Source: an optimization exercise on an open RTL-to-GDS flow (aim: small area and a short achievable clock period). Production flows keep margins and buffers that such runs may drop.
Where RTL was checked, it was by simulation tests only, not by an equivalence proof against the original.
Not every run is shown, and edits may drop behaviour that the tests do not exercise.
For runs 2, 3 and 13, only the layout was checked, not whether the RTL still works.

--- flow/config.mk ---
export PLATFORM = sky130hd
export DESIGN_NAME = fp_mult_top
export DESIGN_NICKNAME = fp_mult_top
export VERILOG_FILES = /design/flow/design.v
export SDC_FILE = /design/flow/constraint.sdc
export NUM_CORES = 4
export LEC_CHECK = 0
export CAP_MARGIN = 20
export CORE_MARGIN = 2
export CORE_UTILIZATION = 60
export CTS_BUF_LIST = sky130_fd_sc_hd__clkbuf_4 sky130_fd_sc_hd__clkbuf_8
export SLEW_MARGIN = 20
--- flow/constraint.sdc ---
create_clock -name core_clock -period 11.0 [get_ports {clk}]
set_input_delay 2.2000 -clock core_clock [delete_from_list [all_inputs] [get_ports {clk}]]
set_output_delay 2.2000 -clock core_clock [all_outputs]
set_load 0.01 [all_outputs]
--- flow/design.v ---
module fp_mult_round (
    input  logic [23:0] hp,       
    input  logic       hn,        
    input  logic       p23,
    input  logic       p22,
    input  logic       s,
    input  logic       sticky,
    input  logic [7:0] e0,        
    input  logic [2:0] ovf,
    input  logic [2:0] unf,
    input  logic       rne, incg, incn, ovinf, unmin,
    input  logic       nn,        
    input  logic       cz, cnan, cinf,
    output logic [31:0] z,
    output logic [7:0]  status
);
    function automatic logic [39:0] fmt(input logic [22:0] fr, input logic [7:0] ex,
                                        input logic ov, input logic un, input logic inexact,
                                        input logic s, input logic ovinf, input logic unmin,
                                        input logic nn, input logic cz, input logic cnan,
                                        input logic cinf);
        logic [31:0] zz;
        logic [7:0] st;
        zz[31] = s & ~cnan;
        if (nn & ov) zz[30:0] = ovinf ? {8'hFF, 23'h0} : {8'hFE, 23'h7FFFFF};
        else if (nn & un) zz[30:0] = unmin ? {8'h01, 23'h0} : 31'h0;
        else if (nn) zz[30:0] = {ex, fr};
        else if (cnan | cinf) zz[30:0] = {8'hFF, 23'h0};
        else zz[30:0] = 31'h0;
        st[7:6] = 2'b00;
        st[5] = nn & (ov | un | inexact);
        st[4] = nn & ov;
        st[3] = nn & un;
        st[2] = cnan;
        st[1] = cnan | cinf | (nn & ov & ovinf);
        st[0] = cz | (nn & un & ~unmin);
        fmt = {st, zz};
    endfunction
    logic h, inc1, inc0, up0, c, inexact;
    logic [24:0] t;               
    logic [22:0] fr;
    logic [39:0] r0, r1;
    always_comb begin
        h = hp[23];
        t = {hp, 1'b1};
        for (int l = 0; l < 5; l++)
            for (int i = 1; i < 25; i++)
                if (((i - 1) >> l) & 1) t[i] = t[i] & t[(((i - 1) >> l) << l)];
        inc1 = p23 ? (incg | (rne & hp[0])) : incn;
        inc0 = p22 ? (incg | (rne & p23)) : incn;
        up0 = inc0 & p23;
        fr = hn ? {hp[21:0] ^ ({22{up0}} & t[21:0]), p23 ^ inc0}
                : hp[22:0] ^ ({23{inc1}} & t[22:0]);
        c = h ? inc1 & t[24] : up0 & t[23];
        inexact = h ? p23 | sticky : p22 | sticky;
        r0 = fmt(fr, e0 + {7'b0, h}, h ? ovf[1] : ovf[0], h ? unf[1] : unf[0], inexact,
                 s, ovinf, unmin, nn, cz, cnan, cinf);
        r1 = fmt(23'h0, e0 + {6'b0, h, ~h}, h ? ovf[2] : ovf[1], h ? unf[2] : unf[1], inexact,
                 s, ovinf, unmin, nn, cz, cnan, cinf);
        {status, z} = c ? r1 : r0;
    end
endmodule
module fp_mult_prep (
    input  logic [31:0] a,
    input  logic [31:0] b,
    output logic [25:1] x3,       
    output logic [7:0]  s1, s2, s3, s4,  
    output logic [6:0]  ng,       
    output logic [9:0]  e0,       
    output logic        cz,       
    output logic        cnan,     
    output logic        cinf,     
    output logic        sticky    
);
    logic [26:0] y;               
    logic [25:0] xa;
    logic az, ai, bz, bi;
    logic [22:0] za, zb;          
    logic nst;
    assign y = {2'b00, 1'b1, b[22:0], 1'b0};
    assign xa = {2'b00, 1'b1, a[22:0]};
    assign x3 = xa[25:1] + {xa[24:0]};
    genvar j;
    generate
        for (j = 0; j < 8; j = j + 1) begin : g_rec
            logic ya, yb, yc, ye;
            assign ya = y[3*j+3];
            assign yb = y[3*j+2];
            assign yc = y[3*j+1];
            assign ye = y[3*j];
            assign s1[j] = (yc ^ ye) & ~(ya ^ yb);
            assign s2[j] = (yb & ~yc & ~ye) | (~yb & yc & ye);
            assign s3[j] = (yc ^ ye) & (ya ^ yb);
            assign s4[j] = ya ? (~yb & ~yc & ~ye) : (yb & yc & ye);
            if (j < 7) begin : g_ng
                assign ng[j] = ya;
            end
        end
    endgenerate
    assign e0 = {2'b00, a[30:23]} + {2'b00, b[30:23]} - 10'd127;
    assign az = (a[30:23] == 8'h00);
    assign ai = (a[30:23] == 8'hFF);
    assign bz = (b[30:23] == 8'h00);
    assign bi = (b[30:23] == 8'hFF);
    assign cz = (az | bz) & ~(ai | bi);
    assign cnan = (az & bi) | (ai & bz);
    assign cinf = (ai | bi) & ~(az | bz);
    always_comb begin
        za[0] = 1'b1;
        zb[0] = 1'b1;
        for (int i = 1; i < 23; i++) begin
            za[i] = za[i-1] & ~a[i-1];
            zb[i] = zb[i-1] & ~b[i-1];
        end
        nst = 1'b0;
        for (int i = 0; i < 23; i++) nst = nst | (za[i] & zb[22-i]);
        sticky = ~nst;
    end
endmodule
module fp_mult_flags (
    input  logic [9:0] e0,        
    input  logic [2:0] rnd,
    input  logic       s,
    input  logic       sticky,
    output logic [2:0] ovf,       
    output logic [2:0] unf,       
    output logic       rne,       
    output logic       incg,      
    output logic       incn,      
    output logic       ovinf,     
    output logic       unmin      
);
    logic m1, m2, m3, m4, m5, up;
    always_comb begin
        for (int k = 0; k < 3; k++) begin
            ovf[k] = $signed(e0) > $signed(10'd254 - 10'(k));
            unf[k] = $signed(e0) < $signed(10'd1 - 10'(k));
        end
        m1 = (rnd == 3'd1);
        m2 = (rnd == 3'd2);
        m3 = (rnd == 3'd3);
        m4 = (rnd == 3'd4);
        m5 = (rnd == 3'd5);
        up = (m2 & ~s) | (m3 & s);       
        rne = ~(m1 | m2 | m3 | m4 | m5);
        incg = up | m5 | (m4 & (~s | sticky)) | (rne & sticky);
        incn = sticky & (up | m5);
        ovinf = ~(m1 | (m2 & s) | (m3 & ~s));
        unmin = up | m5;
    end
endmodule
module fp_mult_tree (
    input  logic [22:0] x,    
    input  logic [25:1] x3,   
    input  logic [7:0]  s1, s2, s3, s4,  
    input  logic [6:0]  ng,   
    input  logic [6:0]  ns,   
    output logic [47:22] p    
);
  logic pp0_0;
  logic pp0_1;
  logic pp0_2;
  logic pp0_3;
  logic pp0_4;
  logic pp0_5;
  logic pp0_6;
  logic pp0_7;
  logic pp0_8;
  logic pp0_9;
  logic pp0_10;
  logic pp0_11;
  logic pp0_12;
  logic pp0_13;
  logic pp0_14;
  logic pp0_15;
  logic pp0_16;
  logic pp0_17;
  logic pp0_18;
  logic pp0_19;
  logic pp0_20;
  logic pp0_21;
  logic pp0_22;
  logic pp0_23;
  logic pp0_24;
  logic pp0_25;
  logic pp1_0;
  logic pp1_1;
  logic pp1_2;
  logic pp1_3;
  logic pp1_4;
  logic pp1_5;
  logic pp1_6;
  logic pp1_7;
  logic pp1_8;
  logic pp1_9;
  logic pp1_10;
  logic pp1_11;
  logic pp1_12;
  logic pp1_13;
  logic pp1_14;
  logic pp1_15;
  logic pp1_16;
  logic pp1_17;
  logic pp1_18;
  logic pp1_19;
  logic pp1_20;
  logic pp1_21;
  logic pp1_22;
  logic pp1_23;
  logic pp1_24;
  logic pp1_25;
  logic pp2_0;
  logic pp2_1;
  logic pp2_2;
  logic pp2_3;
  logic pp2_4;
  logic pp2_5;
  logic pp2_6;
  logic pp2_7;
  logic pp2_8;
  logic pp2_9;
  logic pp2_10;
  logic pp2_11;
  logic pp2_12;
  logic pp2_13;
  logic pp2_14;
  logic pp2_15;
  logic pp2_16;
  logic pp2_17;
  logic pp2_18;
  logic pp2_19;
  logic pp2_20;
  logic pp2_21;
  logic pp2_22;
  logic pp2_23;
  logic pp2_24;
  logic pp2_25;
  logic pp3_0;
  logic pp3_1;
  logic pp3_2;
  logic pp3_3;
  logic pp3_4;
  logic pp3_5;
  logic pp3_6;
  logic pp3_7;
  logic pp3_8;
  logic pp3_9;
  logic pp3_10;
  logic pp3_11;
  logic pp3_12;
  logic pp3_13;
  logic pp3_14;
  logic pp3_15;
  logic pp3_16;
  logic pp3_17;
  logic pp3_18;
  logic pp3_19;
  logic pp3_20;
  logic pp3_21;
  logic pp3_22;
  logic pp3_23;
  logic pp3_24;
  logic pp3_25;
  logic pp4_0;
  logic pp4_1;
  logic pp4_2;
  logic pp4_3;
  logic pp4_4;
  logic pp4_5;
  logic pp4_6;
  logic pp4_7;
  logic pp4_8;
  logic pp4_9;
  logic pp4_10;
  logic pp4_11;
  logic pp4_12;
  logic pp4_13;
  logic pp4_14;
  logic pp4_15;
  logic pp4_16;
  logic pp4_17;
  logic pp4_18;
  logic pp4_19;
  logic pp4_20;
  logic pp4_21;
  logic pp4_22;
  logic pp4_23;
  logic pp4_24;
  logic pp4_25;
  logic pp5_0;
  logic pp5_1;
  logic pp5_2;
  logic pp5_3;
  logic pp5_4;
  logic pp5_5;
  logic pp5_6;
  logic pp5_7;
  logic pp5_8;
  logic pp5_9;
  logic pp5_10;
  logic pp5_11;
  logic pp5_12;
  logic pp5_13;
  logic pp5_14;
  logic pp5_15;
  logic pp5_16;
  logic pp5_17;
  logic pp5_18;
  logic pp5_19;
  logic pp5_20;
  logic pp5_21;
  logic pp5_22;
  logic pp5_23;
  logic pp5_24;
  logic pp5_25;
  logic pp6_0;
  logic pp6_1;
  logic pp6_2;
  logic pp6_3;
  logic pp6_4;
  logic pp6_5;
  logic pp6_6;
  logic pp6_7;
  logic pp6_8;
  logic pp6_9;
  logic pp6_10;
  logic pp6_11;
  logic pp6_12;
  logic pp6_13;
  logic pp6_14;
  logic pp6_15;
  logic pp6_16;
  logic pp6_17;
  logic pp6_18;
  logic pp6_19;
  logic pp6_20;
  logic pp6_21;
  logic pp6_22;
  logic pp6_23;
  logic pp6_24;
  logic pp6_25;
  logic pp7_0;
  logic m7_0;
  logic pp7_1;
  logic m7_1;
  logic pp7_2;
  logic m7_2;
  logic pp7_3;
  logic m7_3;
  logic pp7_4;
  logic m7_4;
  logic pp7_5;
  logic m7_5;
  logic pp7_6;
  logic m7_6;
  logic pp7_7;
  logic m7_7;
  logic pp7_8;
  logic m7_8;
  logic pp7_9;
  logic m7_9;
  logic pp7_10;
  logic m7_10;
  logic pp7_11;
  logic m7_11;
  logic pp7_12;
  logic m7_12;
  logic pp7_13;
  logic m7_13;
  logic pp7_14;
  logic m7_14;
  logic pp7_15;
  logic m7_15;
  logic pp7_16;
  logic m7_16;
  logic pp7_17;
  logic m7_17;
  logic pp7_18;
  logic m7_18;
  logic pp7_19;
  logic m7_19;
  logic pp7_20;
  logic m7_20;
  logic pp7_21;
  logic m7_21;
  logic pp7_22;
  logic m7_22;
  logic pp7_23;
  logic m7_23;
  logic pp7_24;
  logic m7_24;
  logic pp7_25;
  logic m7_25;
  logic hs0;
  logic hc0;
  logic hs1;
  logic hc1;
  logic hs2;
  logic hc2;
  logic fs3;
  logic fc3;
  logic hs4;
  logic hc4;
  logic fs5;
  logic fc5;
  logic hs6;
  logic hc6;
  logic fs7;
  logic fc7;
  logic hs8;
  logic hc8;
  logic fs9;
  logic fc9;
  logic fs10;
  logic fc10;
  logic fs11;
  logic fc11;
  logic fs12;
  logic fc12;
  logic hs13;
  logic hc13;
  logic fs14;
  logic fc14;
  logic fs15;
  logic fc15;
  logic hs16;
  logic hc16;
  logic fs17;
  logic fc17;
  logic fs18;
  logic fc18;
  logic fs19;
  logic fc19;
  logic fs20;
  logic fc20;
  logic fs21;
  logic fc21;
  logic fs22;
  logic fc22;
  logic fs23;
  logic fc23;
  logic fs24;
  logic fc24;
  logic fs25;
  logic fc25;
  logic fs26;
  logic fc26;
  logic fs27;
  logic fc27;
  logic fs28;
  logic fc28;
  logic fs29;
  logic fc29;
  logic fs30;
  logic fc30;
  logic fs31;
  logic fc31;
  logic fs32;
  logic fc32;
  logic fs33;
  logic fc33;
  logic fs34;
  logic fc34;
  logic fs35;
  logic fc35;
  logic fs36;
  logic fc36;
  logic fs37;
  logic fc37;
  logic fs38;
  logic fc38;
  logic fs39;
  logic fc39;
  logic fs40;
  logic fc40;
  logic fs41;
  logic fc41;
  logic fs42;
  logic fc42;
  logic fs43;
  logic fc43;
  logic hs44;
  logic hc44;
  logic hs45;
  logic hc45;
  logic hs46;
  logic hc46;
  logic fs47;
  logic fc47;
  logic hs48;
  logic hc48;
  logic fs49;
  logic fc49;
  logic hs50;
  logic hc50;
  logic fs51;
  logic fc51;
  logic hs52;
  logic hc52;
  logic fs53;
  logic fc53;
  logic fs54;
  logic fc54;
  logic fs55;
  logic fc55;
  logic fs56;
  logic fc56;
  logic fs57;
  logic fc57;
  logic fs58;
  logic fc58;
  logic fs59;
  logic fc59;
  logic fs60;
  logic fc60;
  logic fs61;
  logic fc61;
  logic fs62;
  logic fc62;
  logic fs63;
  logic fc63;
  logic fs64;
  logic fc64;
  logic fs65;
  logic fc65;
  logic fs66;
  logic fc66;
  logic fs67;
  logic fc67;
  logic fs68;
  logic fc68;
  logic fs69;
  logic fc69;
  logic fs70;
  logic fc70;
  logic fs71;
  logic fc71;
  logic fs72;
  logic fc72;
  logic fs73;
  logic fc73;
  logic fs74;
  logic fc74;
  logic fs75;
  logic fc75;
  logic fs76;
  logic fc76;
  logic fs77;
  logic fc77;
  logic fs78;
  logic fc78;
  logic fs79;
  logic fc79;
  logic fs80;
  logic fc80;
  logic fs81;
  logic fc81;
  logic fs82;
  logic fc82;
  logic fs83;
  logic fc83;
  logic fs84;
  logic fc84;
  logic fs85;
  logic fc85;
  logic fs86;
  logic fc86;
  logic fs87;
  logic fc87;
  logic fs88;
  logic fc88;
  logic fs89;
  logic fc89;
  logic fs90;
  logic fc90;
  logic fs91;
  logic fc91;
  logic fs92;
  logic fc92;
  logic fs93;
  logic fc93;
  logic fs94;
  logic fc94;
  logic fs95;
  logic fc95;
  logic fs96;
  logic fc96;
  logic fs97;
  logic fc97;
  logic fs98;
  logic fc98;
  logic fs99;
  logic fc99;
  logic fs100;
  logic fc100;
  logic fs101;
  logic fc101;
  logic fs102;
  logic fc102;
  logic fs103;
  logic fc103;
  logic hs104;
  logic hc104;
  logic hs105;
  logic hc105;
  logic hs106;
  logic hc106;
  logic fs107;
  logic fc107;
  logic fs108;
  logic fc108;
  logic fs109;
  logic fc109;
  logic fs110;
  logic fc110;
  logic fs111;
  logic fc111;
  logic fs112;
  logic fc112;
  logic fs113;
  logic fc113;
  logic fs114;
  logic fc114;
  logic fs115;
  logic fc115;
  logic fs116;
  logic fc116;
  logic fs117;
  logic fc117;
  logic fs118;
  logic fc118;
  logic fs119;
  logic fc119;
  logic fs120;
  logic fc120;
  logic fs121;
  logic fc121;
  logic fs122;
  logic fc122;
  logic fs123;
  logic fc123;
  logic fs124;
  logic fc124;
  logic fs125;
  logic fc125;
  logic fs126;
  logic fc126;
  logic fs127;
  logic fc127;
  logic fs128;
  logic fc128;
  logic fs129;
  logic fc129;
  logic fs130;
  logic fc130;
  logic fs131;
  logic fc131;
  logic fs132;
  logic fc132;
  logic fs133;
  logic fc133;
  logic fs134;
  logic fc134;
  logic fs135;
  logic fc135;
  logic fs136;
  logic fc136;
  logic fs137;
  logic fc137;
  logic fs138;
  logic fc138;
  logic fs139;
  logic fc139;
  logic fs140;
  logic fc140;
  logic fs141;
  logic fc141;
  logic fs142;
  logic fc142;
  logic hs143;
  logic hc143;
  logic hs144;
  logic hc144;
  logic hs145;
  logic hc145;
  logic fs146;
  logic fc146;
  logic fs147;
  logic fc147;
  logic fs148;
  logic fc148;
  logic fs149;
  logic fc149;
  logic fs150;
  logic fc150;
  logic fs151;
  logic fc151;
  logic fs152;
  logic fc152;
  logic fs153;
  logic fc153;
  logic fs154;
  logic fc154;
  logic fs155;
  logic fc155;
  logic fs156;
  logic fc156;
  logic fs157;
  logic fc157;
  logic fs158;
  logic fc158;
  logic fs159;
  logic fc159;
  logic fs160;
  logic fc160;
  logic fs161;
  logic fc161;
  logic fs162;
  logic fc162;
  logic fs163;
  logic fc163;
  logic fs164;
  logic fc164;
  logic fs165;
  logic fc165;
  logic fs166;
  logic fc166;
  logic fs167;
  logic fc167;
  logic fs168;
  logic fc168;
  logic fs169;
  logic fc169;
  logic fs170;
  logic fc170;
  logic fs171;
  logic fc171;
  logic fs172;
  logic fc172;
  logic fs173;
  logic fc173;
  logic fs174;
  logic fc174;
  logic fs175;
  logic fc175;
  logic fs176;
  logic fc176;
  logic fs177;
  logic fc177;
  logic fs178;
  logic fc178;
  logic fs179;
  logic fc179;
  logic fs180;
  logic fc180;
  logic fs181;
  logic fc181;
  logic fs182;
  logic fc182;
  logic fs183;
  logic fc183;
  logic fs184;
  logic fc184;
  logic fs185;
  logic fc185;
  logic fs186;
  logic fc186;
  assign pp0_0 = ng[0] ^ ((s1[0] & x[0]) | (s3[0] & x[0]));
  assign pp0_1 = ng[0] ^ ((s1[0] & x[1]) | (s2[0] & x[0]) | (s3[0] & x3[1]));
  assign pp0_2 = ng[0] ^ ((s1[0] & x[2]) | (s2[0] & x[1]) | (s4[0] & x[0]) | (s3[0] & x3[2]));
  assign pp0_3 = ng[0] ^ ((s1[0] & x[3]) | (s2[0] & x[2]) | (s4[0] & x[1]) | (s3[0] & x3[3]));
  assign pp0_4 = ng[0] ^ ((s1[0] & x[4]) | (s2[0] & x[3]) | (s4[0] & x[2]) | (s3[0] & x3[4]));
  assign pp0_5 = ng[0] ^ ((s1[0] & x[5]) | (s2[0] & x[4]) | (s4[0] & x[3]) | (s3[0] & x3[5]));
  assign pp0_6 = ng[0] ^ ((s1[0] & x[6]) | (s2[0] & x[5]) | (s4[0] & x[4]) | (s3[0] & x3[6]));
  assign pp0_7 = ng[0] ^ ((s1[0] & x[7]) | (s2[0] & x[6]) | (s4[0] & x[5]) | (s3[0] & x3[7]));
  assign pp0_8 = ng[0] ^ ((s1[0] & x[8]) | (s2[0] & x[7]) | (s4[0] & x[6]) | (s3[0] & x3[8]));
  assign pp0_9 = ng[0] ^ ((s1[0] & x[9]) | (s2[0] & x[8]) | (s4[0] & x[7]) | (s3[0] & x3[9]));
  assign pp0_10 = ng[0] ^ ((s1[0] & x[10]) | (s2[0] & x[9]) | (s4[0] & x[8]) | (s3[0] & x3[10]));
  assign pp0_11 = ng[0] ^ ((s1[0] & x[11]) | (s2[0] & x[10]) | (s4[0] & x[9]) | (s3[0] & x3[11]));
  assign pp0_12 = ng[0] ^ ((s1[0] & x[12]) | (s2[0] & x[11]) | (s4[0] & x[10]) | (s3[0] & x3[12]));
  assign pp0_13 = ng[0] ^ ((s1[0] & x[13]) | (s2[0] & x[12]) | (s4[0] & x[11]) | (s3[0] & x3[13]));
  assign pp0_14 = ng[0] ^ ((s1[0] & x[14]) | (s2[0] & x[13]) | (s4[0] & x[12]) | (s3[0] & x3[14]));
  assign pp0_15 = ng[0] ^ ((s1[0] & x[15]) | (s2[0] & x[14]) | (s4[0] & x[13]) | (s3[0] & x3[15]));
  assign pp0_16 = ng[0] ^ ((s1[0] & x[16]) | (s2[0] & x[15]) | (s4[0] & x[14]) | (s3[0] & x3[16]));
  assign pp0_17 = ng[0] ^ ((s1[0] & x[17]) | (s2[0] & x[16]) | (s4[0] & x[15]) | (s3[0] & x3[17]));
  assign pp0_18 = ng[0] ^ ((s1[0] & x[18]) | (s2[0] & x[17]) | (s4[0] & x[16]) | (s3[0] & x3[18]));
  assign pp0_19 = ng[0] ^ ((s1[0] & x[19]) | (s2[0] & x[18]) | (s4[0] & x[17]) | (s3[0] & x3[19]));
  assign pp0_20 = ng[0] ^ ((s1[0] & x[20]) | (s2[0] & x[19]) | (s4[0] & x[18]) | (s3[0] & x3[20]));
  assign pp0_21 = ng[0] ^ ((s1[0] & x[21]) | (s2[0] & x[20]) | (s4[0] & x[19]) | (s3[0] & x3[21]));
  assign pp0_22 = ng[0] ^ ((s1[0] & x[22]) | (s2[0] & x[21]) | (s4[0] & x[20]) | (s3[0] & x3[22]));
  assign pp0_23 = ng[0] ^ (s1[0] | (s2[0] & x[22]) | (s4[0] & x[21]) | (s3[0] & x3[23]));
  assign pp0_24 = ng[0] ^ (s2[0] | (s4[0] & x[22]) | (s3[0] & x3[24]));
  assign pp0_25 = ng[0] ^ (s4[0] | (s3[0] & x3[25]));
  assign pp1_0 = ng[1] ^ ((s1[1] & x[0]) | (s3[1] & x[0]));
  assign pp1_1 = ng[1] ^ ((s1[1] & x[1]) | (s2[1] & x[0]) | (s3[1] & x3[1]));
  assign pp1_2 = ng[1] ^ ((s1[1] & x[2]) | (s2[1] & x[1]) | (s4[1] & x[0]) | (s3[1] & x3[2]));
  assign pp1_3 = ng[1] ^ ((s1[1] & x[3]) | (s2[1] & x[2]) | (s4[1] & x[1]) | (s3[1] & x3[3]));
  assign pp1_4 = ng[1] ^ ((s1[1] & x[4]) | (s2[1] & x[3]) | (s4[1] & x[2]) | (s3[1] & x3[4]));
  assign pp1_5 = ng[1] ^ ((s1[1] & x[5]) | (s2[1] & x[4]) | (s4[1] & x[3]) | (s3[1] & x3[5]));
  assign pp1_6 = ng[1] ^ ((s1[1] & x[6]) | (s2[1] & x[5]) | (s4[1] & x[4]) | (s3[1] & x3[6]));
  assign pp1_7 = ng[1] ^ ((s1[1] & x[7]) | (s2[1] & x[6]) | (s4[1] & x[5]) | (s3[1] & x3[7]));
  assign pp1_8 = ng[1] ^ ((s1[1] & x[8]) | (s2[1] & x[7]) | (s4[1] & x[6]) | (s3[1] & x3[8]));
  assign pp1_9 = ng[1] ^ ((s1[1] & x[9]) | (s2[1] & x[8]) | (s4[1] & x[7]) | (s3[1] & x3[9]));
  assign pp1_10 = ng[1] ^ ((s1[1] & x[10]) | (s2[1] & x[9]) | (s4[1] & x[8]) | (s3[1] & x3[10]));
  assign pp1_11 = ng[1] ^ ((s1[1] & x[11]) | (s2[1] & x[10]) | (s4[1] & x[9]) | (s3[1] & x3[11]));
  assign pp1_12 = ng[1] ^ ((s1[1] & x[12]) | (s2[1] & x[11]) | (s4[1] & x[10]) | (s3[1] & x3[12]));
  assign pp1_13 = ng[1] ^ ((s1[1] & x[13]) | (s2[1] & x[12]) | (s4[1] & x[11]) | (s3[1] & x3[13]));
  assign pp1_14 = ng[1] ^ ((s1[1] & x[14]) | (s2[1] & x[13]) | (s4[1] & x[12]) | (s3[1] & x3[14]));
  assign pp1_15 = ng[1] ^ ((s1[1] & x[15]) | (s2[1] & x[14]) | (s4[1] & x[13]) | (s3[1] & x3[15]));
  assign pp1_16 = ng[1] ^ ((s1[1] & x[16]) | (s2[1] & x[15]) | (s4[1] & x[14]) | (s3[1] & x3[16]));
  assign pp1_17 = ng[1] ^ ((s1[1] & x[17]) | (s2[1] & x[16]) | (s4[1] & x[15]) | (s3[1] & x3[17]));
  assign pp1_18 = ng[1] ^ ((s1[1] & x[18]) | (s2[1] & x[17]) | (s4[1] & x[16]) | (s3[1] & x3[18]));
  assign pp1_19 = ng[1] ^ ((s1[1] & x[19]) | (s2[1] & x[18]) | (s4[1] & x[17]) | (s3[1] & x3[19]));
  assign pp1_20 = ng[1] ^ ((s1[1] & x[20]) | (s2[1] & x[19]) | (s4[1] & x[18]) | (s3[1] & x3[20]));
  assign pp1_21 = ng[1] ^ ((s1[1] & x[21]) | (s2[1] & x[20]) | (s4[1] & x[19]) | (s3[1] & x3[21]));
  assign pp1_22 = ng[1] ^ ((s1[1] & x[22]) | (s2[1] & x[21]) | (s4[1] & x[20]) | (s3[1] & x3[22]));
  assign pp1_23 = ng[1] ^ (s1[1] | (s2[1] & x[22]) | (s4[1] & x[21]) | (s3[1] & x3[23]));
  assign pp1_24 = ng[1] ^ (s2[1] | (s4[1] & x[22]) | (s3[1] & x3[24]));
  assign pp1_25 = ng[1] ^ (s4[1] | (s3[1] & x3[25]));
  assign pp2_0 = ng[2] ^ ((s1[2] & x[0]) | (s3[2] & x[0]));
  assign pp2_1 = ng[2] ^ ((s1[2] & x[1]) | (s2[2] & x[0]) | (s3[2] & x3[1]));
  assign pp2_2 = ng[2] ^ ((s1[2] & x[2]) | (s2[2] & x[1]) | (s4[2] & x[0]) | (s3[2] & x3[2]));
  assign pp2_3 = ng[2] ^ ((s1[2] & x[3]) | (s2[2] & x[2]) | (s4[2] & x[1]) | (s3[2] & x3[3]));
  assign pp2_4 = ng[2] ^ ((s1[2] & x[4]) | (s2[2] & x[3]) | (s4[2] & x[2]) | (s3[2] & x3[4]));
  assign pp2_5 = ng[2] ^ ((s1[2] & x[5]) | (s2[2] & x[4]) | (s4[2] & x[3]) | (s3[2] & x3[5]));
  assign pp2_6 = ng[2] ^ ((s1[2] & x[6]) | (s2[2] & x[5]) | (s4[2] & x[4]) | (s3[2] & x3[6]));
  assign pp2_7 = ng[2] ^ ((s1[2] & x[7]) | (s2[2] & x[6]) | (s4[2] & x[5]) | (s3[2] & x3[7]));
  assign pp2_8 = ng[2] ^ ((s1[2] & x[8]) | (s2[2] & x[7]) | (s4[2] & x[6]) | (s3[2] & x3[8]));
  assign pp2_9 = ng[2] ^ ((s1[2] & x[9]) | (s2[2] & x[8]) | (s4[2] & x[7]) | (s3[2] & x3[9]));
  assign pp2_10 = ng[2] ^ ((s1[2] & x[10]) | (s2[2] & x[9]) | (s4[2] & x[8]) | (s3[2] & x3[10]));
  assign pp2_11 = ng[2] ^ ((s1[2] & x[11]) | (s2[2] & x[10]) | (s4[2] & x[9]) | (s3[2] & x3[11]));
  assign pp2_12 = ng[2] ^ ((s1[2] & x[12]) | (s2[2] & x[11]) | (s4[2] & x[10]) | (s3[2] & x3[12]));
  assign pp2_13 = ng[2] ^ ((s1[2] & x[13]) | (s2[2] & x[12]) | (s4[2] & x[11]) | (s3[2] & x3[13]));
  assign pp2_14 = ng[2] ^ ((s1[2] & x[14]) | (s2[2] & x[13]) | (s4[2] & x[12]) | (s3[2] & x3[14]));
  assign pp2_15 = ng[2] ^ ((s1[2] & x[15]) | (s2[2] & x[14]) | (s4[2] & x[13]) | (s3[2] & x3[15]));
  assign pp2_16 = ng[2] ^ ((s1[2] & x[16]) | (s2[2] & x[15]) | (s4[2] & x[14]) | (s3[2] & x3[16]));
  assign pp2_17 = ng[2] ^ ((s1[2] & x[17]) | (s2[2] & x[16]) | (s4[2] & x[15]) | (s3[2] & x3[17]));
  assign pp2_18 = ng[2] ^ ((s1[2] & x[18]) | (s2[2] & x[17]) | (s4[2] & x[16]) | (s3[2] & x3[18]));
  assign pp2_19 = ng[2] ^ ((s1[2] & x[19]) | (s2[2] & x[18]) | (s4[2] & x[17]) | (s3[2] & x3[19]));
  assign pp2_20 = ng[2] ^ ((s1[2] & x[20]) | (s2[2] & x[19]) | (s4[2] & x[18]) | (s3[2] & x3[20]));
  assign pp2_21 = ng[2] ^ ((s1[2] & x[21]) | (s2[2] & x[20]) | (s4[2] & x[19]) | (s3[2] & x3[21]));
  assign pp2_22 = ng[2] ^ ((s1[2] & x[22]) | (s2[2] & x[21]) | (s4[2] & x[20]) | (s3[2] & x3[22]));
  assign pp2_23 = ng[2] ^ (s1[2] | (s2[2] & x[22]) | (s4[2] & x[21]) | (s3[2] & x3[23]));
  assign pp2_24 = ng[2] ^ (s2[2] | (s4[2] & x[22]) | (s3[2] & x3[24]));
  assign pp2_25 = ng[2] ^ (s4[2] | (s3[2] & x3[25]));
  assign pp3_0 = ng[3] ^ ((s1[3] & x[0]) | (s3[3] & x[0]));
  assign pp3_1 = ng[3] ^ ((s1[3] & x[1]) | (s2[3] & x[0]) | (s3[3] & x3[1]));
  assign pp3_2 = ng[3] ^ ((s1[3] & x[2]) | (s2[3] & x[1]) | (s4[3] & x[0]) | (s3[3] & x3[2]));
  assign pp3_3 = ng[3] ^ ((s1[3] & x[3]) | (s2[3] & x[2]) | (s4[3] & x[1]) | (s3[3] & x3[3]));
  assign pp3_4 = ng[3] ^ ((s1[3] & x[4]) | (s2[3] & x[3]) | (s4[3] & x[2]) | (s3[3] & x3[4]));
  assign pp3_5 = ng[3] ^ ((s1[3] & x[5]) | (s2[3] & x[4]) | (s4[3] & x[3]) | (s3[3] & x3[5]));
  assign pp3_6 = ng[3] ^ ((s1[3] & x[6]) | (s2[3] & x[5]) | (s4[3] & x[4]) | (s3[3] & x3[6]));
  assign pp3_7 = ng[3] ^ ((s1[3] & x[7]) | (s2[3] & x[6]) | (s4[3] & x[5]) | (s3[3] & x3[7]));
  assign pp3_8 = ng[3] ^ ((s1[3] & x[8]) | (s2[3] & x[7]) | (s4[3] & x[6]) | (s3[3] & x3[8]));
  assign pp3_9 = ng[3] ^ ((s1[3] & x[9]) | (s2[3] & x[8]) | (s4[3] & x[7]) | (s3[3] & x3[9]));
  assign pp3_10 = ng[3] ^ ((s1[3] & x[10]) | (s2[3] & x[9]) | (s4[3] & x[8]) | (s3[3] & x3[10]));
  assign pp3_11 = ng[3] ^ ((s1[3] & x[11]) | (s2[3] & x[10]) | (s4[3] & x[9]) | (s3[3] & x3[11]));
  assign pp3_12 = ng[3] ^ ((s1[3] & x[12]) | (s2[3] & x[11]) | (s4[3] & x[10]) | (s3[3] & x3[12]));
  assign pp3_13 = ng[3] ^ ((s1[3] & x[13]) | (s2[3] & x[12]) | (s4[3] & x[11]) | (s3[3] & x3[13]));
  assign pp3_14 = ng[3] ^ ((s1[3] & x[14]) | (s2[3] & x[13]) | (s4[3] & x[12]) | (s3[3] & x3[14]));
  assign pp3_15 = ng[3] ^ ((s1[3] & x[15]) | (s2[3] & x[14]) | (s4[3] & x[13]) | (s3[3] & x3[15]));
  assign pp3_16 = ng[3] ^ ((s1[3] & x[16]) | (s2[3] & x[15]) | (s4[3] & x[14]) | (s3[3] & x3[16]));
  assign pp3_17 = ng[3] ^ ((s1[3] & x[17]) | (s2[3] & x[16]) | (s4[3] & x[15]) | (s3[3] & x3[17]));
  assign pp3_18 = ng[3] ^ ((s1[3] & x[18]) | (s2[3] & x[17]) | (s4[3] & x[16]) | (s3[3] & x3[18]));
  assign pp3_19 = ng[3] ^ ((s1[3] & x[19]) | (s2[3] & x[18]) | (s4[3] & x[17]) | (s3[3] & x3[19]));
  assign pp3_20 = ng[3] ^ ((s1[3] & x[20]) | (s2[3] & x[19]) | (s4[3] & x[18]) | (s3[3] & x3[20]));
  assign pp3_21 = ng[3] ^ ((s1[3] & x[21]) | (s2[3] & x[20]) | (s4[3] & x[19]) | (s3[3] & x3[21]));
  assign pp3_22 = ng[3] ^ ((s1[3] & x[22]) | (s2[3] & x[21]) | (s4[3] & x[20]) | (s3[3] & x3[22]));
  assign pp3_23 = ng[3] ^ (s1[3] | (s2[3] & x[22]) | (s4[3] & x[21]) | (s3[3] & x3[23]));
  assign pp3_24 = ng[3] ^ (s2[3] | (s4[3] & x[22]) | (s3[3] & x3[24]));
  assign pp3_25 = ng[3] ^ (s4[3] | (s3[3] & x3[25]));
  assign pp4_0 = ng[4] ^ ((s1[4] & x[0]) | (s3[4] & x[0]));
  assign pp4_1 = ng[4] ^ ((s1[4] & x[1]) | (s2[4] & x[0]) | (s3[4] & x3[1]));
  assign pp4_2 = ng[4] ^ ((s1[4] & x[2]) | (s2[4] & x[1]) | (s4[4] & x[0]) | (s3[4] & x3[2]));
  assign pp4_3 = ng[4] ^ ((s1[4] & x[3]) | (s2[4] & x[2]) | (s4[4] & x[1]) | (s3[4] & x3[3]));
  assign pp4_4 = ng[4] ^ ((s1[4] & x[4]) | (s2[4] & x[3]) | (s4[4] & x[2]) | (s3[4] & x3[4]));
  assign pp4_5 = ng[4] ^ ((s1[4] & x[5]) | (s2[4] & x[4]) | (s4[4] & x[3]) | (s3[4] & x3[5]));
  assign pp4_6 = ng[4] ^ ((s1[4] & x[6]) | (s2[4] & x[5]) | (s4[4] & x[4]) | (s3[4] & x3[6]));
  assign pp4_7 = ng[4] ^ ((s1[4] & x[7]) | (s2[4] & x[6]) | (s4[4] & x[5]) | (s3[4] & x3[7]));
  assign pp4_8 = ng[4] ^ ((s1[4] & x[8]) | (s2[4] & x[7]) | (s4[4] & x[6]) | (s3[4] & x3[8]));
  assign pp4_9 = ng[4] ^ ((s1[4] & x[9]) | (s2[4] & x[8]) | (s4[4] & x[7]) | (s3[4] & x3[9]));
  assign pp4_10 = ng[4] ^ ((s1[4] & x[10]) | (s2[4] & x[9]) | (s4[4] & x[8]) | (s3[4] & x3[10]));
  assign pp4_11 = ng[4] ^ ((s1[4] & x[11]) | (s2[4] & x[10]) | (s4[4] & x[9]) | (s3[4] & x3[11]));
  assign pp4_12 = ng[4] ^ ((s1[4] & x[12]) | (s2[4] & x[11]) | (s4[4] & x[10]) | (s3[4] & x3[12]));
  assign pp4_13 = ng[4] ^ ((s1[4] & x[13]) | (s2[4] & x[12]) | (s4[4] & x[11]) | (s3[4] & x3[13]));
  assign pp4_14 = ng[4] ^ ((s1[4] & x[14]) | (s2[4] & x[13]) | (s4[4] & x[12]) | (s3[4] & x3[14]));
  assign pp4_15 = ng[4] ^ ((s1[4] & x[15]) | (s2[4] & x[14]) | (s4[4] & x[13]) | (s3[4] & x3[15]));
  assign pp4_16 = ng[4] ^ ((s1[4] & x[16]) | (s2[4] & x[15]) | (s4[4] & x[14]) | (s3[4] & x3[16]));
  assign pp4_17 = ng[4] ^ ((s1[4] & x[17]) | (s2[4] & x[16]) | (s4[4] & x[15]) | (s3[4] & x3[17]));
  assign pp4_18 = ng[4] ^ ((s1[4] & x[18]) | (s2[4] & x[17]) | (s4[4] & x[16]) | (s3[4] & x3[18]));
  assign pp4_19 = ng[4] ^ ((s1[4] & x[19]) | (s2[4] & x[18]) | (s4[4] & x[17]) | (s3[4] & x3[19]));
  assign pp4_20 = ng[4] ^ ((s1[4] & x[20]) | (s2[4] & x[19]) | (s4[4] & x[18]) | (s3[4] & x3[20]));
  assign pp4_21 = ng[4] ^ ((s1[4] & x[21]) | (s2[4] & x[20]) | (s4[4] & x[19]) | (s3[4] & x3[21]));
  assign pp4_22 = ng[4] ^ ((s1[4] & x[22]) | (s2[4] & x[21]) | (s4[4] & x[20]) | (s3[4] & x3[22]));
  assign pp4_23 = ng[4] ^ (s1[4] | (s2[4] & x[22]) | (s4[4] & x[21]) | (s3[4] & x3[23]));
  assign pp4_24 = ng[4] ^ (s2[4] | (s4[4] & x[22]) | (s3[4] & x3[24]));
  assign pp4_25 = ng[4] ^ (s4[4] | (s3[4] & x3[25]));
  assign pp5_0 = ng[5] ^ ((s1[5] & x[0]) | (s3[5] & x[0]));
  assign pp5_1 = ng[5] ^ ((s1[5] & x[1]) | (s2[5] & x[0]) | (s3[5] & x3[1]));
  assign pp5_2 = ng[5] ^ ((s1[5] & x[2]) | (s2[5] & x[1]) | (s4[5] & x[0]) | (s3[5] & x3[2]));
  assign pp5_3 = ng[5] ^ ((s1[5] & x[3]) | (s2[5] & x[2]) | (s4[5] & x[1]) | (s3[5] & x3[3]));
  assign pp5_4 = ng[5] ^ ((s1[5] & x[4]) | (s2[5] & x[3]) | (s4[5] & x[2]) | (s3[5] & x3[4]));
  assign pp5_5 = ng[5] ^ ((s1[5] & x[5]) | (s2[5] & x[4]) | (s4[5] & x[3]) | (s3[5] & x3[5]));
  assign pp5_6 = ng[5] ^ ((s1[5] & x[6]) | (s2[5] & x[5]) | (s4[5] & x[4]) | (s3[5] & x3[6]));
  assign pp5_7 = ng[5] ^ ((s1[5] & x[7]) | (s2[5] & x[6]) | (s4[5] & x[5]) | (s3[5] & x3[7]));
  assign pp5_8 = ng[5] ^ ((s1[5] & x[8]) | (s2[5] & x[7]) | (s4[5] & x[6]) | (s3[5] & x3[8]));
  assign pp5_9 = ng[5] ^ ((s1[5] & x[9]) | (s2[5] & x[8]) | (s4[5] & x[7]) | (s3[5] & x3[9]));
  assign pp5_10 = ng[5] ^ ((s1[5] & x[10]) | (s2[5] & x[9]) | (s4[5] & x[8]) | (s3[5] & x3[10]));
  assign pp5_11 = ng[5] ^ ((s1[5] & x[11]) | (s2[5] & x[10]) | (s4[5] & x[9]) | (s3[5] & x3[11]));
  assign pp5_12 = ng[5] ^ ((s1[5] & x[12]) | (s2[5] & x[11]) | (s4[5] & x[10]) | (s3[5] & x3[12]));
  assign pp5_13 = ng[5] ^ ((s1[5] & x[13]) | (s2[5] & x[12]) | (s4[5] & x[11]) | (s3[5] & x3[13]));
  assign pp5_14 = ng[5] ^ ((s1[5] & x[14]) | (s2[5] & x[13]) | (s4[5] & x[12]) | (s3[5] & x3[14]));
  assign pp5_15 = ng[5] ^ ((s1[5] & x[15]) | (s2[5] & x[14]) | (s4[5] & x[13]) | (s3[5] & x3[15]));
  assign pp5_16 = ng[5] ^ ((s1[5] & x[16]) | (s2[5] & x[15]) | (s4[5] & x[14]) | (s3[5] & x3[16]));
  assign pp5_17 = ng[5] ^ ((s1[5] & x[17]) | (s2[5] & x[16]) | (s4[5] & x[15]) | (s3[5] & x3[17]));
  assign pp5_18 = ng[5] ^ ((s1[5] & x[18]) | (s2[5] & x[17]) | (s4[5] & x[16]) | (s3[5] & x3[18]));
  assign pp5_19 = ng[5] ^ ((s1[5] & x[19]) | (s2[5] & x[18]) | (s4[5] & x[17]) | (s3[5] & x3[19]));
  assign pp5_20 = ng[5] ^ ((s1[5] & x[20]) | (s2[5] & x[19]) | (s4[5] & x[18]) | (s3[5] & x3[20]));
  assign pp5_21 = ng[5] ^ ((s1[5] & x[21]) | (s2[5] & x[20]) | (s4[5] & x[19]) | (s3[5] & x3[21]));
  assign pp5_22 = ng[5] ^ ((s1[5] & x[22]) | (s2[5] & x[21]) | (s4[5] & x[20]) | (s3[5] & x3[22]));
  assign pp5_23 = ng[5] ^ (s1[5] | (s2[5] & x[22]) | (s4[5] & x[21]) | (s3[5] & x3[23]));
  assign pp5_24 = ng[5] ^ (s2[5] | (s4[5] & x[22]) | (s3[5] & x3[24]));
  assign pp5_25 = ng[5] ^ (s4[5] | (s3[5] & x3[25]));
  assign pp6_0 = ng[6] ^ ((s1[6] & x[0]) | (s3[6] & x[0]));
  assign pp6_1 = ng[6] ^ ((s1[6] & x[1]) | (s2[6] & x[0]) | (s3[6] & x3[1]));
  assign pp6_2 = ng[6] ^ ((s1[6] & x[2]) | (s2[6] & x[1]) | (s4[6] & x[0]) | (s3[6] & x3[2]));
  assign pp6_3 = ng[6] ^ ((s1[6] & x[3]) | (s2[6] & x[2]) | (s4[6] & x[1]) | (s3[6] & x3[3]));
  assign pp6_4 = ng[6] ^ ((s1[6] & x[4]) | (s2[6] & x[3]) | (s4[6] & x[2]) | (s3[6] & x3[4]));
  assign pp6_5 = ng[6] ^ ((s1[6] & x[5]) | (s2[6] & x[4]) | (s4[6] & x[3]) | (s3[6] & x3[5]));
  assign pp6_6 = ng[6] ^ ((s1[6] & x[6]) | (s2[6] & x[5]) | (s4[6] & x[4]) | (s3[6] & x3[6]));
  assign pp6_7 = ng[6] ^ ((s1[6] & x[7]) | (s2[6] & x[6]) | (s4[6] & x[5]) | (s3[6] & x3[7]));
  assign pp6_8 = ng[6] ^ ((s1[6] & x[8]) | (s2[6] & x[7]) | (s4[6] & x[6]) | (s3[6] & x3[8]));
  assign pp6_9 = ng[6] ^ ((s1[6] & x[9]) | (s2[6] & x[8]) | (s4[6] & x[7]) | (s3[6] & x3[9]));
  assign pp6_10 = ng[6] ^ ((s1[6] & x[10]) | (s2[6] & x[9]) | (s4[6] & x[8]) | (s3[6] & x3[10]));
  assign pp6_11 = ng[6] ^ ((s1[6] & x[11]) | (s2[6] & x[10]) | (s4[6] & x[9]) | (s3[6] & x3[11]));
  assign pp6_12 = ng[6] ^ ((s1[6] & x[12]) | (s2[6] & x[11]) | (s4[6] & x[10]) | (s3[6] & x3[12]));
  assign pp6_13 = ng[6] ^ ((s1[6] & x[13]) | (s2[6] & x[12]) | (s4[6] & x[11]) | (s3[6] & x3[13]));
  assign pp6_14 = ng[6] ^ ((s1[6] & x[14]) | (s2[6] & x[13]) | (s4[6] & x[12]) | (s3[6] & x3[14]));
  assign pp6_15 = ng[6] ^ ((s1[6] & x[15]) | (s2[6] & x[14]) | (s4[6] & x[13]) | (s3[6] & x3[15]));
  assign pp6_16 = ng[6] ^ ((s1[6] & x[16]) | (s2[6] & x[15]) | (s4[6] & x[14]) | (s3[6] & x3[16]));
  assign pp6_17 = ng[6] ^ ((s1[6] & x[17]) | (s2[6] & x[16]) | (s4[6] & x[15]) | (s3[6] & x3[17]));
  assign pp6_18 = ng[6] ^ ((s1[6] & x[18]) | (s2[6] & x[17]) | (s4[6] & x[16]) | (s3[6] & x3[18]));
  assign pp6_19 = ng[6] ^ ((s1[6] & x[19]) | (s2[6] & x[18]) | (s4[6] & x[17]) | (s3[6] & x3[19]));
  assign pp6_20 = ng[6] ^ ((s1[6] & x[20]) | (s2[6] & x[19]) | (s4[6] & x[18]) | (s3[6] & x3[20]));
  assign pp6_21 = ng[6] ^ ((s1[6] & x[21]) | (s2[6] & x[20]) | (s4[6] & x[19]) | (s3[6] & x3[21]));
  assign pp6_22 = ng[6] ^ ((s1[6] & x[22]) | (s2[6] & x[21]) | (s4[6] & x[20]) | (s3[6] & x3[22]));
  assign pp6_23 = ng[6] ^ (s1[6] | (s2[6] & x[22]) | (s4[6] & x[21]) | (s3[6] & x3[23]));
  assign pp6_24 = ng[6] ^ (s2[6] | (s4[6] & x[22]) | (s3[6] & x3[24]));
  assign pp6_25 = ng[6] ^ (s4[6] | (s3[6] & x3[25]));
  assign m7_0 = (s1[7] & x[0]) | (s3[7] & x[0]);
  assign pp7_0 = (~s1[7] | ~x[0]) & (~s3[7] | ~x[0]);
  assign m7_1 = (s1[7] & x[1]) | (s2[7] & x[0]) | (s3[7] & x3[1]);
  assign pp7_1 = (~s1[7] | ~x[1]) & (~s2[7] | ~x[0]) & (~s3[7] | ~x3[1]);
  assign m7_2 = (s1[7] & x[2]) | (s2[7] & x[1]) | (s4[7] & x[0]) | (s3[7] & x3[2]);
  assign pp7_2 = (~s1[7] | ~x[2]) & (~s2[7] | ~x[1]) & (~s4[7] | ~x[0]) & (~s3[7] | ~x3[2]);
  assign m7_3 = (s1[7] & x[3]) | (s2[7] & x[2]) | (s4[7] & x[1]) | (s3[7] & x3[3]);
  assign pp7_3 = (~s1[7] | ~x[3]) & (~s2[7] | ~x[2]) & (~s4[7] | ~x[1]) & (~s3[7] | ~x3[3]);
  assign m7_4 = (s1[7] & x[4]) | (s2[7] & x[3]) | (s4[7] & x[2]) | (s3[7] & x3[4]);
  assign pp7_4 = (~s1[7] | ~x[4]) & (~s2[7] | ~x[3]) & (~s4[7] | ~x[2]) & (~s3[7] | ~x3[4]);
  assign m7_5 = (s1[7] & x[5]) | (s2[7] & x[4]) | (s4[7] & x[3]) | (s3[7] & x3[5]);
  assign pp7_5 = (~s1[7] | ~x[5]) & (~s2[7] | ~x[4]) & (~s4[7] | ~x[3]) & (~s3[7] | ~x3[5]);
  assign m7_6 = (s1[7] & x[6]) | (s2[7] & x[5]) | (s4[7] & x[4]) | (s3[7] & x3[6]);
  assign pp7_6 = (~s1[7] | ~x[6]) & (~s2[7] | ~x[5]) & (~s4[7] | ~x[4]) & (~s3[7] | ~x3[6]);
  assign m7_7 = (s1[7] & x[7]) | (s2[7] & x[6]) | (s4[7] & x[5]) | (s3[7] & x3[7]);
  assign pp7_7 = (~s1[7] | ~x[7]) & (~s2[7] | ~x[6]) & (~s4[7] | ~x[5]) & (~s3[7] | ~x3[7]);
  assign m7_8 = (s1[7] & x[8]) | (s2[7] & x[7]) | (s4[7] & x[6]) | (s3[7] & x3[8]);
  assign pp7_8 = (~s1[7] | ~x[8]) & (~s2[7] | ~x[7]) & (~s4[7] | ~x[6]) & (~s3[7] | ~x3[8]);
  assign m7_9 = (s1[7] & x[9]) | (s2[7] & x[8]) | (s4[7] & x[7]) | (s3[7] & x3[9]);
  assign pp7_9 = (~s1[7] | ~x[9]) & (~s2[7] | ~x[8]) & (~s4[7] | ~x[7]) & (~s3[7] | ~x3[9]);
  assign m7_10 = (s1[7] & x[10]) | (s2[7] & x[9]) | (s4[7] & x[8]) | (s3[7] & x3[10]);
  assign pp7_10 = (~s1[7] | ~x[10]) & (~s2[7] | ~x[9]) & (~s4[7] | ~x[8]) & (~s3[7] | ~x3[10]);
  assign m7_11 = (s1[7] & x[11]) | (s2[7] & x[10]) | (s4[7] & x[9]) | (s3[7] & x3[11]);
  assign pp7_11 = (~s1[7] | ~x[11]) & (~s2[7] | ~x[10]) & (~s4[7] | ~x[9]) & (~s3[7] | ~x3[11]);
  assign m7_12 = (s1[7] & x[12]) | (s2[7] & x[11]) | (s4[7] & x[10]) | (s3[7] & x3[12]);
  assign pp7_12 = (~s1[7] | ~x[12]) & (~s2[7] | ~x[11]) & (~s4[7] | ~x[10]) & (~s3[7] | ~x3[12]);
  assign m7_13 = (s1[7] & x[13]) | (s2[7] & x[12]) | (s4[7] & x[11]) | (s3[7] & x3[13]);
  assign pp7_13 = (~s1[7] | ~x[13]) & (~s2[7] | ~x[12]) & (~s4[7] | ~x[11]) & (~s3[7] | ~x3[13]);
  assign m7_14 = (s1[7] & x[14]) | (s2[7] & x[13]) | (s4[7] & x[12]) | (s3[7] & x3[14]);
  assign pp7_14 = (~s1[7] | ~x[14]) & (~s2[7] | ~x[13]) & (~s4[7] | ~x[12]) & (~s3[7] | ~x3[14]);
  assign m7_15 = (s1[7] & x[15]) | (s2[7] & x[14]) | (s4[7] & x[13]) | (s3[7] & x3[15]);
  assign pp7_15 = (~s1[7] | ~x[15]) & (~s2[7] | ~x[14]) & (~s4[7] | ~x[13]) & (~s3[7] | ~x3[15]);
  assign m7_16 = (s1[7] & x[16]) | (s2[7] & x[15]) | (s4[7] & x[14]) | (s3[7] & x3[16]);
  assign pp7_16 = (~s1[7] | ~x[16]) & (~s2[7] | ~x[15]) & (~s4[7] | ~x[14]) & (~s3[7] | ~x3[16]);
  assign m7_17 = (s1[7] & x[17]) | (s2[7] & x[16]) | (s4[7] & x[15]) | (s3[7] & x3[17]);
  assign pp7_17 = (~s1[7] | ~x[17]) & (~s2[7] | ~x[16]) & (~s4[7] | ~x[15]) & (~s3[7] | ~x3[17]);
  assign m7_18 = (s1[7] & x[18]) | (s2[7] & x[17]) | (s4[7] & x[16]) | (s3[7] & x3[18]);
  assign pp7_18 = (~s1[7] | ~x[18]) & (~s2[7] | ~x[17]) & (~s4[7] | ~x[16]) & (~s3[7] | ~x3[18]);
  assign m7_19 = (s1[7] & x[19]) | (s2[7] & x[18]) | (s4[7] & x[17]) | (s3[7] & x3[19]);
  assign pp7_19 = (~s1[7] | ~x[19]) & (~s2[7] | ~x[18]) & (~s4[7] | ~x[17]) & (~s3[7] | ~x3[19]);
  assign m7_20 = (s1[7] & x[20]) | (s2[7] & x[19]) | (s4[7] & x[18]) | (s3[7] & x3[20]);
  assign pp7_20 = (~s1[7] | ~x[20]) & (~s2[7] | ~x[19]) & (~s4[7] | ~x[18]) & (~s3[7] | ~x3[20]);
  assign m7_21 = (s1[7] & x[21]) | (s2[7] & x[20]) | (s4[7] & x[19]) | (s3[7] & x3[21]);
  assign pp7_21 = (~s1[7] | ~x[21]) & (~s2[7] | ~x[20]) & (~s4[7] | ~x[19]) & (~s3[7] | ~x3[21]);
  assign m7_22 = (s1[7] & x[22]) | (s2[7] & x[21]) | (s4[7] & x[20]) | (s3[7] & x3[22]);
  assign pp7_22 = (~s1[7] | ~x[22]) & (~s2[7] | ~x[21]) & (~s4[7] | ~x[20]) & (~s3[7] | ~x3[22]);
  assign m7_23 = s1[7] | (s2[7] & x[22]) | (s4[7] & x[21]) | (s3[7] & x3[23]);
  assign pp7_23 = ~s1[7] & (~s2[7] | ~x[22]) & (~s4[7] | ~x[21]) & (~s3[7] | ~x3[23]);
  assign m7_24 = s2[7] | (s4[7] & x[22]) | (s3[7] & x3[24]);
  assign pp7_24 = ~s2[7] & (~s4[7] | ~x[22]) & (~s3[7] | ~x3[24]);
  assign m7_25 = s4[7] | (s3[7] & x3[25]);
  assign pp7_25 = ~s4[7] & (~s3[7] | ~x3[25]);
  assign hs0 = ng[5] ^ pp0_15;
  assign hc0 = ng[5] & pp0_15;
  assign hs1 = pp0_16 ^ pp1_13;
  assign hc1 = pp0_16 & pp1_13;
  assign hs2 = pp0_17 ^ pp1_14;
  assign hc2 = pp0_17 & pp1_14;
  assign fs3 = ng[6] ^ pp0_18 ^ pp1_15;
  assign fc3 = (ng[6] & pp0_18) | (ng[6] & pp1_15) | (pp0_18 & pp1_15);
  assign hs4 = pp2_12 ^ pp3_9;
  assign hc4 = pp2_12 & pp3_9;
  assign fs5 = pp0_19 ^ pp1_16 ^ pp2_13;
  assign fc5 = (pp0_19 & pp1_16) | (pp0_19 & pp2_13) | (pp1_16 & pp2_13);
  assign hs6 = pp3_10 ^ pp4_7;
  assign hc6 = pp3_10 & pp4_7;
  assign fs7 = pp0_20 ^ pp1_17 ^ pp2_14;
  assign fc7 = (pp0_20 & pp1_17) | (pp0_20 & pp2_14) | (pp1_17 & pp2_14);
  assign hs8 = pp3_11 ^ pp4_8;
  assign hc8 = pp3_11 & pp4_8;
  assign fs9 = pp0_21 ^ pp1_18 ^ pp2_15;
  assign fc9 = (pp0_21 & pp1_18) | (pp0_21 & pp2_15) | (pp1_18 & pp2_15);
  assign fs10 = pp3_12 ^ pp4_9 ^ pp5_6;
  assign fc10 = (pp3_12 & pp4_9) | (pp3_12 & pp5_6) | (pp4_9 & pp5_6);
  assign fs11 = pp0_22 ^ pp1_19 ^ pp2_16;
  assign fc11 = (pp0_22 & pp1_19) | (pp0_22 & pp2_16) | (pp1_19 & pp2_16);
  assign fs12 = pp3_13 ^ pp4_10 ^ pp5_7;
  assign fc12 = (pp3_13 & pp4_10) | (pp3_13 & pp5_7) | (pp4_10 & pp5_7);
  assign hs13 = pp6_4 ^ pp7_1;
  assign hc13 = pp6_4 & pp7_1;
  assign fs14 = pp0_23 ^ pp1_20 ^ pp2_17;
  assign fc14 = (pp0_23 & pp1_20) | (pp0_23 & pp2_17) | (pp1_20 & pp2_17);
  assign fs15 = pp3_14 ^ pp4_11 ^ pp5_8;
  assign fc15 = (pp3_14 & pp4_11) | (pp3_14 & pp5_8) | (pp4_11 & pp5_8);
  assign hs16 = pp6_5 ^ pp7_2;
  assign hc16 = pp6_5 & pp7_2;
  assign fs17 = x[0] ^ pp0_24 ^ pp1_21;
  assign fc17 = (x[0] & pp0_24) | (x[0] & pp1_21) | (pp0_24 & pp1_21);
  assign fs18 = pp2_18 ^ pp3_15 ^ pp4_12;
  assign fc18 = (pp2_18 & pp3_15) | (pp2_18 & pp4_12) | (pp3_15 & pp4_12);
  assign fs19 = pp5_9 ^ pp6_6 ^ pp7_3;
  assign fc19 = (pp5_9 & pp6_6) | (pp5_9 & pp7_3) | (pp6_6 & pp7_3);
  assign fs20 = x[1] ^ pp0_25 ^ pp1_22;
  assign fc20 = (x[1] & pp0_25) | (x[1] & pp1_22) | (pp0_25 & pp1_22);
  assign fs21 = pp2_19 ^ pp3_16 ^ pp4_13;
  assign fc21 = (pp2_19 & pp3_16) | (pp2_19 & pp4_13) | (pp3_16 & pp4_13);
  assign fs22 = pp5_10 ^ pp6_7 ^ pp7_4;
  assign fc22 = (pp5_10 & pp6_7) | (pp5_10 & pp7_4) | (pp6_7 & pp7_4);
  assign fs23 = ng[0] ^ x[2] ^ pp1_23;
  assign fc23 = (ng[0] & x[2]) | (ng[0] & pp1_23) | (x[2] & pp1_23);
  assign fs24 = pp2_20 ^ pp3_17 ^ pp4_14;
  assign fc24 = (pp2_20 & pp3_17) | (pp2_20 & pp4_14) | (pp3_17 & pp4_14);
  assign fs25 = pp5_11 ^ pp6_8 ^ pp7_5;
  assign fc25 = (pp5_11 & pp6_8) | (pp5_11 & pp7_5) | (pp6_8 & pp7_5);
  assign fs26 = ng[0] ^ x[3] ^ pp1_24;
  assign fc26 = (ng[0] & x[3]) | (ng[0] & pp1_24) | (x[3] & pp1_24);
  assign fs27 = pp2_21 ^ pp3_18 ^ pp4_15;
  assign fc27 = (pp2_21 & pp3_18) | (pp2_21 & pp4_15) | (pp3_18 & pp4_15);
  assign fs28 = pp5_12 ^ pp6_9 ^ pp7_6;
  assign fc28 = (pp5_12 & pp6_9) | (pp5_12 & pp7_6) | (pp6_9 & pp7_6);
  assign fs29 = ng[0] ^ x[4] ^ pp1_25;
  assign fc29 = (ng[0] & x[4]) | (ng[0] & pp1_25) | (x[4] & pp1_25);
  assign fs30 = pp2_22 ^ pp3_19 ^ pp4_16;
  assign fc30 = (pp2_22 & pp3_19) | (pp2_22 & pp4_16) | (pp3_19 & pp4_16);
  assign fs31 = pp5_13 ^ pp6_10 ^ pp7_7;
  assign fc31 = (pp5_13 & pp6_10) | (pp5_13 & pp7_7) | (pp6_10 & pp7_7);
  assign fs32 = ns[0] ^ ns[1] ^ x[5];
  assign fc32 = (ns[0] & ns[1]) | (ns[0] & x[5]) | (ns[1] & x[5]);
  assign fs33 = pp2_23 ^ pp3_20 ^ pp4_17;
  assign fc33 = (pp2_23 & pp3_20) | (pp2_23 & pp4_17) | (pp3_20 & pp4_17);
  assign fs34 = pp5_14 ^ pp6_11 ^ pp7_8;
  assign fc34 = (pp5_14 & pp6_11) | (pp5_14 & pp7_8) | (pp6_11 & pp7_8);
  assign fs35 = x[6] ^ pp2_24 ^ pp3_21;
  assign fc35 = (x[6] & pp2_24) | (x[6] & pp3_21) | (pp2_24 & pp3_21);
  assign fs36 = pp4_18 ^ pp5_15 ^ pp6_12;
  assign fc36 = (pp4_18 & pp5_15) | (pp4_18 & pp6_12) | (pp5_15 & pp6_12);
  assign fs37 = x[7] ^ pp2_25 ^ pp3_22;
  assign fc37 = (x[7] & pp2_25) | (x[7] & pp3_22) | (pp2_25 & pp3_22);
  assign fs38 = pp4_19 ^ pp5_16 ^ pp6_13;
  assign fc38 = (pp4_19 & pp5_16) | (pp4_19 & pp6_13) | (pp5_16 & pp6_13);
  assign fs39 = ns[2] ^ x[8] ^ pp3_23;
  assign fc39 = (ns[2] & x[8]) | (ns[2] & pp3_23) | (x[8] & pp3_23);
  assign fs40 = pp4_20 ^ pp5_17 ^ pp6_14;
  assign fc40 = (pp4_20 & pp5_17) | (pp4_20 & pp6_14) | (pp5_17 & pp6_14);
  assign fs41 = x[9] ^ pp3_24 ^ pp4_21;
  assign fc41 = (x[9] & pp3_24) | (x[9] & pp4_21) | (pp3_24 & pp4_21);
  assign fs42 = x[10] ^ pp3_25 ^ pp4_22;
  assign fc42 = (x[10] & pp3_25) | (x[10] & pp4_22) | (pp3_25 & pp4_22);
  assign fs43 = ns[3] ^ x[11] ^ pp4_23;
  assign fc43 = (ns[3] & x[11]) | (ns[3] & pp4_23) | (x[11] & pp4_23);
  assign hs44 = ng[3] ^ pp0_9;
  assign hc44 = ng[3] & pp0_9;
  assign hs45 = pp0_10 ^ pp1_7;
  assign hc45 = pp0_10 & pp1_7;
  assign hs46 = pp0_11 ^ pp1_8;
  assign hc46 = pp0_11 & pp1_8;
  assign fs47 = ng[4] ^ pp0_12 ^ pp1_9;
  assign fc47 = (ng[4] & pp0_12) | (ng[4] & pp1_9) | (pp0_12 & pp1_9);
  assign hs48 = pp2_6 ^ pp3_3;
  assign hc48 = pp2_6 & pp3_3;
  assign fs49 = pp0_13 ^ pp1_10 ^ pp2_7;
  assign fc49 = (pp0_13 & pp1_10) | (pp0_13 & pp2_7) | (pp1_10 & pp2_7);
  assign hs50 = pp3_4 ^ pp4_1;
  assign hc50 = pp3_4 & pp4_1;
  assign fs51 = pp0_14 ^ pp1_11 ^ pp2_8;
  assign fc51 = (pp0_14 & pp1_11) | (pp0_14 & pp2_8) | (pp1_11 & pp2_8);
  assign hs52 = pp3_5 ^ pp4_2;
  assign hc52 = pp3_5 & pp4_2;
  assign fs53 = pp1_12 ^ pp2_9 ^ pp3_6;
  assign fc53 = (pp1_12 & pp2_9) | (pp1_12 & pp3_6) | (pp2_9 & pp3_6);
  assign fs54 = pp4_3 ^ pp5_0 ^ hs0;
  assign fc54 = (pp4_3 & pp5_0) | (pp4_3 & hs0) | (pp5_0 & hs0);
  assign fs55 = pp2_10 ^ pp3_7 ^ pp4_4;
  assign fc55 = (pp2_10 & pp3_7) | (pp2_10 & pp4_4) | (pp3_7 & pp4_4);
  assign fs56 = pp5_1 ^ hc0 ^ hs1;
  assign fc56 = (pp5_1 & hc0) | (pp5_1 & hs1) | (hc0 & hs1);
  assign fs57 = pp2_11 ^ pp3_8 ^ pp4_5;
  assign fc57 = (pp2_11 & pp3_8) | (pp2_11 & pp4_5) | (pp3_8 & pp4_5);
  assign fs58 = pp5_2 ^ hc1 ^ hs2;
  assign fc58 = (pp5_2 & hc1) | (pp5_2 & hs2) | (hc1 & hs2);
  assign fs59 = pp4_6 ^ pp5_3 ^ pp6_0;
  assign fc59 = (pp4_6 & pp5_3) | (pp4_6 & pp6_0) | (pp5_3 & pp6_0);
  assign fs60 = hc2 ^ hs4 ^ fs3;
  assign fc60 = (hc2 & hs4) | (hc2 & fs3) | (hs4 & fs3);
  assign fs61 = pp5_4 ^ pp6_1 ^ hc4;
  assign fc61 = (pp5_4 & pp6_1) | (pp5_4 & hc4) | (pp6_1 & hc4);
  assign fs62 = hs6 ^ fc3 ^ fs5;
  assign fc62 = (hs6 & fc3) | (hs6 & fs5) | (fc3 & fs5);
  assign fs63 = pp5_5 ^ pp6_2 ^ hc6;
  assign fc63 = (pp5_5 & pp6_2) | (pp5_5 & hc6) | (pp6_2 & hc6);
  assign fs64 = hs8 ^ fc5 ^ fs7;
  assign fc64 = (hs8 & fc5) | (hs8 & fs7) | (fc5 & fs7);
  assign fs65 = pp6_3 ^ m7_0 ^ hc8;
  assign fc65 = (pp6_3 & m7_0) | (pp6_3 & hc8) | (m7_0 & hc8);
  assign fs66 = fc7 ^ fs9 ^ fs10;
  assign fc66 = (fc7 & fs9) | (fc7 & fs10) | (fs9 & fs10);
  assign fs67 = pp7_0 ^ hs13 ^ fc9;
  assign fc67 = (pp7_0 & hs13) | (pp7_0 & fc9) | (hs13 & fc9);
  assign fs68 = fc10 ^ fs11 ^ fs12;
  assign fc68 = (fc10 & fs11) | (fc10 & fs12) | (fs11 & fs12);
  assign fs69 = hc13 ^ hs16 ^ fc11;
  assign fc69 = (hc13 & hs16) | (hc13 & fc11) | (hs16 & fc11);
  assign fs70 = fc12 ^ fs14 ^ fs15;
  assign fc70 = (fc12 & fs14) | (fc12 & fs15) | (fs14 & fs15);
  assign fs71 = hc16 ^ fc14 ^ fc15;
  assign fc71 = (hc16 & fc14) | (hc16 & fc15) | (fc14 & fc15);
  assign fs72 = fs17 ^ fs18 ^ fs19;
  assign fc72 = (fs17 & fs18) | (fs17 & fs19) | (fs18 & fs19);
  assign fs73 = fc17 ^ fc18 ^ fc19;
  assign fc73 = (fc17 & fc18) | (fc17 & fc19) | (fc18 & fc19);
  assign fs74 = fs20 ^ fs21 ^ fs22;
  assign fc74 = (fs20 & fs21) | (fs20 & fs22) | (fs21 & fs22);
  assign fs75 = fc20 ^ fc21 ^ fc22;
  assign fc75 = (fc20 & fc21) | (fc20 & fc22) | (fc21 & fc22);
  assign fs76 = fs23 ^ fs24 ^ fs25;
  assign fc76 = (fs23 & fs24) | (fs23 & fs25) | (fs24 & fs25);
  assign fs77 = fc23 ^ fc24 ^ fc25;
  assign fc77 = (fc23 & fc24) | (fc23 & fc25) | (fc24 & fc25);
  assign fs78 = fs26 ^ fs27 ^ fs28;
  assign fc78 = (fs26 & fs27) | (fs26 & fs28) | (fs27 & fs28);
  assign fs79 = fc26 ^ fc27 ^ fc28;
  assign fc79 = (fc26 & fc27) | (fc26 & fc28) | (fc27 & fc28);
  assign fs80 = fs29 ^ fs30 ^ fs31;
  assign fc80 = (fs29 & fs30) | (fs29 & fs31) | (fs30 & fs31);
  assign fs81 = fs32 ^ fc29 ^ fc30;
  assign fc81 = (fs32 & fc29) | (fs32 & fc30) | (fc29 & fc30);
  assign fs82 = fc31 ^ fs33 ^ fs34;
  assign fc82 = (fc31 & fs33) | (fc31 & fs34) | (fs33 & fs34);
  assign fs83 = m7_9 ^ fc32 ^ fc33;
  assign fc83 = (m7_9 & fc32) | (m7_9 & fc33) | (fc32 & fc33);
  assign fs84 = fc34 ^ fs35 ^ fs36;
  assign fc84 = (fc34 & fs35) | (fc34 & fs36) | (fs35 & fs36);
  assign fs85 = pp7_9 ^ m7_10 ^ fc35;
  assign fc85 = (pp7_9 & m7_10) | (pp7_9 & fc35) | (m7_10 & fc35);
  assign fs86 = fc36 ^ fs37 ^ fs38;
  assign fc86 = (fc36 & fs37) | (fc36 & fs38) | (fs37 & fs38);
  assign fs87 = pp7_11 ^ pp7_10 ^ fc37;
  assign fc87 = (pp7_11 & pp7_10) | (pp7_11 & fc37) | (pp7_10 & fc37);
  assign fs88 = fc38 ^ fs39 ^ fs40;
  assign fc88 = (fc38 & fs39) | (fc38 & fs40) | (fs39 & fs40);
  assign fs89 = pp5_18 ^ pp6_15 ^ m7_12;
  assign fc89 = (pp5_18 & pp6_15) | (pp5_18 & m7_12) | (pp6_15 & m7_12);
  assign fs90 = fc39 ^ fc40 ^ fs41;
  assign fc90 = (fc39 & fc40) | (fc39 & fs41) | (fc40 & fs41);
  assign fs91 = pp5_19 ^ pp6_16 ^ pp7_12;
  assign fc91 = (pp5_19 & pp6_16) | (pp5_19 & pp7_12) | (pp6_16 & pp7_12);
  assign fs92 = m7_13 ^ fc41 ^ fs42;
  assign fc92 = (m7_13 & fc41) | (m7_13 & fs42) | (fc41 & fs42);
  assign fs93 = pp5_20 ^ pp6_17 ^ pp7_14;
  assign fc93 = (pp5_20 & pp6_17) | (pp5_20 & pp7_14) | (pp6_17 & pp7_14);
  assign fs94 = pp7_13 ^ fc42 ^ fs43;
  assign fc94 = (pp7_13 & fc42) | (pp7_13 & fs43) | (fc42 & fs43);
  assign fs95 = x[12] ^ pp4_24 ^ pp5_21;
  assign fc95 = (x[12] & pp4_24) | (x[12] & pp5_21) | (pp4_24 & pp5_21);
  assign fs96 = pp6_18 ^ m7_15 ^ fc43;
  assign fc96 = (pp6_18 & m7_15) | (pp6_18 & fc43) | (m7_15 & fc43);
  assign fs97 = x[13] ^ pp4_25 ^ pp5_22;
  assign fc97 = (x[13] & pp4_25) | (x[13] & pp5_22) | (pp4_25 & pp5_22);
  assign fs98 = pp6_19 ^ pp7_15 ^ m7_16;
  assign fc98 = (pp6_19 & pp7_15) | (pp6_19 & m7_16) | (pp7_15 & m7_16);
  assign fs99 = ns[4] ^ x[14] ^ pp5_23;
  assign fc99 = (ns[4] & x[14]) | (ns[4] & pp5_23) | (x[14] & pp5_23);
  assign fs100 = pp6_20 ^ pp7_17 ^ pp7_16;
  assign fc100 = (pp6_20 & pp7_17) | (pp6_20 & pp7_16) | (pp7_17 & pp7_16);
  assign fs101 = x[15] ^ pp5_24 ^ pp6_21;
  assign fc101 = (x[15] & pp5_24) | (x[15] & pp6_21) | (pp5_24 & pp6_21);
  assign fs102 = x[16] ^ pp5_25 ^ pp6_22;
  assign fc102 = (x[16] & pp5_25) | (x[16] & pp6_22) | (pp5_25 & pp6_22);
  assign fs103 = ns[5] ^ x[17] ^ pp6_23;
  assign fc103 = (ns[5] & x[17]) | (ns[5] & pp6_23) | (x[17] & pp6_23);
  assign hs104 = ng[2] ^ pp0_6;
  assign hc104 = ng[2] & pp0_6;
  assign hs105 = pp0_7 ^ pp1_4;
  assign hc105 = pp0_7 & pp1_4;
  assign hs106 = pp0_8 ^ pp1_5;
  assign hc106 = pp0_8 & pp1_5;
  assign fs107 = pp1_6 ^ pp2_3 ^ pp3_0;
  assign fc107 = (pp1_6 & pp2_3) | (pp1_6 & pp3_0) | (pp2_3 & pp3_0);
  assign fs108 = pp2_4 ^ pp3_1 ^ hc44;
  assign fc108 = (pp2_4 & pp3_1) | (pp2_4 & hc44) | (pp3_1 & hc44);
  assign fs109 = pp2_5 ^ pp3_2 ^ hc45;
  assign fc109 = (pp2_5 & pp3_2) | (pp2_5 & hc45) | (pp3_2 & hc45);
  assign fs110 = pp4_0 ^ hc46 ^ hs48;
  assign fc110 = (pp4_0 & hc46) | (pp4_0 & hs48) | (hc46 & hs48);
  assign fs111 = hc48 ^ hs50 ^ fc47;
  assign fc111 = (hc48 & hs50) | (hc48 & fc47) | (hs50 & fc47);
  assign fs112 = hc50 ^ hs52 ^ fc49;
  assign fc112 = (hc50 & hs52) | (hc50 & fc49) | (hs52 & fc49);
  assign fs113 = hc52 ^ fc51 ^ fs53;
  assign fc113 = (hc52 & fc51) | (hc52 & fs53) | (fc51 & fs53);
  assign fs114 = fc53 ^ fs55 ^ fc54;
  assign fc114 = (fc53 & fs55) | (fc53 & fc54) | (fs55 & fc54);
  assign fs115 = fc55 ^ fs57 ^ fc56;
  assign fc115 = (fc55 & fs57) | (fc55 & fc56) | (fs57 & fc56);
  assign fs116 = fc57 ^ fs59 ^ fc58;
  assign fc116 = (fc57 & fs59) | (fc57 & fc58) | (fs59 & fc58);
  assign fs117 = fc59 ^ fs61 ^ fc60;
  assign fc117 = (fc59 & fs61) | (fc59 & fc60) | (fs61 & fc60);
  assign fs118 = fc61 ^ fs63 ^ fc62;
  assign fc118 = (fc61 & fs63) | (fc61 & fc62) | (fs63 & fc62);
  assign fs119 = fc63 ^ fs65 ^ fc64;
  assign fc119 = (fc63 & fs65) | (fc63 & fc64) | (fs65 & fc64);
  assign fs120 = fc65 ^ fc66 ^ fs67;
  assign fc120 = (fc65 & fc66) | (fc65 & fs67) | (fc66 & fs67);
  assign fs121 = fc67 ^ fc68 ^ fs69;
  assign fc121 = (fc67 & fc68) | (fc67 & fs69) | (fc68 & fs69);
  assign fs122 = fc69 ^ fc70 ^ fs71;
  assign fc122 = (fc69 & fc70) | (fc69 & fs71) | (fc70 & fs71);
  assign fs123 = fc71 ^ fc72 ^ fs73;
  assign fc123 = (fc71 & fc72) | (fc71 & fs73) | (fc72 & fs73);
  assign fs124 = fc73 ^ fc74 ^ fs75;
  assign fc124 = (fc73 & fc74) | (fc73 & fs75) | (fc74 & fs75);
  assign fs125 = fc75 ^ fc76 ^ fs77;
  assign fc125 = (fc75 & fc76) | (fc75 & fs77) | (fc76 & fs77);
  assign fs126 = fc77 ^ fc78 ^ fs79;
  assign fc126 = (fc77 & fc78) | (fc77 & fs79) | (fc78 & fs79);
  assign fs127 = fc79 ^ fc80 ^ fs81;
  assign fc127 = (fc79 & fc80) | (fc79 & fs81) | (fc80 & fs81);
  assign fs128 = fc81 ^ fc82 ^ fs83;
  assign fc128 = (fc81 & fc82) | (fc81 & fs83) | (fc82 & fs83);
  assign fs129 = fc83 ^ fc84 ^ fs85;
  assign fc129 = (fc83 & fc84) | (fc83 & fs85) | (fc84 & fs85);
  assign fs130 = fc85 ^ fc86 ^ fs87;
  assign fc130 = (fc85 & fc86) | (fc85 & fs87) | (fc86 & fs87);
  assign fs131 = fs89 ^ fc87 ^ fc88;
  assign fc131 = (fs89 & fc87) | (fs89 & fc88) | (fc87 & fc88);
  assign fs132 = fc89 ^ fs91 ^ fc90;
  assign fc132 = (fc89 & fs91) | (fc89 & fc90) | (fs91 & fc90);
  assign fs133 = fc91 ^ fs93 ^ fc92;
  assign fc133 = (fc91 & fs93) | (fc91 & fc92) | (fs93 & fc92);
  assign fs134 = fc93 ^ fs95 ^ fc94;
  assign fc134 = (fc93 & fs95) | (fc93 & fc94) | (fs95 & fc94);
  assign fs135 = fc95 ^ fs97 ^ fs98;
  assign fc135 = (fc95 & fs97) | (fc95 & fs98) | (fs97 & fs98);
  assign fs136 = fc97 ^ fc98 ^ fs99;
  assign fc136 = (fc97 & fc98) | (fc97 & fs99) | (fc98 & fs99);
  assign fs137 = m7_18 ^ fc99 ^ fc100;
  assign fc137 = (m7_18 & fc99) | (m7_18 & fc100) | (fc99 & fc100);
  assign fs138 = pp7_18 ^ m7_19 ^ fc101;
  assign fc138 = (pp7_18 & m7_19) | (pp7_18 & fc101) | (m7_19 & fc101);
  assign fs139 = pp7_20 ^ pp7_19 ^ fc102;
  assign fc139 = (pp7_20 & pp7_19) | (pp7_20 & fc102) | (pp7_19 & fc102);
  assign fs140 = x[18] ^ pp6_24 ^ m7_21;
  assign fc140 = (x[18] & pp6_24) | (x[18] & m7_21) | (pp6_24 & m7_21);
  assign fs141 = x[19] ^ pp6_25 ^ pp7_21;
  assign fc141 = (x[19] & pp6_25) | (x[19] & pp7_21) | (pp6_25 & pp7_21);
  assign fs142 = ns[6] ^ x[20] ^ pp7_23;
  assign fc142 = (ns[6] & x[20]) | (ns[6] & pp7_23) | (x[20] & pp7_23);
  assign hs143 = ng[1] ^ pp0_3;
  assign hc143 = ng[1] & pp0_3;
  assign hs144 = pp0_4 ^ pp1_1;
  assign hc144 = pp0_4 & pp1_1;
  assign hs145 = pp0_5 ^ pp1_2;
  assign hc145 = pp0_5 & pp1_2;
  assign fs146 = pp1_3 ^ pp2_0 ^ hs104;
  assign fc146 = (pp1_3 & pp2_0) | (pp1_3 & hs104) | (pp2_0 & hs104);
  assign fs147 = pp2_1 ^ hc104 ^ hs105;
  assign fc147 = (pp2_1 & hc104) | (pp2_1 & hs105) | (hc104 & hs105);
  assign fs148 = pp2_2 ^ hc105 ^ hs106;
  assign fc148 = (pp2_2 & hc105) | (pp2_2 & hs106) | (hc105 & hs106);
  assign fs149 = hc106 ^ hs44 ^ fs107;
  assign fc149 = (hc106 & hs44) | (hc106 & fs107) | (hs44 & fs107);
  assign fs150 = hs45 ^ fc107 ^ fs108;
  assign fc150 = (hs45 & fc107) | (hs45 & fs108) | (fc107 & fs108);
  assign fs151 = hs46 ^ fc108 ^ fs109;
  assign fc151 = (hs46 & fc108) | (hs46 & fs109) | (fc108 & fs109);
  assign fs152 = fs47 ^ fc109 ^ fs110;
  assign fc152 = (fs47 & fc109) | (fs47 & fs110) | (fc109 & fs110);
  assign fs153 = fs49 ^ fc110 ^ fs111;
  assign fc153 = (fs49 & fc110) | (fs49 & fs111) | (fc110 & fs111);
  assign fs154 = fs51 ^ fc111 ^ fs112;
  assign fc154 = (fs51 & fc111) | (fs51 & fs112) | (fc111 & fs112);
  assign fs155 = fc112 ^ fs54 ^ fs113;
  assign fc155 = (fc112 & fs54) | (fc112 & fs113) | (fs54 & fs113);
  assign fs156 = fs56 ^ fc113 ^ fs114;
  assign fc156 = (fs56 & fc113) | (fs56 & fs114) | (fc113 & fs114);
  assign fs157 = fs58 ^ fc114 ^ fs115;
  assign fc157 = (fs58 & fc114) | (fs58 & fs115) | (fc114 & fs115);
  assign fs158 = fs60 ^ fc115 ^ fs116;
  assign fc158 = (fs60 & fc115) | (fs60 & fs116) | (fc115 & fs116);
  assign fs159 = fs62 ^ fc116 ^ fs117;
  assign fc159 = (fs62 & fc116) | (fs62 & fs117) | (fc116 & fs117);
  assign fs160 = fs64 ^ fc117 ^ fs118;
  assign fc160 = (fs64 & fc117) | (fs64 & fs118) | (fc117 & fs118);
  assign fs161 = fs66 ^ fc118 ^ fs119;
  assign fc161 = (fs66 & fc118) | (fs66 & fs119) | (fc118 & fs119);
  assign fs162 = fs68 ^ fc119 ^ fs120;
  assign fc162 = (fs68 & fc119) | (fs68 & fs120) | (fc119 & fs120);
  assign fs163 = fs70 ^ fc120 ^ fs121;
  assign fc163 = (fs70 & fc120) | (fs70 & fs121) | (fc120 & fs121);
  assign fs164 = fs72 ^ fc121 ^ fs122;
  assign fc164 = (fs72 & fc121) | (fs72 & fs122) | (fc121 & fs122);
  assign fs165 = fs74 ^ fc122 ^ fs123;
  assign fc165 = (fs74 & fc122) | (fs74 & fs123) | (fc122 & fs123);
  assign fs166 = fs76 ^ fc123 ^ fs124;
  assign fc166 = (fs76 & fc123) | (fs76 & fs124) | (fc123 & fs124);
  assign fs167 = fs78 ^ fc124 ^ fs125;
  assign fc167 = (fs78 & fc124) | (fs78 & fs125) | (fc124 & fs125);
  assign fs168 = fs80 ^ fc125 ^ fs126;
  assign fc168 = (fs80 & fc125) | (fs80 & fs126) | (fc125 & fs126);
  assign fs169 = fs82 ^ fc126 ^ fs127;
  assign fc169 = (fs82 & fc126) | (fs82 & fs127) | (fc126 & fs127);
  assign fs170 = fs84 ^ fc127 ^ fs128;
  assign fc170 = (fs84 & fc127) | (fs84 & fs128) | (fc127 & fs128);
  assign fs171 = fs86 ^ fc128 ^ fs129;
  assign fc171 = (fs86 & fc128) | (fs86 & fs129) | (fc128 & fs129);
  assign fs172 = fs88 ^ fc129 ^ fs130;
  assign fc172 = (fs88 & fc129) | (fs88 & fs130) | (fc129 & fs130);
  assign fs173 = fs90 ^ fc130 ^ fs131;
  assign fc173 = (fs90 & fc130) | (fs90 & fs131) | (fc130 & fs131);
  assign fs174 = fs92 ^ fc131 ^ fs132;
  assign fc174 = (fs92 & fc131) | (fs92 & fs132) | (fc131 & fs132);
  assign fs175 = fs94 ^ fc132 ^ fs133;
  assign fc175 = (fs94 & fc132) | (fs94 & fs133) | (fc132 & fs133);
  assign fs176 = fs96 ^ fc133 ^ fs134;
  assign fc176 = (fs96 & fc133) | (fs96 & fs134) | (fc133 & fs134);
  assign fs177 = fc96 ^ fs135 ^ fc134;
  assign fc177 = (fc96 & fs135) | (fc96 & fc134) | (fs135 & fc134);
  assign fs178 = fs100 ^ fc135 ^ fs136;
  assign fc178 = (fs100 & fc135) | (fs100 & fs136) | (fc135 & fs136);
  assign fs179 = fs101 ^ fc136 ^ fs137;
  assign fc179 = (fs101 & fc136) | (fs101 & fs137) | (fc136 & fs137);
  assign fs180 = fs102 ^ fc137 ^ fs138;
  assign fc180 = (fs102 & fc137) | (fs102 & fs138) | (fc137 & fs138);
  assign fs181 = fs103 ^ fc138 ^ fs139;
  assign fc181 = (fs103 & fc138) | (fs103 & fs139) | (fc138 & fs139);
  assign fs182 = fc103 ^ fs140 ^ fc139;
  assign fc182 = (fc103 & fs140) | (fc103 & fc139) | (fs140 & fc139);
  assign fs183 = m7_22 ^ fc140 ^ fs141;
  assign fc183 = (m7_22 & fc140) | (m7_22 & fs141) | (fc140 & fs141);
  assign fs184 = pp7_22 ^ fc141 ^ fs142;
  assign fc184 = (pp7_22 & fc141) | (pp7_22 & fs142) | (fc141 & fs142);
  assign fs185 = x[21] ^ m7_24 ^ fc142;
  assign fc185 = (x[21] & m7_24) | (x[21] & fc142) | (m7_24 & fc142);
  assign fs186 = x[22] ^ pp7_24 ^ m7_25;
  assign fc186 = (x[22] & pp7_24) | (x[22] & m7_25) | (pp7_24 & m7_25);
  logic [47:0] ra, rb, sum;
  assign ra = {fc186, fc185, fc184, fc183, fc182, fc181, fc180, fc179, fc178, fc177, fc176, fc175, fc174, fc173, fc172, fc171, fc170, fc169, fc168, fc167, fc166, fc165, fc164, fc163, fc162, fc161, fc160, fc159, fc158, fc157, fc156, fc155, fc154, fc153, fc152, fc151, fc150, fc149, fc148, fc147, fc146, hc145, hc144, hc143, hs143, pp0_2, pp0_1, ng[0]};
  assign rb = {m7_25, fs186, fs185, fs184, fs183, fs182, fs181, fs180, fs179, fs178, fs177, fs176, fs175, fs174, fs173, fs172, fs171, fs170, fs169, fs168, fs167, fs166, fs165, fs164, fs163, fs162, fs161, fs160, fs159, fs158, fs157, fs156, fs155, fs154, fs153, fs152, fs151, fs150, fs149, fs148, fs147, fs146, hs145, hs144, pp1_0, 1'b0, 1'b0, pp0_0};
  logic [47:0] g, pr;
  assign g = ra & rb;
  assign pr = ra ^ rb;
  logic G0_1, P0_1;
  assign G0_1 = g[1] | (pr[1] & g[0]);
  assign P0_1 = pr[1] & pr[0];
  logic G0_2, P0_2;
  assign G0_2 = g[2] | (pr[2] & g[1]);
  assign P0_2 = pr[2] & pr[1];
  logic G0_3, P0_3;
  assign G0_3 = g[3] | (pr[3] & g[2]);
  assign P0_3 = pr[3] & pr[2];
  logic G0_4, P0_4;
  assign G0_4 = g[4] | (pr[4] & g[3]);
  assign P0_4 = pr[4] & pr[3];
  logic G0_5, P0_5;
  assign G0_5 = g[5] | (pr[5] & g[4]);
  assign P0_5 = pr[5] & pr[4];
  logic G0_6, P0_6;
  assign G0_6 = g[6] | (pr[6] & g[5]);
  assign P0_6 = pr[6] & pr[5];
  logic G0_7, P0_7;
  assign G0_7 = g[7] | (pr[7] & g[6]);
  assign P0_7 = pr[7] & pr[6];
  logic G0_8, P0_8;
  assign G0_8 = g[8] | (pr[8] & g[7]);
  assign P0_8 = pr[8] & pr[7];
  logic G0_9, P0_9;
  assign G0_9 = g[9] | (pr[9] & g[8]);
  assign P0_9 = pr[9] & pr[8];
  logic G0_10, P0_10;
  assign G0_10 = g[10] | (pr[10] & g[9]);
  assign P0_10 = pr[10] & pr[9];
  logic G0_11, P0_11;
  assign G0_11 = g[11] | (pr[11] & g[10]);
  assign P0_11 = pr[11] & pr[10];
  logic G0_12, P0_12;
  assign G0_12 = g[12] | (pr[12] & g[11]);
  assign P0_12 = pr[12] & pr[11];
  logic G0_13, P0_13;
  assign G0_13 = g[13] | (pr[13] & g[12]);
  assign P0_13 = pr[13] & pr[12];
  logic G0_14, P0_14;
  assign G0_14 = g[14] | (pr[14] & g[13]);
  assign P0_14 = pr[14] & pr[13];
  logic G0_15, P0_15;
  assign G0_15 = g[15] | (pr[15] & g[14]);
  assign P0_15 = pr[15] & pr[14];
  logic G0_16, P0_16;
  assign G0_16 = g[16] | (pr[16] & g[15]);
  assign P0_16 = pr[16] & pr[15];
  logic G0_17, P0_17;
  assign G0_17 = g[17] | (pr[17] & g[16]);
  assign P0_17 = pr[17] & pr[16];
  logic G0_18, P0_18;
  assign G0_18 = g[18] | (pr[18] & g[17]);
  assign P0_18 = pr[18] & pr[17];
  logic G0_19, P0_19;
  assign G0_19 = g[19] | (pr[19] & g[18]);
  assign P0_19 = pr[19] & pr[18];
  logic G0_20, P0_20;
  assign G0_20 = g[20] | (pr[20] & g[19]);
  assign P0_20 = pr[20] & pr[19];
  logic G0_21, P0_21;
  assign G0_21 = g[21] | (pr[21] & g[20]);
  assign P0_21 = pr[21] & pr[20];
  logic G0_22, P0_22;
  assign G0_22 = g[22] | (pr[22] & g[21]);
  assign P0_22 = pr[22] & pr[21];
  logic G0_23, P0_23;
  assign G0_23 = g[23] | (pr[23] & g[22]);
  assign P0_23 = pr[23] & pr[22];
  logic G0_24, P0_24;
  assign G0_24 = g[24] | (pr[24] & g[23]);
  assign P0_24 = pr[24] & pr[23];
  logic G0_25, P0_25;
  assign G0_25 = g[25] | (pr[25] & g[24]);
  assign P0_25 = pr[25] & pr[24];
  logic G0_26, P0_26;
  assign G0_26 = g[26] | (pr[26] & g[25]);
  assign P0_26 = pr[26] & pr[25];
  logic G0_27, P0_27;
  assign G0_27 = g[27] | (pr[27] & g[26]);
  assign P0_27 = pr[27] & pr[26];
  logic G0_28, P0_28;
  assign G0_28 = g[28] | (pr[28] & g[27]);
  assign P0_28 = pr[28] & pr[27];
  logic G0_29, P0_29;
  assign G0_29 = g[29] | (pr[29] & g[28]);
  assign P0_29 = pr[29] & pr[28];
  logic G0_30, P0_30;
  assign G0_30 = g[30] | (pr[30] & g[29]);
  assign P0_30 = pr[30] & pr[29];
  logic G0_31, P0_31;
  assign G0_31 = g[31] | (pr[31] & g[30]);
  assign P0_31 = pr[31] & pr[30];
  logic G0_32, P0_32;
  assign G0_32 = g[32] | (pr[32] & g[31]);
  assign P0_32 = pr[32] & pr[31];
  logic G0_33, P0_33;
  assign G0_33 = g[33] | (pr[33] & g[32]);
  assign P0_33 = pr[33] & pr[32];
  logic G0_34, P0_34;
  assign G0_34 = g[34] | (pr[34] & g[33]);
  assign P0_34 = pr[34] & pr[33];
  logic G0_35, P0_35;
  assign G0_35 = g[35] | (pr[35] & g[34]);
  assign P0_35 = pr[35] & pr[34];
  logic G0_36, P0_36;
  assign G0_36 = g[36] | (pr[36] & g[35]);
  assign P0_36 = pr[36] & pr[35];
  logic G0_37, P0_37;
  assign G0_37 = g[37] | (pr[37] & g[36]);
  assign P0_37 = pr[37] & pr[36];
  logic G0_38, P0_38;
  assign G0_38 = g[38] | (pr[38] & g[37]);
  assign P0_38 = pr[38] & pr[37];
  logic G0_39, P0_39;
  assign G0_39 = g[39] | (pr[39] & g[38]);
  assign P0_39 = pr[39] & pr[38];
  logic G0_40, P0_40;
  assign G0_40 = g[40] | (pr[40] & g[39]);
  assign P0_40 = pr[40] & pr[39];
  logic G0_41, P0_41;
  assign G0_41 = g[41] | (pr[41] & g[40]);
  assign P0_41 = pr[41] & pr[40];
  logic G0_42, P0_42;
  assign G0_42 = g[42] | (pr[42] & g[41]);
  assign P0_42 = pr[42] & pr[41];
  logic G0_43, P0_43;
  assign G0_43 = g[43] | (pr[43] & g[42]);
  assign P0_43 = pr[43] & pr[42];
  logic G0_44, P0_44;
  assign G0_44 = g[44] | (pr[44] & g[43]);
  assign P0_44 = pr[44] & pr[43];
  logic G0_45, P0_45;
  assign G0_45 = g[45] | (pr[45] & g[44]);
  assign P0_45 = pr[45] & pr[44];
  logic G0_46, P0_46;
  assign G0_46 = g[46] | (pr[46] & g[45]);
  assign P0_46 = pr[46] & pr[45];
  logic G0_47, P0_47;
  assign G0_47 = g[47] | (pr[47] & g[46]);
  assign P0_47 = pr[47] & pr[46];
  logic G1_2, P1_2;
  assign G1_2 = G0_2 | (P0_2 & g[0]);
  assign P1_2 = P0_2 & pr[0];
  logic G1_3, P1_3;
  assign G1_3 = G0_3 | (P0_3 & G0_1);
  assign P1_3 = P0_3 & P0_1;
  logic G1_4, P1_4;
  assign G1_4 = G0_4 | (P0_4 & G0_2);
  assign P1_4 = P0_4 & P0_2;
  logic G1_5, P1_5;
  assign G1_5 = G0_5 | (P0_5 & G0_3);
  assign P1_5 = P0_5 & P0_3;
  logic G1_6, P1_6;
  assign G1_6 = G0_6 | (P0_6 & G0_4);
  assign P1_6 = P0_6 & P0_4;
  logic G1_7, P1_7;
  assign G1_7 = G0_7 | (P0_7 & G0_5);
  assign P1_7 = P0_7 & P0_5;
  logic G1_8, P1_8;
  assign G1_8 = G0_8 | (P0_8 & G0_6);
  assign P1_8 = P0_8 & P0_6;
  logic G1_9, P1_9;
  assign G1_9 = G0_9 | (P0_9 & G0_7);
  assign P1_9 = P0_9 & P0_7;
  logic G1_10, P1_10;
  assign G1_10 = G0_10 | (P0_10 & G0_8);
  assign P1_10 = P0_10 & P0_8;
  logic G1_11, P1_11;
  assign G1_11 = G0_11 | (P0_11 & G0_9);
  assign P1_11 = P0_11 & P0_9;
  logic G1_12, P1_12;
  assign G1_12 = G0_12 | (P0_12 & G0_10);
  assign P1_12 = P0_12 & P0_10;
  logic G1_13, P1_13;
  assign G1_13 = G0_13 | (P0_13 & G0_11);
  assign P1_13 = P0_13 & P0_11;
  logic G1_14, P1_14;
  assign G1_14 = G0_14 | (P0_14 & G0_12);
  assign P1_14 = P0_14 & P0_12;
  logic G1_15, P1_15;
  assign G1_15 = G0_15 | (P0_15 & G0_13);
  assign P1_15 = P0_15 & P0_13;
  logic G1_16, P1_16;
  assign G1_16 = G0_16 | (P0_16 & G0_14);
  assign P1_16 = P0_16 & P0_14;
  logic G1_17, P1_17;
  assign G1_17 = G0_17 | (P0_17 & G0_15);
  assign P1_17 = P0_17 & P0_15;
  logic G1_18, P1_18;
  assign G1_18 = G0_18 | (P0_18 & G0_16);
  assign P1_18 = P0_18 & P0_16;
  logic G1_19, P1_19;
  assign G1_19 = G0_19 | (P0_19 & G0_17);
  assign P1_19 = P0_19 & P0_17;
  logic G1_20, P1_20;
  assign G1_20 = G0_20 | (P0_20 & G0_18);
  assign P1_20 = P0_20 & P0_18;
  logic G1_21, P1_21;
  assign G1_21 = G0_21 | (P0_21 & G0_19);
  assign P1_21 = P0_21 & P0_19;
  logic G1_22, P1_22;
  assign G1_22 = G0_22 | (P0_22 & G0_20);
  assign P1_22 = P0_22 & P0_20;
  logic G1_23, P1_23;
  assign G1_23 = G0_23 | (P0_23 & G0_21);
  assign P1_23 = P0_23 & P0_21;
  logic G1_24, P1_24;
  assign G1_24 = G0_24 | (P0_24 & G0_22);
  assign P1_24 = P0_24 & P0_22;
  logic G1_25, P1_25;
  assign G1_25 = G0_25 | (P0_25 & G0_23);
  assign P1_25 = P0_25 & P0_23;
  logic G1_26, P1_26;
  assign G1_26 = G0_26 | (P0_26 & G0_24);
  assign P1_26 = P0_26 & P0_24;
  logic G1_27, P1_27;
  assign G1_27 = G0_27 | (P0_27 & G0_25);
  assign P1_27 = P0_27 & P0_25;
  logic G1_28, P1_28;
  assign G1_28 = G0_28 | (P0_28 & G0_26);
  assign P1_28 = P0_28 & P0_26;
  logic G1_29, P1_29;
  assign G1_29 = G0_29 | (P0_29 & G0_27);
  assign P1_29 = P0_29 & P0_27;
  logic G1_30, P1_30;
  assign G1_30 = G0_30 | (P0_30 & G0_28);
  assign P1_30 = P0_30 & P0_28;
  logic G1_31, P1_31;
  assign G1_31 = G0_31 | (P0_31 & G0_29);
  assign P1_31 = P0_31 & P0_29;
  logic G1_32, P1_32;
  assign G1_32 = G0_32 | (P0_32 & G0_30);
  assign P1_32 = P0_32 & P0_30;
  logic G1_33, P1_33;
  assign G1_33 = G0_33 | (P0_33 & G0_31);
  assign P1_33 = P0_33 & P0_31;
  logic G1_34, P1_34;
  assign G1_34 = G0_34 | (P0_34 & G0_32);
  assign P1_34 = P0_34 & P0_32;
  logic G1_35, P1_35;
  assign G1_35 = G0_35 | (P0_35 & G0_33);
  assign P1_35 = P0_35 & P0_33;
  logic G1_36, P1_36;
  assign G1_36 = G0_36 | (P0_36 & G0_34);
  assign P1_36 = P0_36 & P0_34;
  logic G1_37, P1_37;
  assign G1_37 = G0_37 | (P0_37 & G0_35);
  assign P1_37 = P0_37 & P0_35;
  logic G1_38, P1_38;
  assign G1_38 = G0_38 | (P0_38 & G0_36);
  assign P1_38 = P0_38 & P0_36;
  logic G1_39, P1_39;
  assign G1_39 = G0_39 | (P0_39 & G0_37);
  assign P1_39 = P0_39 & P0_37;
  logic G1_40, P1_40;
  assign G1_40 = G0_40 | (P0_40 & G0_38);
  assign P1_40 = P0_40 & P0_38;
  logic G1_41, P1_41;
  assign G1_41 = G0_41 | (P0_41 & G0_39);
  assign P1_41 = P0_41 & P0_39;
  logic G1_42, P1_42;
  assign G1_42 = G0_42 | (P0_42 & G0_40);
  assign P1_42 = P0_42 & P0_40;
  logic G1_43, P1_43;
  assign G1_43 = G0_43 | (P0_43 & G0_41);
  assign P1_43 = P0_43 & P0_41;
  logic G1_44, P1_44;
  assign G1_44 = G0_44 | (P0_44 & G0_42);
  assign P1_44 = P0_44 & P0_42;
  logic G1_45, P1_45;
  assign G1_45 = G0_45 | (P0_45 & G0_43);
  assign P1_45 = P0_45 & P0_43;
  logic G1_46, P1_46;
  assign G1_46 = G0_46 | (P0_46 & G0_44);
  assign P1_46 = P0_46 & P0_44;
  logic G1_47, P1_47;
  assign G1_47 = G0_47 | (P0_47 & G0_45);
  assign P1_47 = P0_47 & P0_45;
  logic G2_4, P2_4;
  assign G2_4 = G1_4 | (P1_4 & g[0]);
  assign P2_4 = P1_4 & pr[0];
  logic G2_5, P2_5;
  assign G2_5 = G1_5 | (P1_5 & G0_1);
  assign P2_5 = P1_5 & P0_1;
  logic G2_6, P2_6;
  assign G2_6 = G1_6 | (P1_6 & G1_2);
  assign P2_6 = P1_6 & P1_2;
  logic G2_7, P2_7;
  assign G2_7 = G1_7 | (P1_7 & G1_3);
  assign P2_7 = P1_7 & P1_3;
  logic G2_8, P2_8;
  assign G2_8 = G1_8 | (P1_8 & G1_4);
  assign P2_8 = P1_8 & P1_4;
  logic G2_9, P2_9;
  assign G2_9 = G1_9 | (P1_9 & G1_5);
  assign P2_9 = P1_9 & P1_5;
  logic G2_10, P2_10;
  assign G2_10 = G1_10 | (P1_10 & G1_6);
  assign P2_10 = P1_10 & P1_6;
  logic G2_11, P2_11;
  assign G2_11 = G1_11 | (P1_11 & G1_7);
  assign P2_11 = P1_11 & P1_7;
  logic G2_12, P2_12;
  assign G2_12 = G1_12 | (P1_12 & G1_8);
  assign P2_12 = P1_12 & P1_8;
  logic G2_13, P2_13;
  assign G2_13 = G1_13 | (P1_13 & G1_9);
  assign P2_13 = P1_13 & P1_9;
  logic G2_14, P2_14;
  assign G2_14 = G1_14 | (P1_14 & G1_10);
  assign P2_14 = P1_14 & P1_10;
  logic G2_15, P2_15;
  assign G2_15 = G1_15 | (P1_15 & G1_11);
  assign P2_15 = P1_15 & P1_11;
  logic G2_16, P2_16;
  assign G2_16 = G1_16 | (P1_16 & G1_12);
  assign P2_16 = P1_16 & P1_12;
  logic G2_17, P2_17;
  assign G2_17 = G1_17 | (P1_17 & G1_13);
  assign P2_17 = P1_17 & P1_13;
  logic G2_18, P2_18;
  assign G2_18 = G1_18 | (P1_18 & G1_14);
  assign P2_18 = P1_18 & P1_14;
  logic G2_19, P2_19;
  assign G2_19 = G1_19 | (P1_19 & G1_15);
  assign P2_19 = P1_19 & P1_15;
  logic G2_20, P2_20;
  assign G2_20 = G1_20 | (P1_20 & G1_16);
  assign P2_20 = P1_20 & P1_16;
  logic G2_21, P2_21;
  assign G2_21 = G1_21 | (P1_21 & G1_17);
  assign P2_21 = P1_21 & P1_17;
  logic G2_22, P2_22;
  assign G2_22 = G1_22 | (P1_22 & G1_18);
  assign P2_22 = P1_22 & P1_18;
  logic G2_23, P2_23;
  assign G2_23 = G1_23 | (P1_23 & G1_19);
  assign P2_23 = P1_23 & P1_19;
  logic G2_24, P2_24;
  assign G2_24 = G1_24 | (P1_24 & G1_20);
  assign P2_24 = P1_24 & P1_20;
  logic G2_25, P2_25;
  assign G2_25 = G1_25 | (P1_25 & G1_21);
  assign P2_25 = P1_25 & P1_21;
  logic G2_26, P2_26;
  assign G2_26 = G1_26 | (P1_26 & G1_22);
  assign P2_26 = P1_26 & P1_22;
  logic G2_27, P2_27;
  assign G2_27 = G1_27 | (P1_27 & G1_23);
  assign P2_27 = P1_27 & P1_23;
  logic G2_28, P2_28;
  assign G2_28 = G1_28 | (P1_28 & G1_24);
  assign P2_28 = P1_28 & P1_24;
  logic G2_29, P2_29;
  assign G2_29 = G1_29 | (P1_29 & G1_25);
  assign P2_29 = P1_29 & P1_25;
  logic G2_30, P2_30;
  assign G2_30 = G1_30 | (P1_30 & G1_26);
  assign P2_30 = P1_30 & P1_26;
  logic G2_31, P2_31;
  assign G2_31 = G1_31 | (P1_31 & G1_27);
  assign P2_31 = P1_31 & P1_27;
  logic G2_32, P2_32;
  assign G2_32 = G1_32 | (P1_32 & G1_28);
  assign P2_32 = P1_32 & P1_28;
  logic G2_33, P2_33;
  assign G2_33 = G1_33 | (P1_33 & G1_29);
  assign P2_33 = P1_33 & P1_29;
  logic G2_34, P2_34;
  assign G2_34 = G1_34 | (P1_34 & G1_30);
  assign P2_34 = P1_34 & P1_30;
  logic G2_35, P2_35;
  assign G2_35 = G1_35 | (P1_35 & G1_31);
  assign P2_35 = P1_35 & P1_31;
  logic G2_36, P2_36;
  assign G2_36 = G1_36 | (P1_36 & G1_32);
  assign P2_36 = P1_36 & P1_32;
  logic G2_37, P2_37;
  assign G2_37 = G1_37 | (P1_37 & G1_33);
  assign P2_37 = P1_37 & P1_33;
  logic G2_38, P2_38;
  assign G2_38 = G1_38 | (P1_38 & G1_34);
  assign P2_38 = P1_38 & P1_34;
  logic G2_39, P2_39;
  assign G2_39 = G1_39 | (P1_39 & G1_35);
  assign P2_39 = P1_39 & P1_35;
  logic G2_40, P2_40;
  assign G2_40 = G1_40 | (P1_40 & G1_36);
  assign P2_40 = P1_40 & P1_36;
  logic G2_41, P2_41;
  assign G2_41 = G1_41 | (P1_41 & G1_37);
  assign P2_41 = P1_41 & P1_37;
  logic G2_42, P2_42;
  assign G2_42 = G1_42 | (P1_42 & G1_38);
  assign P2_42 = P1_42 & P1_38;
  logic G2_43, P2_43;
  assign G2_43 = G1_43 | (P1_43 & G1_39);
  assign P2_43 = P1_43 & P1_39;
  logic G2_44, P2_44;
  assign G2_44 = G1_44 | (P1_44 & G1_40);
  assign P2_44 = P1_44 & P1_40;
  logic G2_45, P2_45;
  assign G2_45 = G1_45 | (P1_45 & G1_41);
  assign P2_45 = P1_45 & P1_41;
  logic G2_46, P2_46;
  assign G2_46 = G1_46 | (P1_46 & G1_42);
  assign P2_46 = P1_46 & P1_42;
  logic G2_47, P2_47;
  assign G2_47 = G1_47 | (P1_47 & G1_43);
  assign P2_47 = P1_47 & P1_43;
  logic G3_8, P3_8;
  assign G3_8 = G2_8 | (P2_8 & g[0]);
  assign P3_8 = P2_8 & pr[0];
  logic G3_9, P3_9;
  assign G3_9 = G2_9 | (P2_9 & G0_1);
  assign P3_9 = P2_9 & P0_1;
  logic G3_10, P3_10;
  assign G3_10 = G2_10 | (P2_10 & G1_2);
  assign P3_10 = P2_10 & P1_2;
  logic G3_11, P3_11;
  assign G3_11 = G2_11 | (P2_11 & G1_3);
  assign P3_11 = P2_11 & P1_3;
  logic G3_12, P3_12;
  assign G3_12 = G2_12 | (P2_12 & G2_4);
  assign P3_12 = P2_12 & P2_4;
  logic G3_13, P3_13;
  assign G3_13 = G2_13 | (P2_13 & G2_5);
  assign P3_13 = P2_13 & P2_5;
  logic G3_14, P3_14;
  assign G3_14 = G2_14 | (P2_14 & G2_6);
  assign P3_14 = P2_14 & P2_6;
  logic G3_15, P3_15;
  assign G3_15 = G2_15 | (P2_15 & G2_7);
  assign P3_15 = P2_15 & P2_7;
  logic G3_16, P3_16;
  assign G3_16 = G2_16 | (P2_16 & G2_8);
  assign P3_16 = P2_16 & P2_8;
  logic G3_17, P3_17;
  assign G3_17 = G2_17 | (P2_17 & G2_9);
  assign P3_17 = P2_17 & P2_9;
  logic G3_18, P3_18;
  assign G3_18 = G2_18 | (P2_18 & G2_10);
  assign P3_18 = P2_18 & P2_10;
  logic G3_19, P3_19;
  assign G3_19 = G2_19 | (P2_19 & G2_11);
  assign P3_19 = P2_19 & P2_11;
  logic G3_20, P3_20;
  assign G3_20 = G2_20 | (P2_20 & G2_12);
  assign P3_20 = P2_20 & P2_12;
  logic G3_21, P3_21;
  assign G3_21 = G2_21 | (P2_21 & G2_13);
  assign P3_21 = P2_21 & P2_13;
  logic G3_22, P3_22;
  assign G3_22 = G2_22 | (P2_22 & G2_14);
  assign P3_22 = P2_22 & P2_14;
  logic G3_23, P3_23;
  assign G3_23 = G2_23 | (P2_23 & G2_15);
  assign P3_23 = P2_23 & P2_15;
  logic G3_24, P3_24;
  assign G3_24 = G2_24 | (P2_24 & G2_16);
  assign P3_24 = P2_24 & P2_16;
  logic G3_25, P3_25;
  assign G3_25 = G2_25 | (P2_25 & G2_17);
  assign P3_25 = P2_25 & P2_17;
  logic G3_26, P3_26;
  assign G3_26 = G2_26 | (P2_26 & G2_18);
  assign P3_26 = P2_26 & P2_18;
  logic G3_27, P3_27;
  assign G3_27 = G2_27 | (P2_27 & G2_19);
  assign P3_27 = P2_27 & P2_19;
  logic G3_28, P3_28;
  assign G3_28 = G2_28 | (P2_28 & G2_20);
  assign P3_28 = P2_28 & P2_20;
  logic G3_29, P3_29;
  assign G3_29 = G2_29 | (P2_29 & G2_21);
  assign P3_29 = P2_29 & P2_21;
  logic G3_30, P3_30;
  assign G3_30 = G2_30 | (P2_30 & G2_22);
  assign P3_30 = P2_30 & P2_22;
  logic G3_31, P3_31;
  assign G3_31 = G2_31 | (P2_31 & G2_23);
  assign P3_31 = P2_31 & P2_23;
  logic G3_32, P3_32;
  assign G3_32 = G2_32 | (P2_32 & G2_24);
  assign P3_32 = P2_32 & P2_24;
  logic G3_33, P3_33;
  assign G3_33 = G2_33 | (P2_33 & G2_25);
  assign P3_33 = P2_33 & P2_25;
  logic G3_34, P3_34;
  assign G3_34 = G2_34 | (P2_34 & G2_26);
  assign P3_34 = P2_34 & P2_26;
  logic G3_35, P3_35;
  assign G3_35 = G2_35 | (P2_35 & G2_27);
  assign P3_35 = P2_35 & P2_27;
  logic G3_36, P3_36;
  assign G3_36 = G2_36 | (P2_36 & G2_28);
  assign P3_36 = P2_36 & P2_28;
  logic G3_37, P3_37;
  assign G3_37 = G2_37 | (P2_37 & G2_29);
  assign P3_37 = P2_37 & P2_29;
  logic G3_38, P3_38;
  assign G3_38 = G2_38 | (P2_38 & G2_30);
  assign P3_38 = P2_38 & P2_30;
  logic G3_39, P3_39;
  assign G3_39 = G2_39 | (P2_39 & G2_31);
  assign P3_39 = P2_39 & P2_31;
  logic G3_40, P3_40;
  assign G3_40 = G2_40 | (P2_40 & G2_32);
  assign P3_40 = P2_40 & P2_32;
  logic G3_41, P3_41;
  assign G3_41 = G2_41 | (P2_41 & G2_33);
  assign P3_41 = P2_41 & P2_33;
  logic G3_42, P3_42;
  assign G3_42 = G2_42 | (P2_42 & G2_34);
  assign P3_42 = P2_42 & P2_34;
  logic G3_43, P3_43;
  assign G3_43 = G2_43 | (P2_43 & G2_35);
  assign P3_43 = P2_43 & P2_35;
  logic G3_44, P3_44;
  assign G3_44 = G2_44 | (P2_44 & G2_36);
  assign P3_44 = P2_44 & P2_36;
  logic G3_45, P3_45;
  assign G3_45 = G2_45 | (P2_45 & G2_37);
  assign P3_45 = P2_45 & P2_37;
  logic G3_46, P3_46;
  assign G3_46 = G2_46 | (P2_46 & G2_38);
  assign P3_46 = P2_46 & P2_38;
  logic G3_47, P3_47;
  assign G3_47 = G2_47 | (P2_47 & G2_39);
  assign P3_47 = P2_47 & P2_39;
  logic G4_16, P4_16;
  assign G4_16 = G3_16 | (P3_16 & g[0]);
  assign P4_16 = P3_16 & pr[0];
  logic G4_17, P4_17;
  assign G4_17 = G3_17 | (P3_17 & G0_1);
  assign P4_17 = P3_17 & P0_1;
  logic G4_18, P4_18;
  assign G4_18 = G3_18 | (P3_18 & G1_2);
  assign P4_18 = P3_18 & P1_2;
  logic G4_19, P4_19;
  assign G4_19 = G3_19 | (P3_19 & G1_3);
  assign P4_19 = P3_19 & P1_3;
  logic G4_20, P4_20;
  assign G4_20 = G3_20 | (P3_20 & G2_4);
  assign P4_20 = P3_20 & P2_4;
  logic G4_21, P4_21;
  assign G4_21 = G3_21 | (P3_21 & G2_5);
  assign P4_21 = P3_21 & P2_5;
  logic G4_22, P4_22;
  assign G4_22 = G3_22 | (P3_22 & G2_6);
  assign P4_22 = P3_22 & P2_6;
  logic G4_23, P4_23;
  assign G4_23 = G3_23 | (P3_23 & G2_7);
  assign P4_23 = P3_23 & P2_7;
  logic G4_24, P4_24;
  assign G4_24 = G3_24 | (P3_24 & G3_8);
  assign P4_24 = P3_24 & P3_8;
  logic G4_25, P4_25;
  assign G4_25 = G3_25 | (P3_25 & G3_9);
  assign P4_25 = P3_25 & P3_9;
  logic G4_26, P4_26;
  assign G4_26 = G3_26 | (P3_26 & G3_10);
  assign P4_26 = P3_26 & P3_10;
  logic G4_27, P4_27;
  assign G4_27 = G3_27 | (P3_27 & G3_11);
  assign P4_27 = P3_27 & P3_11;
  logic G4_28, P4_28;
  assign G4_28 = G3_28 | (P3_28 & G3_12);
  assign P4_28 = P3_28 & P3_12;
  logic G4_29, P4_29;
  assign G4_29 = G3_29 | (P3_29 & G3_13);
  assign P4_29 = P3_29 & P3_13;
  logic G4_30, P4_30;
  assign G4_30 = G3_30 | (P3_30 & G3_14);
  assign P4_30 = P3_30 & P3_14;
  logic G4_31, P4_31;
  assign G4_31 = G3_31 | (P3_31 & G3_15);
  assign P4_31 = P3_31 & P3_15;
  logic G4_32, P4_32;
  assign G4_32 = G3_32 | (P3_32 & G3_16);
  assign P4_32 = P3_32 & P3_16;
  logic G4_33, P4_33;
  assign G4_33 = G3_33 | (P3_33 & G3_17);
  assign P4_33 = P3_33 & P3_17;
  logic G4_34, P4_34;
  assign G4_34 = G3_34 | (P3_34 & G3_18);
  assign P4_34 = P3_34 & P3_18;
  logic G4_35, P4_35;
  assign G4_35 = G3_35 | (P3_35 & G3_19);
  assign P4_35 = P3_35 & P3_19;
  logic G4_36, P4_36;
  assign G4_36 = G3_36 | (P3_36 & G3_20);
  assign P4_36 = P3_36 & P3_20;
  logic G4_37, P4_37;
  assign G4_37 = G3_37 | (P3_37 & G3_21);
  assign P4_37 = P3_37 & P3_21;
  logic G4_38, P4_38;
  assign G4_38 = G3_38 | (P3_38 & G3_22);
  assign P4_38 = P3_38 & P3_22;
  logic G4_39, P4_39;
  assign G4_39 = G3_39 | (P3_39 & G3_23);
  assign P4_39 = P3_39 & P3_23;
  logic G4_40, P4_40;
  assign G4_40 = G3_40 | (P3_40 & G3_24);
  assign P4_40 = P3_40 & P3_24;
  logic G4_41, P4_41;
  assign G4_41 = G3_41 | (P3_41 & G3_25);
  assign P4_41 = P3_41 & P3_25;
  logic G4_42, P4_42;
  assign G4_42 = G3_42 | (P3_42 & G3_26);
  assign P4_42 = P3_42 & P3_26;
  logic G4_43, P4_43;
  assign G4_43 = G3_43 | (P3_43 & G3_27);
  assign P4_43 = P3_43 & P3_27;
  logic G4_44, P4_44;
  assign G4_44 = G3_44 | (P3_44 & G3_28);
  assign P4_44 = P3_44 & P3_28;
  logic G4_45, P4_45;
  assign G4_45 = G3_45 | (P3_45 & G3_29);
  assign P4_45 = P3_45 & P3_29;
  logic G4_46, P4_46;
  assign G4_46 = G3_46 | (P3_46 & G3_30);
  assign P4_46 = P3_46 & P3_30;
  logic G4_47, P4_47;
  assign G4_47 = G3_47 | (P3_47 & G3_31);
  assign P4_47 = P3_47 & P3_31;
  logic G5_32, P5_32;
  assign G5_32 = G4_32 | (P4_32 & g[0]);
  assign P5_32 = P4_32 & pr[0];
  logic G5_33, P5_33;
  assign G5_33 = G4_33 | (P4_33 & G0_1);
  assign P5_33 = P4_33 & P0_1;
  logic G5_34, P5_34;
  assign G5_34 = G4_34 | (P4_34 & G1_2);
  assign P5_34 = P4_34 & P1_2;
  logic G5_35, P5_35;
  assign G5_35 = G4_35 | (P4_35 & G1_3);
  assign P5_35 = P4_35 & P1_3;
  logic G5_36, P5_36;
  assign G5_36 = G4_36 | (P4_36 & G2_4);
  assign P5_36 = P4_36 & P2_4;
  logic G5_37, P5_37;
  assign G5_37 = G4_37 | (P4_37 & G2_5);
  assign P5_37 = P4_37 & P2_5;
  logic G5_38, P5_38;
  assign G5_38 = G4_38 | (P4_38 & G2_6);
  assign P5_38 = P4_38 & P2_6;
  logic G5_39, P5_39;
  assign G5_39 = G4_39 | (P4_39 & G2_7);
  assign P5_39 = P4_39 & P2_7;
  logic G5_40, P5_40;
  assign G5_40 = G4_40 | (P4_40 & G3_8);
  assign P5_40 = P4_40 & P3_8;
  logic G5_41, P5_41;
  assign G5_41 = G4_41 | (P4_41 & G3_9);
  assign P5_41 = P4_41 & P3_9;
  logic G5_42, P5_42;
  assign G5_42 = G4_42 | (P4_42 & G3_10);
  assign P5_42 = P4_42 & P3_10;
  logic G5_43, P5_43;
  assign G5_43 = G4_43 | (P4_43 & G3_11);
  assign P5_43 = P4_43 & P3_11;
  logic G5_44, P5_44;
  assign G5_44 = G4_44 | (P4_44 & G3_12);
  assign P5_44 = P4_44 & P3_12;
  logic G5_45, P5_45;
  assign G5_45 = G4_45 | (P4_45 & G3_13);
  assign P5_45 = P4_45 & P3_13;
  logic G5_46, P5_46;
  assign G5_46 = G4_46 | (P4_46 & G3_14);
  assign P5_46 = P4_46 & P3_14;
  logic G5_47, P5_47;
  assign G5_47 = G4_47 | (P4_47 & G3_15);
  assign P5_47 = P4_47 & P3_15;
  assign sum[0] = pr[0];
  assign sum[1] = pr[1] ^ g[0];
  assign sum[2] = pr[2] ^ G0_1;
  assign sum[3] = pr[3] ^ G1_2;
  assign sum[4] = pr[4] ^ G1_3;
  assign sum[5] = pr[5] ^ G2_4;
  assign sum[6] = pr[6] ^ G2_5;
  assign sum[7] = pr[7] ^ G2_6;
  assign sum[8] = pr[8] ^ G2_7;
  assign sum[9] = pr[9] ^ G3_8;
  assign sum[10] = pr[10] ^ G3_9;
  assign sum[11] = pr[11] ^ G3_10;
  assign sum[12] = pr[12] ^ G3_11;
  assign sum[13] = pr[13] ^ G3_12;
  assign sum[14] = pr[14] ^ G3_13;
  assign sum[15] = pr[15] ^ G3_14;
  assign sum[16] = pr[16] ^ G3_15;
  assign sum[17] = pr[17] ^ G4_16;
  assign sum[18] = pr[18] ^ G4_17;
  assign sum[19] = pr[19] ^ G4_18;
  assign sum[20] = pr[20] ^ G4_19;
  assign sum[21] = pr[21] ^ G4_20;
  assign sum[22] = pr[22] ^ G4_21;
  assign sum[23] = pr[23] ^ G4_22;
  assign sum[24] = pr[24] ^ G4_23;
  assign sum[25] = pr[25] ^ G4_24;
  assign sum[26] = pr[26] ^ G4_25;
  assign sum[27] = pr[27] ^ G4_26;
  assign sum[28] = pr[28] ^ G4_27;
  assign sum[29] = pr[29] ^ G4_28;
  assign sum[30] = pr[30] ^ G4_29;
  assign sum[31] = pr[31] ^ G4_30;
  assign sum[32] = pr[32] ^ G4_31;
  assign sum[33] = pr[33] ^ G5_32;
  assign sum[34] = pr[34] ^ G5_33;
  assign sum[35] = pr[35] ^ G5_34;
  assign sum[36] = pr[36] ^ G5_35;
  assign sum[37] = pr[37] ^ G5_36;
  assign sum[38] = pr[38] ^ G5_37;
  assign sum[39] = pr[39] ^ G5_38;
  assign sum[40] = pr[40] ^ G5_39;
  assign sum[41] = pr[41] ^ G5_40;
  assign sum[42] = pr[42] ^ G5_41;
  assign sum[43] = pr[43] ^ G5_42;
  assign sum[44] = pr[44] ^ G5_43;
  assign sum[45] = pr[45] ^ G5_44;
  assign sum[46] = pr[46] ^ G5_45;
  assign sum[47] = pr[47] ^ G5_46;
  assign p = sum[47:22];
endmodule
module fp_mult_top (
     clk, rst, rnd, a, b, z, status
);
    input logic [31:0] a, b;
    input logic [2:0] rnd;
    output logic [31:0] z;
    output logic [7:0] status;
    input logic clk, rst;
    logic [25:1] x3_a;
    logic [7:0] s1_a, s2_a, s3_a, s4_a;
    logic [6:0] ng_a;
    logic [9:0] e0_a;
    logic cz_a, cnan_a, cinf_a, sticky_a;
    fp_mult_prep prep (
        .a(a), .b(b), .x3(x3_a), .s1(s1_a), .s2(s2_a), .s3(s3_a), .s4(s4_a),
        .ng(ng_a), .e0(e0_a), .cz(cz_a), .cnan(cnan_a), .cinf(cinf_a),
        .sticky(sticky_a)
    );
    logic [22:0] x1;
    logic [25:1] x31;
    logic [7:0] s11, s21, s31, s41;
    logic [6:0] ng1, ns1;    
    logic [9:0] e01;
    logic [2:0] rnd1;
    logic sticky1, sg1, cz1, cnan1, cinf1;
    always_ff @(posedge clk) begin
        x1 <= a[22:0];
        x31 <= x3_a;
        s11 <= s1_a; s21 <= s2_a; s31 <= s3_a; s41 <= s4_a;
        ng1 <= ng_a;
        ns1 <= ~ng_a;
        e01 <= e0_a;
        rnd1 <= rnd;
        sticky1 <= sticky_a;
    end
    always_ff @(posedge clk) begin
        if (rst) begin
            sg1 <= 1'b0; cz1 <= 1'b1; cnan1 <= 1'b0; cinf1 <= 1'b0;
        end else begin
            sg1 <= a[31] ^ b[31]; cz1 <= cz_a; cnan1 <= cnan_a; cinf1 <= cinf_a;
        end
    end
    logic [47:22] p_b;
    logic [2:0] ovf_b, unf_b;
    logic rne_b, incg_b, incn_b, ovinf_b, unmin_b;
    fp_mult_tree tree (
        .x(x1), .x3(x31), .s1(s11), .s2(s21), .s3(s31), .s4(s41), .ng(ng1), .ns(ns1),
        .p(p_b)
    );
    fp_mult_flags flags (
        .e0(e01), .rnd(rnd1), .s(sg1), .sticky(sticky1),
        .ovf(ovf_b), .unf(unf_b), .rne(rne_b), .incg(incg_b), .incn(incn_b),
        .ovinf(ovinf_b), .unmin(unmin_b)
    );
    logic [47:22] p2;
    logic hn2;               
    logic [7:0] e02;
    logic [2:0] ovf2, unf2;
    logic rne2, incg2, incn2, ovinf2, unmin2, sticky2;
    logic sg2, nn2, cz2, cnan2, cinf2;
    always_ff @(posedge clk) begin
        p2 <= p_b;
        hn2 <= ~p_b[47];
        e02 <= e01[7:0];
        ovf2 <= ovf_b; unf2 <= unf_b;
        rne2 <= rne_b; incg2 <= incg_b; incn2 <= incn_b;
        ovinf2 <= ovinf_b; unmin2 <= unmin_b;
        sticky2 <= sticky1;
    end
    always_ff @(posedge clk) begin
        if (rst) begin
            sg2 <= 1'b0; nn2 <= 1'b0; cz2 <= 1'b0; cnan2 <= 1'b0; cinf2 <= 1'b0;
        end else begin
            sg2 <= sg1; nn2 <= ~(cz1 | cnan1 | cinf1);
            cz2 <= cz1; cnan2 <= cnan1; cinf2 <= cinf1;
        end
    end
    fp_mult_round round (
        .hp(p2[47:24]), .hn(hn2), .p23(p2[23]), .p22(p2[22]), .s(sg2), .sticky(sticky2), .e0(e02), .ovf(ovf2), .unf(unf2),
        .rne(rne2), .incg(incg2), .incn(incn2), .ovinf(ovinf2), .unmin(unmin2),
        .nn(nn2), .cz(cz2), .cnan(cnan2), .cinf(cinf2),
        .z(z), .status(status)
    );
endmodule
--- flow/flow/run.sh ---
#!/bin/bash
# The standard layout (standard.sh) with these make settings:
#  - port buffers are sky130_fd_sc_hd__buf_2 cells
#  - SYNTH_ARGS=-noabc: Yosys synth skips its early generic ABC pass, so that the
#    adder extraction sees the RTL's full adders as written
set -euo pipefail
bash standard.sh SETUP_SLACK_MARGIN=5.5 "BUFFER_PORTS_ARGS=-buffer_cell sky130_fd_sc_hd__buf_2" "SYNTH_ARGS=-noabc" finish > standard_make.log 2>&1
--- flow/standard.sh ---
#!/bin/bash
# synth_recipe.tcl (not shown) runs the flow's synth.tcl, then flattens the netlist and writes it again
# the make line also repeats each setting of config.mk as NAME=value (left out here)
make -C /OpenROAD-flow-scripts/flow DESIGN_CONFIG=/design/flow/config.mk WORK_HOME=/design/flow/orfs CLKGATE_MAP_FILE= SYNTH_SCRIPT=/design/flow/synth_recipe.tcl "${@:-finish}"
**Run 1: power grid**

The bar under the picture is 50 um long. Pins as bars on the die edge.
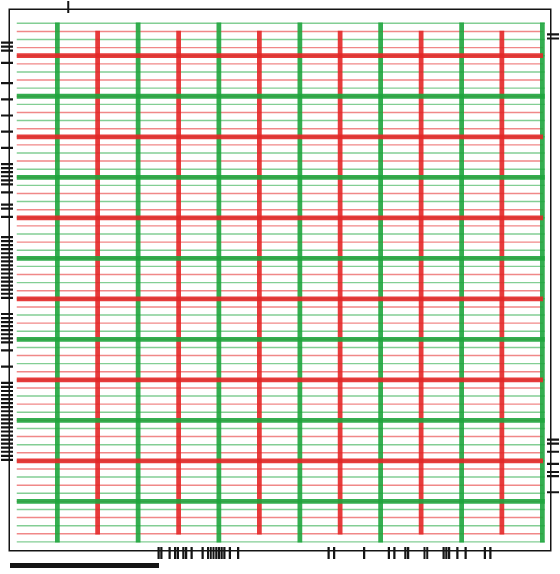
| net | color |
|---|---|
| VDD | red |
| VSS | green |
met4 straps: 13
rows: 64

**Run 1: placement by cell class**

Fill, decap, tap and diode cells in gray.
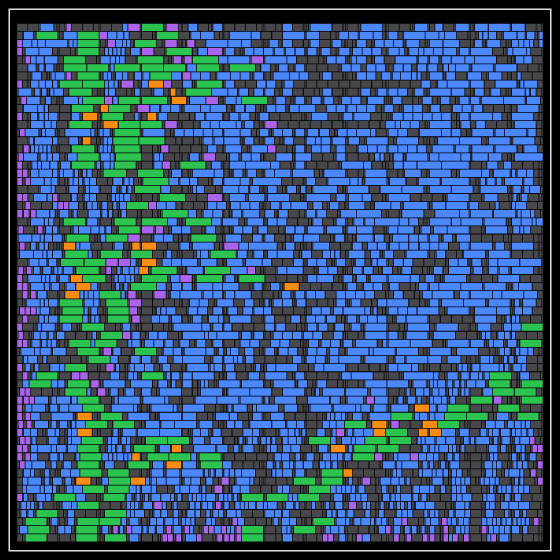
| class | color | cells |
|---|---|---|
| all other logic | blue | 1746 |
| other buffers and delay cells | purple | 162 |
| clock drivers and dummy loads | orange | 32 |
| flip-flops | green | 164 |

==> impl_metrics.py, run 1 <==
metrics = {
    "clock_network": {
        "clock_path_buffers": 2,
        "cts_buffers": 17,
        "cts_root_buf": "clkbuf_8",
        "h-tree-depth": 4,
        "clk_pin_slew_ns": 0.09,
        "cts_tree": "done",
        "cts_hold_buffers": 0,
        "postCtsResizedCells": 42,
        "clk_latency_ns": 0.48,
        "cts_sinks": 164,
        "cts_setup_buffers": 3,
    },
    "outcome": {
        "status": "no timing/DRC/antenna violations",
    },
    "place": {
        "place_congestion": 0.983,
        "dp.cells": 2446,
        "placedInstanceArea_sq_um": 19400,
        "numPortBuffers": 106,
        "hpwl_mm": 47.3,
        "place_ws_ns": 4.97,
    },
    "flow_run": {
        "drv_cap": 0,
    },
    "worst_setup_path": {
        "crit_path_start_kind": "flip-flop",
        "reg2reg_slack_ns": 5.63,
        "endpoint_kind": "flip-flop",
        "cp_data_required_time_ns": 11.36,
        "timing.critical_path.from": "x31[21]$_DFF_P_",
        "cp.buffers_inverters": 2,
        "crit_end": "hn2$_DFF_P_",
        "slowest_delay_ns": 0.55,
        "regToRegEndpoint": "hn2$_DFF_P_",
        "cp_max_fo": 8,
        "r2r_start": "x31[21]$_DFF_P_",
        "critPathArrivalTime_ns": 5.73,
        "critPathSlowestCell": "fa_1",
        "crit_type": "flip-flop to flip-flop",
        "crit_path_frequent_cell": "fa_1",
        "crit_cells": 17,
        "cp_top_family": "adder cells",
        "rr_worst_depth": 17,
        "crit_chain": "a22o_1, a221oi_1, xnor2_1, fa_1, fa_1, fa_1, fa_1, ha_2, a21o_1, a21o_1, a21oi_1, inv_1, a2111oi_4, buf_4, a21oi_4, and3_1, or3_1",
    },
    "timing": {
        "timing.hold.ws_ns": 0.379,
        "rsz0062_at_grt": "false",
        "maxSlewViolCount": 0,
        "setup_tns_ns": 0,
        "fmax_mhz": 186,
        "finalHoldViolCount": 0,
        "clock_skew_ns": 0.0138,
        "slew_headroom": 0.279,
        "setup_violations": 0,
        "worst_pin_slew_ns": 1.08,
        "finalCriticalPeriod_ns": 5.37,
        "fin_crit_sh": 0.488,
        "worst_slack_ns": 5.63,
    },
    "route": {
        "wl_per_cell_um": 25.9,
        "vias": 17700,
        "wl_met2_mm": 25.9,
        "ant_nets": 0,
        "drc": 0,
        "routed-wl-met3_mm": 9.24,
        "dr.pass1.iters": 10,
        "wl_met1_mm": 26.8,
        "routed_wl_mm": 64.8,
        "drt_iter0_drc": 2729,
        "via_per_inst": 7.07,
        "top_layer": "met5",
    },
    "synth": {
        "ys.flop_type": "dfxtp_1",
        "synth.area.mux_share": 0.00617,
        "synth_top_area_cell": "fa_1",
        "syn_area_per_cell_sq_um": 8.94,
        "synthTopCellsByArea": "fa_1, dfxtp_1, xnor2_1",
        "synth_seq_cells": 164,
        "synth-edff-count": 0,
        "synth_cell_types": 81,
        "postSynthCellCount": 2110,
        "synth_top_family_by_area": "compound AO/OA/AOI/OAI gates",
        "synthTopCellsByCount": "xnor2_1, fa_1, a221oi_1, clkbuf_1, dfxtp_1",
        "synthAdderAreaFrac": 0.251,
        "yosysMostFrequentCell": "xnor2_1",
        "yosys_warnings": 4,
        "synthXorXnorAreaFrac": 0.122,
        "synthSimpleGateAreaFrac": 0.107,
        "synthArstFlopShare": 0,
        "yosysTopAreaCellShare": 0.180,
        "ys_seq_area_frac": 0.174,
        "mappedNetlistArea_sq_um": 18900,
        "synth_compound_area_frac": 0.286,
    },
    "finish": {
        "layout_common_cells": "xnor2_1, fa_1, a22o_1",
        "diodes": 0,
        "largest_class": "multi-input gates",
        "n_all_inverters": 58,
        "regArea_sq_um": 3420,
        "nMultiInputCombCells": 1688,
        "layout.clock.cell_area_share": 0.0180,
        "design.seq.count": 164,
        "layout.nonclk_buf_frac": 0.0503,
        "fillers": 2519,
        "utilization": 0.671,
        "largest_reg_flops": 26,
        "multi_input_area_sq_um": 15100,
        "multi_input_area_share": 0.732,
        "seq_area_frac": 0.166,
        "top_register": "p2",
        "biggestRegsByFlops": "p2: 26 flops, x31: 25 flops, x1: 23 flops",
        "final_common_cell": "xnor2_1",
        "drive_gt1_frac": 0.164,
        "nClkBuffers": 19,
        "syn_to_final_growth_pct": 9.45,
        "nets": 2436,
        "num-nonclk-buffers": 162,
        "design_area_sq_um": 20600,
        "final_cell_count_no_fill": 2500,
    },
    "min_path": {
        "hold_class": "flip-flop to flip-flop",
        "hold_path_depth": 0,
        "min_to": "e02[4]$_DFF_P_",
        "hp-start": "e01[4]$_DFF_P_",
    },
    "floorplanning": {
        "fp.dieW_um": 181,
        "ios": 109,
        "row_count": 64,
        "coreArea_sq_um": 30700,
        "die_y_um": 181,
        "tap_cells": 396,
        "start_util": 0.613,
        "dieArea_sq_um": 32900,
    },
    "global_route": {
        "grt_pass1_wl_mm": 96.0,
        "globalRouteMet1Util": 0.534,
        "grt_use_met3": 0.149,
        "grt_overflow": 0,
        "top_usage_layer": "met1",
        "grt.met2_usage": 0.530,
        "grt_antenna_before_repair": 1,
        "grt_pass1_vias": 16100,
        "grt_max_degree": 45,
        "track_usage": 0.379,
    },
}
**Run 1: clock wires, drivers and flops**

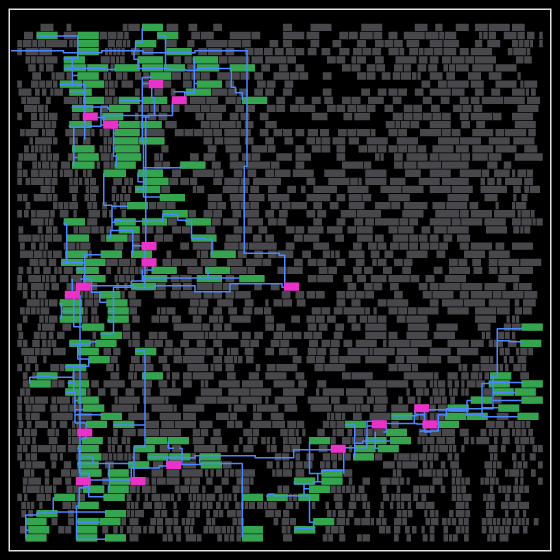
[flip-flops] green | count: 164
[cells driving clock nets] magenta | count: 17
[clock wires] blue | length: 1900 um
routed clock nets: 18

**Run 1: finished layout with every layer on**

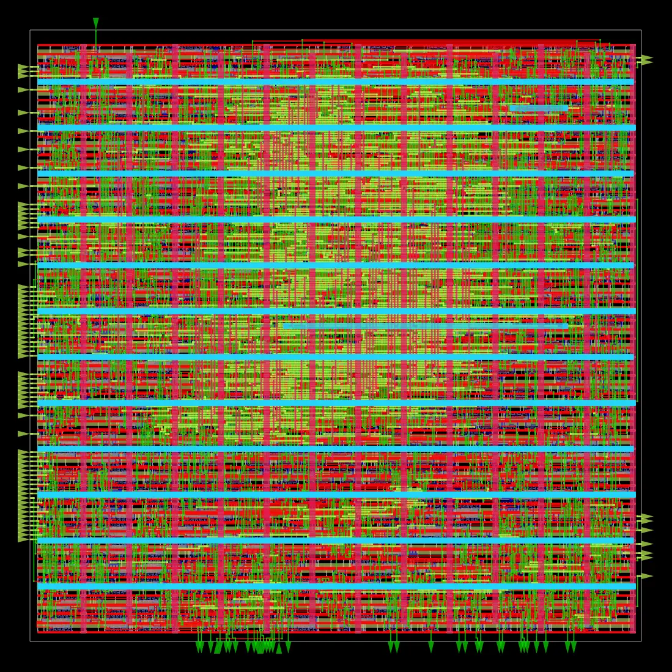

--- run 2 (diff from run 1) ---
--- a/flow/design.v
+++ b/flow/design.v
@@ -130,23 +130,20 @@
     output logic       ovinf,     
     output logic       unmin      
 );
-    logic m1, m2, m3, m4, m5, up;
     always_comb begin
         for (int k = 0; k < 3; k++) begin
             ovf[k] = $signed(e0) > $signed(10'd254 - 10'(k));
             unf[k] = $signed(e0) < $signed(10'd1 - 10'(k));
         end
-        m1 = (rnd == 3'd1);
-        m2 = (rnd == 3'd2);
-        m3 = (rnd == 3'd3);
-        m4 = (rnd == 3'd4);
-        m5 = (rnd == 3'd5);
-        up = (m2 & ~s) | (m3 & s);       
-        rne = ~(m1 | m2 | m3 | m4 | m5);
-        incg = up | m5 | (m4 & (~s | sticky)) | (rne & sticky);
-        incn = sticky & (up | m5);
-        ovinf = ~(m1 | (m2 & s) | (m3 & ~s));
-        unmin = up | m5;
+        rne = 1'b0; incg = 1'b0; incn = 1'b0; ovinf = 1'b1; unmin = 1'b0;
+        case (rnd)
+            3'd1: begin ovinf = 1'b0; end
+            3'd2: begin incg = ~s; incn = ~s & sticky; ovinf = ~s; unmin = ~s; end
+            3'd3: begin incg = s; incn = s & sticky; ovinf = s; unmin = s; end
+            3'd4: begin incg = ~s | sticky; end
+            3'd5: begin incg = 1'b1; incn = sticky; unmin = 1'b1; end
+            default: begin rne = 1'b1; incg = sticky; end
+        endcase
     end
 endmodule
 module fp_mult_tree (
**Run 2: finished layout with every layer on**

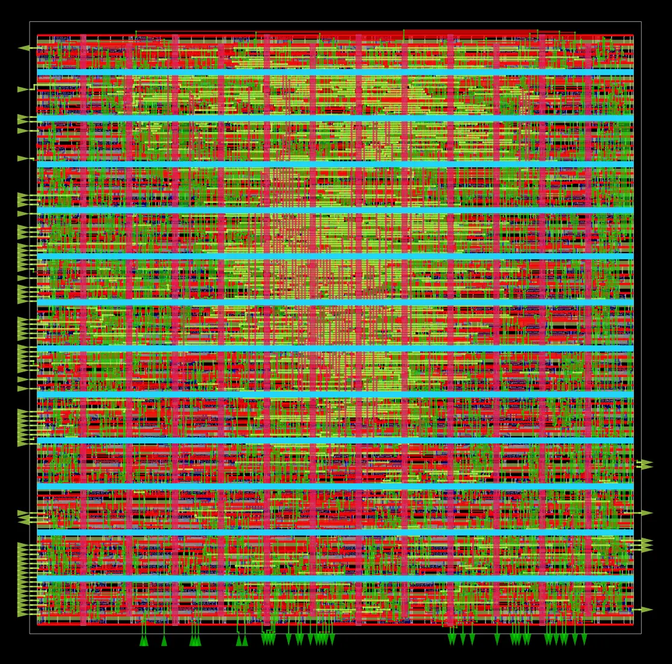
Finished Cell Area: 20600 sq um
Total Wirelength: 63.7 mm

**Run 2: power grid**

The bar under the picture is 50 um long. Pins as bars on the die edge.
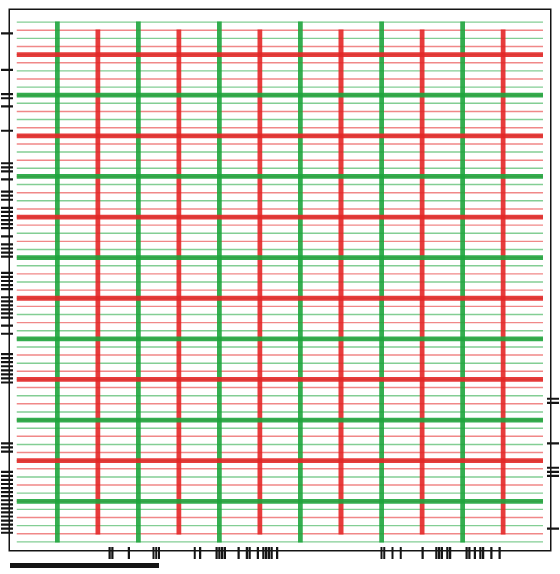
Core Area: 30700 sq um
Die X: 181 um
die height: 181 um

==> impl_metrics.py, run 2 <==
metrics = {
    "min_path": {
        "hold_path_depth": 0,
        "min_to": "e02[4]$_DFF_P_",
        "hp-start": "e01[4]$_DFF_P_",
        "hold_class": "flip-flop to flip-flop",
    },
    "worst_setup_path": {
        "critPathSlowestCell": "fa_1",
        "cp_max_fo": 8,
        "crit_type": "flip-flop to flip-flop",
        "reg2reg_slack_ns": 5.56,
        "critPathArrivalTime_ns": 5.79,
        "crit_cells": 15,
        "cp.buffers_inverters": 0,
        "crit_chain": "a22o_1, a221oi_1, xnor2_1, fa_1, fa_1, fa_1, ha_1, a21o_1, a311o_1, a31o_2, and2_4, nor3_4, a21oi_2, or4_1, o311ai_1",
        "timing.critical_path.from": "x31[5]$_DFF_P_",
        "cp_data_required_time_ns": 11.35,
        "r2r_start": "x31[5]$_DFF_P_",
        "crit_end": "p2[46]$_DFF_P_",
        "cp_top_family": "adder cells",
        "rr_worst_depth": 15,
        "crit_path_start_kind": "flip-flop",
        "crit_path_frequent_cell": "fa_1",
        "slowest_delay_ns": 0.54,
        "endpoint_kind": "flip-flop",
        "regToRegEndpoint": "p2[46]$_DFF_P_",
    },
    "synth": {
        "synth_compound_area_frac": 0.278,
        "synthArstFlopShare": 0,
        "synthTopCellsByCount": "xnor2_1, clkbuf_1, fa_1, a221oi_1, dfxtp_1",
        "synth.area.mux_share": 0.00767,
        "synth_cell_types": 75,
        "synthSimpleGateAreaFrac": 0.103,
        "yosys_warnings": 4,
        "synth_seq_cells": 164,
        "synth_top_family_by_area": "compound AO/OA/AOI/OAI gates",
        "syn_area_per_cell_sq_um": 8.97,
        "synth_top_area_cell": "fa_1",
        "synthAdderAreaFrac": 0.252,
        "ys_seq_area_frac": 0.175,
        "yosysMostFrequentCell": "xnor2_1",
        "mappedNetlistArea_sq_um": 18800,
        "yosysTopAreaCellShare": 0.181,
        "postSynthCellCount": 2093,
        "synthXorXnorAreaFrac": 0.126,
        "ys.flop_type": "dfxtp_1",
        "synth-edff-count": 0,
        "synthTopCellsByArea": "fa_1, dfxtp_1, xnor2_1",
    },
    "clock_network": {
        "cts_tree": "done",
        "cts_root_buf": "clkbuf_8",
        "cts_sinks": 164,
        "postCtsResizedCells": 125,
        "clk_pin_slew_ns": 0.09,
        "cts_setup_buffers": 12,
        "cts_buffers": 17,
        "clk_latency_ns": 0.46,
        "h-tree-depth": 4,
        "clock_path_buffers": 2,
        "cts_hold_buffers": 0,
    },
    "timing": {
        "rsz0062_at_grt": "true",
        "clock_skew_ns": 0.0170,
        "slew_headroom": 0.402,
        "finalHoldViolCount": 0,
        "fmax_mhz": 184,
        "setup_violations": 0,
        "timing.hold.ws_ns": 0.375,
        "setup_tns_ns": 0,
        "maxSlewViolCount": 0,
        "finalCriticalPeriod_ns": 5.44,
        "worst_pin_slew_ns": 0.874,
        "fin_crit_sh": 0.495,
        "worst_slack_ns": 5.56,
    },
    "floorplanning": {
        "ios": 109,
        "start_util": 0.612,
        "dieArea_sq_um": 32700,
        "tap_cells": 396,
    },
    "flow_run": {
        "drv_cap": 0,
    },
    "finish": {
        "biggestRegsByFlops": "p2: 26 flops, x31: 25 flops, x1: 23 flops",
        "final_common_cell": "xnor2_1",
        "design.seq.count": 164,
        "largest_reg_flops": 26,
        "layout.clock.cell_area_share": 0.0190,
        "multi_input_area_sq_um": 14900,
        "diodes": 0,
        "largest_class": "multi-input gates",
        "nClkBuffers": 18,
        "layout_common_cells": "xnor2_1, fa_1, a22o_1",
        "multi_input_area_share": 0.723,
        "regArea_sq_um": 3450,
        "num-nonclk-buffers": 169,
        "syn_to_final_growth_pct": 9.83,
        "top_register": "p2",
        "n_all_inverters": 71,
        "layout.nonclk_buf_frac": 0.0531,
        "final_cell_count_no_fill": 2491,
        "nets": 2428,
        "drive_gt1_frac": 0.170,
        "fillers": 2561,
        "nMultiInputCombCells": 1660,
    },
    "route": {
        "wl_per_cell_um": 25.6,
        "vias": 17600,
        "wl_met1_mm": 27.4,
        "drt_iter0_drc": 2603,
        "routed-wl-met3_mm": 8.59,
        "via_per_inst": 7.07,
        "top_layer": "met4",
        "wl_met2_mm": 25.6,
        "drc": 0,
        "dr.pass1.iters": 11,
        "ant_nets": 0,
    },
    "global_route": {
        "globalRouteMet1Util": 0.559,
        "grt_use_met3": 0.112,
        "grt_antenna_before_repair": 0,
        "grt_max_degree": 49,
        "grt_pass1_vias": 16100,
        "track_usage": 0.374,
        "grt_pass1_wl_mm": 95.9,
        "top_usage_layer": "met1",
        "grt_overflow": 0,
        "grt.met2_usage": 0.525,
    },
    "place": {
        "numPortBuffers": 106,
        "dp.cells": 2429,
        "placedInstanceArea_sq_um": 19200,
        "place_congestion": 0.967,
        "place_ws_ns": 4.74,
        "hpwl_mm": 45.2,
    },
    "outcome": {
        "status": "no timing/DRC/antenna violations",
    },
}
**Run 2: placement by cell class**

Fill, decap, tap and diode cells in gray.
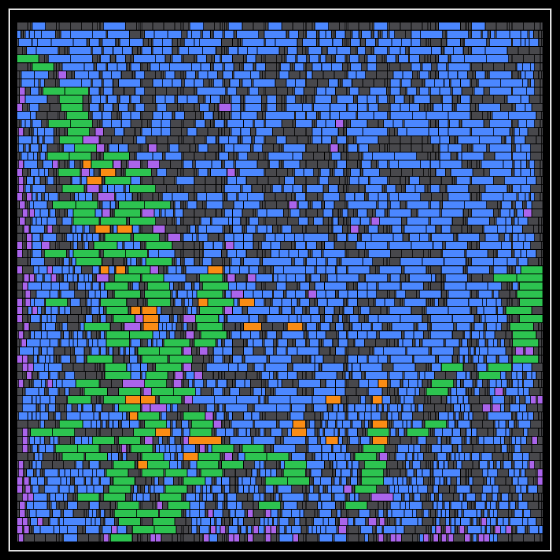
| class | color | cells |
|---|---|---|
| all other logic | blue | 1731 |
| clock drivers and dummy loads | orange | 31 |
| other buffers and delay cells | purple | 169 |
| flip-flops | green | 164 |
Rows: 64
sequential share of cell area: 0.167
Finished Core Util: 0.672

**Run 2: clock wires, drivers and flops**

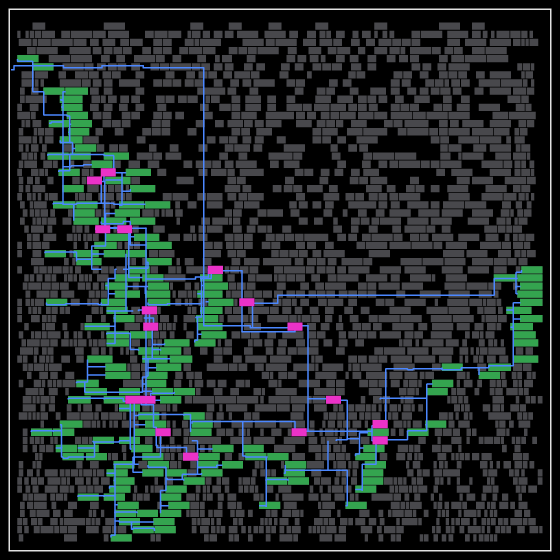
[flip-flops] green | count: 164
[cells driving clock nets] magenta | count: 17
[clock wires] blue | length: 1940 um
routed clock nets: 18

**Run 2: routed metal, one color a layer**

Only two layers are drawn.
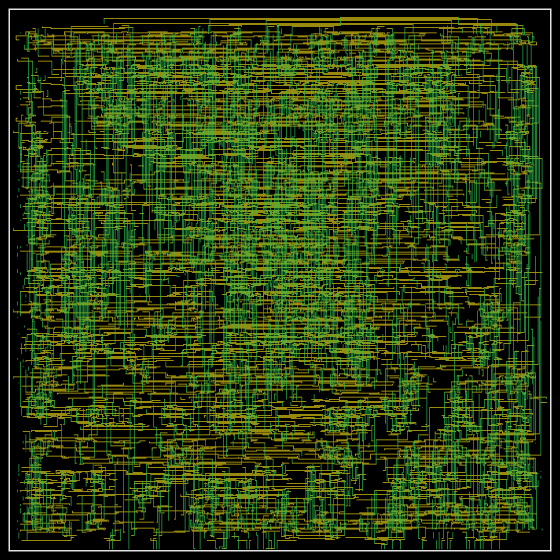

--- run 3 (diff from run 2) ---
==> flow/flow/run.sh (replaced) <==
#!/bin/bash
# The standard layout (standard.sh, synthesis unchanged) with two make settings:
#  - the port buffers are sky130_fd_sc_hd__buf_2 cells
set -euo pipefail
bash standard.sh SETUP_SLACK_MARGIN=5.5 "BUFFER_PORTS_ARGS=-buffer_cell sky130_fd_sc_hd__buf_2" finish > standard_make.log 2>&1
**Run 3: routed metal, one color a layer**

Only two layers are drawn.
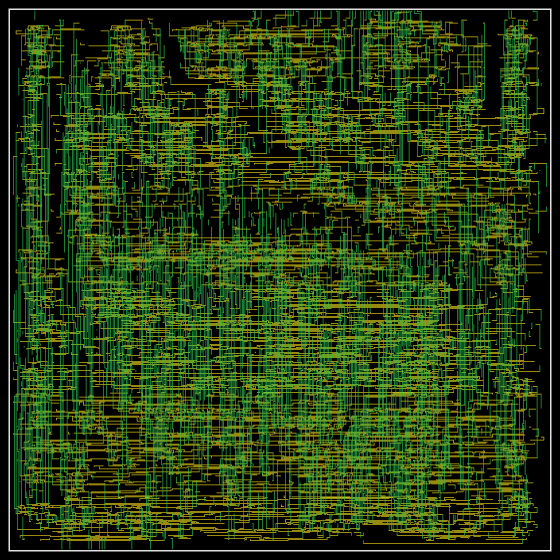
| layer | color | wire length |
|---|---|---|
| met1 | yellow | 25.0 mm |
| met2 | green | 27.8 mm |
Total Wirelength: 62.4 mm
DR vias: 18000
drt wl/cell: 23.1 um
global-route usage over all layers: 0.370

**Run 3: power grid**

The bar under the picture is 50 um long. Pins as bars on the die edge.
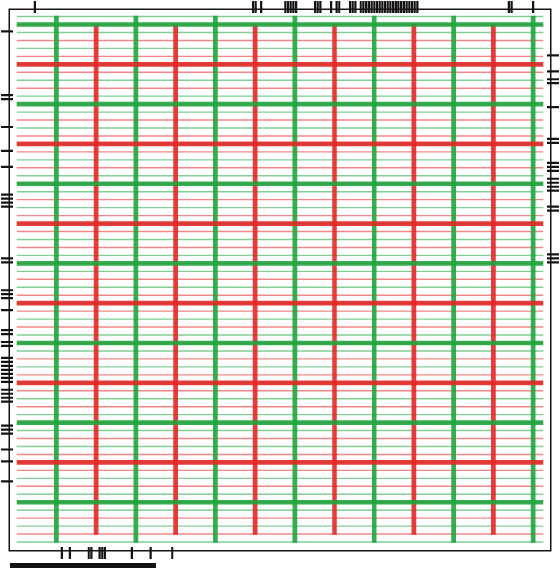
Core Area: 32300 sq um
Die X: 184 um
die height: 184 um

==> impl_metrics.py, run 3 <==
metrics = {
    "place": {
        "placedInstanceArea_sq_um": 20100,
        "hpwl_mm": 45.2,
        "dp.cells": 2667,
        "numPortBuffers": 106,
        "place_congestion": 0.926,
        "place_ws_ns": 4.98,
    },
    "route": {
        "drc": 0,
        "drt_iter0_drc": 2028,
        "routed-wl-met3_mm": 6.42,
        "top_layer": "met4",
        "via_per_inst": 6.65,
        "wl_met1_mm": 25.0,
        "wl_met2_mm": 27.8,
        "ant_nets": 0,
        "dr.pass1.iters": 7,
    },
    "min_path": {
        "hold_class": "flip-flop to flip-flop",
        "hp-start": "e01[3]$_DFF_P_",
        "hold_path_depth": 0,
        "min_to": "e02[3]$_DFF_P_",
    },
    "finish": {
        "multi_input_area_sq_um": 14900,
        "final_common_cell": "inv_1",
        "drive_gt1_frac": 0.136,
        "multi_input_area_share": 0.708,
        "top_register": "p2",
        "diodes": 0,
        "fillers": 2825,
        "syn_to_final_growth_pct": 7.93,
        "nMultiInputCombCells": 1683,
        "layout_common_cells": "inv_1, xnor2_1, fa_1",
        "layout.clock.cell_area_share": 0.0203,
        "final_cell_count_no_fill": 2708,
        "nClkBuffers": 19,
        "nets": 2600,
        "n_all_inverters": 225,
        "num-nonclk-buffers": 163,
        "regArea_sq_um": 3350,
        "layout.nonclk_buf_frac": 0.0470,
        "biggestRegsByFlops": "p2: 26 flops, x31: 25 flops, x1: 23 flops",
        "largest_reg_flops": 26,
        "design.seq.count": 164,
        "largest_class": "multi-input gates",
    },
    "synth": {
        "synthArstFlopShare": 0,
        "ys_seq_area_frac": 0.168,
        "synth_top_family_by_area": "compound AO/OA/AOI/OAI gates",
        "synthTopCellsByArea": "fa_1, dfxtp_1, xnor2_1",
        "synthAdderAreaFrac": 0.243,
        "postSynthCellCount": 2284,
        "synthTopCellsByCount": "inv_1, xnor2_1, clkbuf_1, fa_1, a221oi_1",
        "synth_cell_types": 83,
        "synthXorXnorAreaFrac": 0.120,
        "synth.area.mux_share": 0.00519,
        "mappedNetlistArea_sq_um": 19500,
        "ys.flop_type": "dfxtp_1",
        "syn_area_per_cell_sq_um": 8.56,
        "yosysMostFrequentCell": "inv_1",
        "synthSimpleGateAreaFrac": 0.103,
        "yosysTopAreaCellShare": 0.174,
        "synth_seq_cells": 164,
        "synth_compound_area_frac": 0.275,
        "yosys_warnings": 4,
        "synth-edff-count": 0,
        "synth_top_area_cell": "fa_1",
    },
    "global_route": {
        "grt_antenna_before_repair": 0,
        "grt_overflow": 0,
        "grt_pass1_wl_mm": 96.1,
        "top_usage_layer": "met2",
        "grt.met2_usage": 0.575,
        "globalRouteMet1Util": 0.479,
        "grt_pass1_vias": 17100,
        "grt_use_met3": 0.0943,
        "grt_max_degree": 59,
    },
    "floorplanning": {
        "ios": 109,
        "start_util": 0.605,
        "dieArea_sq_um": 34000,
        "tap_cells": 442,
    },
    "timing": {
        "maxSlewViolCount": 0,
        "worst_pin_slew_ns": 0.779,
        "slew_headroom": 0.477,
        "setup_violations": 0,
        "fin_crit_sh": 0.501,
        "fmax_mhz": 181,
        "worst_slack_ns": 5.49,
        "timing.hold.ws_ns": 0.376,
        "finalHoldViolCount": 0,
        "setup_tns_ns": 0,
        "rsz0062_at_grt": "true",
        "finalCriticalPeriod_ns": 5.51,
    },
    "worst_setup_path": {
        "crit_path_frequent_cell": "fa_1",
        "cp.buffers_inverters": 3,
        "crit_end": "p2[44]$_DFF_P_",
        "crit_chain": "a221oi_2, xnor2_1, fa_1, inv_1, fa_1, fa_1, fa_1, inv_1, ha_2, nand4_1, buf_4, nor3_4, a22oi_2, and3_4, nand2_2, a211oi_4, or4b_1, nand3_1",
        "cp_data_required_time_ns": 11.44,
        "cp_max_fo": 24,
        "crit_path_start_kind": "flip-flop",
        "critPathArrivalTime_ns": 5.95,
        "regToRegEndpoint": "p2[44]$_DFF_P_",
        "critPathSlowestCell": "dfxtp_2",
        "endpoint_kind": "flip-flop",
        "cp_top_family": "adder cells",
        "slowest_delay_ns": 0.82,
        "r2r_start": "s11[3]$_DFF_P_",
        "reg2reg_slack_ns": 5.49,
        "rr_worst_depth": 18,
        "crit_cells": 18,
        "crit_type": "flip-flop to flip-flop",
        "timing.critical_path.from": "s11[3]$_DFF_P_",
    },
    "clock_network": {
        "postCtsResizedCells": 29,
        "cts_hold_buffers": 0,
        "clk_pin_slew_ns": 0.09,
        "cts_root_buf": "clkbuf_8",
        "cts_setup_buffers": 1,
        "clock_path_buffers": 2,
        "cts_buffers": 17,
        "cts_tree": "done",
        "h-tree-depth": 4,
        "cts_sinks": 164,
    },
    "flow_run": {
        "drv_cap": 0,
    },
    "outcome": {
        "status": "no timing/DRC/antenna violations",
    },
}
**Run 3: clock wires, drivers and flops**

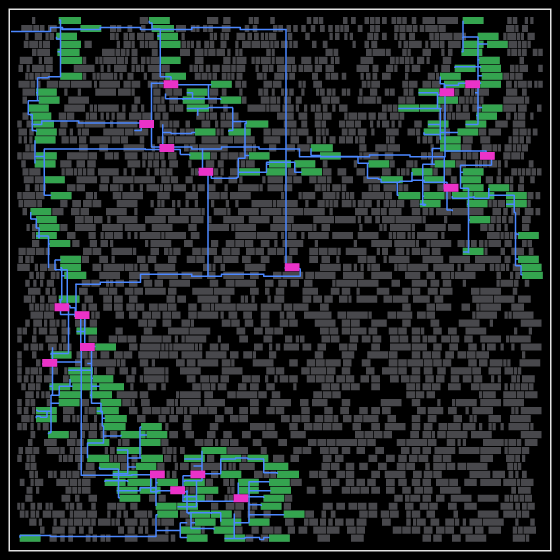
Clock Skew: 0.0167 ns
Clk Latency, worst-skew pair: 0.51 ns

**Run 3: placement by cell class**

Fill, decap, tap and diode cells in gray.
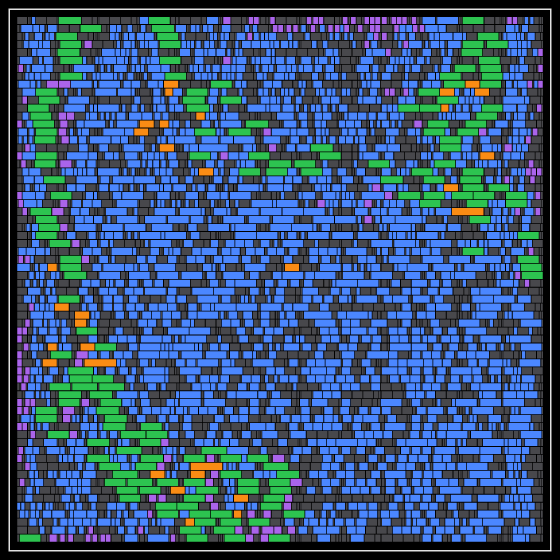
Finished Cell Area: 21100 sq um
sequential share of cell area: 0.159
Rows: 66
Finished Core Util: 0.653

**Run 3: finished layout with every layer on**

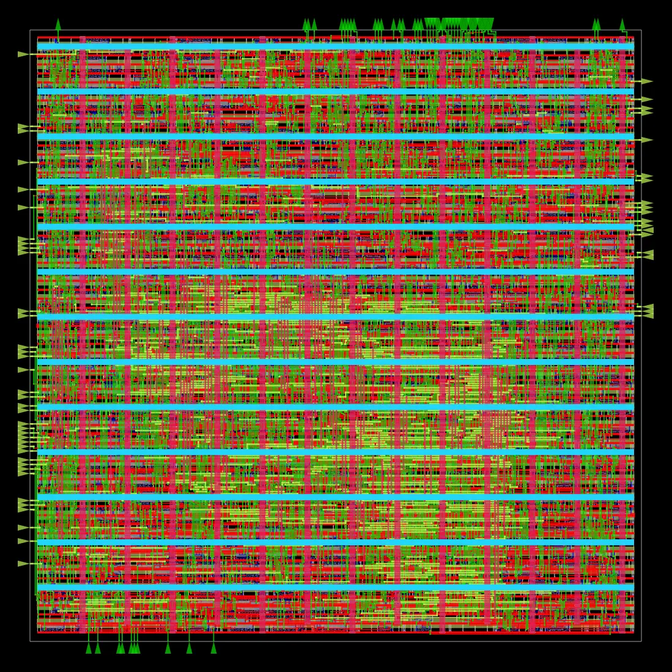

--- run 4 (diff from run 3) ---
--- a/flow/design.v
+++ b/flow/design.v
@@ -130,20 +130,23 @@
     output logic       ovinf,     
     output logic       unmin      
 );
+    logic m1, m2, m3, m4, m5, up;
     always_comb begin
         for (int k = 0; k < 3; k++) begin
             ovf[k] = $signed(e0) > $signed(10'd254 - 10'(k));
             unf[k] = $signed(e0) < $signed(10'd1 - 10'(k));
         end
-        rne = 1'b0; incg = 1'b0; incn = 1'b0; ovinf = 1'b1; unmin = 1'b0;
-        case (rnd)
-            3'd1: begin ovinf = 1'b0; end
-            3'd2: begin incg = ~s; incn = ~s & sticky; ovinf = ~s; unmin = ~s; end
-            3'd3: begin incg = s; incn = s & sticky; ovinf = s; unmin = s; end
-            3'd4: begin incg = ~s | sticky; end
-            3'd5: begin incg = 1'b1; incn = sticky; unmin = 1'b1; end
-            default: begin rne = 1'b1; incg = sticky; end
-        endcase
+        m1 = (rnd == 3'd1);
+        m2 = (rnd == 3'd2);
+        m3 = (rnd == 3'd3);
+        m4 = (rnd == 3'd4);
+        m5 = (rnd == 3'd5);
+        up = (m2 & ~s) | (m3 & s);       
+        rne = ~(m1 | m2 | m3 | m4 | m5);
+        incg = up | m5 | (m4 & (~s | sticky)) | (rne & sticky);
+        incn = sticky & (up | m5);
+        ovinf = ~(m1 | (m2 & s) | (m3 & ~s));
+        unmin = up | m5;
     end
 endmodule
 module fp_mult_tree (
==> flow/flow/run.sh (replaced) <==
#!/bin/bash
# The standard layout (standard.sh) with these make settings:
#  - port buffers are sky130_fd_sc_hd__buf_2 cells
#  - SYNTH_ARGS=-noabc: Yosys synth skips its early generic ABC pass (the
#    registers and their names come out as in the standard synthesis)
#  - DONT_USE_CELLS: the platform's list, plus the slow stacked OR3/OR4/AND4
#    cells, so that mapping builds wide ORs/ANDs from NAND/NOR gates
set -euo pipefail
DU="sky130_fd_sc_hd__probe_p_8 sky130_fd_sc_hd__probec_p_8 sky130_fd_sc_hd__lpflow_bleeder_1 sky130_fd_sc_hd__lpflow_clkbufkapwr_1 sky130_fd_sc_hd__lpflow_clkbufkapwr_16 sky130_fd_sc_hd__lpflow_clkbufkapwr_2 sky130_fd_sc_hd__lpflow_clkbufkapwr_4 sky130_fd_sc_hd__lpflow_clkbufkapwr_8 sky130_fd_sc_hd__lpflow_clkinvkapwr_1 sky130_fd_sc_hd__lpflow_clkinvkapwr_16 sky130_fd_sc_hd__lpflow_clkinvkapwr_2 sky130_fd_sc_hd__lpflow_clkinvkapwr_4 sky130_fd_sc_hd__lpflow_clkinvkapwr_8 sky130_fd_sc_hd__lpflow_decapkapwr_12 sky130_fd_sc_hd__lpflow_decapkapwr_3 sky130_fd_sc_hd__lpflow_decapkapwr_4 sky130_fd_sc_hd__lpflow_decapkapwr_6 sky130_fd_sc_hd__lpflow_decapkapwr_8 sky130_fd_sc_hd__lpflow_inputiso0n_1 sky130_fd_sc_hd__lpflow_inputiso0p_1 sky130_fd_sc_hd__lpflow_inputiso1n_1 sky130_fd_sc_hd__lpflow_inputiso1p_1 sky130_fd_sc_hd__lpflow_inputisolatch_1 sky130_fd_sc_hd__lpflow_isobufsrc_1 sky130_fd_sc_hd__lpflow_isobufsrc_16 sky130_fd_sc_hd__lpflow_isobufsrc_2 sky130_fd_sc_hd__lpflow_isobufsrc_4 sky130_fd_sc_hd__lpflow_isobufsrc_8 sky130_fd_sc_hd__lpflow_isobufsrckapwr_16 sky130_fd_sc_hd__lpflow_lsbuf_lh_hl_isowell_tap_1 sky130_fd_sc_hd__lpflow_lsbuf_lh_hl_isowell_tap_2 sky130_fd_sc_hd__lpflow_lsbuf_lh_hl_isowell_tap_4 sky130_fd_sc_hd__lpflow_lsbuf_lh_isowell_4 sky130_fd_sc_hd__lpflow_lsbuf_lh_isowell_tap_1 sky130_fd_sc_hd__lpflow_lsbuf_lh_isowell_tap_2 sky130_fd_sc_hd__lpflow_lsbuf_lh_isowell_tap_4"
DU="$DU sky130_fd_sc_hd__or4_1 sky130_fd_sc_hd__or4_2 sky130_fd_sc_hd__or4_4"
DU="$DU sky130_fd_sc_hd__or4b_1 sky130_fd_sc_hd__or4b_2 sky130_fd_sc_hd__or4b_4"
DU="$DU sky130_fd_sc_hd__or4bb_1 sky130_fd_sc_hd__or4bb_2 sky130_fd_sc_hd__or4bb_4"
DU="$DU sky130_fd_sc_hd__or3_1 sky130_fd_sc_hd__or3_2 sky130_fd_sc_hd__or3_4"
DU="$DU sky130_fd_sc_hd__or3b_1 sky130_fd_sc_hd__or3b_2 sky130_fd_sc_hd__or3b_4"
DU="$DU sky130_fd_sc_hd__and4_1 sky130_fd_sc_hd__and4_2 sky130_fd_sc_hd__and4_4"
bash standard.sh SETUP_SLACK_MARGIN=5.5 "BUFFER_PORTS_ARGS=-buffer_cell sky130_fd_sc_hd__buf_2" \
    "SYNTH_ARGS=-noabc" "DONT_USE_CELLS=$DU" finish > standard_make.log 2>&1
**Run 4: finished layout with every layer on**

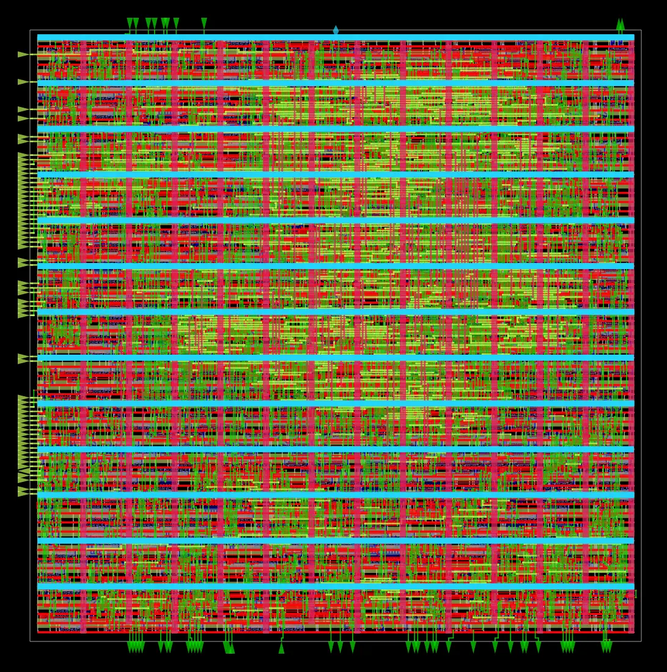
Finished Cell Area: 20600 sq um
I/O pins: 109
die height: 182 um
die area: 33000 sq um

**Run 4: clock wires, drivers and flops**

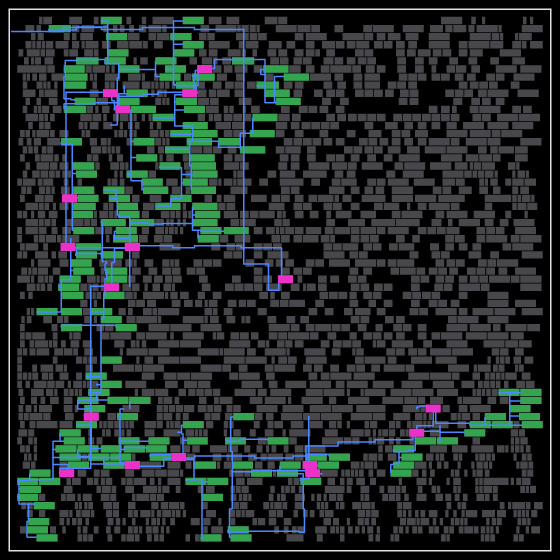
[clock wires] blue | length: 1940 um
[cells driving clock nets] magenta | count: 17
[flip-flops] green | count: 164
routed clock nets: 18

**Run 4: routed metal, one color a layer**

Only two layers are drawn.
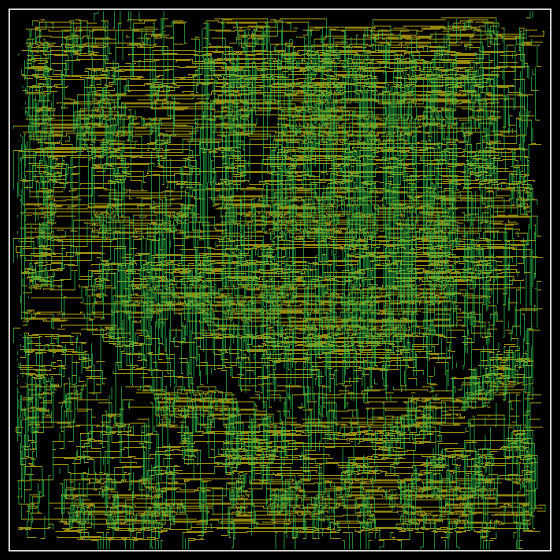
| layer | color | wire length |
|---|---|---|
| met2 | green | 26.1 mm |
| met1 | yellow | 24.7 mm |
Total Wirelength: 60.2 mm
drt wl/cell: 24.0 um
global-route usage over all layers: 0.353
DR vias: 17500

**Run 4: placement by cell class**

Fill, decap, tap and diode cells in gray.
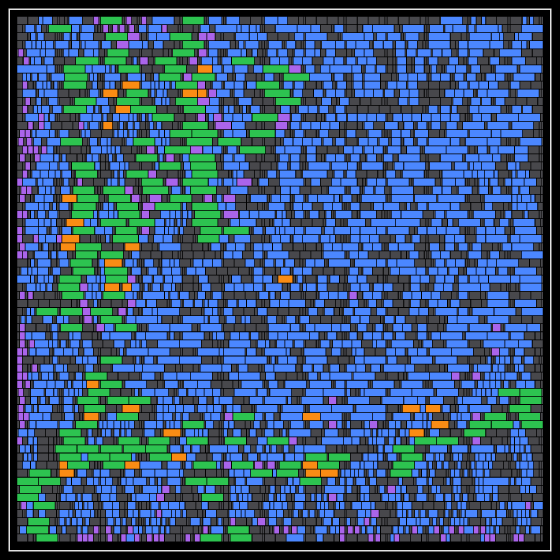
Core Area: 31300 sq um
Rows: 65
Finished Core Util: 0.658

==> impl_metrics.py, run 4 <==
metrics = {
    "finish": {
        "layout.clock.cell_area_share": 0.0214,
        "largest_class": "multi-input gates",
        "num-nonclk-buffers": 167,
        "nClkBuffers": 17,
        "largest_reg_flops": 26,
        "layout.nonclk_buf_frac": 0.0509,
        "layout_common_cells": "xnor2_1, fa_1, a22o_1",
        "top_register": "p2",
        "regArea_sq_um": 3400,
        "final_common_cell": "xnor2_1",
        "syn_to_final_growth_pct": 8.80,
        "multi_input_area_share": 0.727,
        "drive_gt1_frac": 0.156,
        "final_cell_count_no_fill": 2509,
        "multi_input_area_sq_um": 15000,
        "nets": 2439,
        "seq_area_frac": 0.165,
        "biggestRegsByFlops": "p2: 26 flops, x31: 25 flops, x1: 23 flops",
        "design.seq.count": 164,
        "nMultiInputCombCells": 1683,
        "n_all_inverters": 61,
        "diodes": 0,
    },
    "timing": {
        "fin_crit_sh": 0.495,
        "timing.hold.ws_ns": 0.371,
        "setup_violations": 0,
        "fmax_mhz": 183,
        "worst_pin_slew_ns": 1.05,
        "maxSlewViolCount": 0,
        "setup_tns_ns": 0,
        "finalHoldViolCount": 0,
        "rsz0062_at_grt": "true",
        "slew_headroom": 0.291,
        "worst_slack_ns": 5.55,
    },
    "place": {
        "place_ws_ns": 5.03,
        "place_congestion": 0.936,
        "numPortBuffers": 106,
        "placedInstanceArea_sq_um": 19400,
        "hpwl_mm": 43.3,
        "dp.cells": 2446,
    },
    "synth": {
        "synth_cell_types": 87,
        "synth-edff-count": 0,
        "yosysMostFrequentCell": "xnor2_1",
        "synth_compound_area_frac": 0.283,
        "mappedNetlistArea_sq_um": 18900,
        "synthArstFlopShare": 0,
        "ys.flop_type": "dfxtp_1",
        "synthXorXnorAreaFrac": 0.122,
        "yosys_warnings": 4,
        "synthSimpleGateAreaFrac": 0.113,
        "synth_top_area_cell": "fa_1",
        "yosysTopAreaCellShare": 0.180,
        "synthAdderAreaFrac": 0.250,
        "synthTopCellsByCount": "xnor2_1, fa_1, a221oi_1, clkbuf_1, dfxtp_1",
        "synth_seq_cells": 164,
        "syn_area_per_cell_sq_um": 9.00,
    },
    "route": {
        "routed-wl-met3_mm": 7.16,
        "wl_met1_mm": 24.7,
        "via_per_inst": 6.99,
        "top_layer": "met4",
        "ant_nets": 0,
        "dr.pass1.iters": 6,
        "drc": 0,
        "drt_iter0_drc": 2546,
    },
    "global_route": {
        "grt_pass1_vias": 16100,
        "grt_use_met3": 0.101,
        "grt.met2_usage": 0.517,
        "grt_pass1_wl_mm": 91.4,
        "grt_overflow": 0,
        "top_usage_layer": "met2",
        "globalRouteMet1Util": 0.494,
    },
    "worst_setup_path": {
        "critPathArrivalTime_ns": 5.84,
        "crit_cells": 16,
        "crit_path_start_kind": "flip-flop",
        "crit_end": "p2[40]$_DFF_P_",
        "cp_top_family": "adder cells",
        "r2r_start": "x31[16]$_DFF_P_",
        "rr_worst_depth": 16,
        "cp_max_fo": 8,
        "cp_data_required_time_ns": 11.39,
        "slowest_delay_ns": 0.51,
        "crit_type": "flip-flop to flip-flop",
        "endpoint_kind": "flip-flop",
        "timing.critical_path.from": "x31[16]$_DFF_P_",
        "critPathSlowestCell": "dfxtp_1",
        "reg2reg_slack_ns": 5.55,
        "crit_path_frequent_cell": "fa_1",
    },
    "outcome": {
        "status": "no timing/DRC/antenna violations",
    },
    "clock_network": {
        "cts_tree": "done",
        "cts_buffers": 17,
        "clk_latency_ns": 0.50,
        "cts_setup_buffers": 4,
        "cts_hold_buffers": 0,
        "clock_path_buffers": 2,
        "cts_root_buf": "clkbuf_8",
        "postCtsResizedCells": 43,
    },
    "floorplanning": {
        "tap_cells": 402,
        "fp.dieW_um": 182,
        "start_util": 0.605,
    },
    "min_path": {
        "hold_class": "flip-flop to flip-flop",
        "hp-start": "e01[2]$_DFF_P_",
        "min_to": "e02[2]$_DFF_P_",
        "hold_path_depth": 0,
    },
    "flow_run": {
        "drv_cap": 0,
    },
}
**Run 4: power grid**

The bar under the picture is 50 um long. Pins as bars on the die edge.
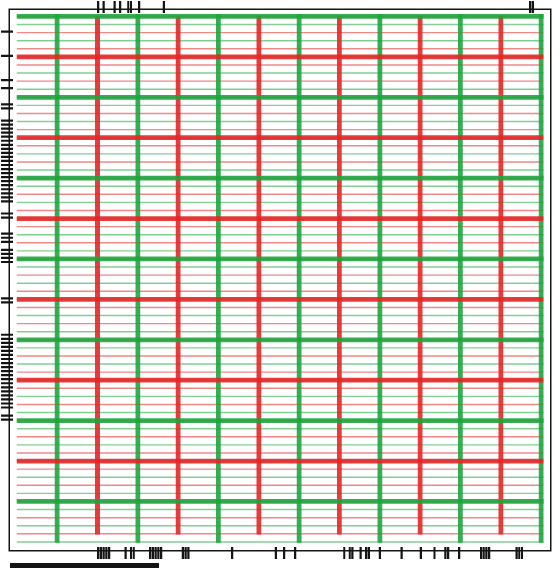

--- run 5 (diff from run 4) ---
--- a/flow/flow/run.sh
+++ b/flow/flow/run.sh
@@ -13,5 +13,5 @@
 DU="$DU sky130_fd_sc_hd__or3_1 sky130_fd_sc_hd__or3_2 sky130_fd_sc_hd__or3_4"
 DU="$DU sky130_fd_sc_hd__or3b_1 sky130_fd_sc_hd__or3b_2 sky130_fd_sc_hd__or3b_4"
 DU="$DU sky130_fd_sc_hd__and4_1 sky130_fd_sc_hd__and4_2 sky130_fd_sc_hd__and4_4"
-bash standard.sh SETUP_SLACK_MARGIN=5.5 "BUFFER_PORTS_ARGS=-buffer_cell sky130_fd_sc_hd__buf_2" \
+bash standard.sh SETUP_SLACK_MARGIN=5.75 "BUFFER_PORTS_ARGS=-buffer_cell sky130_fd_sc_hd__buf_2" \
     "SYNTH_ARGS=-noabc" "DONT_USE_CELLS=$DU" finish > standard_make.log 2>&1
**Run 5: power grid**

The bar under the picture is 50 um long. Pins as bars on the die edge.
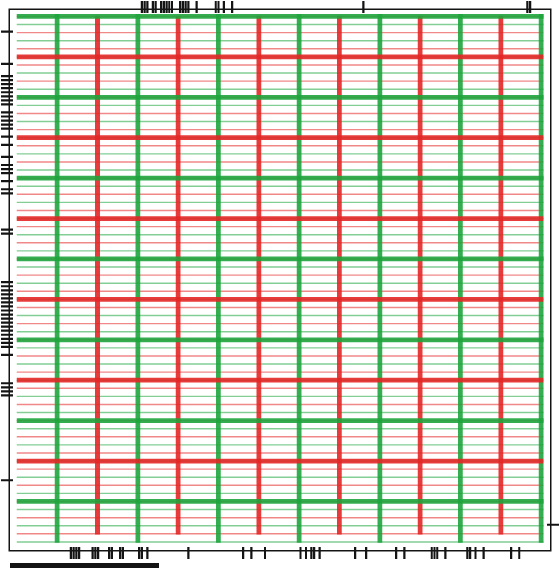
| net | color |
|---|---|
| VDD | red |
| VSS | green |
met4 straps: 13
met5 straps: 13
rows: 65

**Run 5: finished layout with every layer on**

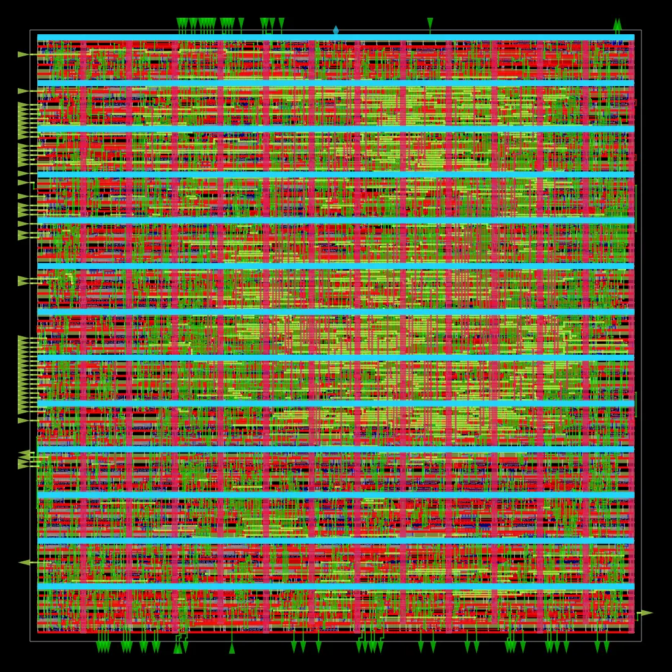
Die X: 182 um
Total Wirelength: 62.6 mm
Final Instance Count excl. Fillers: 2530
Finished Cell Area: 21200 sq um

==> impl_metrics.py, run 5 <==
metrics = {
    "timing": {
        "slew_headroom": 0.269,
        "timing.hold.ws_ns": 0.371,
        "fmax_mhz": 192,
        "clock_skew_ns": 0.0287,
        "finalCriticalPeriod_ns": 5.21,
        "maxSlewViolCount": 0,
        "setup_tns_ns": 0,
        "fin_crit_sh": 0.473,
        "worst_pin_slew_ns": 1.09,
        "setup_violations": 0,
        "finalHoldViolCount": 0,
        "rsz0062_at_grt": "true",
    },
    "global_route": {
        "grt_antenna_before_repair": 0,
        "top_usage_layer": "met2",
        "grt_pass1_wl_mm": 93.9,
        "grt.met2_usage": 0.540,
        "globalRouteMet1Util": 0.502,
        "grt_overflow": 0,
        "grt_pass1_vias": 16500,
    },
    "route": {
        "ant_nets": 0,
        "wl_met1_mm": 25.5,
        "wl_met2_mm": 27.2,
        "top_layer": "met4",
        "drc": 0,
        "drt_iter0_drc": 2160,
        "dr.pass1.iters": 8,
    },
    "synth": {
        "synthAdderAreaFrac": 0.250,
        "synthXorXnorAreaFrac": 0.122,
        "yosysMostFrequentCell": "xnor2_1",
        "synthSimpleGateAreaFrac": 0.113,
        "mappedNetlistArea_sq_um": 18900,
        "synth_cell_types": 87,
        "synth_seq_cells": 164,
        "ys_seq_area_frac": 0.173,
        "synth_compound_area_frac": 0.283,
        "yosys_warnings": 4,
        "synth-edff-count": 0,
        "synthTopCellsByCount": "xnor2_1, fa_1, a221oi_1, clkbuf_1, dfxtp_1",
        "yosysTopAreaCellShare": 0.180,
    },
    "clock_network": {
        "cts_root_buf": "clkbuf_8",
        "h-tree-depth": 4,
        "cts_sinks": 164,
        "cts_tree": "done",
        "clk_latency_ns": 0.49,
        "postCtsResizedCells": 107,
        "cts_buffers": 17,
        "cts_setup_buffers": 11,
        "cts_hold_buffers": 0,
        "clk_pin_slew_ns": 0.09,
    },
    "finish": {
        "nMultiInputCombCells": 1683,
        "seq_area_frac": 0.162,
        "final_common_cell": "xnor2_1",
        "regArea_sq_um": 3430,
        "nets": 2460,
        "nClkBuffers": 17,
        "n_all_inverters": 61,
        "drive_gt1_frac": 0.192,
        "largest_class": "multi-input gates",
        "multi_input_area_sq_um": 15300,
        "layout_common_cells": "xnor2_1, a22o_1, fa_1",
        "multi_input_area_share": 0.719,
        "layout.clock.cell_area_share": 0.0200,
        "biggestRegsByFlops": "p2: 26 flops, x31: 25 flops, x1: 23 flops",
        "top_register": "p2",
        "design.seq.count": 164,
        "num-nonclk-buffers": 188,
    },
    "min_path": {
        "hold_class": "flip-flop to flip-flop",
        "hold_path_depth": 0,
        "min_to": "e02[2]$_DFF_P_",
        "hp-start": "e01[2]$_DFF_P_",
    },
    "outcome": {
        "status": "no timing/DRC/antenna violations",
    },
    "worst_setup_path": {
        "critPathArrivalTime_ns": 5.57,
        "crit_end": "hn2$_DFF_P_",
        "crit_cells": 19,
        "reg2reg_slack_ns": 5.79,
        "critPathSlowestCell": "fa_2",
        "slowest_delay_ns": 0.54,
        "crit_chain": "buf_6, a22o_1, a221oi_2, xnor2_1, fa_1, fa_2, fa_2, fa_1, ha_4, nand4_1, buf_4, a211oi_2, a21o_1, a21oi_2, buf_6, a31o_4, a21oi_4, nand2_2, a211o_1",
        "r2r_start": "x1[11]$_DFF_P_",
        "rr_worst_depth": 19,
        "cp.buffers_inverters": 3,
        "cp_data_required_time_ns": 11.37,
        "crit_type": "flip-flop to flip-flop",
        "timing.critical_path.from": "x1[11]$_DFF_P_",
        "cp_top_family": "adder cells",
    },
    "floorplanning": {
        "start_util": 0.605,
        "coreArea_sq_um": 31300,
        "tap_cells": 402,
        "ios": 109,
        "row_count": 65,
    },
    "place": {
        "hpwl_mm": 43.0,
        "numPortBuffers": 106,
        "dp.cells": 2448,
    },
}
**Run 5: routed metal, one color a layer**

Only two layers are drawn.
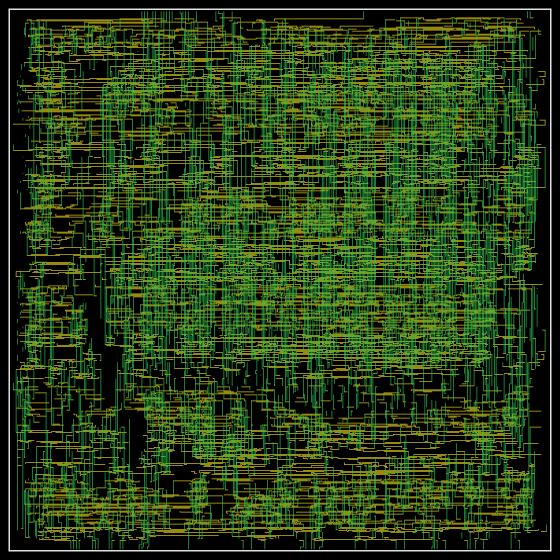
| layer | color | wire length |
|---|---|---|
| met2 | green | 27.2 mm |
| met1 | yellow | 25.5 mm |
drt wl/cell: 24.8 um
DR vias: 17800
global-route usage over all layers: 0.364

**Run 5: clock wires, drivers and flops**

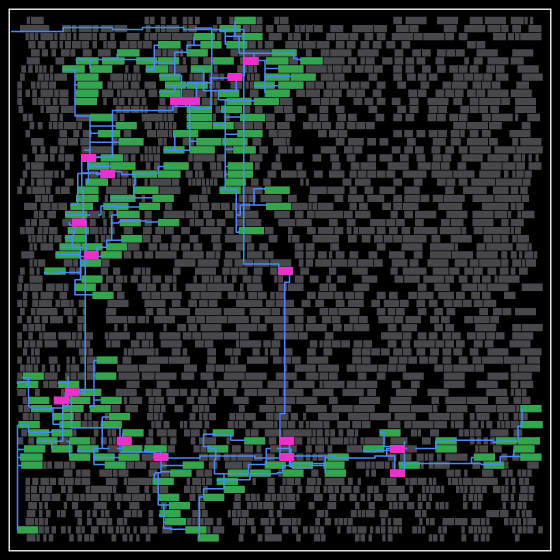
[cells driving clock nets] magenta | count: 17
[flip-flops] green | count: 164
[clock wires] blue | length: 1890 um
routed clock nets: 18

**Run 5: placement by cell class**

Fill, decap, tap and diode cells in gray.
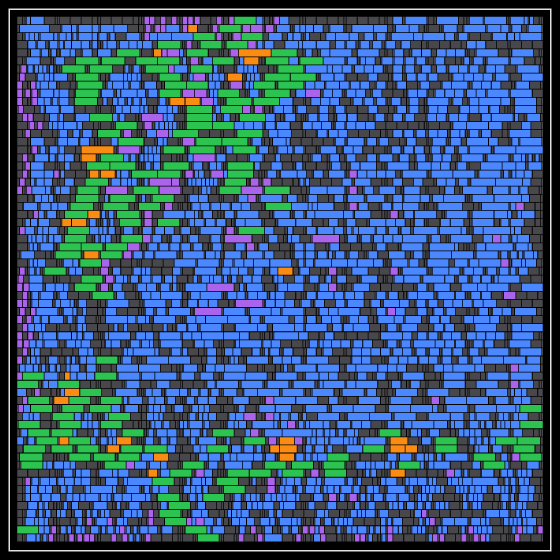

--- run 6 (diff from run 5) ---
--- a/flow/config.mk
+++ b/flow/config.mk
@@ -7,6 +7,6 @@
 export LEC_CHECK = 0
 export CAP_MARGIN = 20
 export CORE_MARGIN = 2
-export CORE_UTILIZATION = 60
+export CORE_UTILIZATION = 66
 export CTS_BUF_LIST = sky130_fd_sc_hd__clkbuf_4 sky130_fd_sc_hd__clkbuf_8
 export SLEW_MARGIN = 20
**Run 6: placement by cell class**

Fill, decap, tap and diode cells in gray.
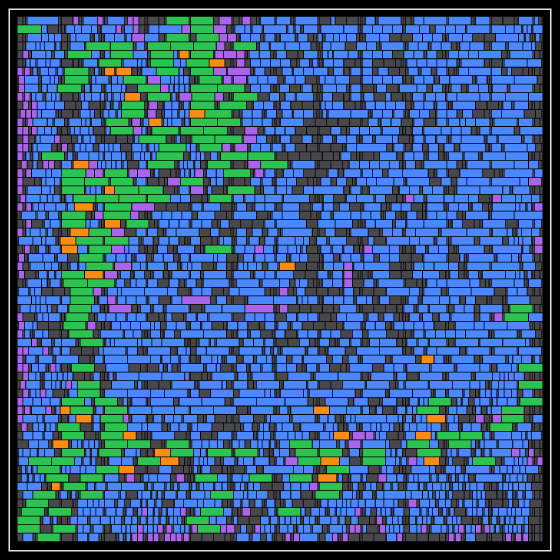
| class | color | cells |
|---|---|---|
| clock drivers and dummy loads | orange | 32 |
| other buffers and delay cells | purple | 186 |
| all other logic | blue | 1743 |
| flip-flops | green | 164 |
sequential share of cell area: 0.161
Finished Core Util: 0.741
Finished Cell Area: 21100 sq um

**Run 6: power grid**

The bar under the picture is 50 um long. Pins as bars on the die edge.
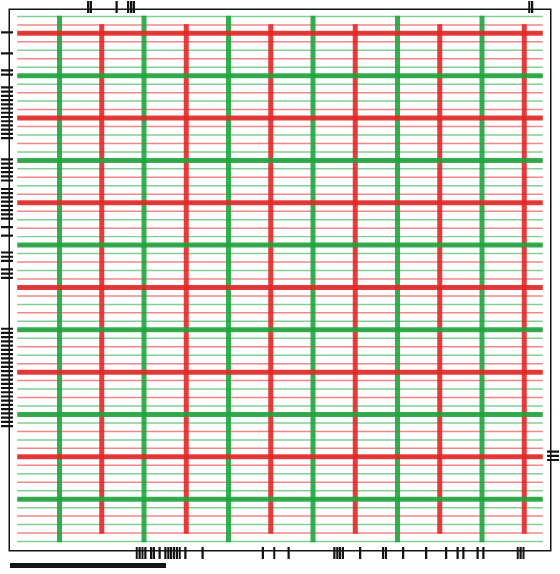
| net | color |
|---|---|
| VDD | red |
| VSS | green |
met4 straps: 12
signal pins: 109
Die X: 173 um
die height: 173 um
Core Area: 28500 sq um

==> impl_metrics.py, run 6 <==
metrics = {
    "outcome": {
        "status": "no timing/DRC/antenna violations",
    },
    "timing": {
        "fmax_mhz": 190,
        "finalCriticalPeriod_ns": 5.27,
        "maxSlewViolCount": 0,
        "setup_tns_ns": 0,
        "setup_violations": 0,
        "slew_headroom": 0.227,
        "worst_slack_ns": 5.73,
        "worst_pin_slew_ns": 1.15,
        "finalHoldViolCount": 0,
        "fin_crit_sh": 0.479,
        "rsz0062_at_grt": "true",
        "timing.hold.ws_ns": 0.377,
    },
    "synth": {
        "synth_top_family_by_area": "compound AO/OA/AOI/OAI gates",
        "synthTopCellsByArea": "fa_1, dfxtp_1, xnor2_1",
        "syn_area_per_cell_sq_um": 9.00,
        "synth.area.mux_share": 0.00561,
        "mappedNetlistArea_sq_um": 18900,
        "synthAdderAreaFrac": 0.250,
        "synth_cell_types": 87,
        "synth-edff-count": 0,
        "synthArstFlopShare": 0,
        "synthXorXnorAreaFrac": 0.122,
        "synth_top_area_cell": "fa_1",
        "yosys_warnings": 4,
        "synthTopCellsByCount": "xnor2_1, fa_1, a221oi_1, clkbuf_1, dfxtp_1",
        "ys_seq_area_frac": 0.173,
        "postSynthCellCount": 2105,
        "yosysMostFrequentCell": "xnor2_1",
        "synth_seq_cells": 164,
        "ys.flop_type": "dfxtp_1",
        "yosysTopAreaCellShare": 0.180,
        "synthSimpleGateAreaFrac": 0.113,
        "synth_compound_area_frac": 0.283,
    },
    "clock_network": {
        "cts_root_buf": "clkbuf_8",
        "cts_buffers": 17,
        "clock_path_buffers": 2,
        "h-tree-depth": 4,
        "cts_sinks": 164,
        "cts_tree": "done",
        "cts_setup_buffers": 12,
        "clk_pin_slew_ns": 0.10,
        "cts_hold_buffers": 0,
        "postCtsResizedCells": 91,
    },
    "finish": {
        "num-nonclk-buffers": 186,
        "layout.clock.cell_area_share": 0.0201,
        "multi_input_area_sq_um": 15300,
        "design.seq.count": 164,
        "layout_common_cells": "xnor2_1, a22o_1, fa_1",
        "diodes": 0,
        "nClkBuffers": 17,
        "nMultiInputCombCells": 1682,
        "biggestRegsByFlops": "p2: 26 flops, x31: 25 flops, x1: 23 flops",
        "regArea_sq_um": 3400,
        "multi_input_area_share": 0.724,
        "syn_to_final_growth_pct": 11.4,
        "final_common_cell": "xnor2_1",
        "nets": 2457,
        "drive_gt1_frac": 0.186,
        "top_register": "p2",
        "fillers": 2090,
        "largest_reg_flops": 26,
        "largest_class": "multi-input gates",
        "n_all_inverters": 61,
        "layout.nonclk_buf_frac": 0.0613,
    },
    "worst_setup_path": {
        "cp_max_fo": 8,
        "timing.critical_path.from": "x31[4]$_DFF_P_",
        "crit_type": "flip-flop to flip-flop",
        "critPathArrivalTime_ns": 5.68,
        "crit_end": "p2[44]$_DFF_P_",
        "crit_cells": 17,
        "cp_top_family": "adder cells",
        "rr_worst_depth": 17,
        "cp.buffers_inverters": 1,
        "slowest_delay_ns": 0.81,
        "endpoint_kind": "flip-flop",
        "critPathSlowestCell": "dfxtp_1",
        "crit_chain": "a22o_1, a221oi_2, xnor2_1, ha_1, fa_1, fa_1, fa_1, ha_4, nand4_1, a211oi_2, a21o_1, a21oi_2, buf_6, a31o_4, a211oi_4, nor2_1, o311ai_2",
        "regToRegEndpoint": "p2[44]$_DFF_P_",
        "crit_path_frequent_cell": "fa_1",
        "reg2reg_slack_ns": 5.73,
        "crit_path_start_kind": "flip-flop",
        "cp_data_required_time_ns": 11.41,
        "r2r_start": "x31[4]$_DFF_P_",
    },
    "floorplanning": {
        "tap_cells": 384,
        "ios": 109,
        "start_util": 0.665,
    },
    "global_route": {
        "grt_pass1_vias": 17000,
        "globalRouteMet1Util": 0.553,
        "grt_pass1_wl_mm": 96.9,
        "grt_antenna_before_repair": 1,
        "track_usage": 0.415,
        "top_usage_layer": "met2",
        "grt_use_met3": 0.137,
        "grt_overflow": 0,
        "grt.met2_usage": 0.609,
        "grt_max_degree": 45,
    },
    "place": {
        "hpwl_mm": 44.7,
        "placedInstanceArea_sq_um": 19500,
        "place_congestion": 0.993,
        "place_ws_ns": 5.13,
        "numPortBuffers": 106,
        "dp.cells": 2438,
    },
    "route": {
        "top_layer": "met5",
        "dr.pass1.iters": 10,
        "ant_nets": 0,
        "wl_met1_mm": 25.3,
        "vias": 18300,
        "via_per_inst": 7.31,
        "wl_per_cell_um": 26.2,
        "wl_met2_mm": 27.9,
        "drt_iter0_drc": 2531,
        "drc": 0,
        "routed-wl-met3_mm": 9.14,
    },
    "min_path": {
        "min_to": "e02[2]$_DFF_P_",
        "hp-start": "e01[2]$_DFF_P_",
        "hold_path_depth": 0,
        "hold_class": "flip-flop to flip-flop",
    },
    "flow_run": {
        "drv_cap": 0,
    },
}
**Run 6: clock wires, drivers and flops**

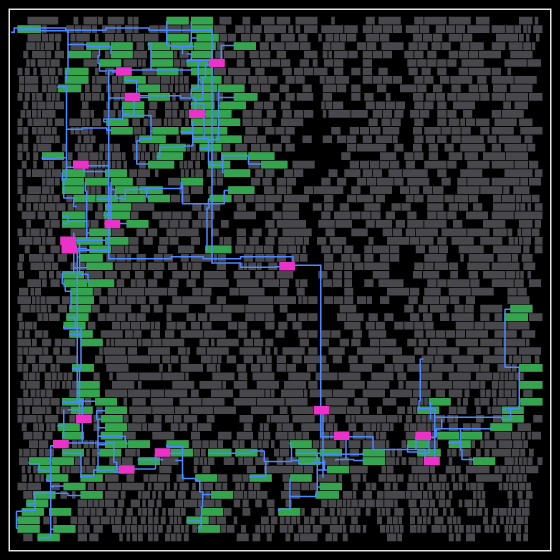
Clk Latency, worst-skew pair: 0.50 ns
Clock Skew: 0.0149 ns

**Run 6: finished layout with every layer on**

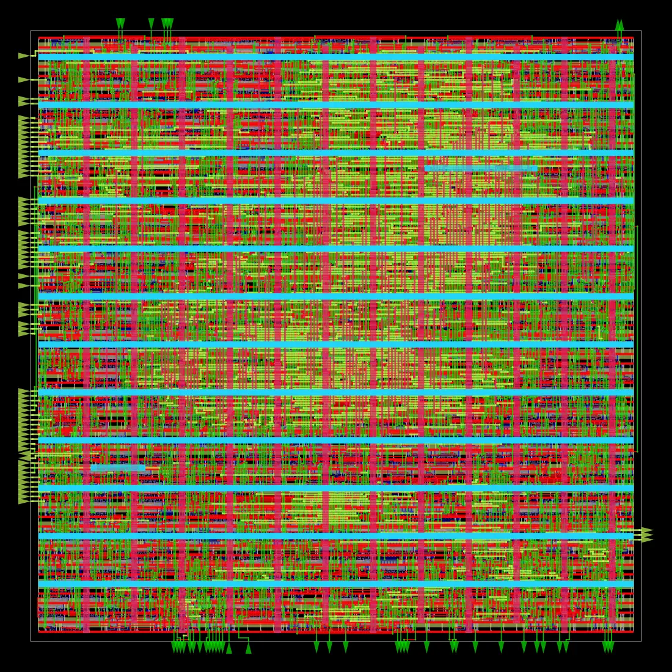
Rows: 62
Final Instance Count excl. Fillers: 2509
die area: 30100 sq um
Total Wirelength: 65.8 mm

**Run 6: routed metal, one color a layer**

Only two layers are drawn.
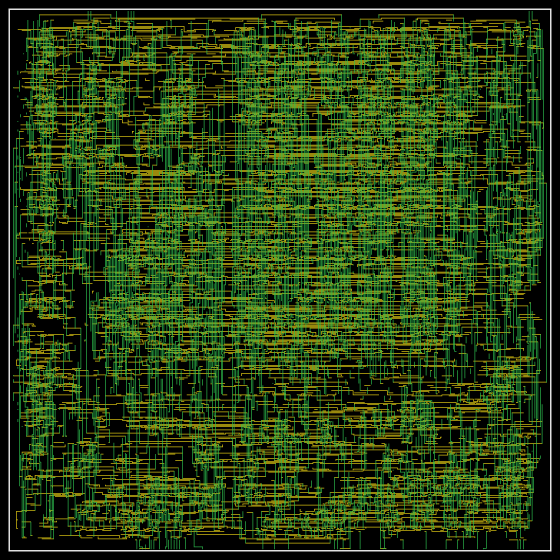

--- run 7 (diff from run 6) ---
--- a/flow/flow/run.sh
+++ b/flow/flow/run.sh
@@ -1,6 +1,6 @@
 #!/bin/bash
 # The standard layout (standard.sh) with these make settings:
-#  - port buffers are sky130_fd_sc_hd__buf_2 cells
+#  - port buffers are sky130_fd_sc_hd__buf_1 cells
 #  - SYNTH_ARGS=-noabc: Yosys synth skips its early generic ABC pass (the
 #    registers and their names come out as in the standard synthesis)
 #  - DONT_USE_CELLS: the platform's list, plus the slow stacked OR3/OR4/AND4
@@ -13,5 +13,5 @@
 DU="$DU sky130_fd_sc_hd__or3_1 sky130_fd_sc_hd__or3_2 sky130_fd_sc_hd__or3_4"
 DU="$DU sky130_fd_sc_hd__or3b_1 sky130_fd_sc_hd__or3b_2 sky130_fd_sc_hd__or3b_4"
 DU="$DU sky130_fd_sc_hd__and4_1 sky130_fd_sc_hd__and4_2 sky130_fd_sc_hd__and4_4"
-bash standard.sh SETUP_SLACK_MARGIN=5.75 "BUFFER_PORTS_ARGS=-buffer_cell sky130_fd_sc_hd__buf_2" \
+bash standard.sh SETUP_SLACK_MARGIN=5.75 "BUFFER_PORTS_ARGS=-buffer_cell sky130_fd_sc_hd__buf_1" \
     "SYNTH_ARGS=-noabc" "DONT_USE_CELLS=$DU" finish > standard_make.log 2>&1
--- a/flow/config.mk
+++ b/flow/config.mk
@@ -7,6 +7,6 @@
 export LEC_CHECK = 0
 export CAP_MARGIN = 20
 export CORE_MARGIN = 2
-export CORE_UTILIZATION = 66
+export CORE_UTILIZATION = 60
 export CTS_BUF_LIST = sky130_fd_sc_hd__clkbuf_4 sky130_fd_sc_hd__clkbuf_8
 export SLEW_MARGIN = 20
**Run 7: routed metal, one color a layer**

Only two layers are drawn.
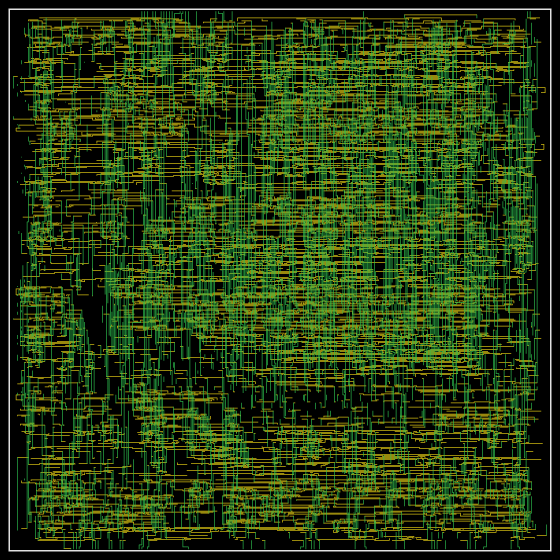
| layer | color | wire length |
|---|---|---|
| met2 | green | 27.1 mm |
| met1 | yellow | 25.4 mm |
Total Wirelength: 62.5 mm
drt wl/cell: 24.7 um
DR vias: 17700
global-route usage over all layers: 0.362

**Run 7: finished layout with every layer on**

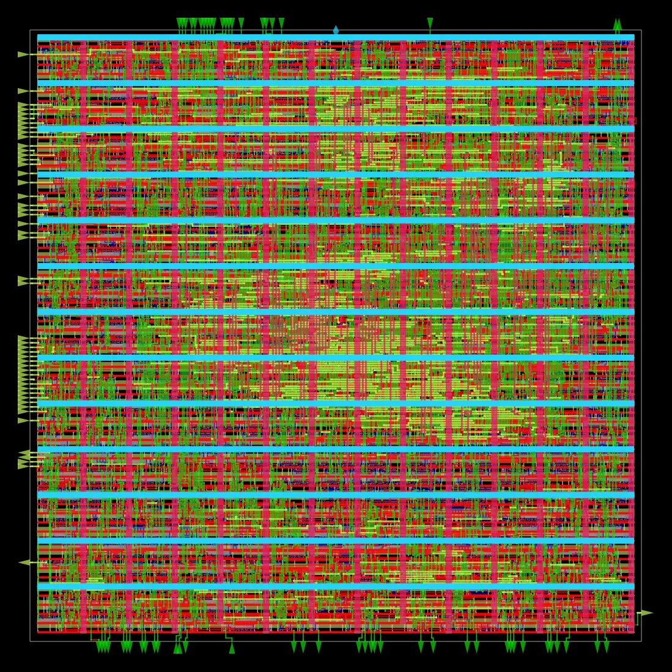
Die X: 182 um
die area: 33000 sq um

**Run 7: clock wires, drivers and flops**

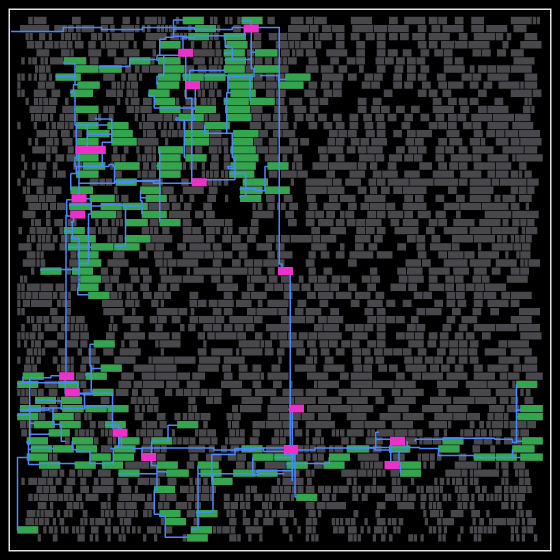
Clk Latency, worst-skew pair: 0.49 ns
Clock Skew: 0.0171 ns

**Run 7: placement by cell class**

Fill, decap, tap and diode cells in gray.
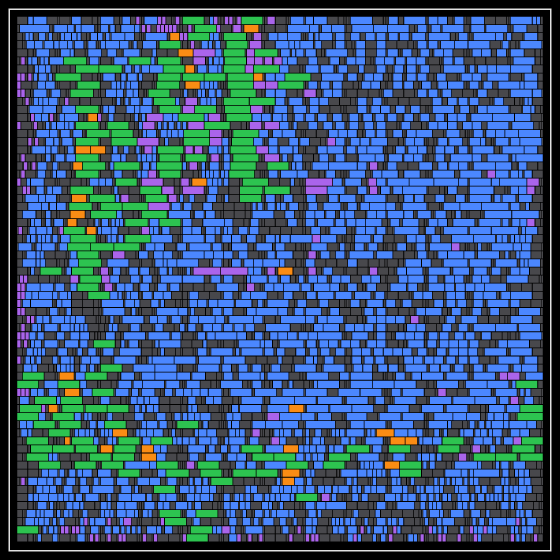
| class | color | cells |
|---|---|---|
| all other logic | blue | 1743 |
| other buffers and delay cells | purple | 188 |
| clock drivers and dummy loads | orange | 32 |
| flip-flops | green | 164 |
Core Area: 31300 sq um
Rows: 65
Finished Core Util: 0.676
Finished Cell Area: 21200 sq um
sequential share of cell area: 0.163

==> impl_metrics.py, run 7 <==
metrics = {
    "outcome": {
        "status": "no timing/DRC/antenna violations",
    },
    "finish": {
        "num-nonclk-buffers": 188,
        "nets": 2459,
        "largest_reg_flops": 26,
        "biggestRegsByFlops": "p2: 26 flops, x31: 25 flops, x1: 23 flops",
        "design.seq.count": 164,
        "n_all_inverters": 61,
        "largest_class": "multi-input gates",
        "multi_input_area_share": 0.726,
        "final_common_cell": "xnor2_1",
        "nMultiInputCombCells": 1682,
        "regArea_sq_um": 3450,
    },
    "floorplanning": {
        "tap_cells": 402,
    },
    "global_route": {
        "grt_antenna_before_repair": 0,
        "grt_overflow": 0,
        "grt_use_met3": 0.0860,
        "grt.met2_usage": 0.532,
        "grt_pass1_vias": 16500,
        "globalRouteMet1Util": 0.501,
    },
    "synth": {
        "mappedNetlistArea_sq_um": 18900,
        "synth-edff-count": 0,
        "synthAdderAreaFrac": 0.250,
        "synth.area.mux_share": 0.00561,
        "synthArstFlopShare": 0,
        "postSynthCellCount": 2105,
        "synthTopCellsByCount": "xnor2_1, fa_1, a221oi_1, clkbuf_1, dfxtp_1",
        "synth_compound_area_frac": 0.283,
        "syn_area_per_cell_sq_um": 9.00,
        "synth_cell_types": 87,
        "ys.flop_type": "dfxtp_1",
    },
    "min_path": {
        "hold_class": "flip-flop to flip-flop",
        "min_to": "e02[2]$_DFF_P_",
        "hp-start": "e01[2]$_DFF_P_",
        "hold_path_depth": 0,
    },
    "place": {
        "place_congestion": 0.957,
        "place_ws_ns": 4.99,
    },
    "route": {
        "drc": 0,
        "routed-wl-met3_mm": 6.95,
        "via_per_inst": 7.01,
    },
    "clock_network": {
        "cts_setup_buffers": 17,
        "cts_root_buf": "clkbuf_8",
        "cts_sinks": 164,
        "cts_buffers": 17,
        "cts_tree": "done",
    },
    "timing": {
        "finalHoldViolCount": 0,
        "slew_headroom": 0.345,
        "rsz0062_at_grt": "true",
        "setup_violations": 0,
        "fin_crit_sh": 0.475,
    },
    "worst_setup_path": {
        "endpoint_kind": "flip-flop",
        "crit_path_start_kind": "flip-flop",
        "slowest_delay_ns": 0.60,
        "crit_end": "p2[46]$_DFF_P_",
    },
    "flow_run": {
        "drv_cap": 0,
    },
}
--- run 8 (diff from run 7) ---
--- a/flow/config.mk
+++ b/flow/config.mk
@@ -10,3 +10,4 @@
 export CORE_UTILIZATION = 60
 export CTS_BUF_LIST = sky130_fd_sc_hd__clkbuf_4 sky130_fd_sc_hd__clkbuf_8
 export SLEW_MARGIN = 20
+export TNS_END_PERCENT = 0
**Run 8: clock wires, drivers and flops**

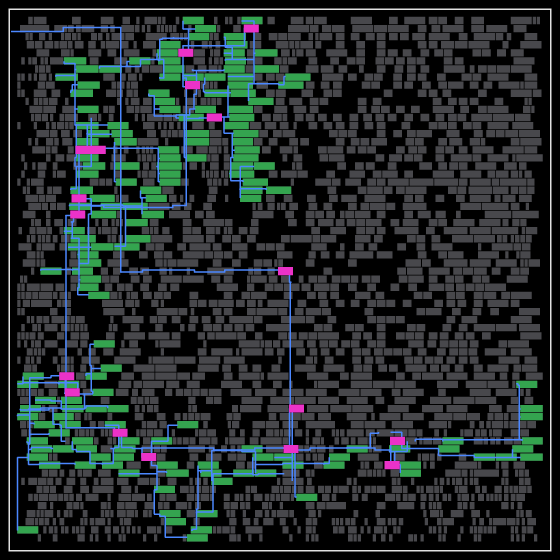
Clock Skew: 0.0158 ns

**Run 8: finished layout with every layer on**

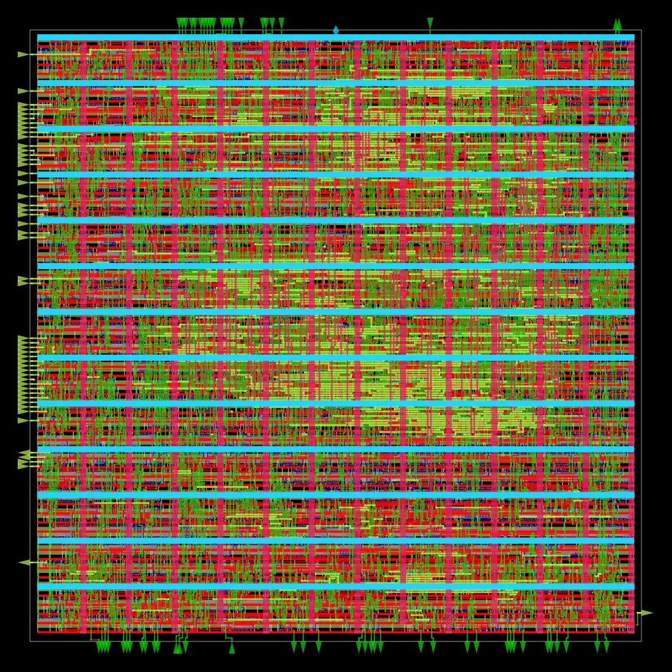
Finished Core Util: 0.661
Total Wirelength: 61.0 mm
Finished Cell Area: 20700 sq um

==> impl_metrics.py, run 8 <==
metrics = {
    "finish": {
        "layout.nonclk_buf_frac": 0.0470,
        "syn_to_final_growth_pct": 9.27,
        "num-nonclk-buffers": 167,
        "layout_common_cells": "xnor2_1, a22o_1, fa_1",
        "nMultiInputCombCells": 1682,
        "multi_input_area_sq_um": 15200,
        "nClkBuffers": 17,
        "largest_reg_flops": 26,
        "design.seq.count": 164,
        "top_register": "p2",
        "biggestRegsByFlops": "p2: 26 flops, x31: 25 flops, x1: 23 flops",
        "fillers": 2612,
        "multi_input_area_share": 0.733,
        "final_common_cell": "xnor2_1",
        "drive_gt1_frac": 0.128,
    },
    "synth": {
        "synth_seq_cells": 164,
        "yosysMostFrequentCell": "xnor2_1",
        "synth_top_area_cell": "fa_1",
        "synth_cell_types": 87,
        "synthXorXnorAreaFrac": 0.122,
        "synthSimpleGateAreaFrac": 0.113,
        "ys_seq_area_frac": 0.173,
        "ys.flop_type": "dfxtp_1",
        "synthAdderAreaFrac": 0.250,
        "synthTopCellsByCount": "xnor2_1, fa_1, a221oi_1, clkbuf_1, dfxtp_1",
        "yosysTopAreaCellShare": 0.180,
        "synthTopCellsByArea": "fa_1, dfxtp_1, xnor2_1",
        "postSynthCellCount": 2105,
        "syn_area_per_cell_sq_um": 9.00,
        "synthArstFlopShare": 0,
        "yosys_warnings": 4,
        "synth.area.mux_share": 0.00561,
        "mappedNetlistArea_sq_um": 18900,
        "synth_top_family_by_area": "compound AO/OA/AOI/OAI gates",
        "synth_compound_area_frac": 0.283,
    },
    "clock_network": {
        "clock_path_buffers": 2,
        "clk_pin_slew_ns": 0.10,
        "cts_sinks": 164,
        "cts_hold_buffers": 0,
        "cts_setup_buffers": 14,
        "cts_root_buf": "clkbuf_8",
        "h-tree-depth": 4,
        "postCtsResizedCells": 114,
        "cts_tree": "done",
        "cts_buffers": 17,
    },
    "flow_run": {
        "drv_cap": 0,
    },
    "route": {
        "ant_nets": 0,
        "routed-wl-met3_mm": 6.54,
        "dr.pass1.iters": 9,
        "via_per_inst": 7.00,
        "drt_iter0_drc": 2298,
        "wl_per_cell_um": 24.3,
        "drc": 0,
        "wl_met2_mm": 26.4,
    },
    "worst_setup_path": {
        "cp_top_family": "adder cells",
        "rr_worst_depth": 19,
        "cp_max_fo": 25,
        "crit_path_frequent_cell": "fa_1",
        "cp.buffers_inverters": 3,
        "crit_cells": 19,
        "endpoint_kind": "flip-flop",
        "reg2reg_slack_ns": 5.74,
        "regToRegEndpoint": "p2[46]$_DFF_P_",
        "slowest_delay_ns": 0.60,
        "critPathSlowestCell": "fa_1",
        "cp_data_required_time_ns": 11.38,
        "timing.critical_path.from": "x1[14]$_DFF_P_",
        "r2r_start": "x1[14]$_DFF_P_",
        "crit_end": "p2[46]$_DFF_P_",
        "crit_type": "flip-flop to flip-flop",
    },
    "global_route": {
        "grt_use_met3": 0.0826,
        "globalRouteMet1Util": 0.501,
        "grt_pass1_vias": 16400,
        "grt_antenna_before_repair": 0,
        "grt_pass1_wl_mm": 93.2,
        "top_usage_layer": "met2",
        "grt_max_degree": 45,
        "grt_overflow": 0,
    },
    "floorplanning": {
        "coreArea_sq_um": 31300,
        "ios": 109,
        "row_count": 65,
        "die_y_um": 182,
        "tap_cells": 402,
        "dieArea_sq_um": 33000,
    },
    "min_path": {
        "hold_class": "flip-flop to flip-flop",
        "hold_path_depth": 0,
    },
    "timing": {
        "fin_crit_sh": 0.478,
        "worst_slack_ns": 5.74,
        "setup_tns_ns": 0,
        "rsz0062_at_grt": "true",
        "maxSlewViolCount": 0,
        "worst_pin_slew_ns": 0.868,
        "finalHoldViolCount": 0,
        "timing.hold.ws_ns": 0.379,
        "fmax_mhz": 190,
    },
    "place": {
        "numPortBuffers": 106,
        "place_ws_ns": 4.99,
        "dp.cells": 2446,
        "placedInstanceArea_sq_um": 19300,
        "hpwl_mm": 42.7,
        "place_congestion": 0.957,
    },
    "outcome": {
        "status": "no timing/DRC/antenna violations",
    },
}
**Run 8: routed metal, one color a layer**

Only two layers are drawn.
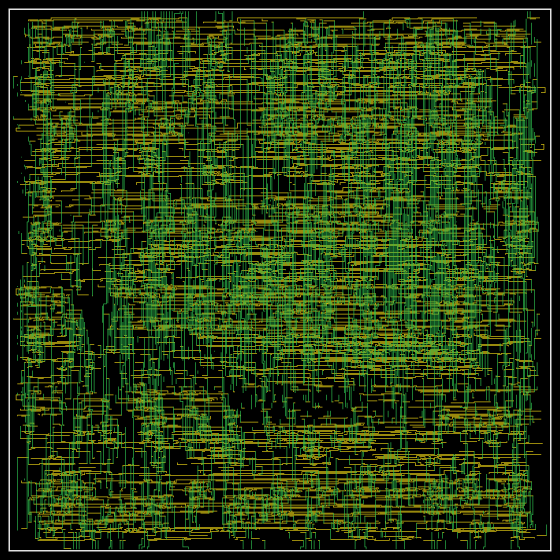
| layer | color | wire length |
|---|---|---|
| met1 | yellow | 25.2 mm |
| met2 | green | 26.4 mm |
global-route usage over all layers: 0.361
DR vias: 17600

**Run 8: placement by cell class**

Fill, decap, tap and diode cells in gray.
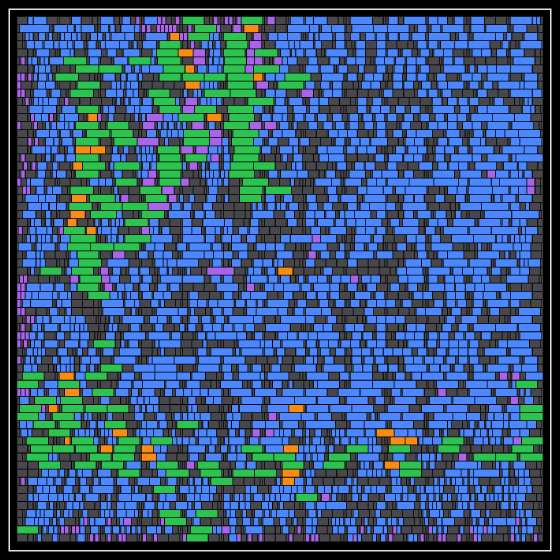
| class | color | cells |
|---|---|---|
| clock drivers and dummy loads | orange | 32 |
| other buffers and delay cells | purple | 167 |
| flip-flops | green | 164 |
| all other logic | blue | 1743 |
sequential share of cell area: 0.165

--- run 9 (diff from run 8) ---
--- a/flow/flow/run.sh
+++ b/flow/flow/run.sh
@@ -5,6 +5,7 @@
 #    registers and their names come out as in the standard synthesis)
 #  - DONT_USE_CELLS: the platform's list, plus the slow stacked OR3/OR4/AND4
 #    cells, so that mapping builds wide ORs/ANDs from NAND/NOR gates
+#  - SKIP_CTS_REPAIR_TIMING=1: timing repair runs once, after global routing
 set -euo pipefail
 DU="sky130_fd_sc_hd__probe_p_8 sky130_fd_sc_hd__probec_p_8 sky130_fd_sc_hd__lpflow_bleeder_1 sky130_fd_sc_hd__lpflow_clkbufkapwr_1 sky130_fd_sc_hd__lpflow_clkbufkapwr_16 sky130_fd_sc_hd__lpflow_clkbufkapwr_2 sky130_fd_sc_hd__lpflow_clkbufkapwr_4 sky130_fd_sc_hd__lpflow_clkbufkapwr_8 sky130_fd_sc_hd__lpflow_clkinvkapwr_1 sky130_fd_sc_hd__lpflow_clkinvkapwr_16 sky130_fd_sc_hd__lpflow_clkinvkapwr_2 sky130_fd_sc_hd__lpflow_clkinvkapwr_4 sky130_fd_sc_hd__lpflow_clkinvkapwr_8 sky130_fd_sc_hd__lpflow_decapkapwr_12 sky130_fd_sc_hd__lpflow_decapkapwr_3 sky130_fd_sc_hd__lpflow_decapkapwr_4 sky130_fd_sc_hd__lpflow_decapkapwr_6 sky130_fd_sc_hd__lpflow_decapkapwr_8 sky130_fd_sc_hd__lpflow_inputiso0n_1 sky130_fd_sc_hd__lpflow_inputiso0p_1 sky130_fd_sc_hd__lpflow_inputiso1n_1 sky130_fd_sc_hd__lpflow_inputiso1p_1 sky130_fd_sc_hd__lpflow_inputisolatch_1 sky130_fd_sc_hd__lpflow_isobufsrc_1 sky130_fd_sc_hd__lpflow_isobufsrc_16 sky130_fd_sc_hd__lpflow_isobufsrc_2 sky130_fd_sc_hd__lpflow_isobufsrc_4 sky130_fd_sc_hd__lpflow_isobufsrc_8 sky130_fd_sc_hd__lpflow_isobufsrckapwr_16 sky130_fd_sc_hd__lpflow_lsbuf_lh_hl_isowell_tap_1 sky130_fd_sc_hd__lpflow_lsbuf_lh_hl_isowell_tap_2 sky130_fd_sc_hd__lpflow_lsbuf_lh_hl_isowell_tap_4 sky130_fd_sc_hd__lpflow_lsbuf_lh_isowell_4 sky130_fd_sc_hd__lpflow_lsbuf_lh_isowell_tap_1 sky130_fd_sc_hd__lpflow_lsbuf_lh_isowell_tap_2 sky130_fd_sc_hd__lpflow_lsbuf_lh_isowell_tap_4"
 DU="$DU sky130_fd_sc_hd__or4_1 sky130_fd_sc_hd__or4_2 sky130_fd_sc_hd__or4_4"
@@ -14,4 +15,4 @@
 DU="$DU sky130_fd_sc_hd__or3b_1 sky130_fd_sc_hd__or3b_2 sky130_fd_sc_hd__or3b_4"
 DU="$DU sky130_fd_sc_hd__and4_1 sky130_fd_sc_hd__and4_2 sky130_fd_sc_hd__and4_4"
 bash standard.sh SETUP_SLACK_MARGIN=5.75 "BUFFER_PORTS_ARGS=-buffer_cell sky130_fd_sc_hd__buf_1" \
-    "SYNTH_ARGS=-noabc" "DONT_USE_CELLS=$DU" finish > standard_make.log 2>&1
+    "SYNTH_ARGS=-noabc" "DONT_USE_CELLS=$DU" SKIP_CTS_REPAIR_TIMING=1 finish > standard_make.log 2>&1
**Run 9: finished layout with every layer on**

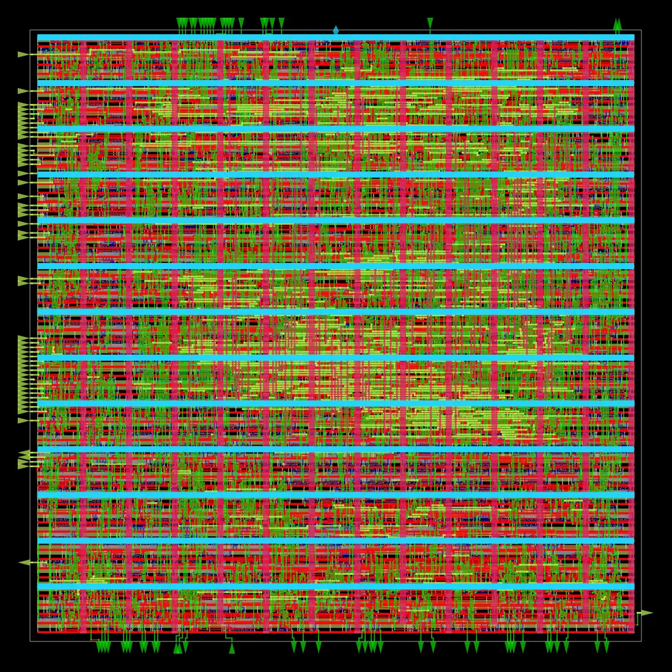
Finished Core Util: 0.651
Total Wirelength: 59.7 mm

**Run 9: clock wires, drivers and flops**

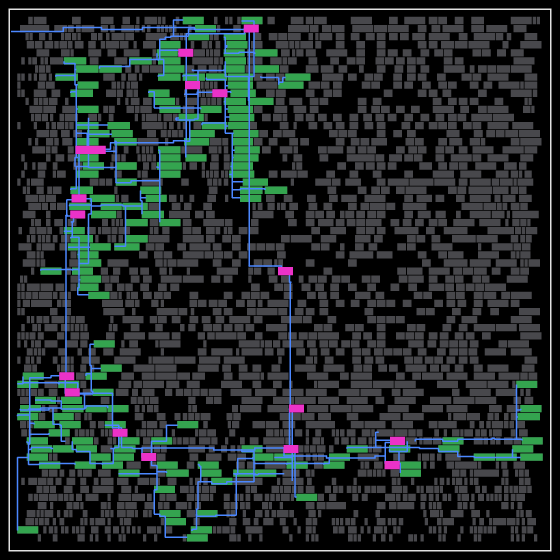
Clock Skew: 0.0158 ns

==> impl_metrics.py, run 9 <==
metrics = {
    "outcome": {
        "status": "no timing/DRC/antenna violations",
    },
    "route": {
        "via_per_inst": 6.96,
        "wl_met2_mm": 26.0,
        "ant_nets": 0,
        "dr.pass1.iters": 7,
        "drc": 0,
        "drt_iter0_drc": 2203,
        "routed-wl-met3_mm": 5.91,
        "top_layer": "met4",
    },
    "timing": {
        "slew_headroom": 0.408,
        "finalHoldViolCount": 0,
        "rsz0062_at_grt": "true",
        "finalCriticalPeriod_ns": 5.25,
        "worst_pin_slew_ns": 0.887,
        "fin_crit_sh": 0.478,
        "setup_tns_ns": 0,
        "setup_violations": 0,
    },
    "worst_setup_path": {
        "slowest_delay_ns": 0.57,
        "regToRegEndpoint": "p2[46]$_DFF_P_",
        "rr_worst_depth": 16,
        "cp_top_family": "adder cells",
        "crit_path_frequent_cell": "fa_2",
        "cp.buffers_inverters": 1,
        "crit_chain": "a22o_1, a221oi_1, xnor2_1, fa_1, fa_2, fa_2, fa_2, ha_1, nand4_1, nor4_2, o211ai_2, a31o_4, a21oi_4, buf_12, nand2_2, a211o_1",
        "crit_path_start_kind": "flip-flop",
        "crit_type": "flip-flop to flip-flop",
        "timing.critical_path.from": "x31[17]$_DFF_P_",
        "crit_cells": 16,
        "critPathSlowestCell": "fa_2",
        "endpoint_kind": "flip-flop",
        "reg2reg_slack_ns": 5.75,
        "crit_end": "p2[46]$_DFF_P_",
    },
    "global_route": {
        "grt_max_degree": 45,
        "grt.met2_usage": 0.522,
        "grt_pass1_wl_mm": 91.6,
        "grt_use_met3": 0.0818,
        "grt_antenna_before_repair": 0,
        "grt_overflow": 0,
        "globalRouteMet1Util": 0.494,
    },
    "min_path": {
        "hold_class": "flip-flop to flip-flop",
        "min_to": "e02[2]$_DFF_P_",
        "hp-start": "e01[2]$_DFF_P_",
        "hold_path_depth": 0,
    },
    "place": {
        "dp.cells": 2446,
        "place_congestion": 0.957,
        "numPortBuffers": 106,
        "place_ws_ns": 4.99,
    },
    "clock_network": {
        "cts_tree": "done",
        "cts_buffers": 17,
        "clock_path_buffers": 2,
        "clk_pin_slew_ns": 0.10,
        "cts_sinks": 164,
        "clk_latency_ns": 0.49,
        "h-tree-depth": 4,
    },
    "finish": {
        "nets": 2426,
        "multi_input_area_sq_um": 15000,
        "fillers": 2650,
        "top_register": "p2",
        "layout.clock.cell_area_share": 0.0190,
        "syn_to_final_growth_pct": 7.62,
        "diodes": 0,
        "final_common_cell": "xnor2_1",
        "n_all_inverters": 61,
        "regArea_sq_um": 3410,
        "multi_input_area_share": 0.734,
        "nMultiInputCombCells": 1682,
        "seq_area_frac": 0.167,
    },
    "floorplanning": {
        "tap_cells": 402,
        "ios": 109,
        "coreArea_sq_um": 31300,
        "row_count": 65,
        "fp.dieW_um": 182,
        "die_y_um": 182,
        "start_util": 0.605,
    },
    "synth": {
        "synthSimpleGateAreaFrac": 0.113,
        "synth-edff-count": 0,
        "synth.area.mux_share": 0.00561,
        "synthTopCellsByCount": "xnor2_1, fa_1, a221oi_1, clkbuf_1, dfxtp_1",
        "postSynthCellCount": 2105,
        "syn_area_per_cell_sq_um": 9.00,
        "synthTopCellsByArea": "fa_1, dfxtp_1, xnor2_1",
        "yosysTopAreaCellShare": 0.180,
        "synthAdderAreaFrac": 0.250,
        "synth_compound_area_frac": 0.283,
        "synth_top_family_by_area": "compound AO/OA/AOI/OAI gates",
        "ys.flop_type": "dfxtp_1",
        "synth_cell_types": 87,
        "yosysMostFrequentCell": "xnor2_1",
        "synth_top_area_cell": "fa_1",
        "yosys_warnings": 4,
        "ys_seq_area_frac": 0.173,
    },
}
**Run 9: placement by cell class**

Fill, decap, tap and diode cells in gray.
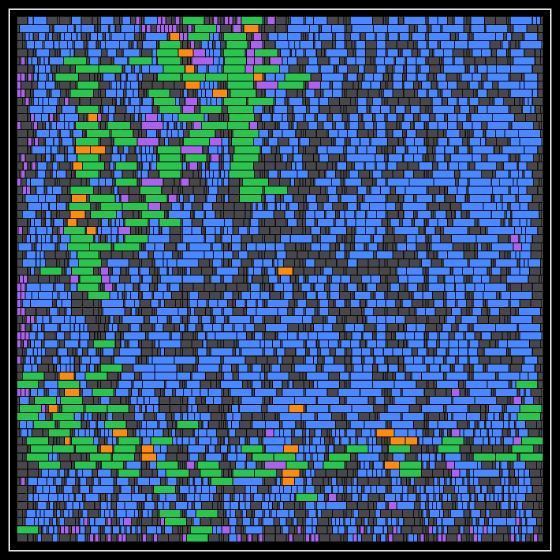
| class | color | cells |
|---|---|---|
| all other logic | blue | 1743 |
| other buffers and delay cells | purple | 155 |
| flip-flops | green | 164 |
| clock drivers and dummy loads | orange | 32 |

**Run 9: routed metal, one color a layer**

Only two layers are drawn.
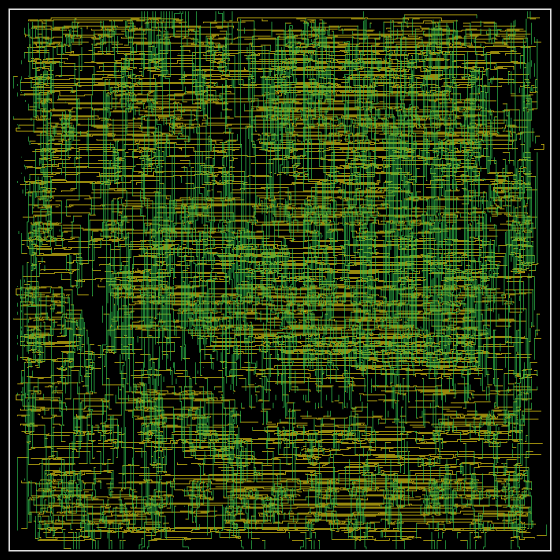
drt wl/cell: 23.9 um
DR vias: 17400
global-route usage over all layers: 0.353

--- run 10 (diff from run 9) ---
--- a/flow/flow/run.sh
+++ b/flow/flow/run.sh
@@ -14,5 +14,5 @@
 DU="$DU sky130_fd_sc_hd__or3_1 sky130_fd_sc_hd__or3_2 sky130_fd_sc_hd__or3_4"
 DU="$DU sky130_fd_sc_hd__or3b_1 sky130_fd_sc_hd__or3b_2 sky130_fd_sc_hd__or3b_4"
 DU="$DU sky130_fd_sc_hd__and4_1 sky130_fd_sc_hd__and4_2 sky130_fd_sc_hd__and4_4"
-bash standard.sh SETUP_SLACK_MARGIN=5.75 "BUFFER_PORTS_ARGS=-buffer_cell sky130_fd_sc_hd__buf_1" \
+bash standard.sh SETUP_SLACK_MARGIN=6 "BUFFER_PORTS_ARGS=-buffer_cell sky130_fd_sc_hd__buf_1" \
     "SYNTH_ARGS=-noabc" "DONT_USE_CELLS=$DU" SKIP_CTS_REPAIR_TIMING=1 finish > standard_make.log 2>&1
**Run 10: clock wires, drivers and flops**

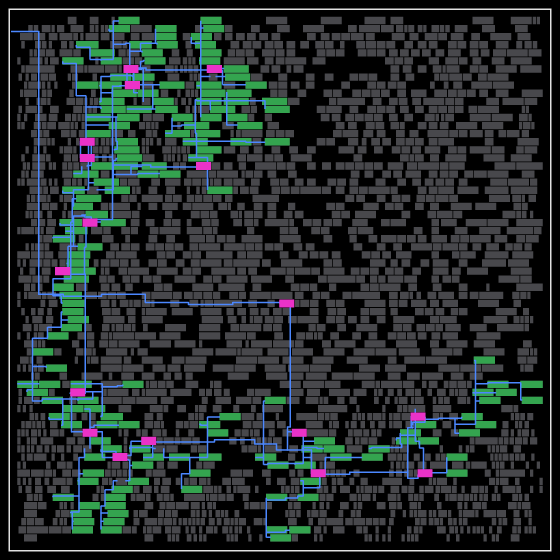
Clock Skew: 0.0208 ns
Clk Latency, worst-skew pair: 0.50 ns

**Run 10: finished layout with every layer on**

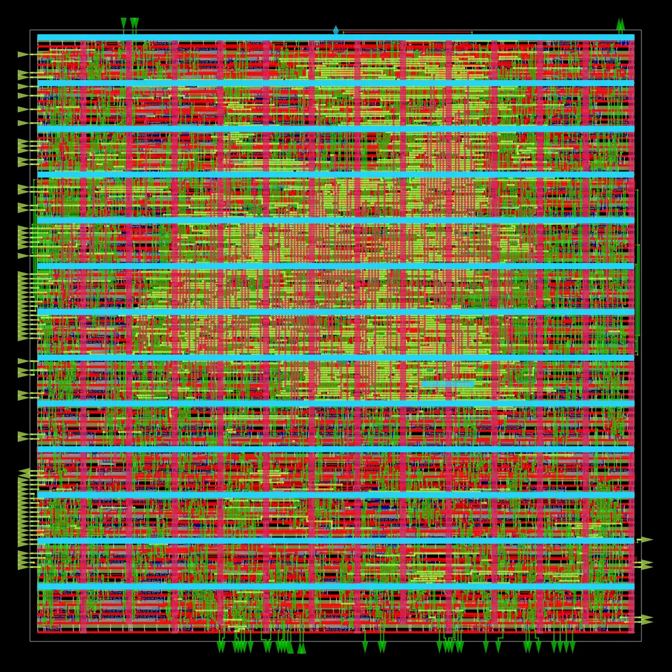
Total Wirelength: 66.9 mm
Finished Cell Area: 21200 sq um

==> impl_metrics.py, run 10 <==
metrics = {
    "synth": {
        "synth_top_area_cell": "fa_1",
        "synth-edff-count": 0,
        "synth_top_family_by_area": "compound AO/OA/AOI/OAI gates",
        "synth_compound_area_frac": 0.283,
        "synth_seq_cells": 164,
        "mappedNetlistArea_sq_um": 18900,
        "syn_area_per_cell_sq_um": 9.00,
        "synthTopCellsByCount": "xnor2_1, fa_1, a221oi_1, clkbuf_1, dfxtp_1",
        "postSynthCellCount": 2105,
        "synthXorXnorAreaFrac": 0.122,
        "synthTopCellsByArea": "fa_1, dfxtp_1, xnor2_1",
        "synthSimpleGateAreaFrac": 0.113,
        "synthArstFlopShare": 0,
        "synth.area.mux_share": 0.00561,
        "yosys_warnings": 4,
        "ys_seq_area_frac": 0.173,
        "synthAdderAreaFrac": 0.250,
        "synth_cell_types": 87,
        "ys.flop_type": "dfxtp_1",
        "yosysMostFrequentCell": "xnor2_1",
        "yosysTopAreaCellShare": 0.180,
    },
    "finish": {
        "layout.clock.cell_area_share": 0.0188,
        "syn_to_final_growth_pct": 11.8,
        "utilization": 0.676,
        "top_register": "p2",
        "layout_common_cells": "xnor2_1, fa_1, a22o_1",
        "layout.nonclk_buf_frac": 0.0661,
        "num-nonclk-buffers": 209,
        "largest_reg_flops": 26,
        "design.seq.count": 164,
        "drive_gt1_frac": 0.144,
        "seq_area_frac": 0.163,
        "multi_input_area_share": 0.717,
        "nClkBuffers": 18,
        "regArea_sq_um": 3450,
        "final_common_cell": "xnor2_1",
        "final_cell_count_no_fill": 2550,
        "n_all_inverters": 61,
        "biggestRegsByFlops": "p2: 26 flops, x31: 25 flops, x1: 23 flops",
        "nMultiInputCombCells": 1682,
        "multi_input_area_sq_um": 15200,
        "largest_class": "multi-input gates",
        "diodes": 0,
        "nets": 2480,
        "fillers": 2560,
    },
    "place": {
        "dp.cells": 2444,
        "placedInstanceArea_sq_um": 19400,
        "hpwl_mm": 44.6,
        "place_ws_ns": 5.10,
        "numPortBuffers": 106,
        "place_congestion": 0.968,
    },
    "floorplanning": {
        "fp.dieW_um": 182,
        "start_util": 0.605,
        "dieArea_sq_um": 33000,
        "ios": 109,
        "coreArea_sq_um": 31300,
        "tap_cells": 402,
        "row_count": 65,
    },
    "worst_setup_path": {
        "cp_max_fo": 12,
        "endpoint_kind": "flip-flop",
        "rr_worst_depth": 20,
        "crit_end": "p2[41]$_DFF_P_",
        "crit_type": "flip-flop to flip-flop",
        "slowest_delay_ns": 0.52,
        "regToRegEndpoint": "p2[41]$_DFF_P_",
        "cp_top_family": "compound AO/OA/AOI/OAI gates",
        "timing.critical_path.from": "s41[0]$_SDFF_PN0_",
        "cp_data_required_time_ns": 11.42,
        "reg2reg_slack_ns": 5.72,
        "r2r_start": "s41[0]$_SDFF_PN0_",
        "crit_chain": "buf_4, buf_6, a22o_1, a221oi_1, xnor2_1, ha_1, fa_1, fa_1, ha_1, a211oi_1, o211ai_1, a21o_1, a21oi_2, buf_4, a31o_4, a21oi_4, buf_12, buf_4, a221oi_2, xnor2_1",
        "crit_cells": 20,
        "crit_path_start_kind": "flip-flop",
        "critPathSlowestCell": "a221oi_1",
        "critPathArrivalTime_ns": 5.70,
        "crit_path_frequent_cell": "buf_4",
        "cp.buffers_inverters": 5,
    },
    "min_path": {
        "hp-start": "e01[6]$_DFF_P_",
        "hold_path_depth": 0,
        "hold_class": "flip-flop to flip-flop",
        "min_to": "e02[6]$_DFF_P_",
    },
    "flow_run": {
        "drv_cap": 0,
    },
    "timing": {
        "fin_crit_sh": 0.480,
        "worst_pin_slew_ns": 0.806,
        "worst_slack_ns": 5.72,
        "timing.hold.ws_ns": 0.376,
        "fmax_mhz": 189,
        "maxSlewViolCount": 0,
        "finalHoldViolCount": 0,
        "setup_tns_ns": 0,
        "slew_headroom": 0.463,
        "setup_violations": 0,
        "finalCriticalPeriod_ns": 5.28,
        "rsz0062_at_grt": "true",
    },
    "clock_network": {
        "cts_root_buf": "clkbuf_8",
        "clk_pin_slew_ns": 0.10,
        "h-tree-depth": 4,
        "cts_sinks": 164,
        "clock_path_buffers": 2,
        "cts_buffers": 17,
        "cts_tree": "done",
    },
    "global_route": {
        "top_usage_layer": "met2",
        "grt_max_degree": 45,
        "globalRouteMet1Util": 0.507,
        "grt_pass1_vias": 16200,
        "grt_pass1_wl_mm": 94.7,
        "grt.met2_usage": 0.541,
        "grt_antenna_before_repair": 1,
        "grt_use_met3": 0.102,
        "grt_overflow": 0,
    },
    "route": {
        "via_per_inst": 7.22,
        "wl_met2_mm": 27.6,
        "top_layer": "met5",
        "drt_iter0_drc": 2680,
        "drc": 0,
        "ant_nets": 0,
        "routed-wl-met3_mm": 8.84,
        "dr.pass1.iters": 8,
        "wl_met1_mm": 26.4,
    },
    "outcome": {
        "status": "no timing/DRC/antenna violations",
    },
}
**Run 10: routed metal, one color a layer**

Only two layers are drawn.
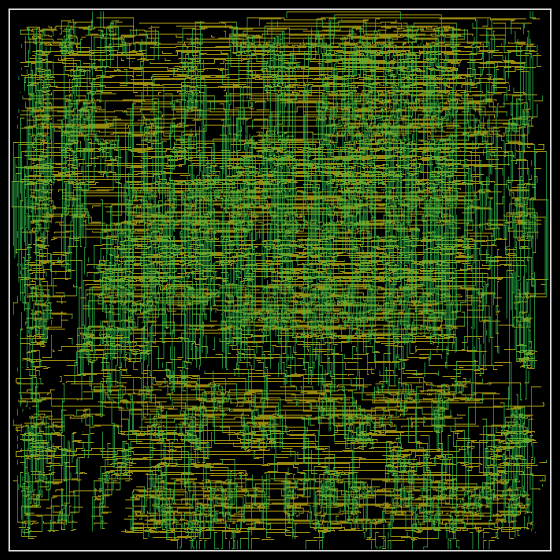
global-route usage over all layers: 0.368
DR vias: 18400
drt wl/cell: 26.2 um

**Run 10: power grid**

The bar under the picture is 50 um long. Pins as bars on the die edge.
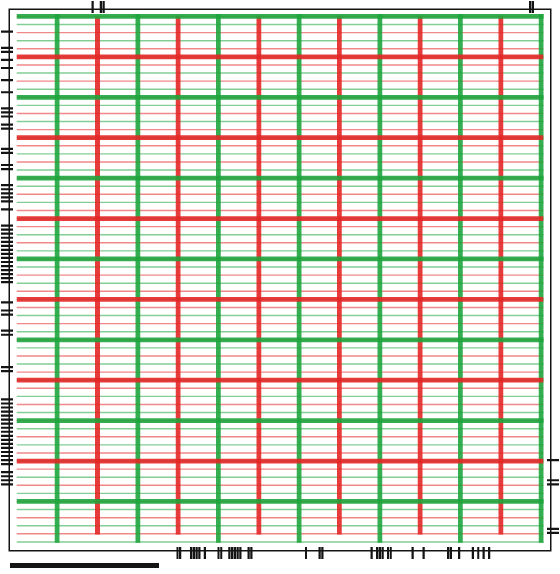
| net | color |
|---|---|
| VDD | red |
| VSS | green |
met1 rails: 66
signal pins: 109
die height: 182 um

**Run 10: placement by cell class**

Fill, decap, tap and diode cells in gray.
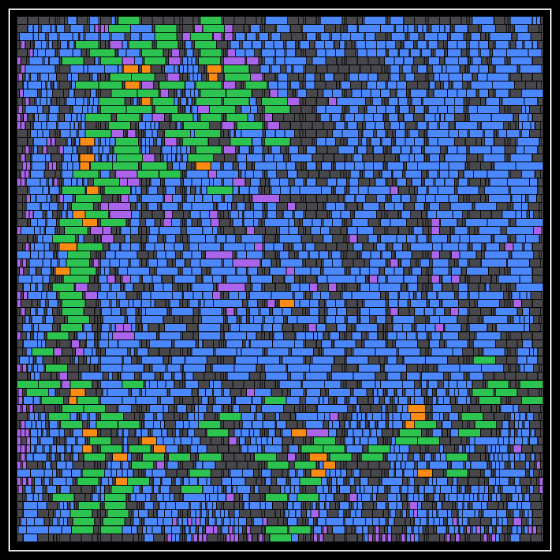

--- run 11 (diff from run 10) ---
--- a/flow/flow/run.sh
+++ b/flow/flow/run.sh
@@ -14,5 +14,5 @@
 DU="$DU sky130_fd_sc_hd__or3_1 sky130_fd_sc_hd__or3_2 sky130_fd_sc_hd__or3_4"
 DU="$DU sky130_fd_sc_hd__or3b_1 sky130_fd_sc_hd__or3b_2 sky130_fd_sc_hd__or3b_4"
 DU="$DU sky130_fd_sc_hd__and4_1 sky130_fd_sc_hd__and4_2 sky130_fd_sc_hd__and4_4"
-bash standard.sh SETUP_SLACK_MARGIN=6 "BUFFER_PORTS_ARGS=-buffer_cell sky130_fd_sc_hd__buf_1" \
+bash standard.sh SETUP_SLACK_MARGIN=5.5 "BUFFER_PORTS_ARGS=-buffer_cell sky130_fd_sc_hd__buf_1" \
     "SYNTH_ARGS=-noabc" "DONT_USE_CELLS=$DU" SKIP_CTS_REPAIR_TIMING=1 finish > standard_make.log 2>&1
**Run 11: placement by cell class**

Fill, decap, tap and diode cells in gray.
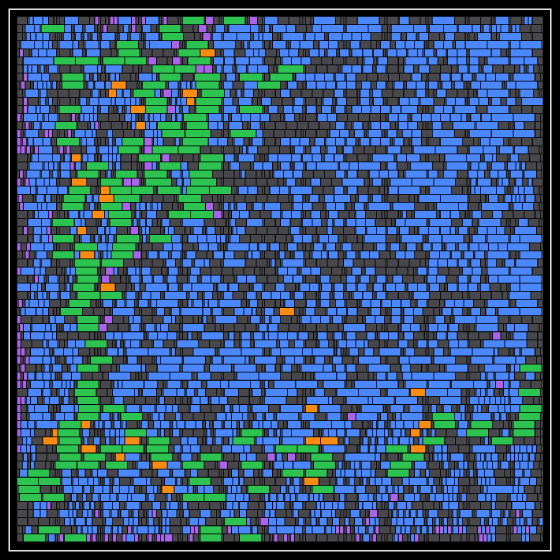
| class | color | cells |
|---|---|---|
| other buffers and delay cells | purple | 142 |
| flip-flops | green | 164 |
| clock drivers and dummy loads | orange | 32 |
| all other logic | blue | 1744 |
sequential share of cell area: 0.169
Finished Core Util: 0.636
Finished Cell Area: 19900 sq um

**Run 11: routed metal, one color a layer**

Only two layers are drawn.
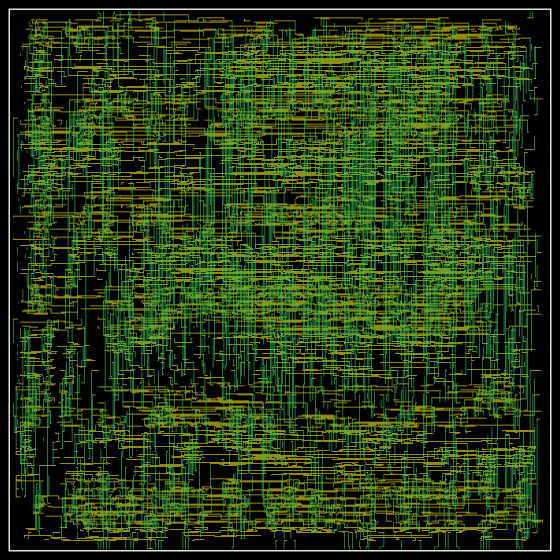
| layer | color | wire length |
|---|---|---|
| met1 | yellow | 24.7 mm |
| met2 | green | 25.9 mm |

**Run 11: clock wires, drivers and flops**

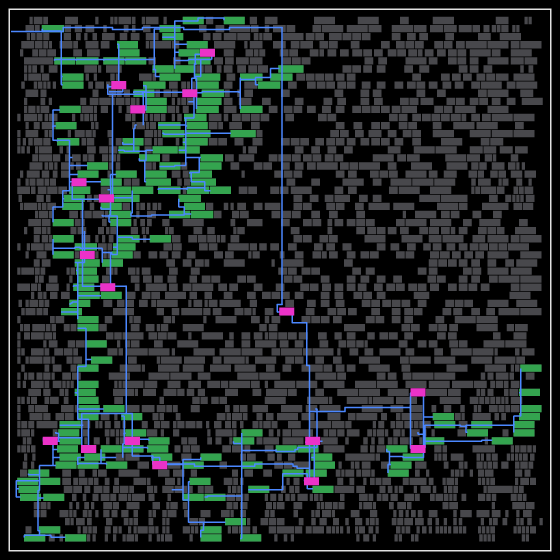
[clock wires] blue | length: 1880 um
[flip-flops] green | count: 164
[cells driving clock nets] magenta | count: 17
routed clock nets: 18
Clock Skew: 0.0206 ns

**Run 11: finished layout with every layer on**

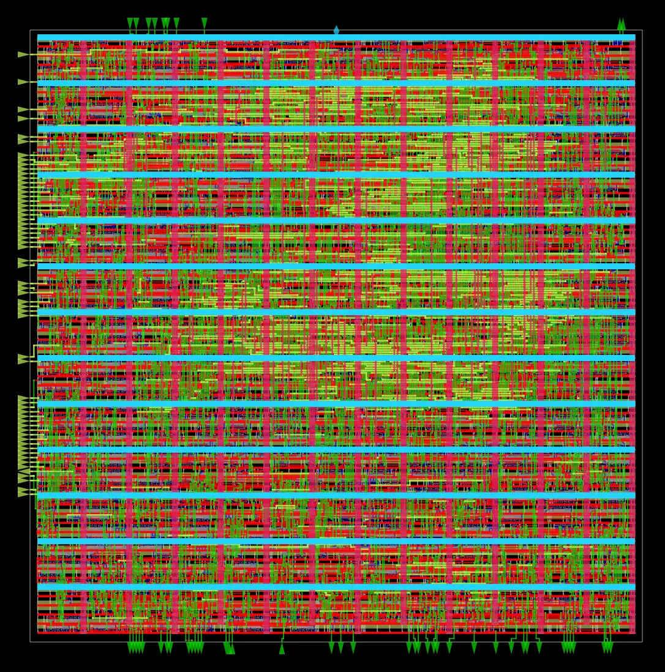
Final Instance Count excl. Fillers: 2484
Total Wirelength: 59.6 mm

==> impl_metrics.py, run 11 <==
metrics = {
    "global_route": {
        "grt_overflow": 0,
        "grt_pass1_vias": 16300,
        "track_usage": 0.358,
        "grt_max_degree": 45,
        "grt_use_met3": 0.117,
        "grt.met2_usage": 0.529,
        "globalRouteMet1Util": 0.488,
        "grt_pass1_wl_mm": 92.4,
        "top_usage_layer": "met2",
    },
    "timing": {
        "maxSlewViolCount": 0,
        "worst_slack_ns": 5.50,
        "fin_crit_sh": 0.500,
        "setup_violations": 0,
        "slew_headroom": 0.309,
    },
    "worst_setup_path": {
        "cp_data_required_time_ns": 8.80,
        "reg2reg_slack_ns": 5.51,
        "endpoint_kind": "output port",
        "crit_path_start_kind": "flip-flop",
        "crit_type": "flip-flop to output port",
        "cp.buffers_inverters": 2,
        "cp_top_family": "simple AND/OR/NAND/NOR gates",
        "crit_chain": "a21oi_1, a21oi_1, ha_1, inv_1, nor3_4, nor3b_4, and2b_4, o22a_1, a21oi_1, o41ai_2, buf_1",
        "crit_cells": 11,
        "slowest_delay_ns": 0.45,
    },
    "place": {
        "dp.cells": 2443,
        "place_congestion": 0.971,
        "numPortBuffers": 106,
        "place_ws_ns": 5.05,
    },
    "synth": {
        "yosys_warnings": 4,
        "yosysTopAreaCellShare": 0.180,
        "synthSimpleGateAreaFrac": 0.113,
        "synthAdderAreaFrac": 0.250,
        "ys.flop_type": "dfxtp_1",
        "synth_compound_area_frac": 0.283,
        "synth_top_area_cell": "fa_1",
        "ys_seq_area_frac": 0.173,
        "synth-edff-count": 0,
        "synthTopCellsByArea": "fa_1, dfxtp_1, xnor2_1",
    },
    "finish": {
        "largest_reg_flops": 26,
        "multi_input_area_share": 0.742,
        "regArea_sq_um": 3360,
        "n_all_inverters": 61,
        "nets": 2414,
        "syn_to_final_growth_pct": 5.20,
        "layout_common_cells": "xnor2_1, fa_1, a221oi_1",
        "largest_class": "multi-input gates",
    },
    "clock_network": {
        "cts_root_buf": "clkbuf_8",
        "h-tree-depth": 4,
        "clk_pin_slew_ns": 0.09,
        "cts_sinks": 164,
        "clk_latency_ns": 0.50,
    },
    "route": {
        "wl_met2_mm": 25.9,
        "drt_iter0_drc": 2152,
        "drc": 0,
        "routed-wl-met3_mm": 6.93,
    },
    "floorplanning": {
        "ios": 109,
        "row_count": 65,
    },
    "outcome": {
        "status": "no timing/DRC/antenna violations",
    },
    "min_path": {
        "hold_path_depth": 0,
        "min_to": "e02[3]$_DFF_P_",
    },
}
--- run 12 (diff from run 11) ---
--- a/flow/flow/run.sh
+++ b/flow/flow/run.sh
@@ -14,5 +14,5 @@
 DU="$DU sky130_fd_sc_hd__or3_1 sky130_fd_sc_hd__or3_2 sky130_fd_sc_hd__or3_4"
 DU="$DU sky130_fd_sc_hd__or3b_1 sky130_fd_sc_hd__or3b_2 sky130_fd_sc_hd__or3b_4"
 DU="$DU sky130_fd_sc_hd__and4_1 sky130_fd_sc_hd__and4_2 sky130_fd_sc_hd__and4_4"
-bash standard.sh SETUP_SLACK_MARGIN=5.5 "BUFFER_PORTS_ARGS=-buffer_cell sky130_fd_sc_hd__buf_1" \
+bash standard.sh SETUP_SLACK_MARGIN=6.25 "BUFFER_PORTS_ARGS=-buffer_cell sky130_fd_sc_hd__buf_1" \
     "SYNTH_ARGS=-noabc" "DONT_USE_CELLS=$DU" SKIP_CTS_REPAIR_TIMING=1 finish > standard_make.log 2>&1
**Run 12: clock wires, drivers and flops**

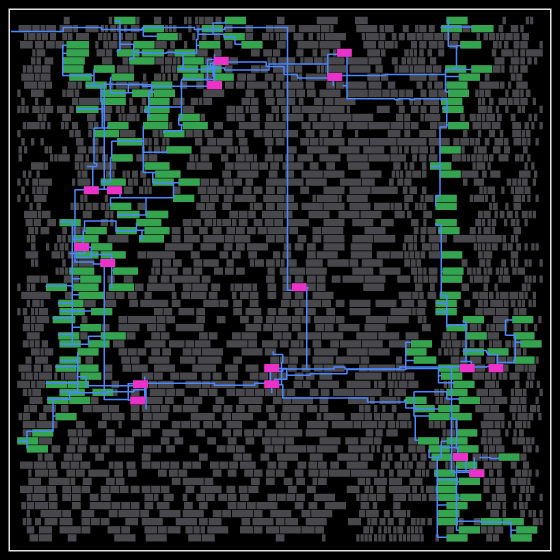
[cells driving clock nets] magenta | count: 17
[clock wires] blue | length: 2150 um
[flip-flops] green | count: 164
routed clock nets: 18
flops lie: widely spread
Clock Skew: 0.0236 ns
Clk Latency, worst-skew pair: 0.52 ns

**Run 12: placement by cell class**

Fill, decap, tap and diode cells in gray.
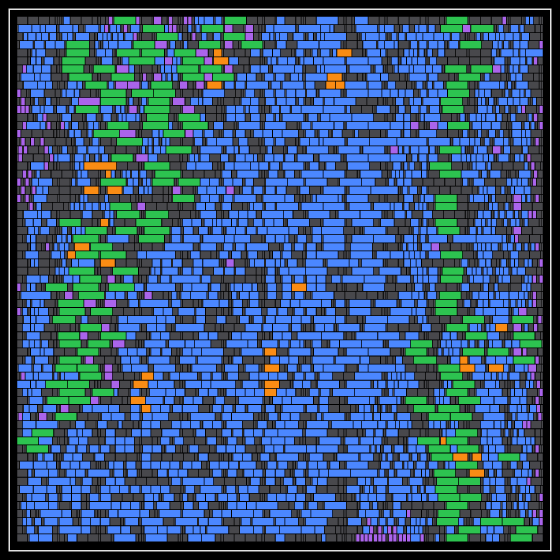
| class | color | cells |
|---|---|---|
| flip-flops | green | 164 |
| other buffers and delay cells | purple | 163 |
| clock drivers and dummy loads | orange | 32 |
| all other logic | blue | 1744 |

==> impl_metrics.py, run 12 <==
metrics = {
    "clock_network": {
        "clock_path_buffers": 2,
        "h-tree-depth": 4,
        "cts_sinks": 164,
        "cts_tree": "done",
        "cts_buffers": 17,
        "cts_root_buf": "clkbuf_8",
        "clk_pin_slew_ns": 0.11,
    },
    "synth": {
        "syn_area_per_cell_sq_um": 9.00,
        "ys.flop_type": "dfxtp_1",
        "synth_top_area_cell": "fa_1",
        "synth_seq_cells": 164,
        "ys_seq_area_frac": 0.173,
        "postSynthCellCount": 2105,
        "synth-edff-count": 0,
        "synthTopCellsByArea": "fa_1, dfxtp_1, xnor2_1",
        "yosysMostFrequentCell": "xnor2_1",
        "mappedNetlistArea_sq_um": 18900,
        "synthXorXnorAreaFrac": 0.122,
        "synth_top_family_by_area": "compound AO/OA/AOI/OAI gates",
        "synthAdderAreaFrac": 0.250,
        "synthArstFlopShare": 0,
        "synth_cell_types": 87,
        "yosys_warnings": 4,
        "synthTopCellsByCount": "xnor2_1, fa_1, a221oi_1, clkbuf_1, dfxtp_1",
        "synthSimpleGateAreaFrac": 0.113,
        "synth.area.mux_share": 0.00561,
        "yosysTopAreaCellShare": 0.180,
        "synth_compound_area_frac": 0.283,
    },
    "route": {
        "top_layer": "met5",
        "dr.pass1.iters": 10,
        "routed-wl-met3_mm": 7.10,
        "via_per_inst": 7.00,
        "wl_met1_mm": 24.5,
        "drc": 0,
        "routed_wl_mm": 61.3,
        "wl_met2_mm": 26.7,
        "ant_nets": 0,
        "vias": 17500,
        "wl_per_cell_um": 24.5,
        "drt_iter0_drc": 2105,
    },
    "finish": {
        "largest_reg_flops": 26,
        "num-nonclk-buffers": 163,
        "final_common_cell": "xnor2_1",
        "syn_to_final_growth_pct": 9.08,
        "multi_input_area_sq_um": 15300,
        "drive_gt1_frac": 0.118,
        "top_register": "p2",
        "design_area_sq_um": 20700,
        "nMultiInputCombCells": 1683,
        "layout.nonclk_buf_frac": 0.0429,
        "nets": 2435,
        "fillers": 2641,
        "final_cell_count_no_fill": 2505,
        "seq_area_frac": 0.164,
        "regArea_sq_um": 3400,
        "n_all_inverters": 61,
        "nClkBuffers": 18,
        "multi_input_area_share": 0.739,
        "utilization": 0.660,
        "biggestRegsByFlops": "p2: 26 flops, x31: 25 flops, x1: 23 flops",
        "layout_common_cells": "xnor2_1, a22o_1, fa_1",
        "layout.clock.cell_area_share": 0.0186,
        "diodes": 0,
        "largest_class": "multi-input gates",
        "design.seq.count": 164,
    },
    "floorplanning": {
        "row_count": 65,
        "ios": 109,
        "dieArea_sq_um": 33000,
        "die_y_um": 182,
        "coreArea_sq_um": 31300,
        "start_util": 0.605,
        "fp.dieW_um": 182,
        "tap_cells": 402,
    },
    "timing": {
        "worst_slack_ns": 5.81,
        "setup_violations": 0,
        "rsz0062_at_grt": "true",
        "finalHoldViolCount": 0,
        "timing.hold.ws_ns": 0.370,
        "finalCriticalPeriod_ns": 5.19,
        "maxSlewViolCount": 0,
        "worst_pin_slew_ns": 0.849,
        "fmax_mhz": 193,
        "setup_tns_ns": 0,
        "slew_headroom": 0.434,
        "fin_crit_sh": 0.472,
    },
    "worst_setup_path": {
        "critPathArrivalTime_ns": 5.62,
        "slowest_delay_ns": 0.74,
        "cp.buffers_inverters": 2,
        "crit_end": "p2[44]$_DFF_P_",
        "timing.critical_path.from": "x31[24]$_DFF_P_",
        "crit_chain": "a221oi_2, xnor2_1, fa_1, fa_1, fa_1, fa_1, ha_4, a21o_1, a21o_1, a21oi_1, inv_1, a2111oi_4, buf_4, a21oi_4, a2111o_1, o311ai_2",
        "cp_top_family": "adder cells",
        "crit_path_frequent_cell": "fa_1",
        "critPathSlowestCell": "dfxtp_1",
        "r2r_start": "x31[24]$_DFF_P_",
        "reg2reg_slack_ns": 5.81,
        "crit_path_start_kind": "flip-flop",
        "cp_max_fo": 8,
        "cp_data_required_time_ns": 11.43,
        "crit_type": "flip-flop to flip-flop",
        "crit_cells": 16,
        "rr_worst_depth": 16,
        "endpoint_kind": "flip-flop",
        "regToRegEndpoint": "p2[44]$_DFF_P_",
    },
    "place": {
        "dp.cells": 2451,
        "numPortBuffers": 106,
        "place_congestion": 0.975,
        "placedInstanceArea_sq_um": 19600,
        "place_ws_ns": 5.25,
        "hpwl_mm": 42.6,
    },
    "global_route": {
        "grt.met2_usage": 0.555,
        "grt_antenna_before_repair": 1,
        "grt_max_degree": 45,
        "grt_pass1_wl_mm": 94.1,
        "top_usage_layer": "met2",
        "grt_use_met3": 0.111,
        "track_usage": 0.364,
        "grt_pass1_vias": 16700,
        "grt_overflow": 0,
        "globalRouteMet1Util": 0.479,
    },
    "min_path": {
        "hold_path_depth": 0,
        "hp-start": "e01[7]$_DFF_P_",
        "min_to": "e02[7]$_DFF_P_",
        "hold_class": "flip-flop to flip-flop",
    },
    "outcome": {
        "status": "no timing/DRC/antenna violations",
    },
    "flow_run": {
        "drv_cap": 0,
    },
}
**Run 12: power grid**

The bar under the picture is 50 um long. Pins as bars on the die edge.
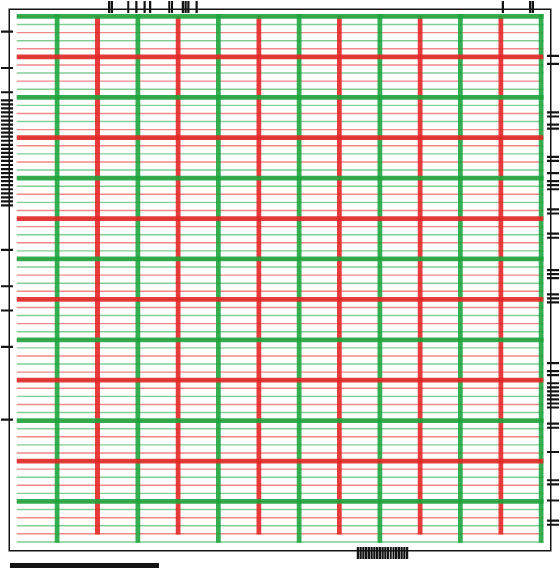
| net | color |
|---|---|
| VDD | red |
| VSS | green |
met1 rails: 66
met4 straps: 13
rows: 65
met5 straps: 13

**Run 12: routed metal, one color a layer**

Only two layers are drawn.
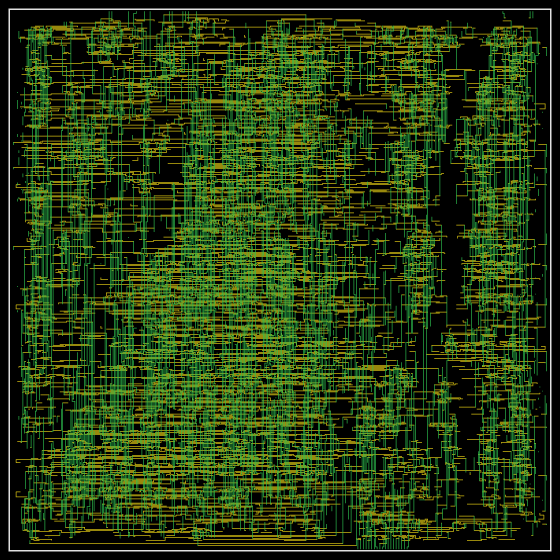
| layer | color | wire length |
|---|---|---|
| met2 | green | 26.7 mm |
| met1 | yellow | 24.5 mm |

**Run 12: finished layout with every layer on**

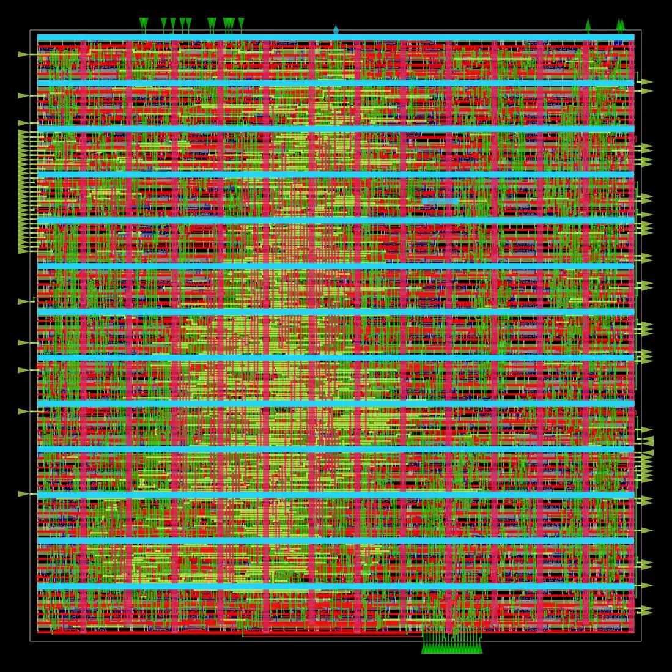

## Run 13: large edit since run 12, in outline
flow/design.v: 2190 -> 1898 lines; modules unchanged: 1
  fp_mult_round: edited, 62 -> 66 lines
  fp_mult_flags: edited, 32 -> 29 lines
  fp_mult_tree: edited, 1955 -> 1664 lines
  fp_mult_top: edited, 84 -> 82 lines
==> module fp_mult_top as of run 13 <==
module fp_mult_top (
     clk, rst, rnd, a, b, z, status
);
    input logic [31:0] a, b;
    input logic [2:0] rnd;
    output logic [31:0] z;
    output logic [7:0] status;
    input logic clk, rst;
    logic [25:1] x3_a;
    logic [7:0] s1_a, s2_a, s3_a, s4_a;
    logic [6:0] ng_a;
    logic [9:0] e0_a;
    logic cz_a, cnan_a, cinf_a, sticky_a;
    fp_mult_prep prep (
        .a(a), .b(b), .x3(x3_a), .s1(s1_a), .s2(s2_a), .s3(s3_a), .s4(s4_a),
        .ng(ng_a), .e0(e0_a), .cz(cz_a), .cnan(cnan_a), .cinf(cinf_a),
        .sticky(sticky_a)
    );
    logic [22:0] x1;
    logic [25:1] x31;
    logic [7:0] s11, s21, s31, s41;
    logic [6:0] ng1, ns1;    
    logic [9:0] e01;
    logic [2:0] rnd1;
    logic sticky1, sg1, cz1, cnan1, cinf1;
    always_ff @(posedge clk) begin
        x1 <= a[22:0];
        x31 <= x3_a;
        s11 <= s1_a; s21 <= s2_a; s31 <= s3_a; s41 <= s4_a;
        ng1 <= ng_a;
        ns1 <= ~ng_a;
        e01 <= e0_a;
        rnd1 <= rnd;
        sticky1 <= sticky_a;
    end
    always_ff @(posedge clk) begin
        if (rst) begin
            sg1 <= 1'b0; cz1 <= 1'b1; cnan1 <= 1'b0; cinf1 <= 1'b0;
        end else begin
            sg1 <= a[31] ^ b[31]; cz1 <= cz_a; cnan1 <= cnan_a; cinf1 <= cinf_a;
        end
    end
    logic [47:22] p_b;
    logic [2:0] ovf_b, unf_b;
    logic rne_b, incg_b, incn_b, ovinf_b, unmin_b;
    fp_mult_tree tree (
        .x(x1), .x3(x31), .s1(s11), .s2(s21), .s3(s31), .s4(s41), .ng(ng1), .ns(ns1),
        .p(p_b)
    );
    fp_mult_flags flags (
        .e0(e01), .rnd(rnd1), .s(sg1), .sticky(sticky1),
        .ovf(ovf_b), .unf(unf_b), .rne(rne_b), .incg(incg_b), .incn(incn_b),
        .ovinf(ovinf_b), .unmin(unmin_b)
    );
    logic [47:22] p2;
    logic [7:0] e02;
    logic [2:0] ovf2, unf2;
    logic rne2, incg2, incn2, ovinf2, unmin2, sticky2;
    logic sg2, nn2, cz2, cnan2, cinf2;
    always_ff @(posedge clk) begin
        p2 <= p_b;
        e02 <= e01[7:0];
        ovf2 <= ovf_b; unf2 <= unf_b;
        rne2 <= rne_b; incg2 <= incg_b; incn2 <= incn_b;
        ovinf2 <= ovinf_b; unmin2 <= unmin_b;
        sticky2 <= sticky1;
    end
    always_ff @(posedge clk) begin
        if (rst) begin
            sg2 <= 1'b0; nn2 <= 1'b0; cz2 <= 1'b0; cnan2 <= 1'b0; cinf2 <= 1'b0;
        end else begin
            sg2 <= sg1; nn2 <= ~(cz1 | cnan1 | cinf1);
            cz2 <= cz1; cnan2 <= cnan1; cinf2 <= cinf1;
        end
    end
    fp_mult_round round (
        .hp(p2[47:24]), .p23(p2[23]), .p22(p2[22]), .s(sg2), .sticky(sticky2), .e0(e02), .ovf(ovf2), .unf(unf2),
        .rne(rne2), .incg(incg2), .incn(incn2), .ovinf(ovinf2), .unmin(unmin2),
        .nn(nn2), .cz(cz2), .cnan(cnan2), .cinf(cinf2),
        .z(z), .status(status)
    );
endmodule
==> flow/flow/run.sh (replaced) <==
#!/bin/bash
# The standard layout (standard.sh) with these make settings:
#  - port buffers are sky130_fd_sc_hd__buf_2 cells
#  - SYNTH_ARGS=-noabc: Yosys synth skips its early generic ABC pass, so that the
#    adder extraction sees the RTL's full adders as written
set -euo pipefail
bash standard.sh SETUP_SLACK_MARGIN=5.5 "BUFFER_PORTS_ARGS=-buffer_cell sky130_fd_sc_hd__buf_2" "SYNTH_ARGS=-noabc" finish > standard_make.log 2>&1
--- a/flow/config.mk
+++ b/flow/config.mk
@@ -9,5 +9,3 @@
 export CORE_MARGIN = 2
 export CORE_UTILIZATION = 60
-export CTS_BUF_LIST = sky130_fd_sc_hd__clkbuf_4 sky130_fd_sc_hd__clkbuf_8
 export SLEW_MARGIN = 20
-export TNS_END_PERCENT = 0
**Run 13: finished layout with every layer on**

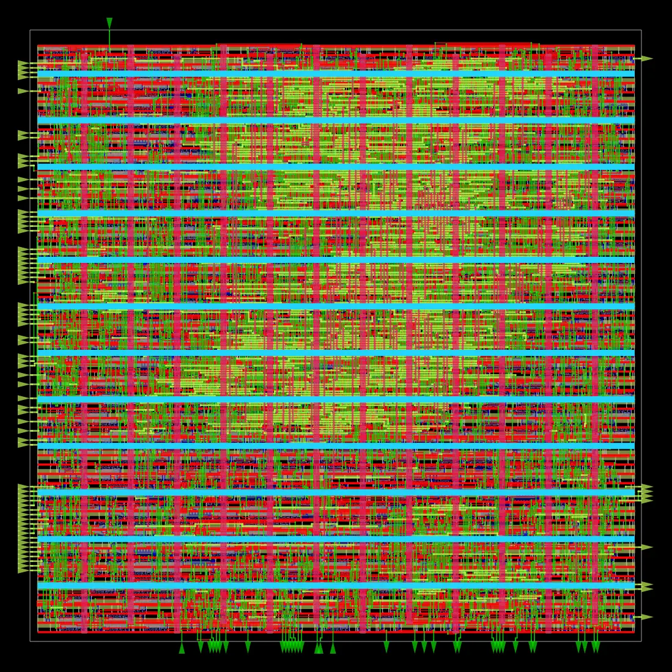
Finished Cell Area: 21200 sq um
Total Wirelength: 62.4 mm
Final Instance Count excl. Fillers: 2438
Finished Core Util: 0.708
die area: 31900 sq um

**Run 13: clock wires, drivers and flops**

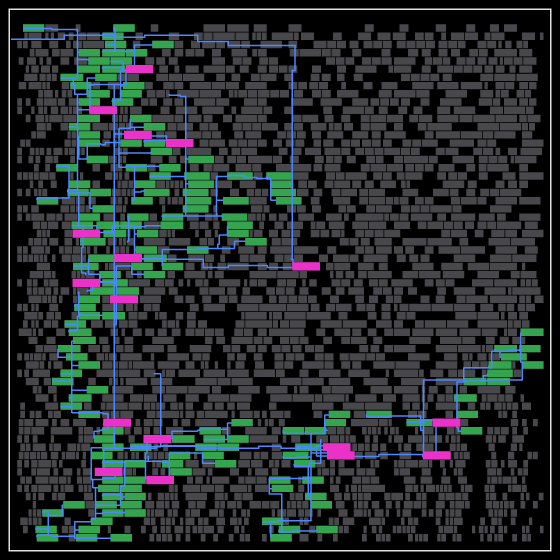
Clk Latency, worst-skew pair: 0.45 ns

**Run 13: routed metal, one color a layer**

Only two layers are drawn.
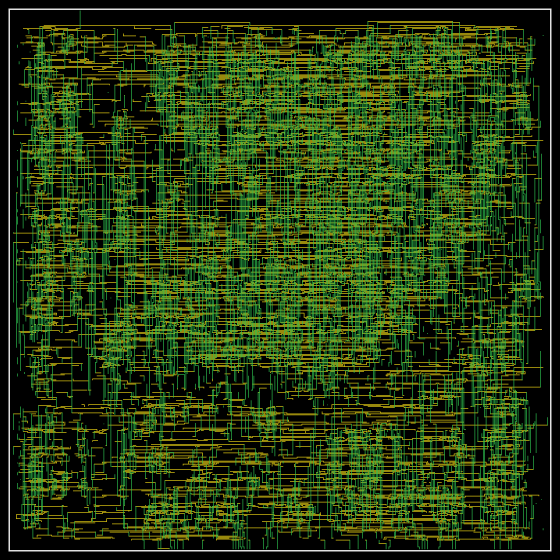
| layer | color | wire length |
|---|---|---|
| met2 | green | 26.1 mm |
| met1 | yellow | 24.9 mm |
DR vias: 17500
drt wl/cell: 25.6 um
global-route usage over all layers: 0.383

**Run 13: placement by cell class**

Fill, decap, tap and diode cells in gray.
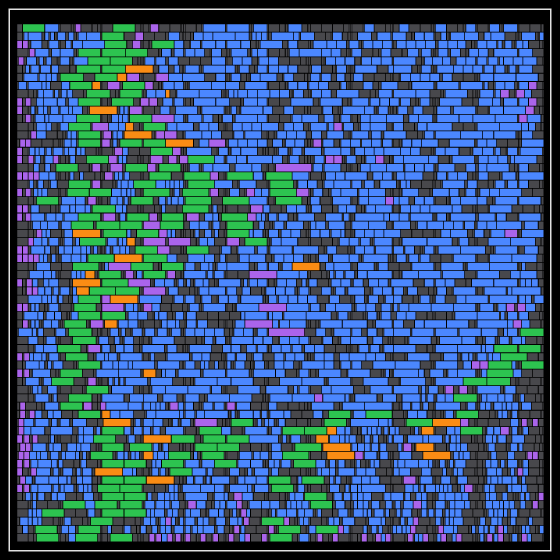
Core Area: 29900 sq um
Rows: 63
sequential share of cell area: 0.160

==> impl_metrics.py, run 13 <==
metrics = {
    "global_route": {
        "globalRouteMet1Util": 0.528,
        "grt_pass1_wl_mm": 93.3,
        "grt_use_met3": 0.140,
        "grt.met2_usage": 0.551,
        "top_usage_layer": "met2",
        "grt_overflow": 0,
    },
    "worst_setup_path": {
        "cp_data_required_time_ns": 11.36,
        "crit_path_frequent_cell": "fa_1",
        "critPathArrivalTime_ns": 5.90,
        "slowest_delay_ns": 0.75,
        "regToRegEndpoint": "p2[29]$_DFF_P_",
        "crit_cells": 19,
        "reg2reg_slack_ns": 5.45,
        "r2r_start": "s11[0]$_DFF_P_",
        "crit_end": "p2[29]$_DFF_P_",
        "crit_chain": "a221oi_2, xnor2_1, fa_1, fa_2, fa_1, fa_1, ha_1, o21ai_1, o21a_2, o21ai_2, nor4_4, buf_4, buf_4, o311ai_4, a21oi_2, o21bai_1, a21o_1, a21o_1, xor2_1",
    },
    "clock_network": {
        "cts_root_buf": "clkbuf_16",
        "cts_buffers": 17,
        "h-tree-depth": 4,
        "cts_hold_buffers": 0,
        "cts_tree": "done",
        "postCtsResizedCells": 190,
        "clock_path_buffers": 2,
        "clk_pin_slew_ns": 0.08,
    },
    "timing": {
        "worst_pin_slew_ns": 0.926,
        "fin_crit_sh": 0.504,
        "fmax_mhz": 180,
        "finalCriticalPeriod_ns": 5.55,
        "finalHoldViolCount": 0,
        "clock_skew_ns": 0.0117,
        "maxSlewViolCount": 0,
    },
    "route": {
        "drt_iter0_drc": 2498,
        "routed-wl-met3_mm": 8.76,
    },
    "synth": {
        "yosysMostFrequentCell": "xnor2_1",
        "synthTopCellsByArea": "fa_1, dfxtp_1, xnor2_1",
        "yosys_warnings": 4,
        "synth_top_area_cell": "fa_1",
        "synthArstFlopShare": 0,
        "synth_top_family_by_area": "compound AO/OA/AOI/OAI gates",
        "synth_seq_cells": 163,
        "syn_area_per_cell_sq_um": 9.10,
        "synth_compound_area_frac": 0.285,
        "ys_seq_area_frac": 0.178,
        "synthXorXnorAreaFrac": 0.123,
        "ys.flop_type": "dfxtp_1",
        "synthAdderAreaFrac": 0.259,
        "mappedNetlistArea_sq_um": 18300,
        "synth-edff-count": 0,
    },
    "finish": {
        "layout.clock.cell_area_share": 0.0268,
        "final_common_cell": "xnor2_1",
        "layout.nonclk_buf_frac": 0.0721,
        "n_all_inverters": 52,
        "layout_common_cells": "xnor2_1, a22o_1, fa_1",
        "regArea_sq_um": 3390,
        "syn_to_final_growth_pct": 15.5,
        "biggestRegsByFlops": "p2: 26 flops, x31: 25 flops, x1: 23 flops",
        "nets": 2381,
        "top_register": "p2",
    },
    "floorplanning": {
        "die_y_um": 179,
        "start_util": 0.613,
        "ios": 109,
        "tap_cells": 390,
    },
    "place": {
        "place_ws_ns": 4.42,
        "place_congestion": 0.978,
        "placedInstanceArea_sq_um": 19000,
        "dp.cells": 2360,
        "hpwl_mm": 42.0,
    },
    "outcome": {
        "status": "no timing/DRC/antenna violations",
    },
}

port drivers added, routing unchanged:
In the flow no input, the clock included, has a driving cell. The finished layouts below were timed again as built, in two steps. Step 1 (the two cells are an assumption about what drives the block):
set clk [get_ports {clk}]
set_driving_cell -lib_cell sky130_fd_sc_hd__clkbuf_16 $clk
set_driving_cell -lib_cell sky130_fd_sc_hd__buf_2 [delete_from_list [all_inputs] $clk]
Step 2 adds t to the input delays and takes it off the output delays; t is the mean of the earliest and latest rising clock arrival at the registers after step 1. Input paths then give back, and output paths get back, about the clock's delay inside the block. a / b / c = no drivers / after step 1 / after step 2; a / b = the first two.
run | t (ns) | setup slack, ns | pins driven straight from the clock port
run 1 | 0.526 | 5.630 / 5.630 / 5.630 | 1
run 2 | 0.510 | 5.557 / 5.522 / 5.557 | 1
run 3 | 0.549 | 5.487 / 5.487 / 5.487 | 1
run 4 | 0.546 | 5.550 / 5.550 / 5.550 | 1
run 5 | 0.530 | 5.793 / 5.793 / 5.793 | 1
run 6 | 0.542 | 5.731 / 5.731 / 5.731 | 1
run 7 | 0.534 | 5.771 / 5.771 / 5.771 | 1
run 8 | 0.539 | 5.737 / 5.737 / 5.737 | 1
run 9 | 0.529 | 5.746 / 5.746 / 5.746 | 1
run 10 | 0.545 | 5.719 / 5.719 / 5.719 | 1
run 11 | 0.542 | 5.498 / 5.444 / 5.508 | 1
run 12 | 0.554 | 5.807 / 5.807 / 5.807 | 1
run 13 | 0.498 | 5.455 / 5.455 / 5.455 | 1
After both steps every run listed still meets setup and hold.
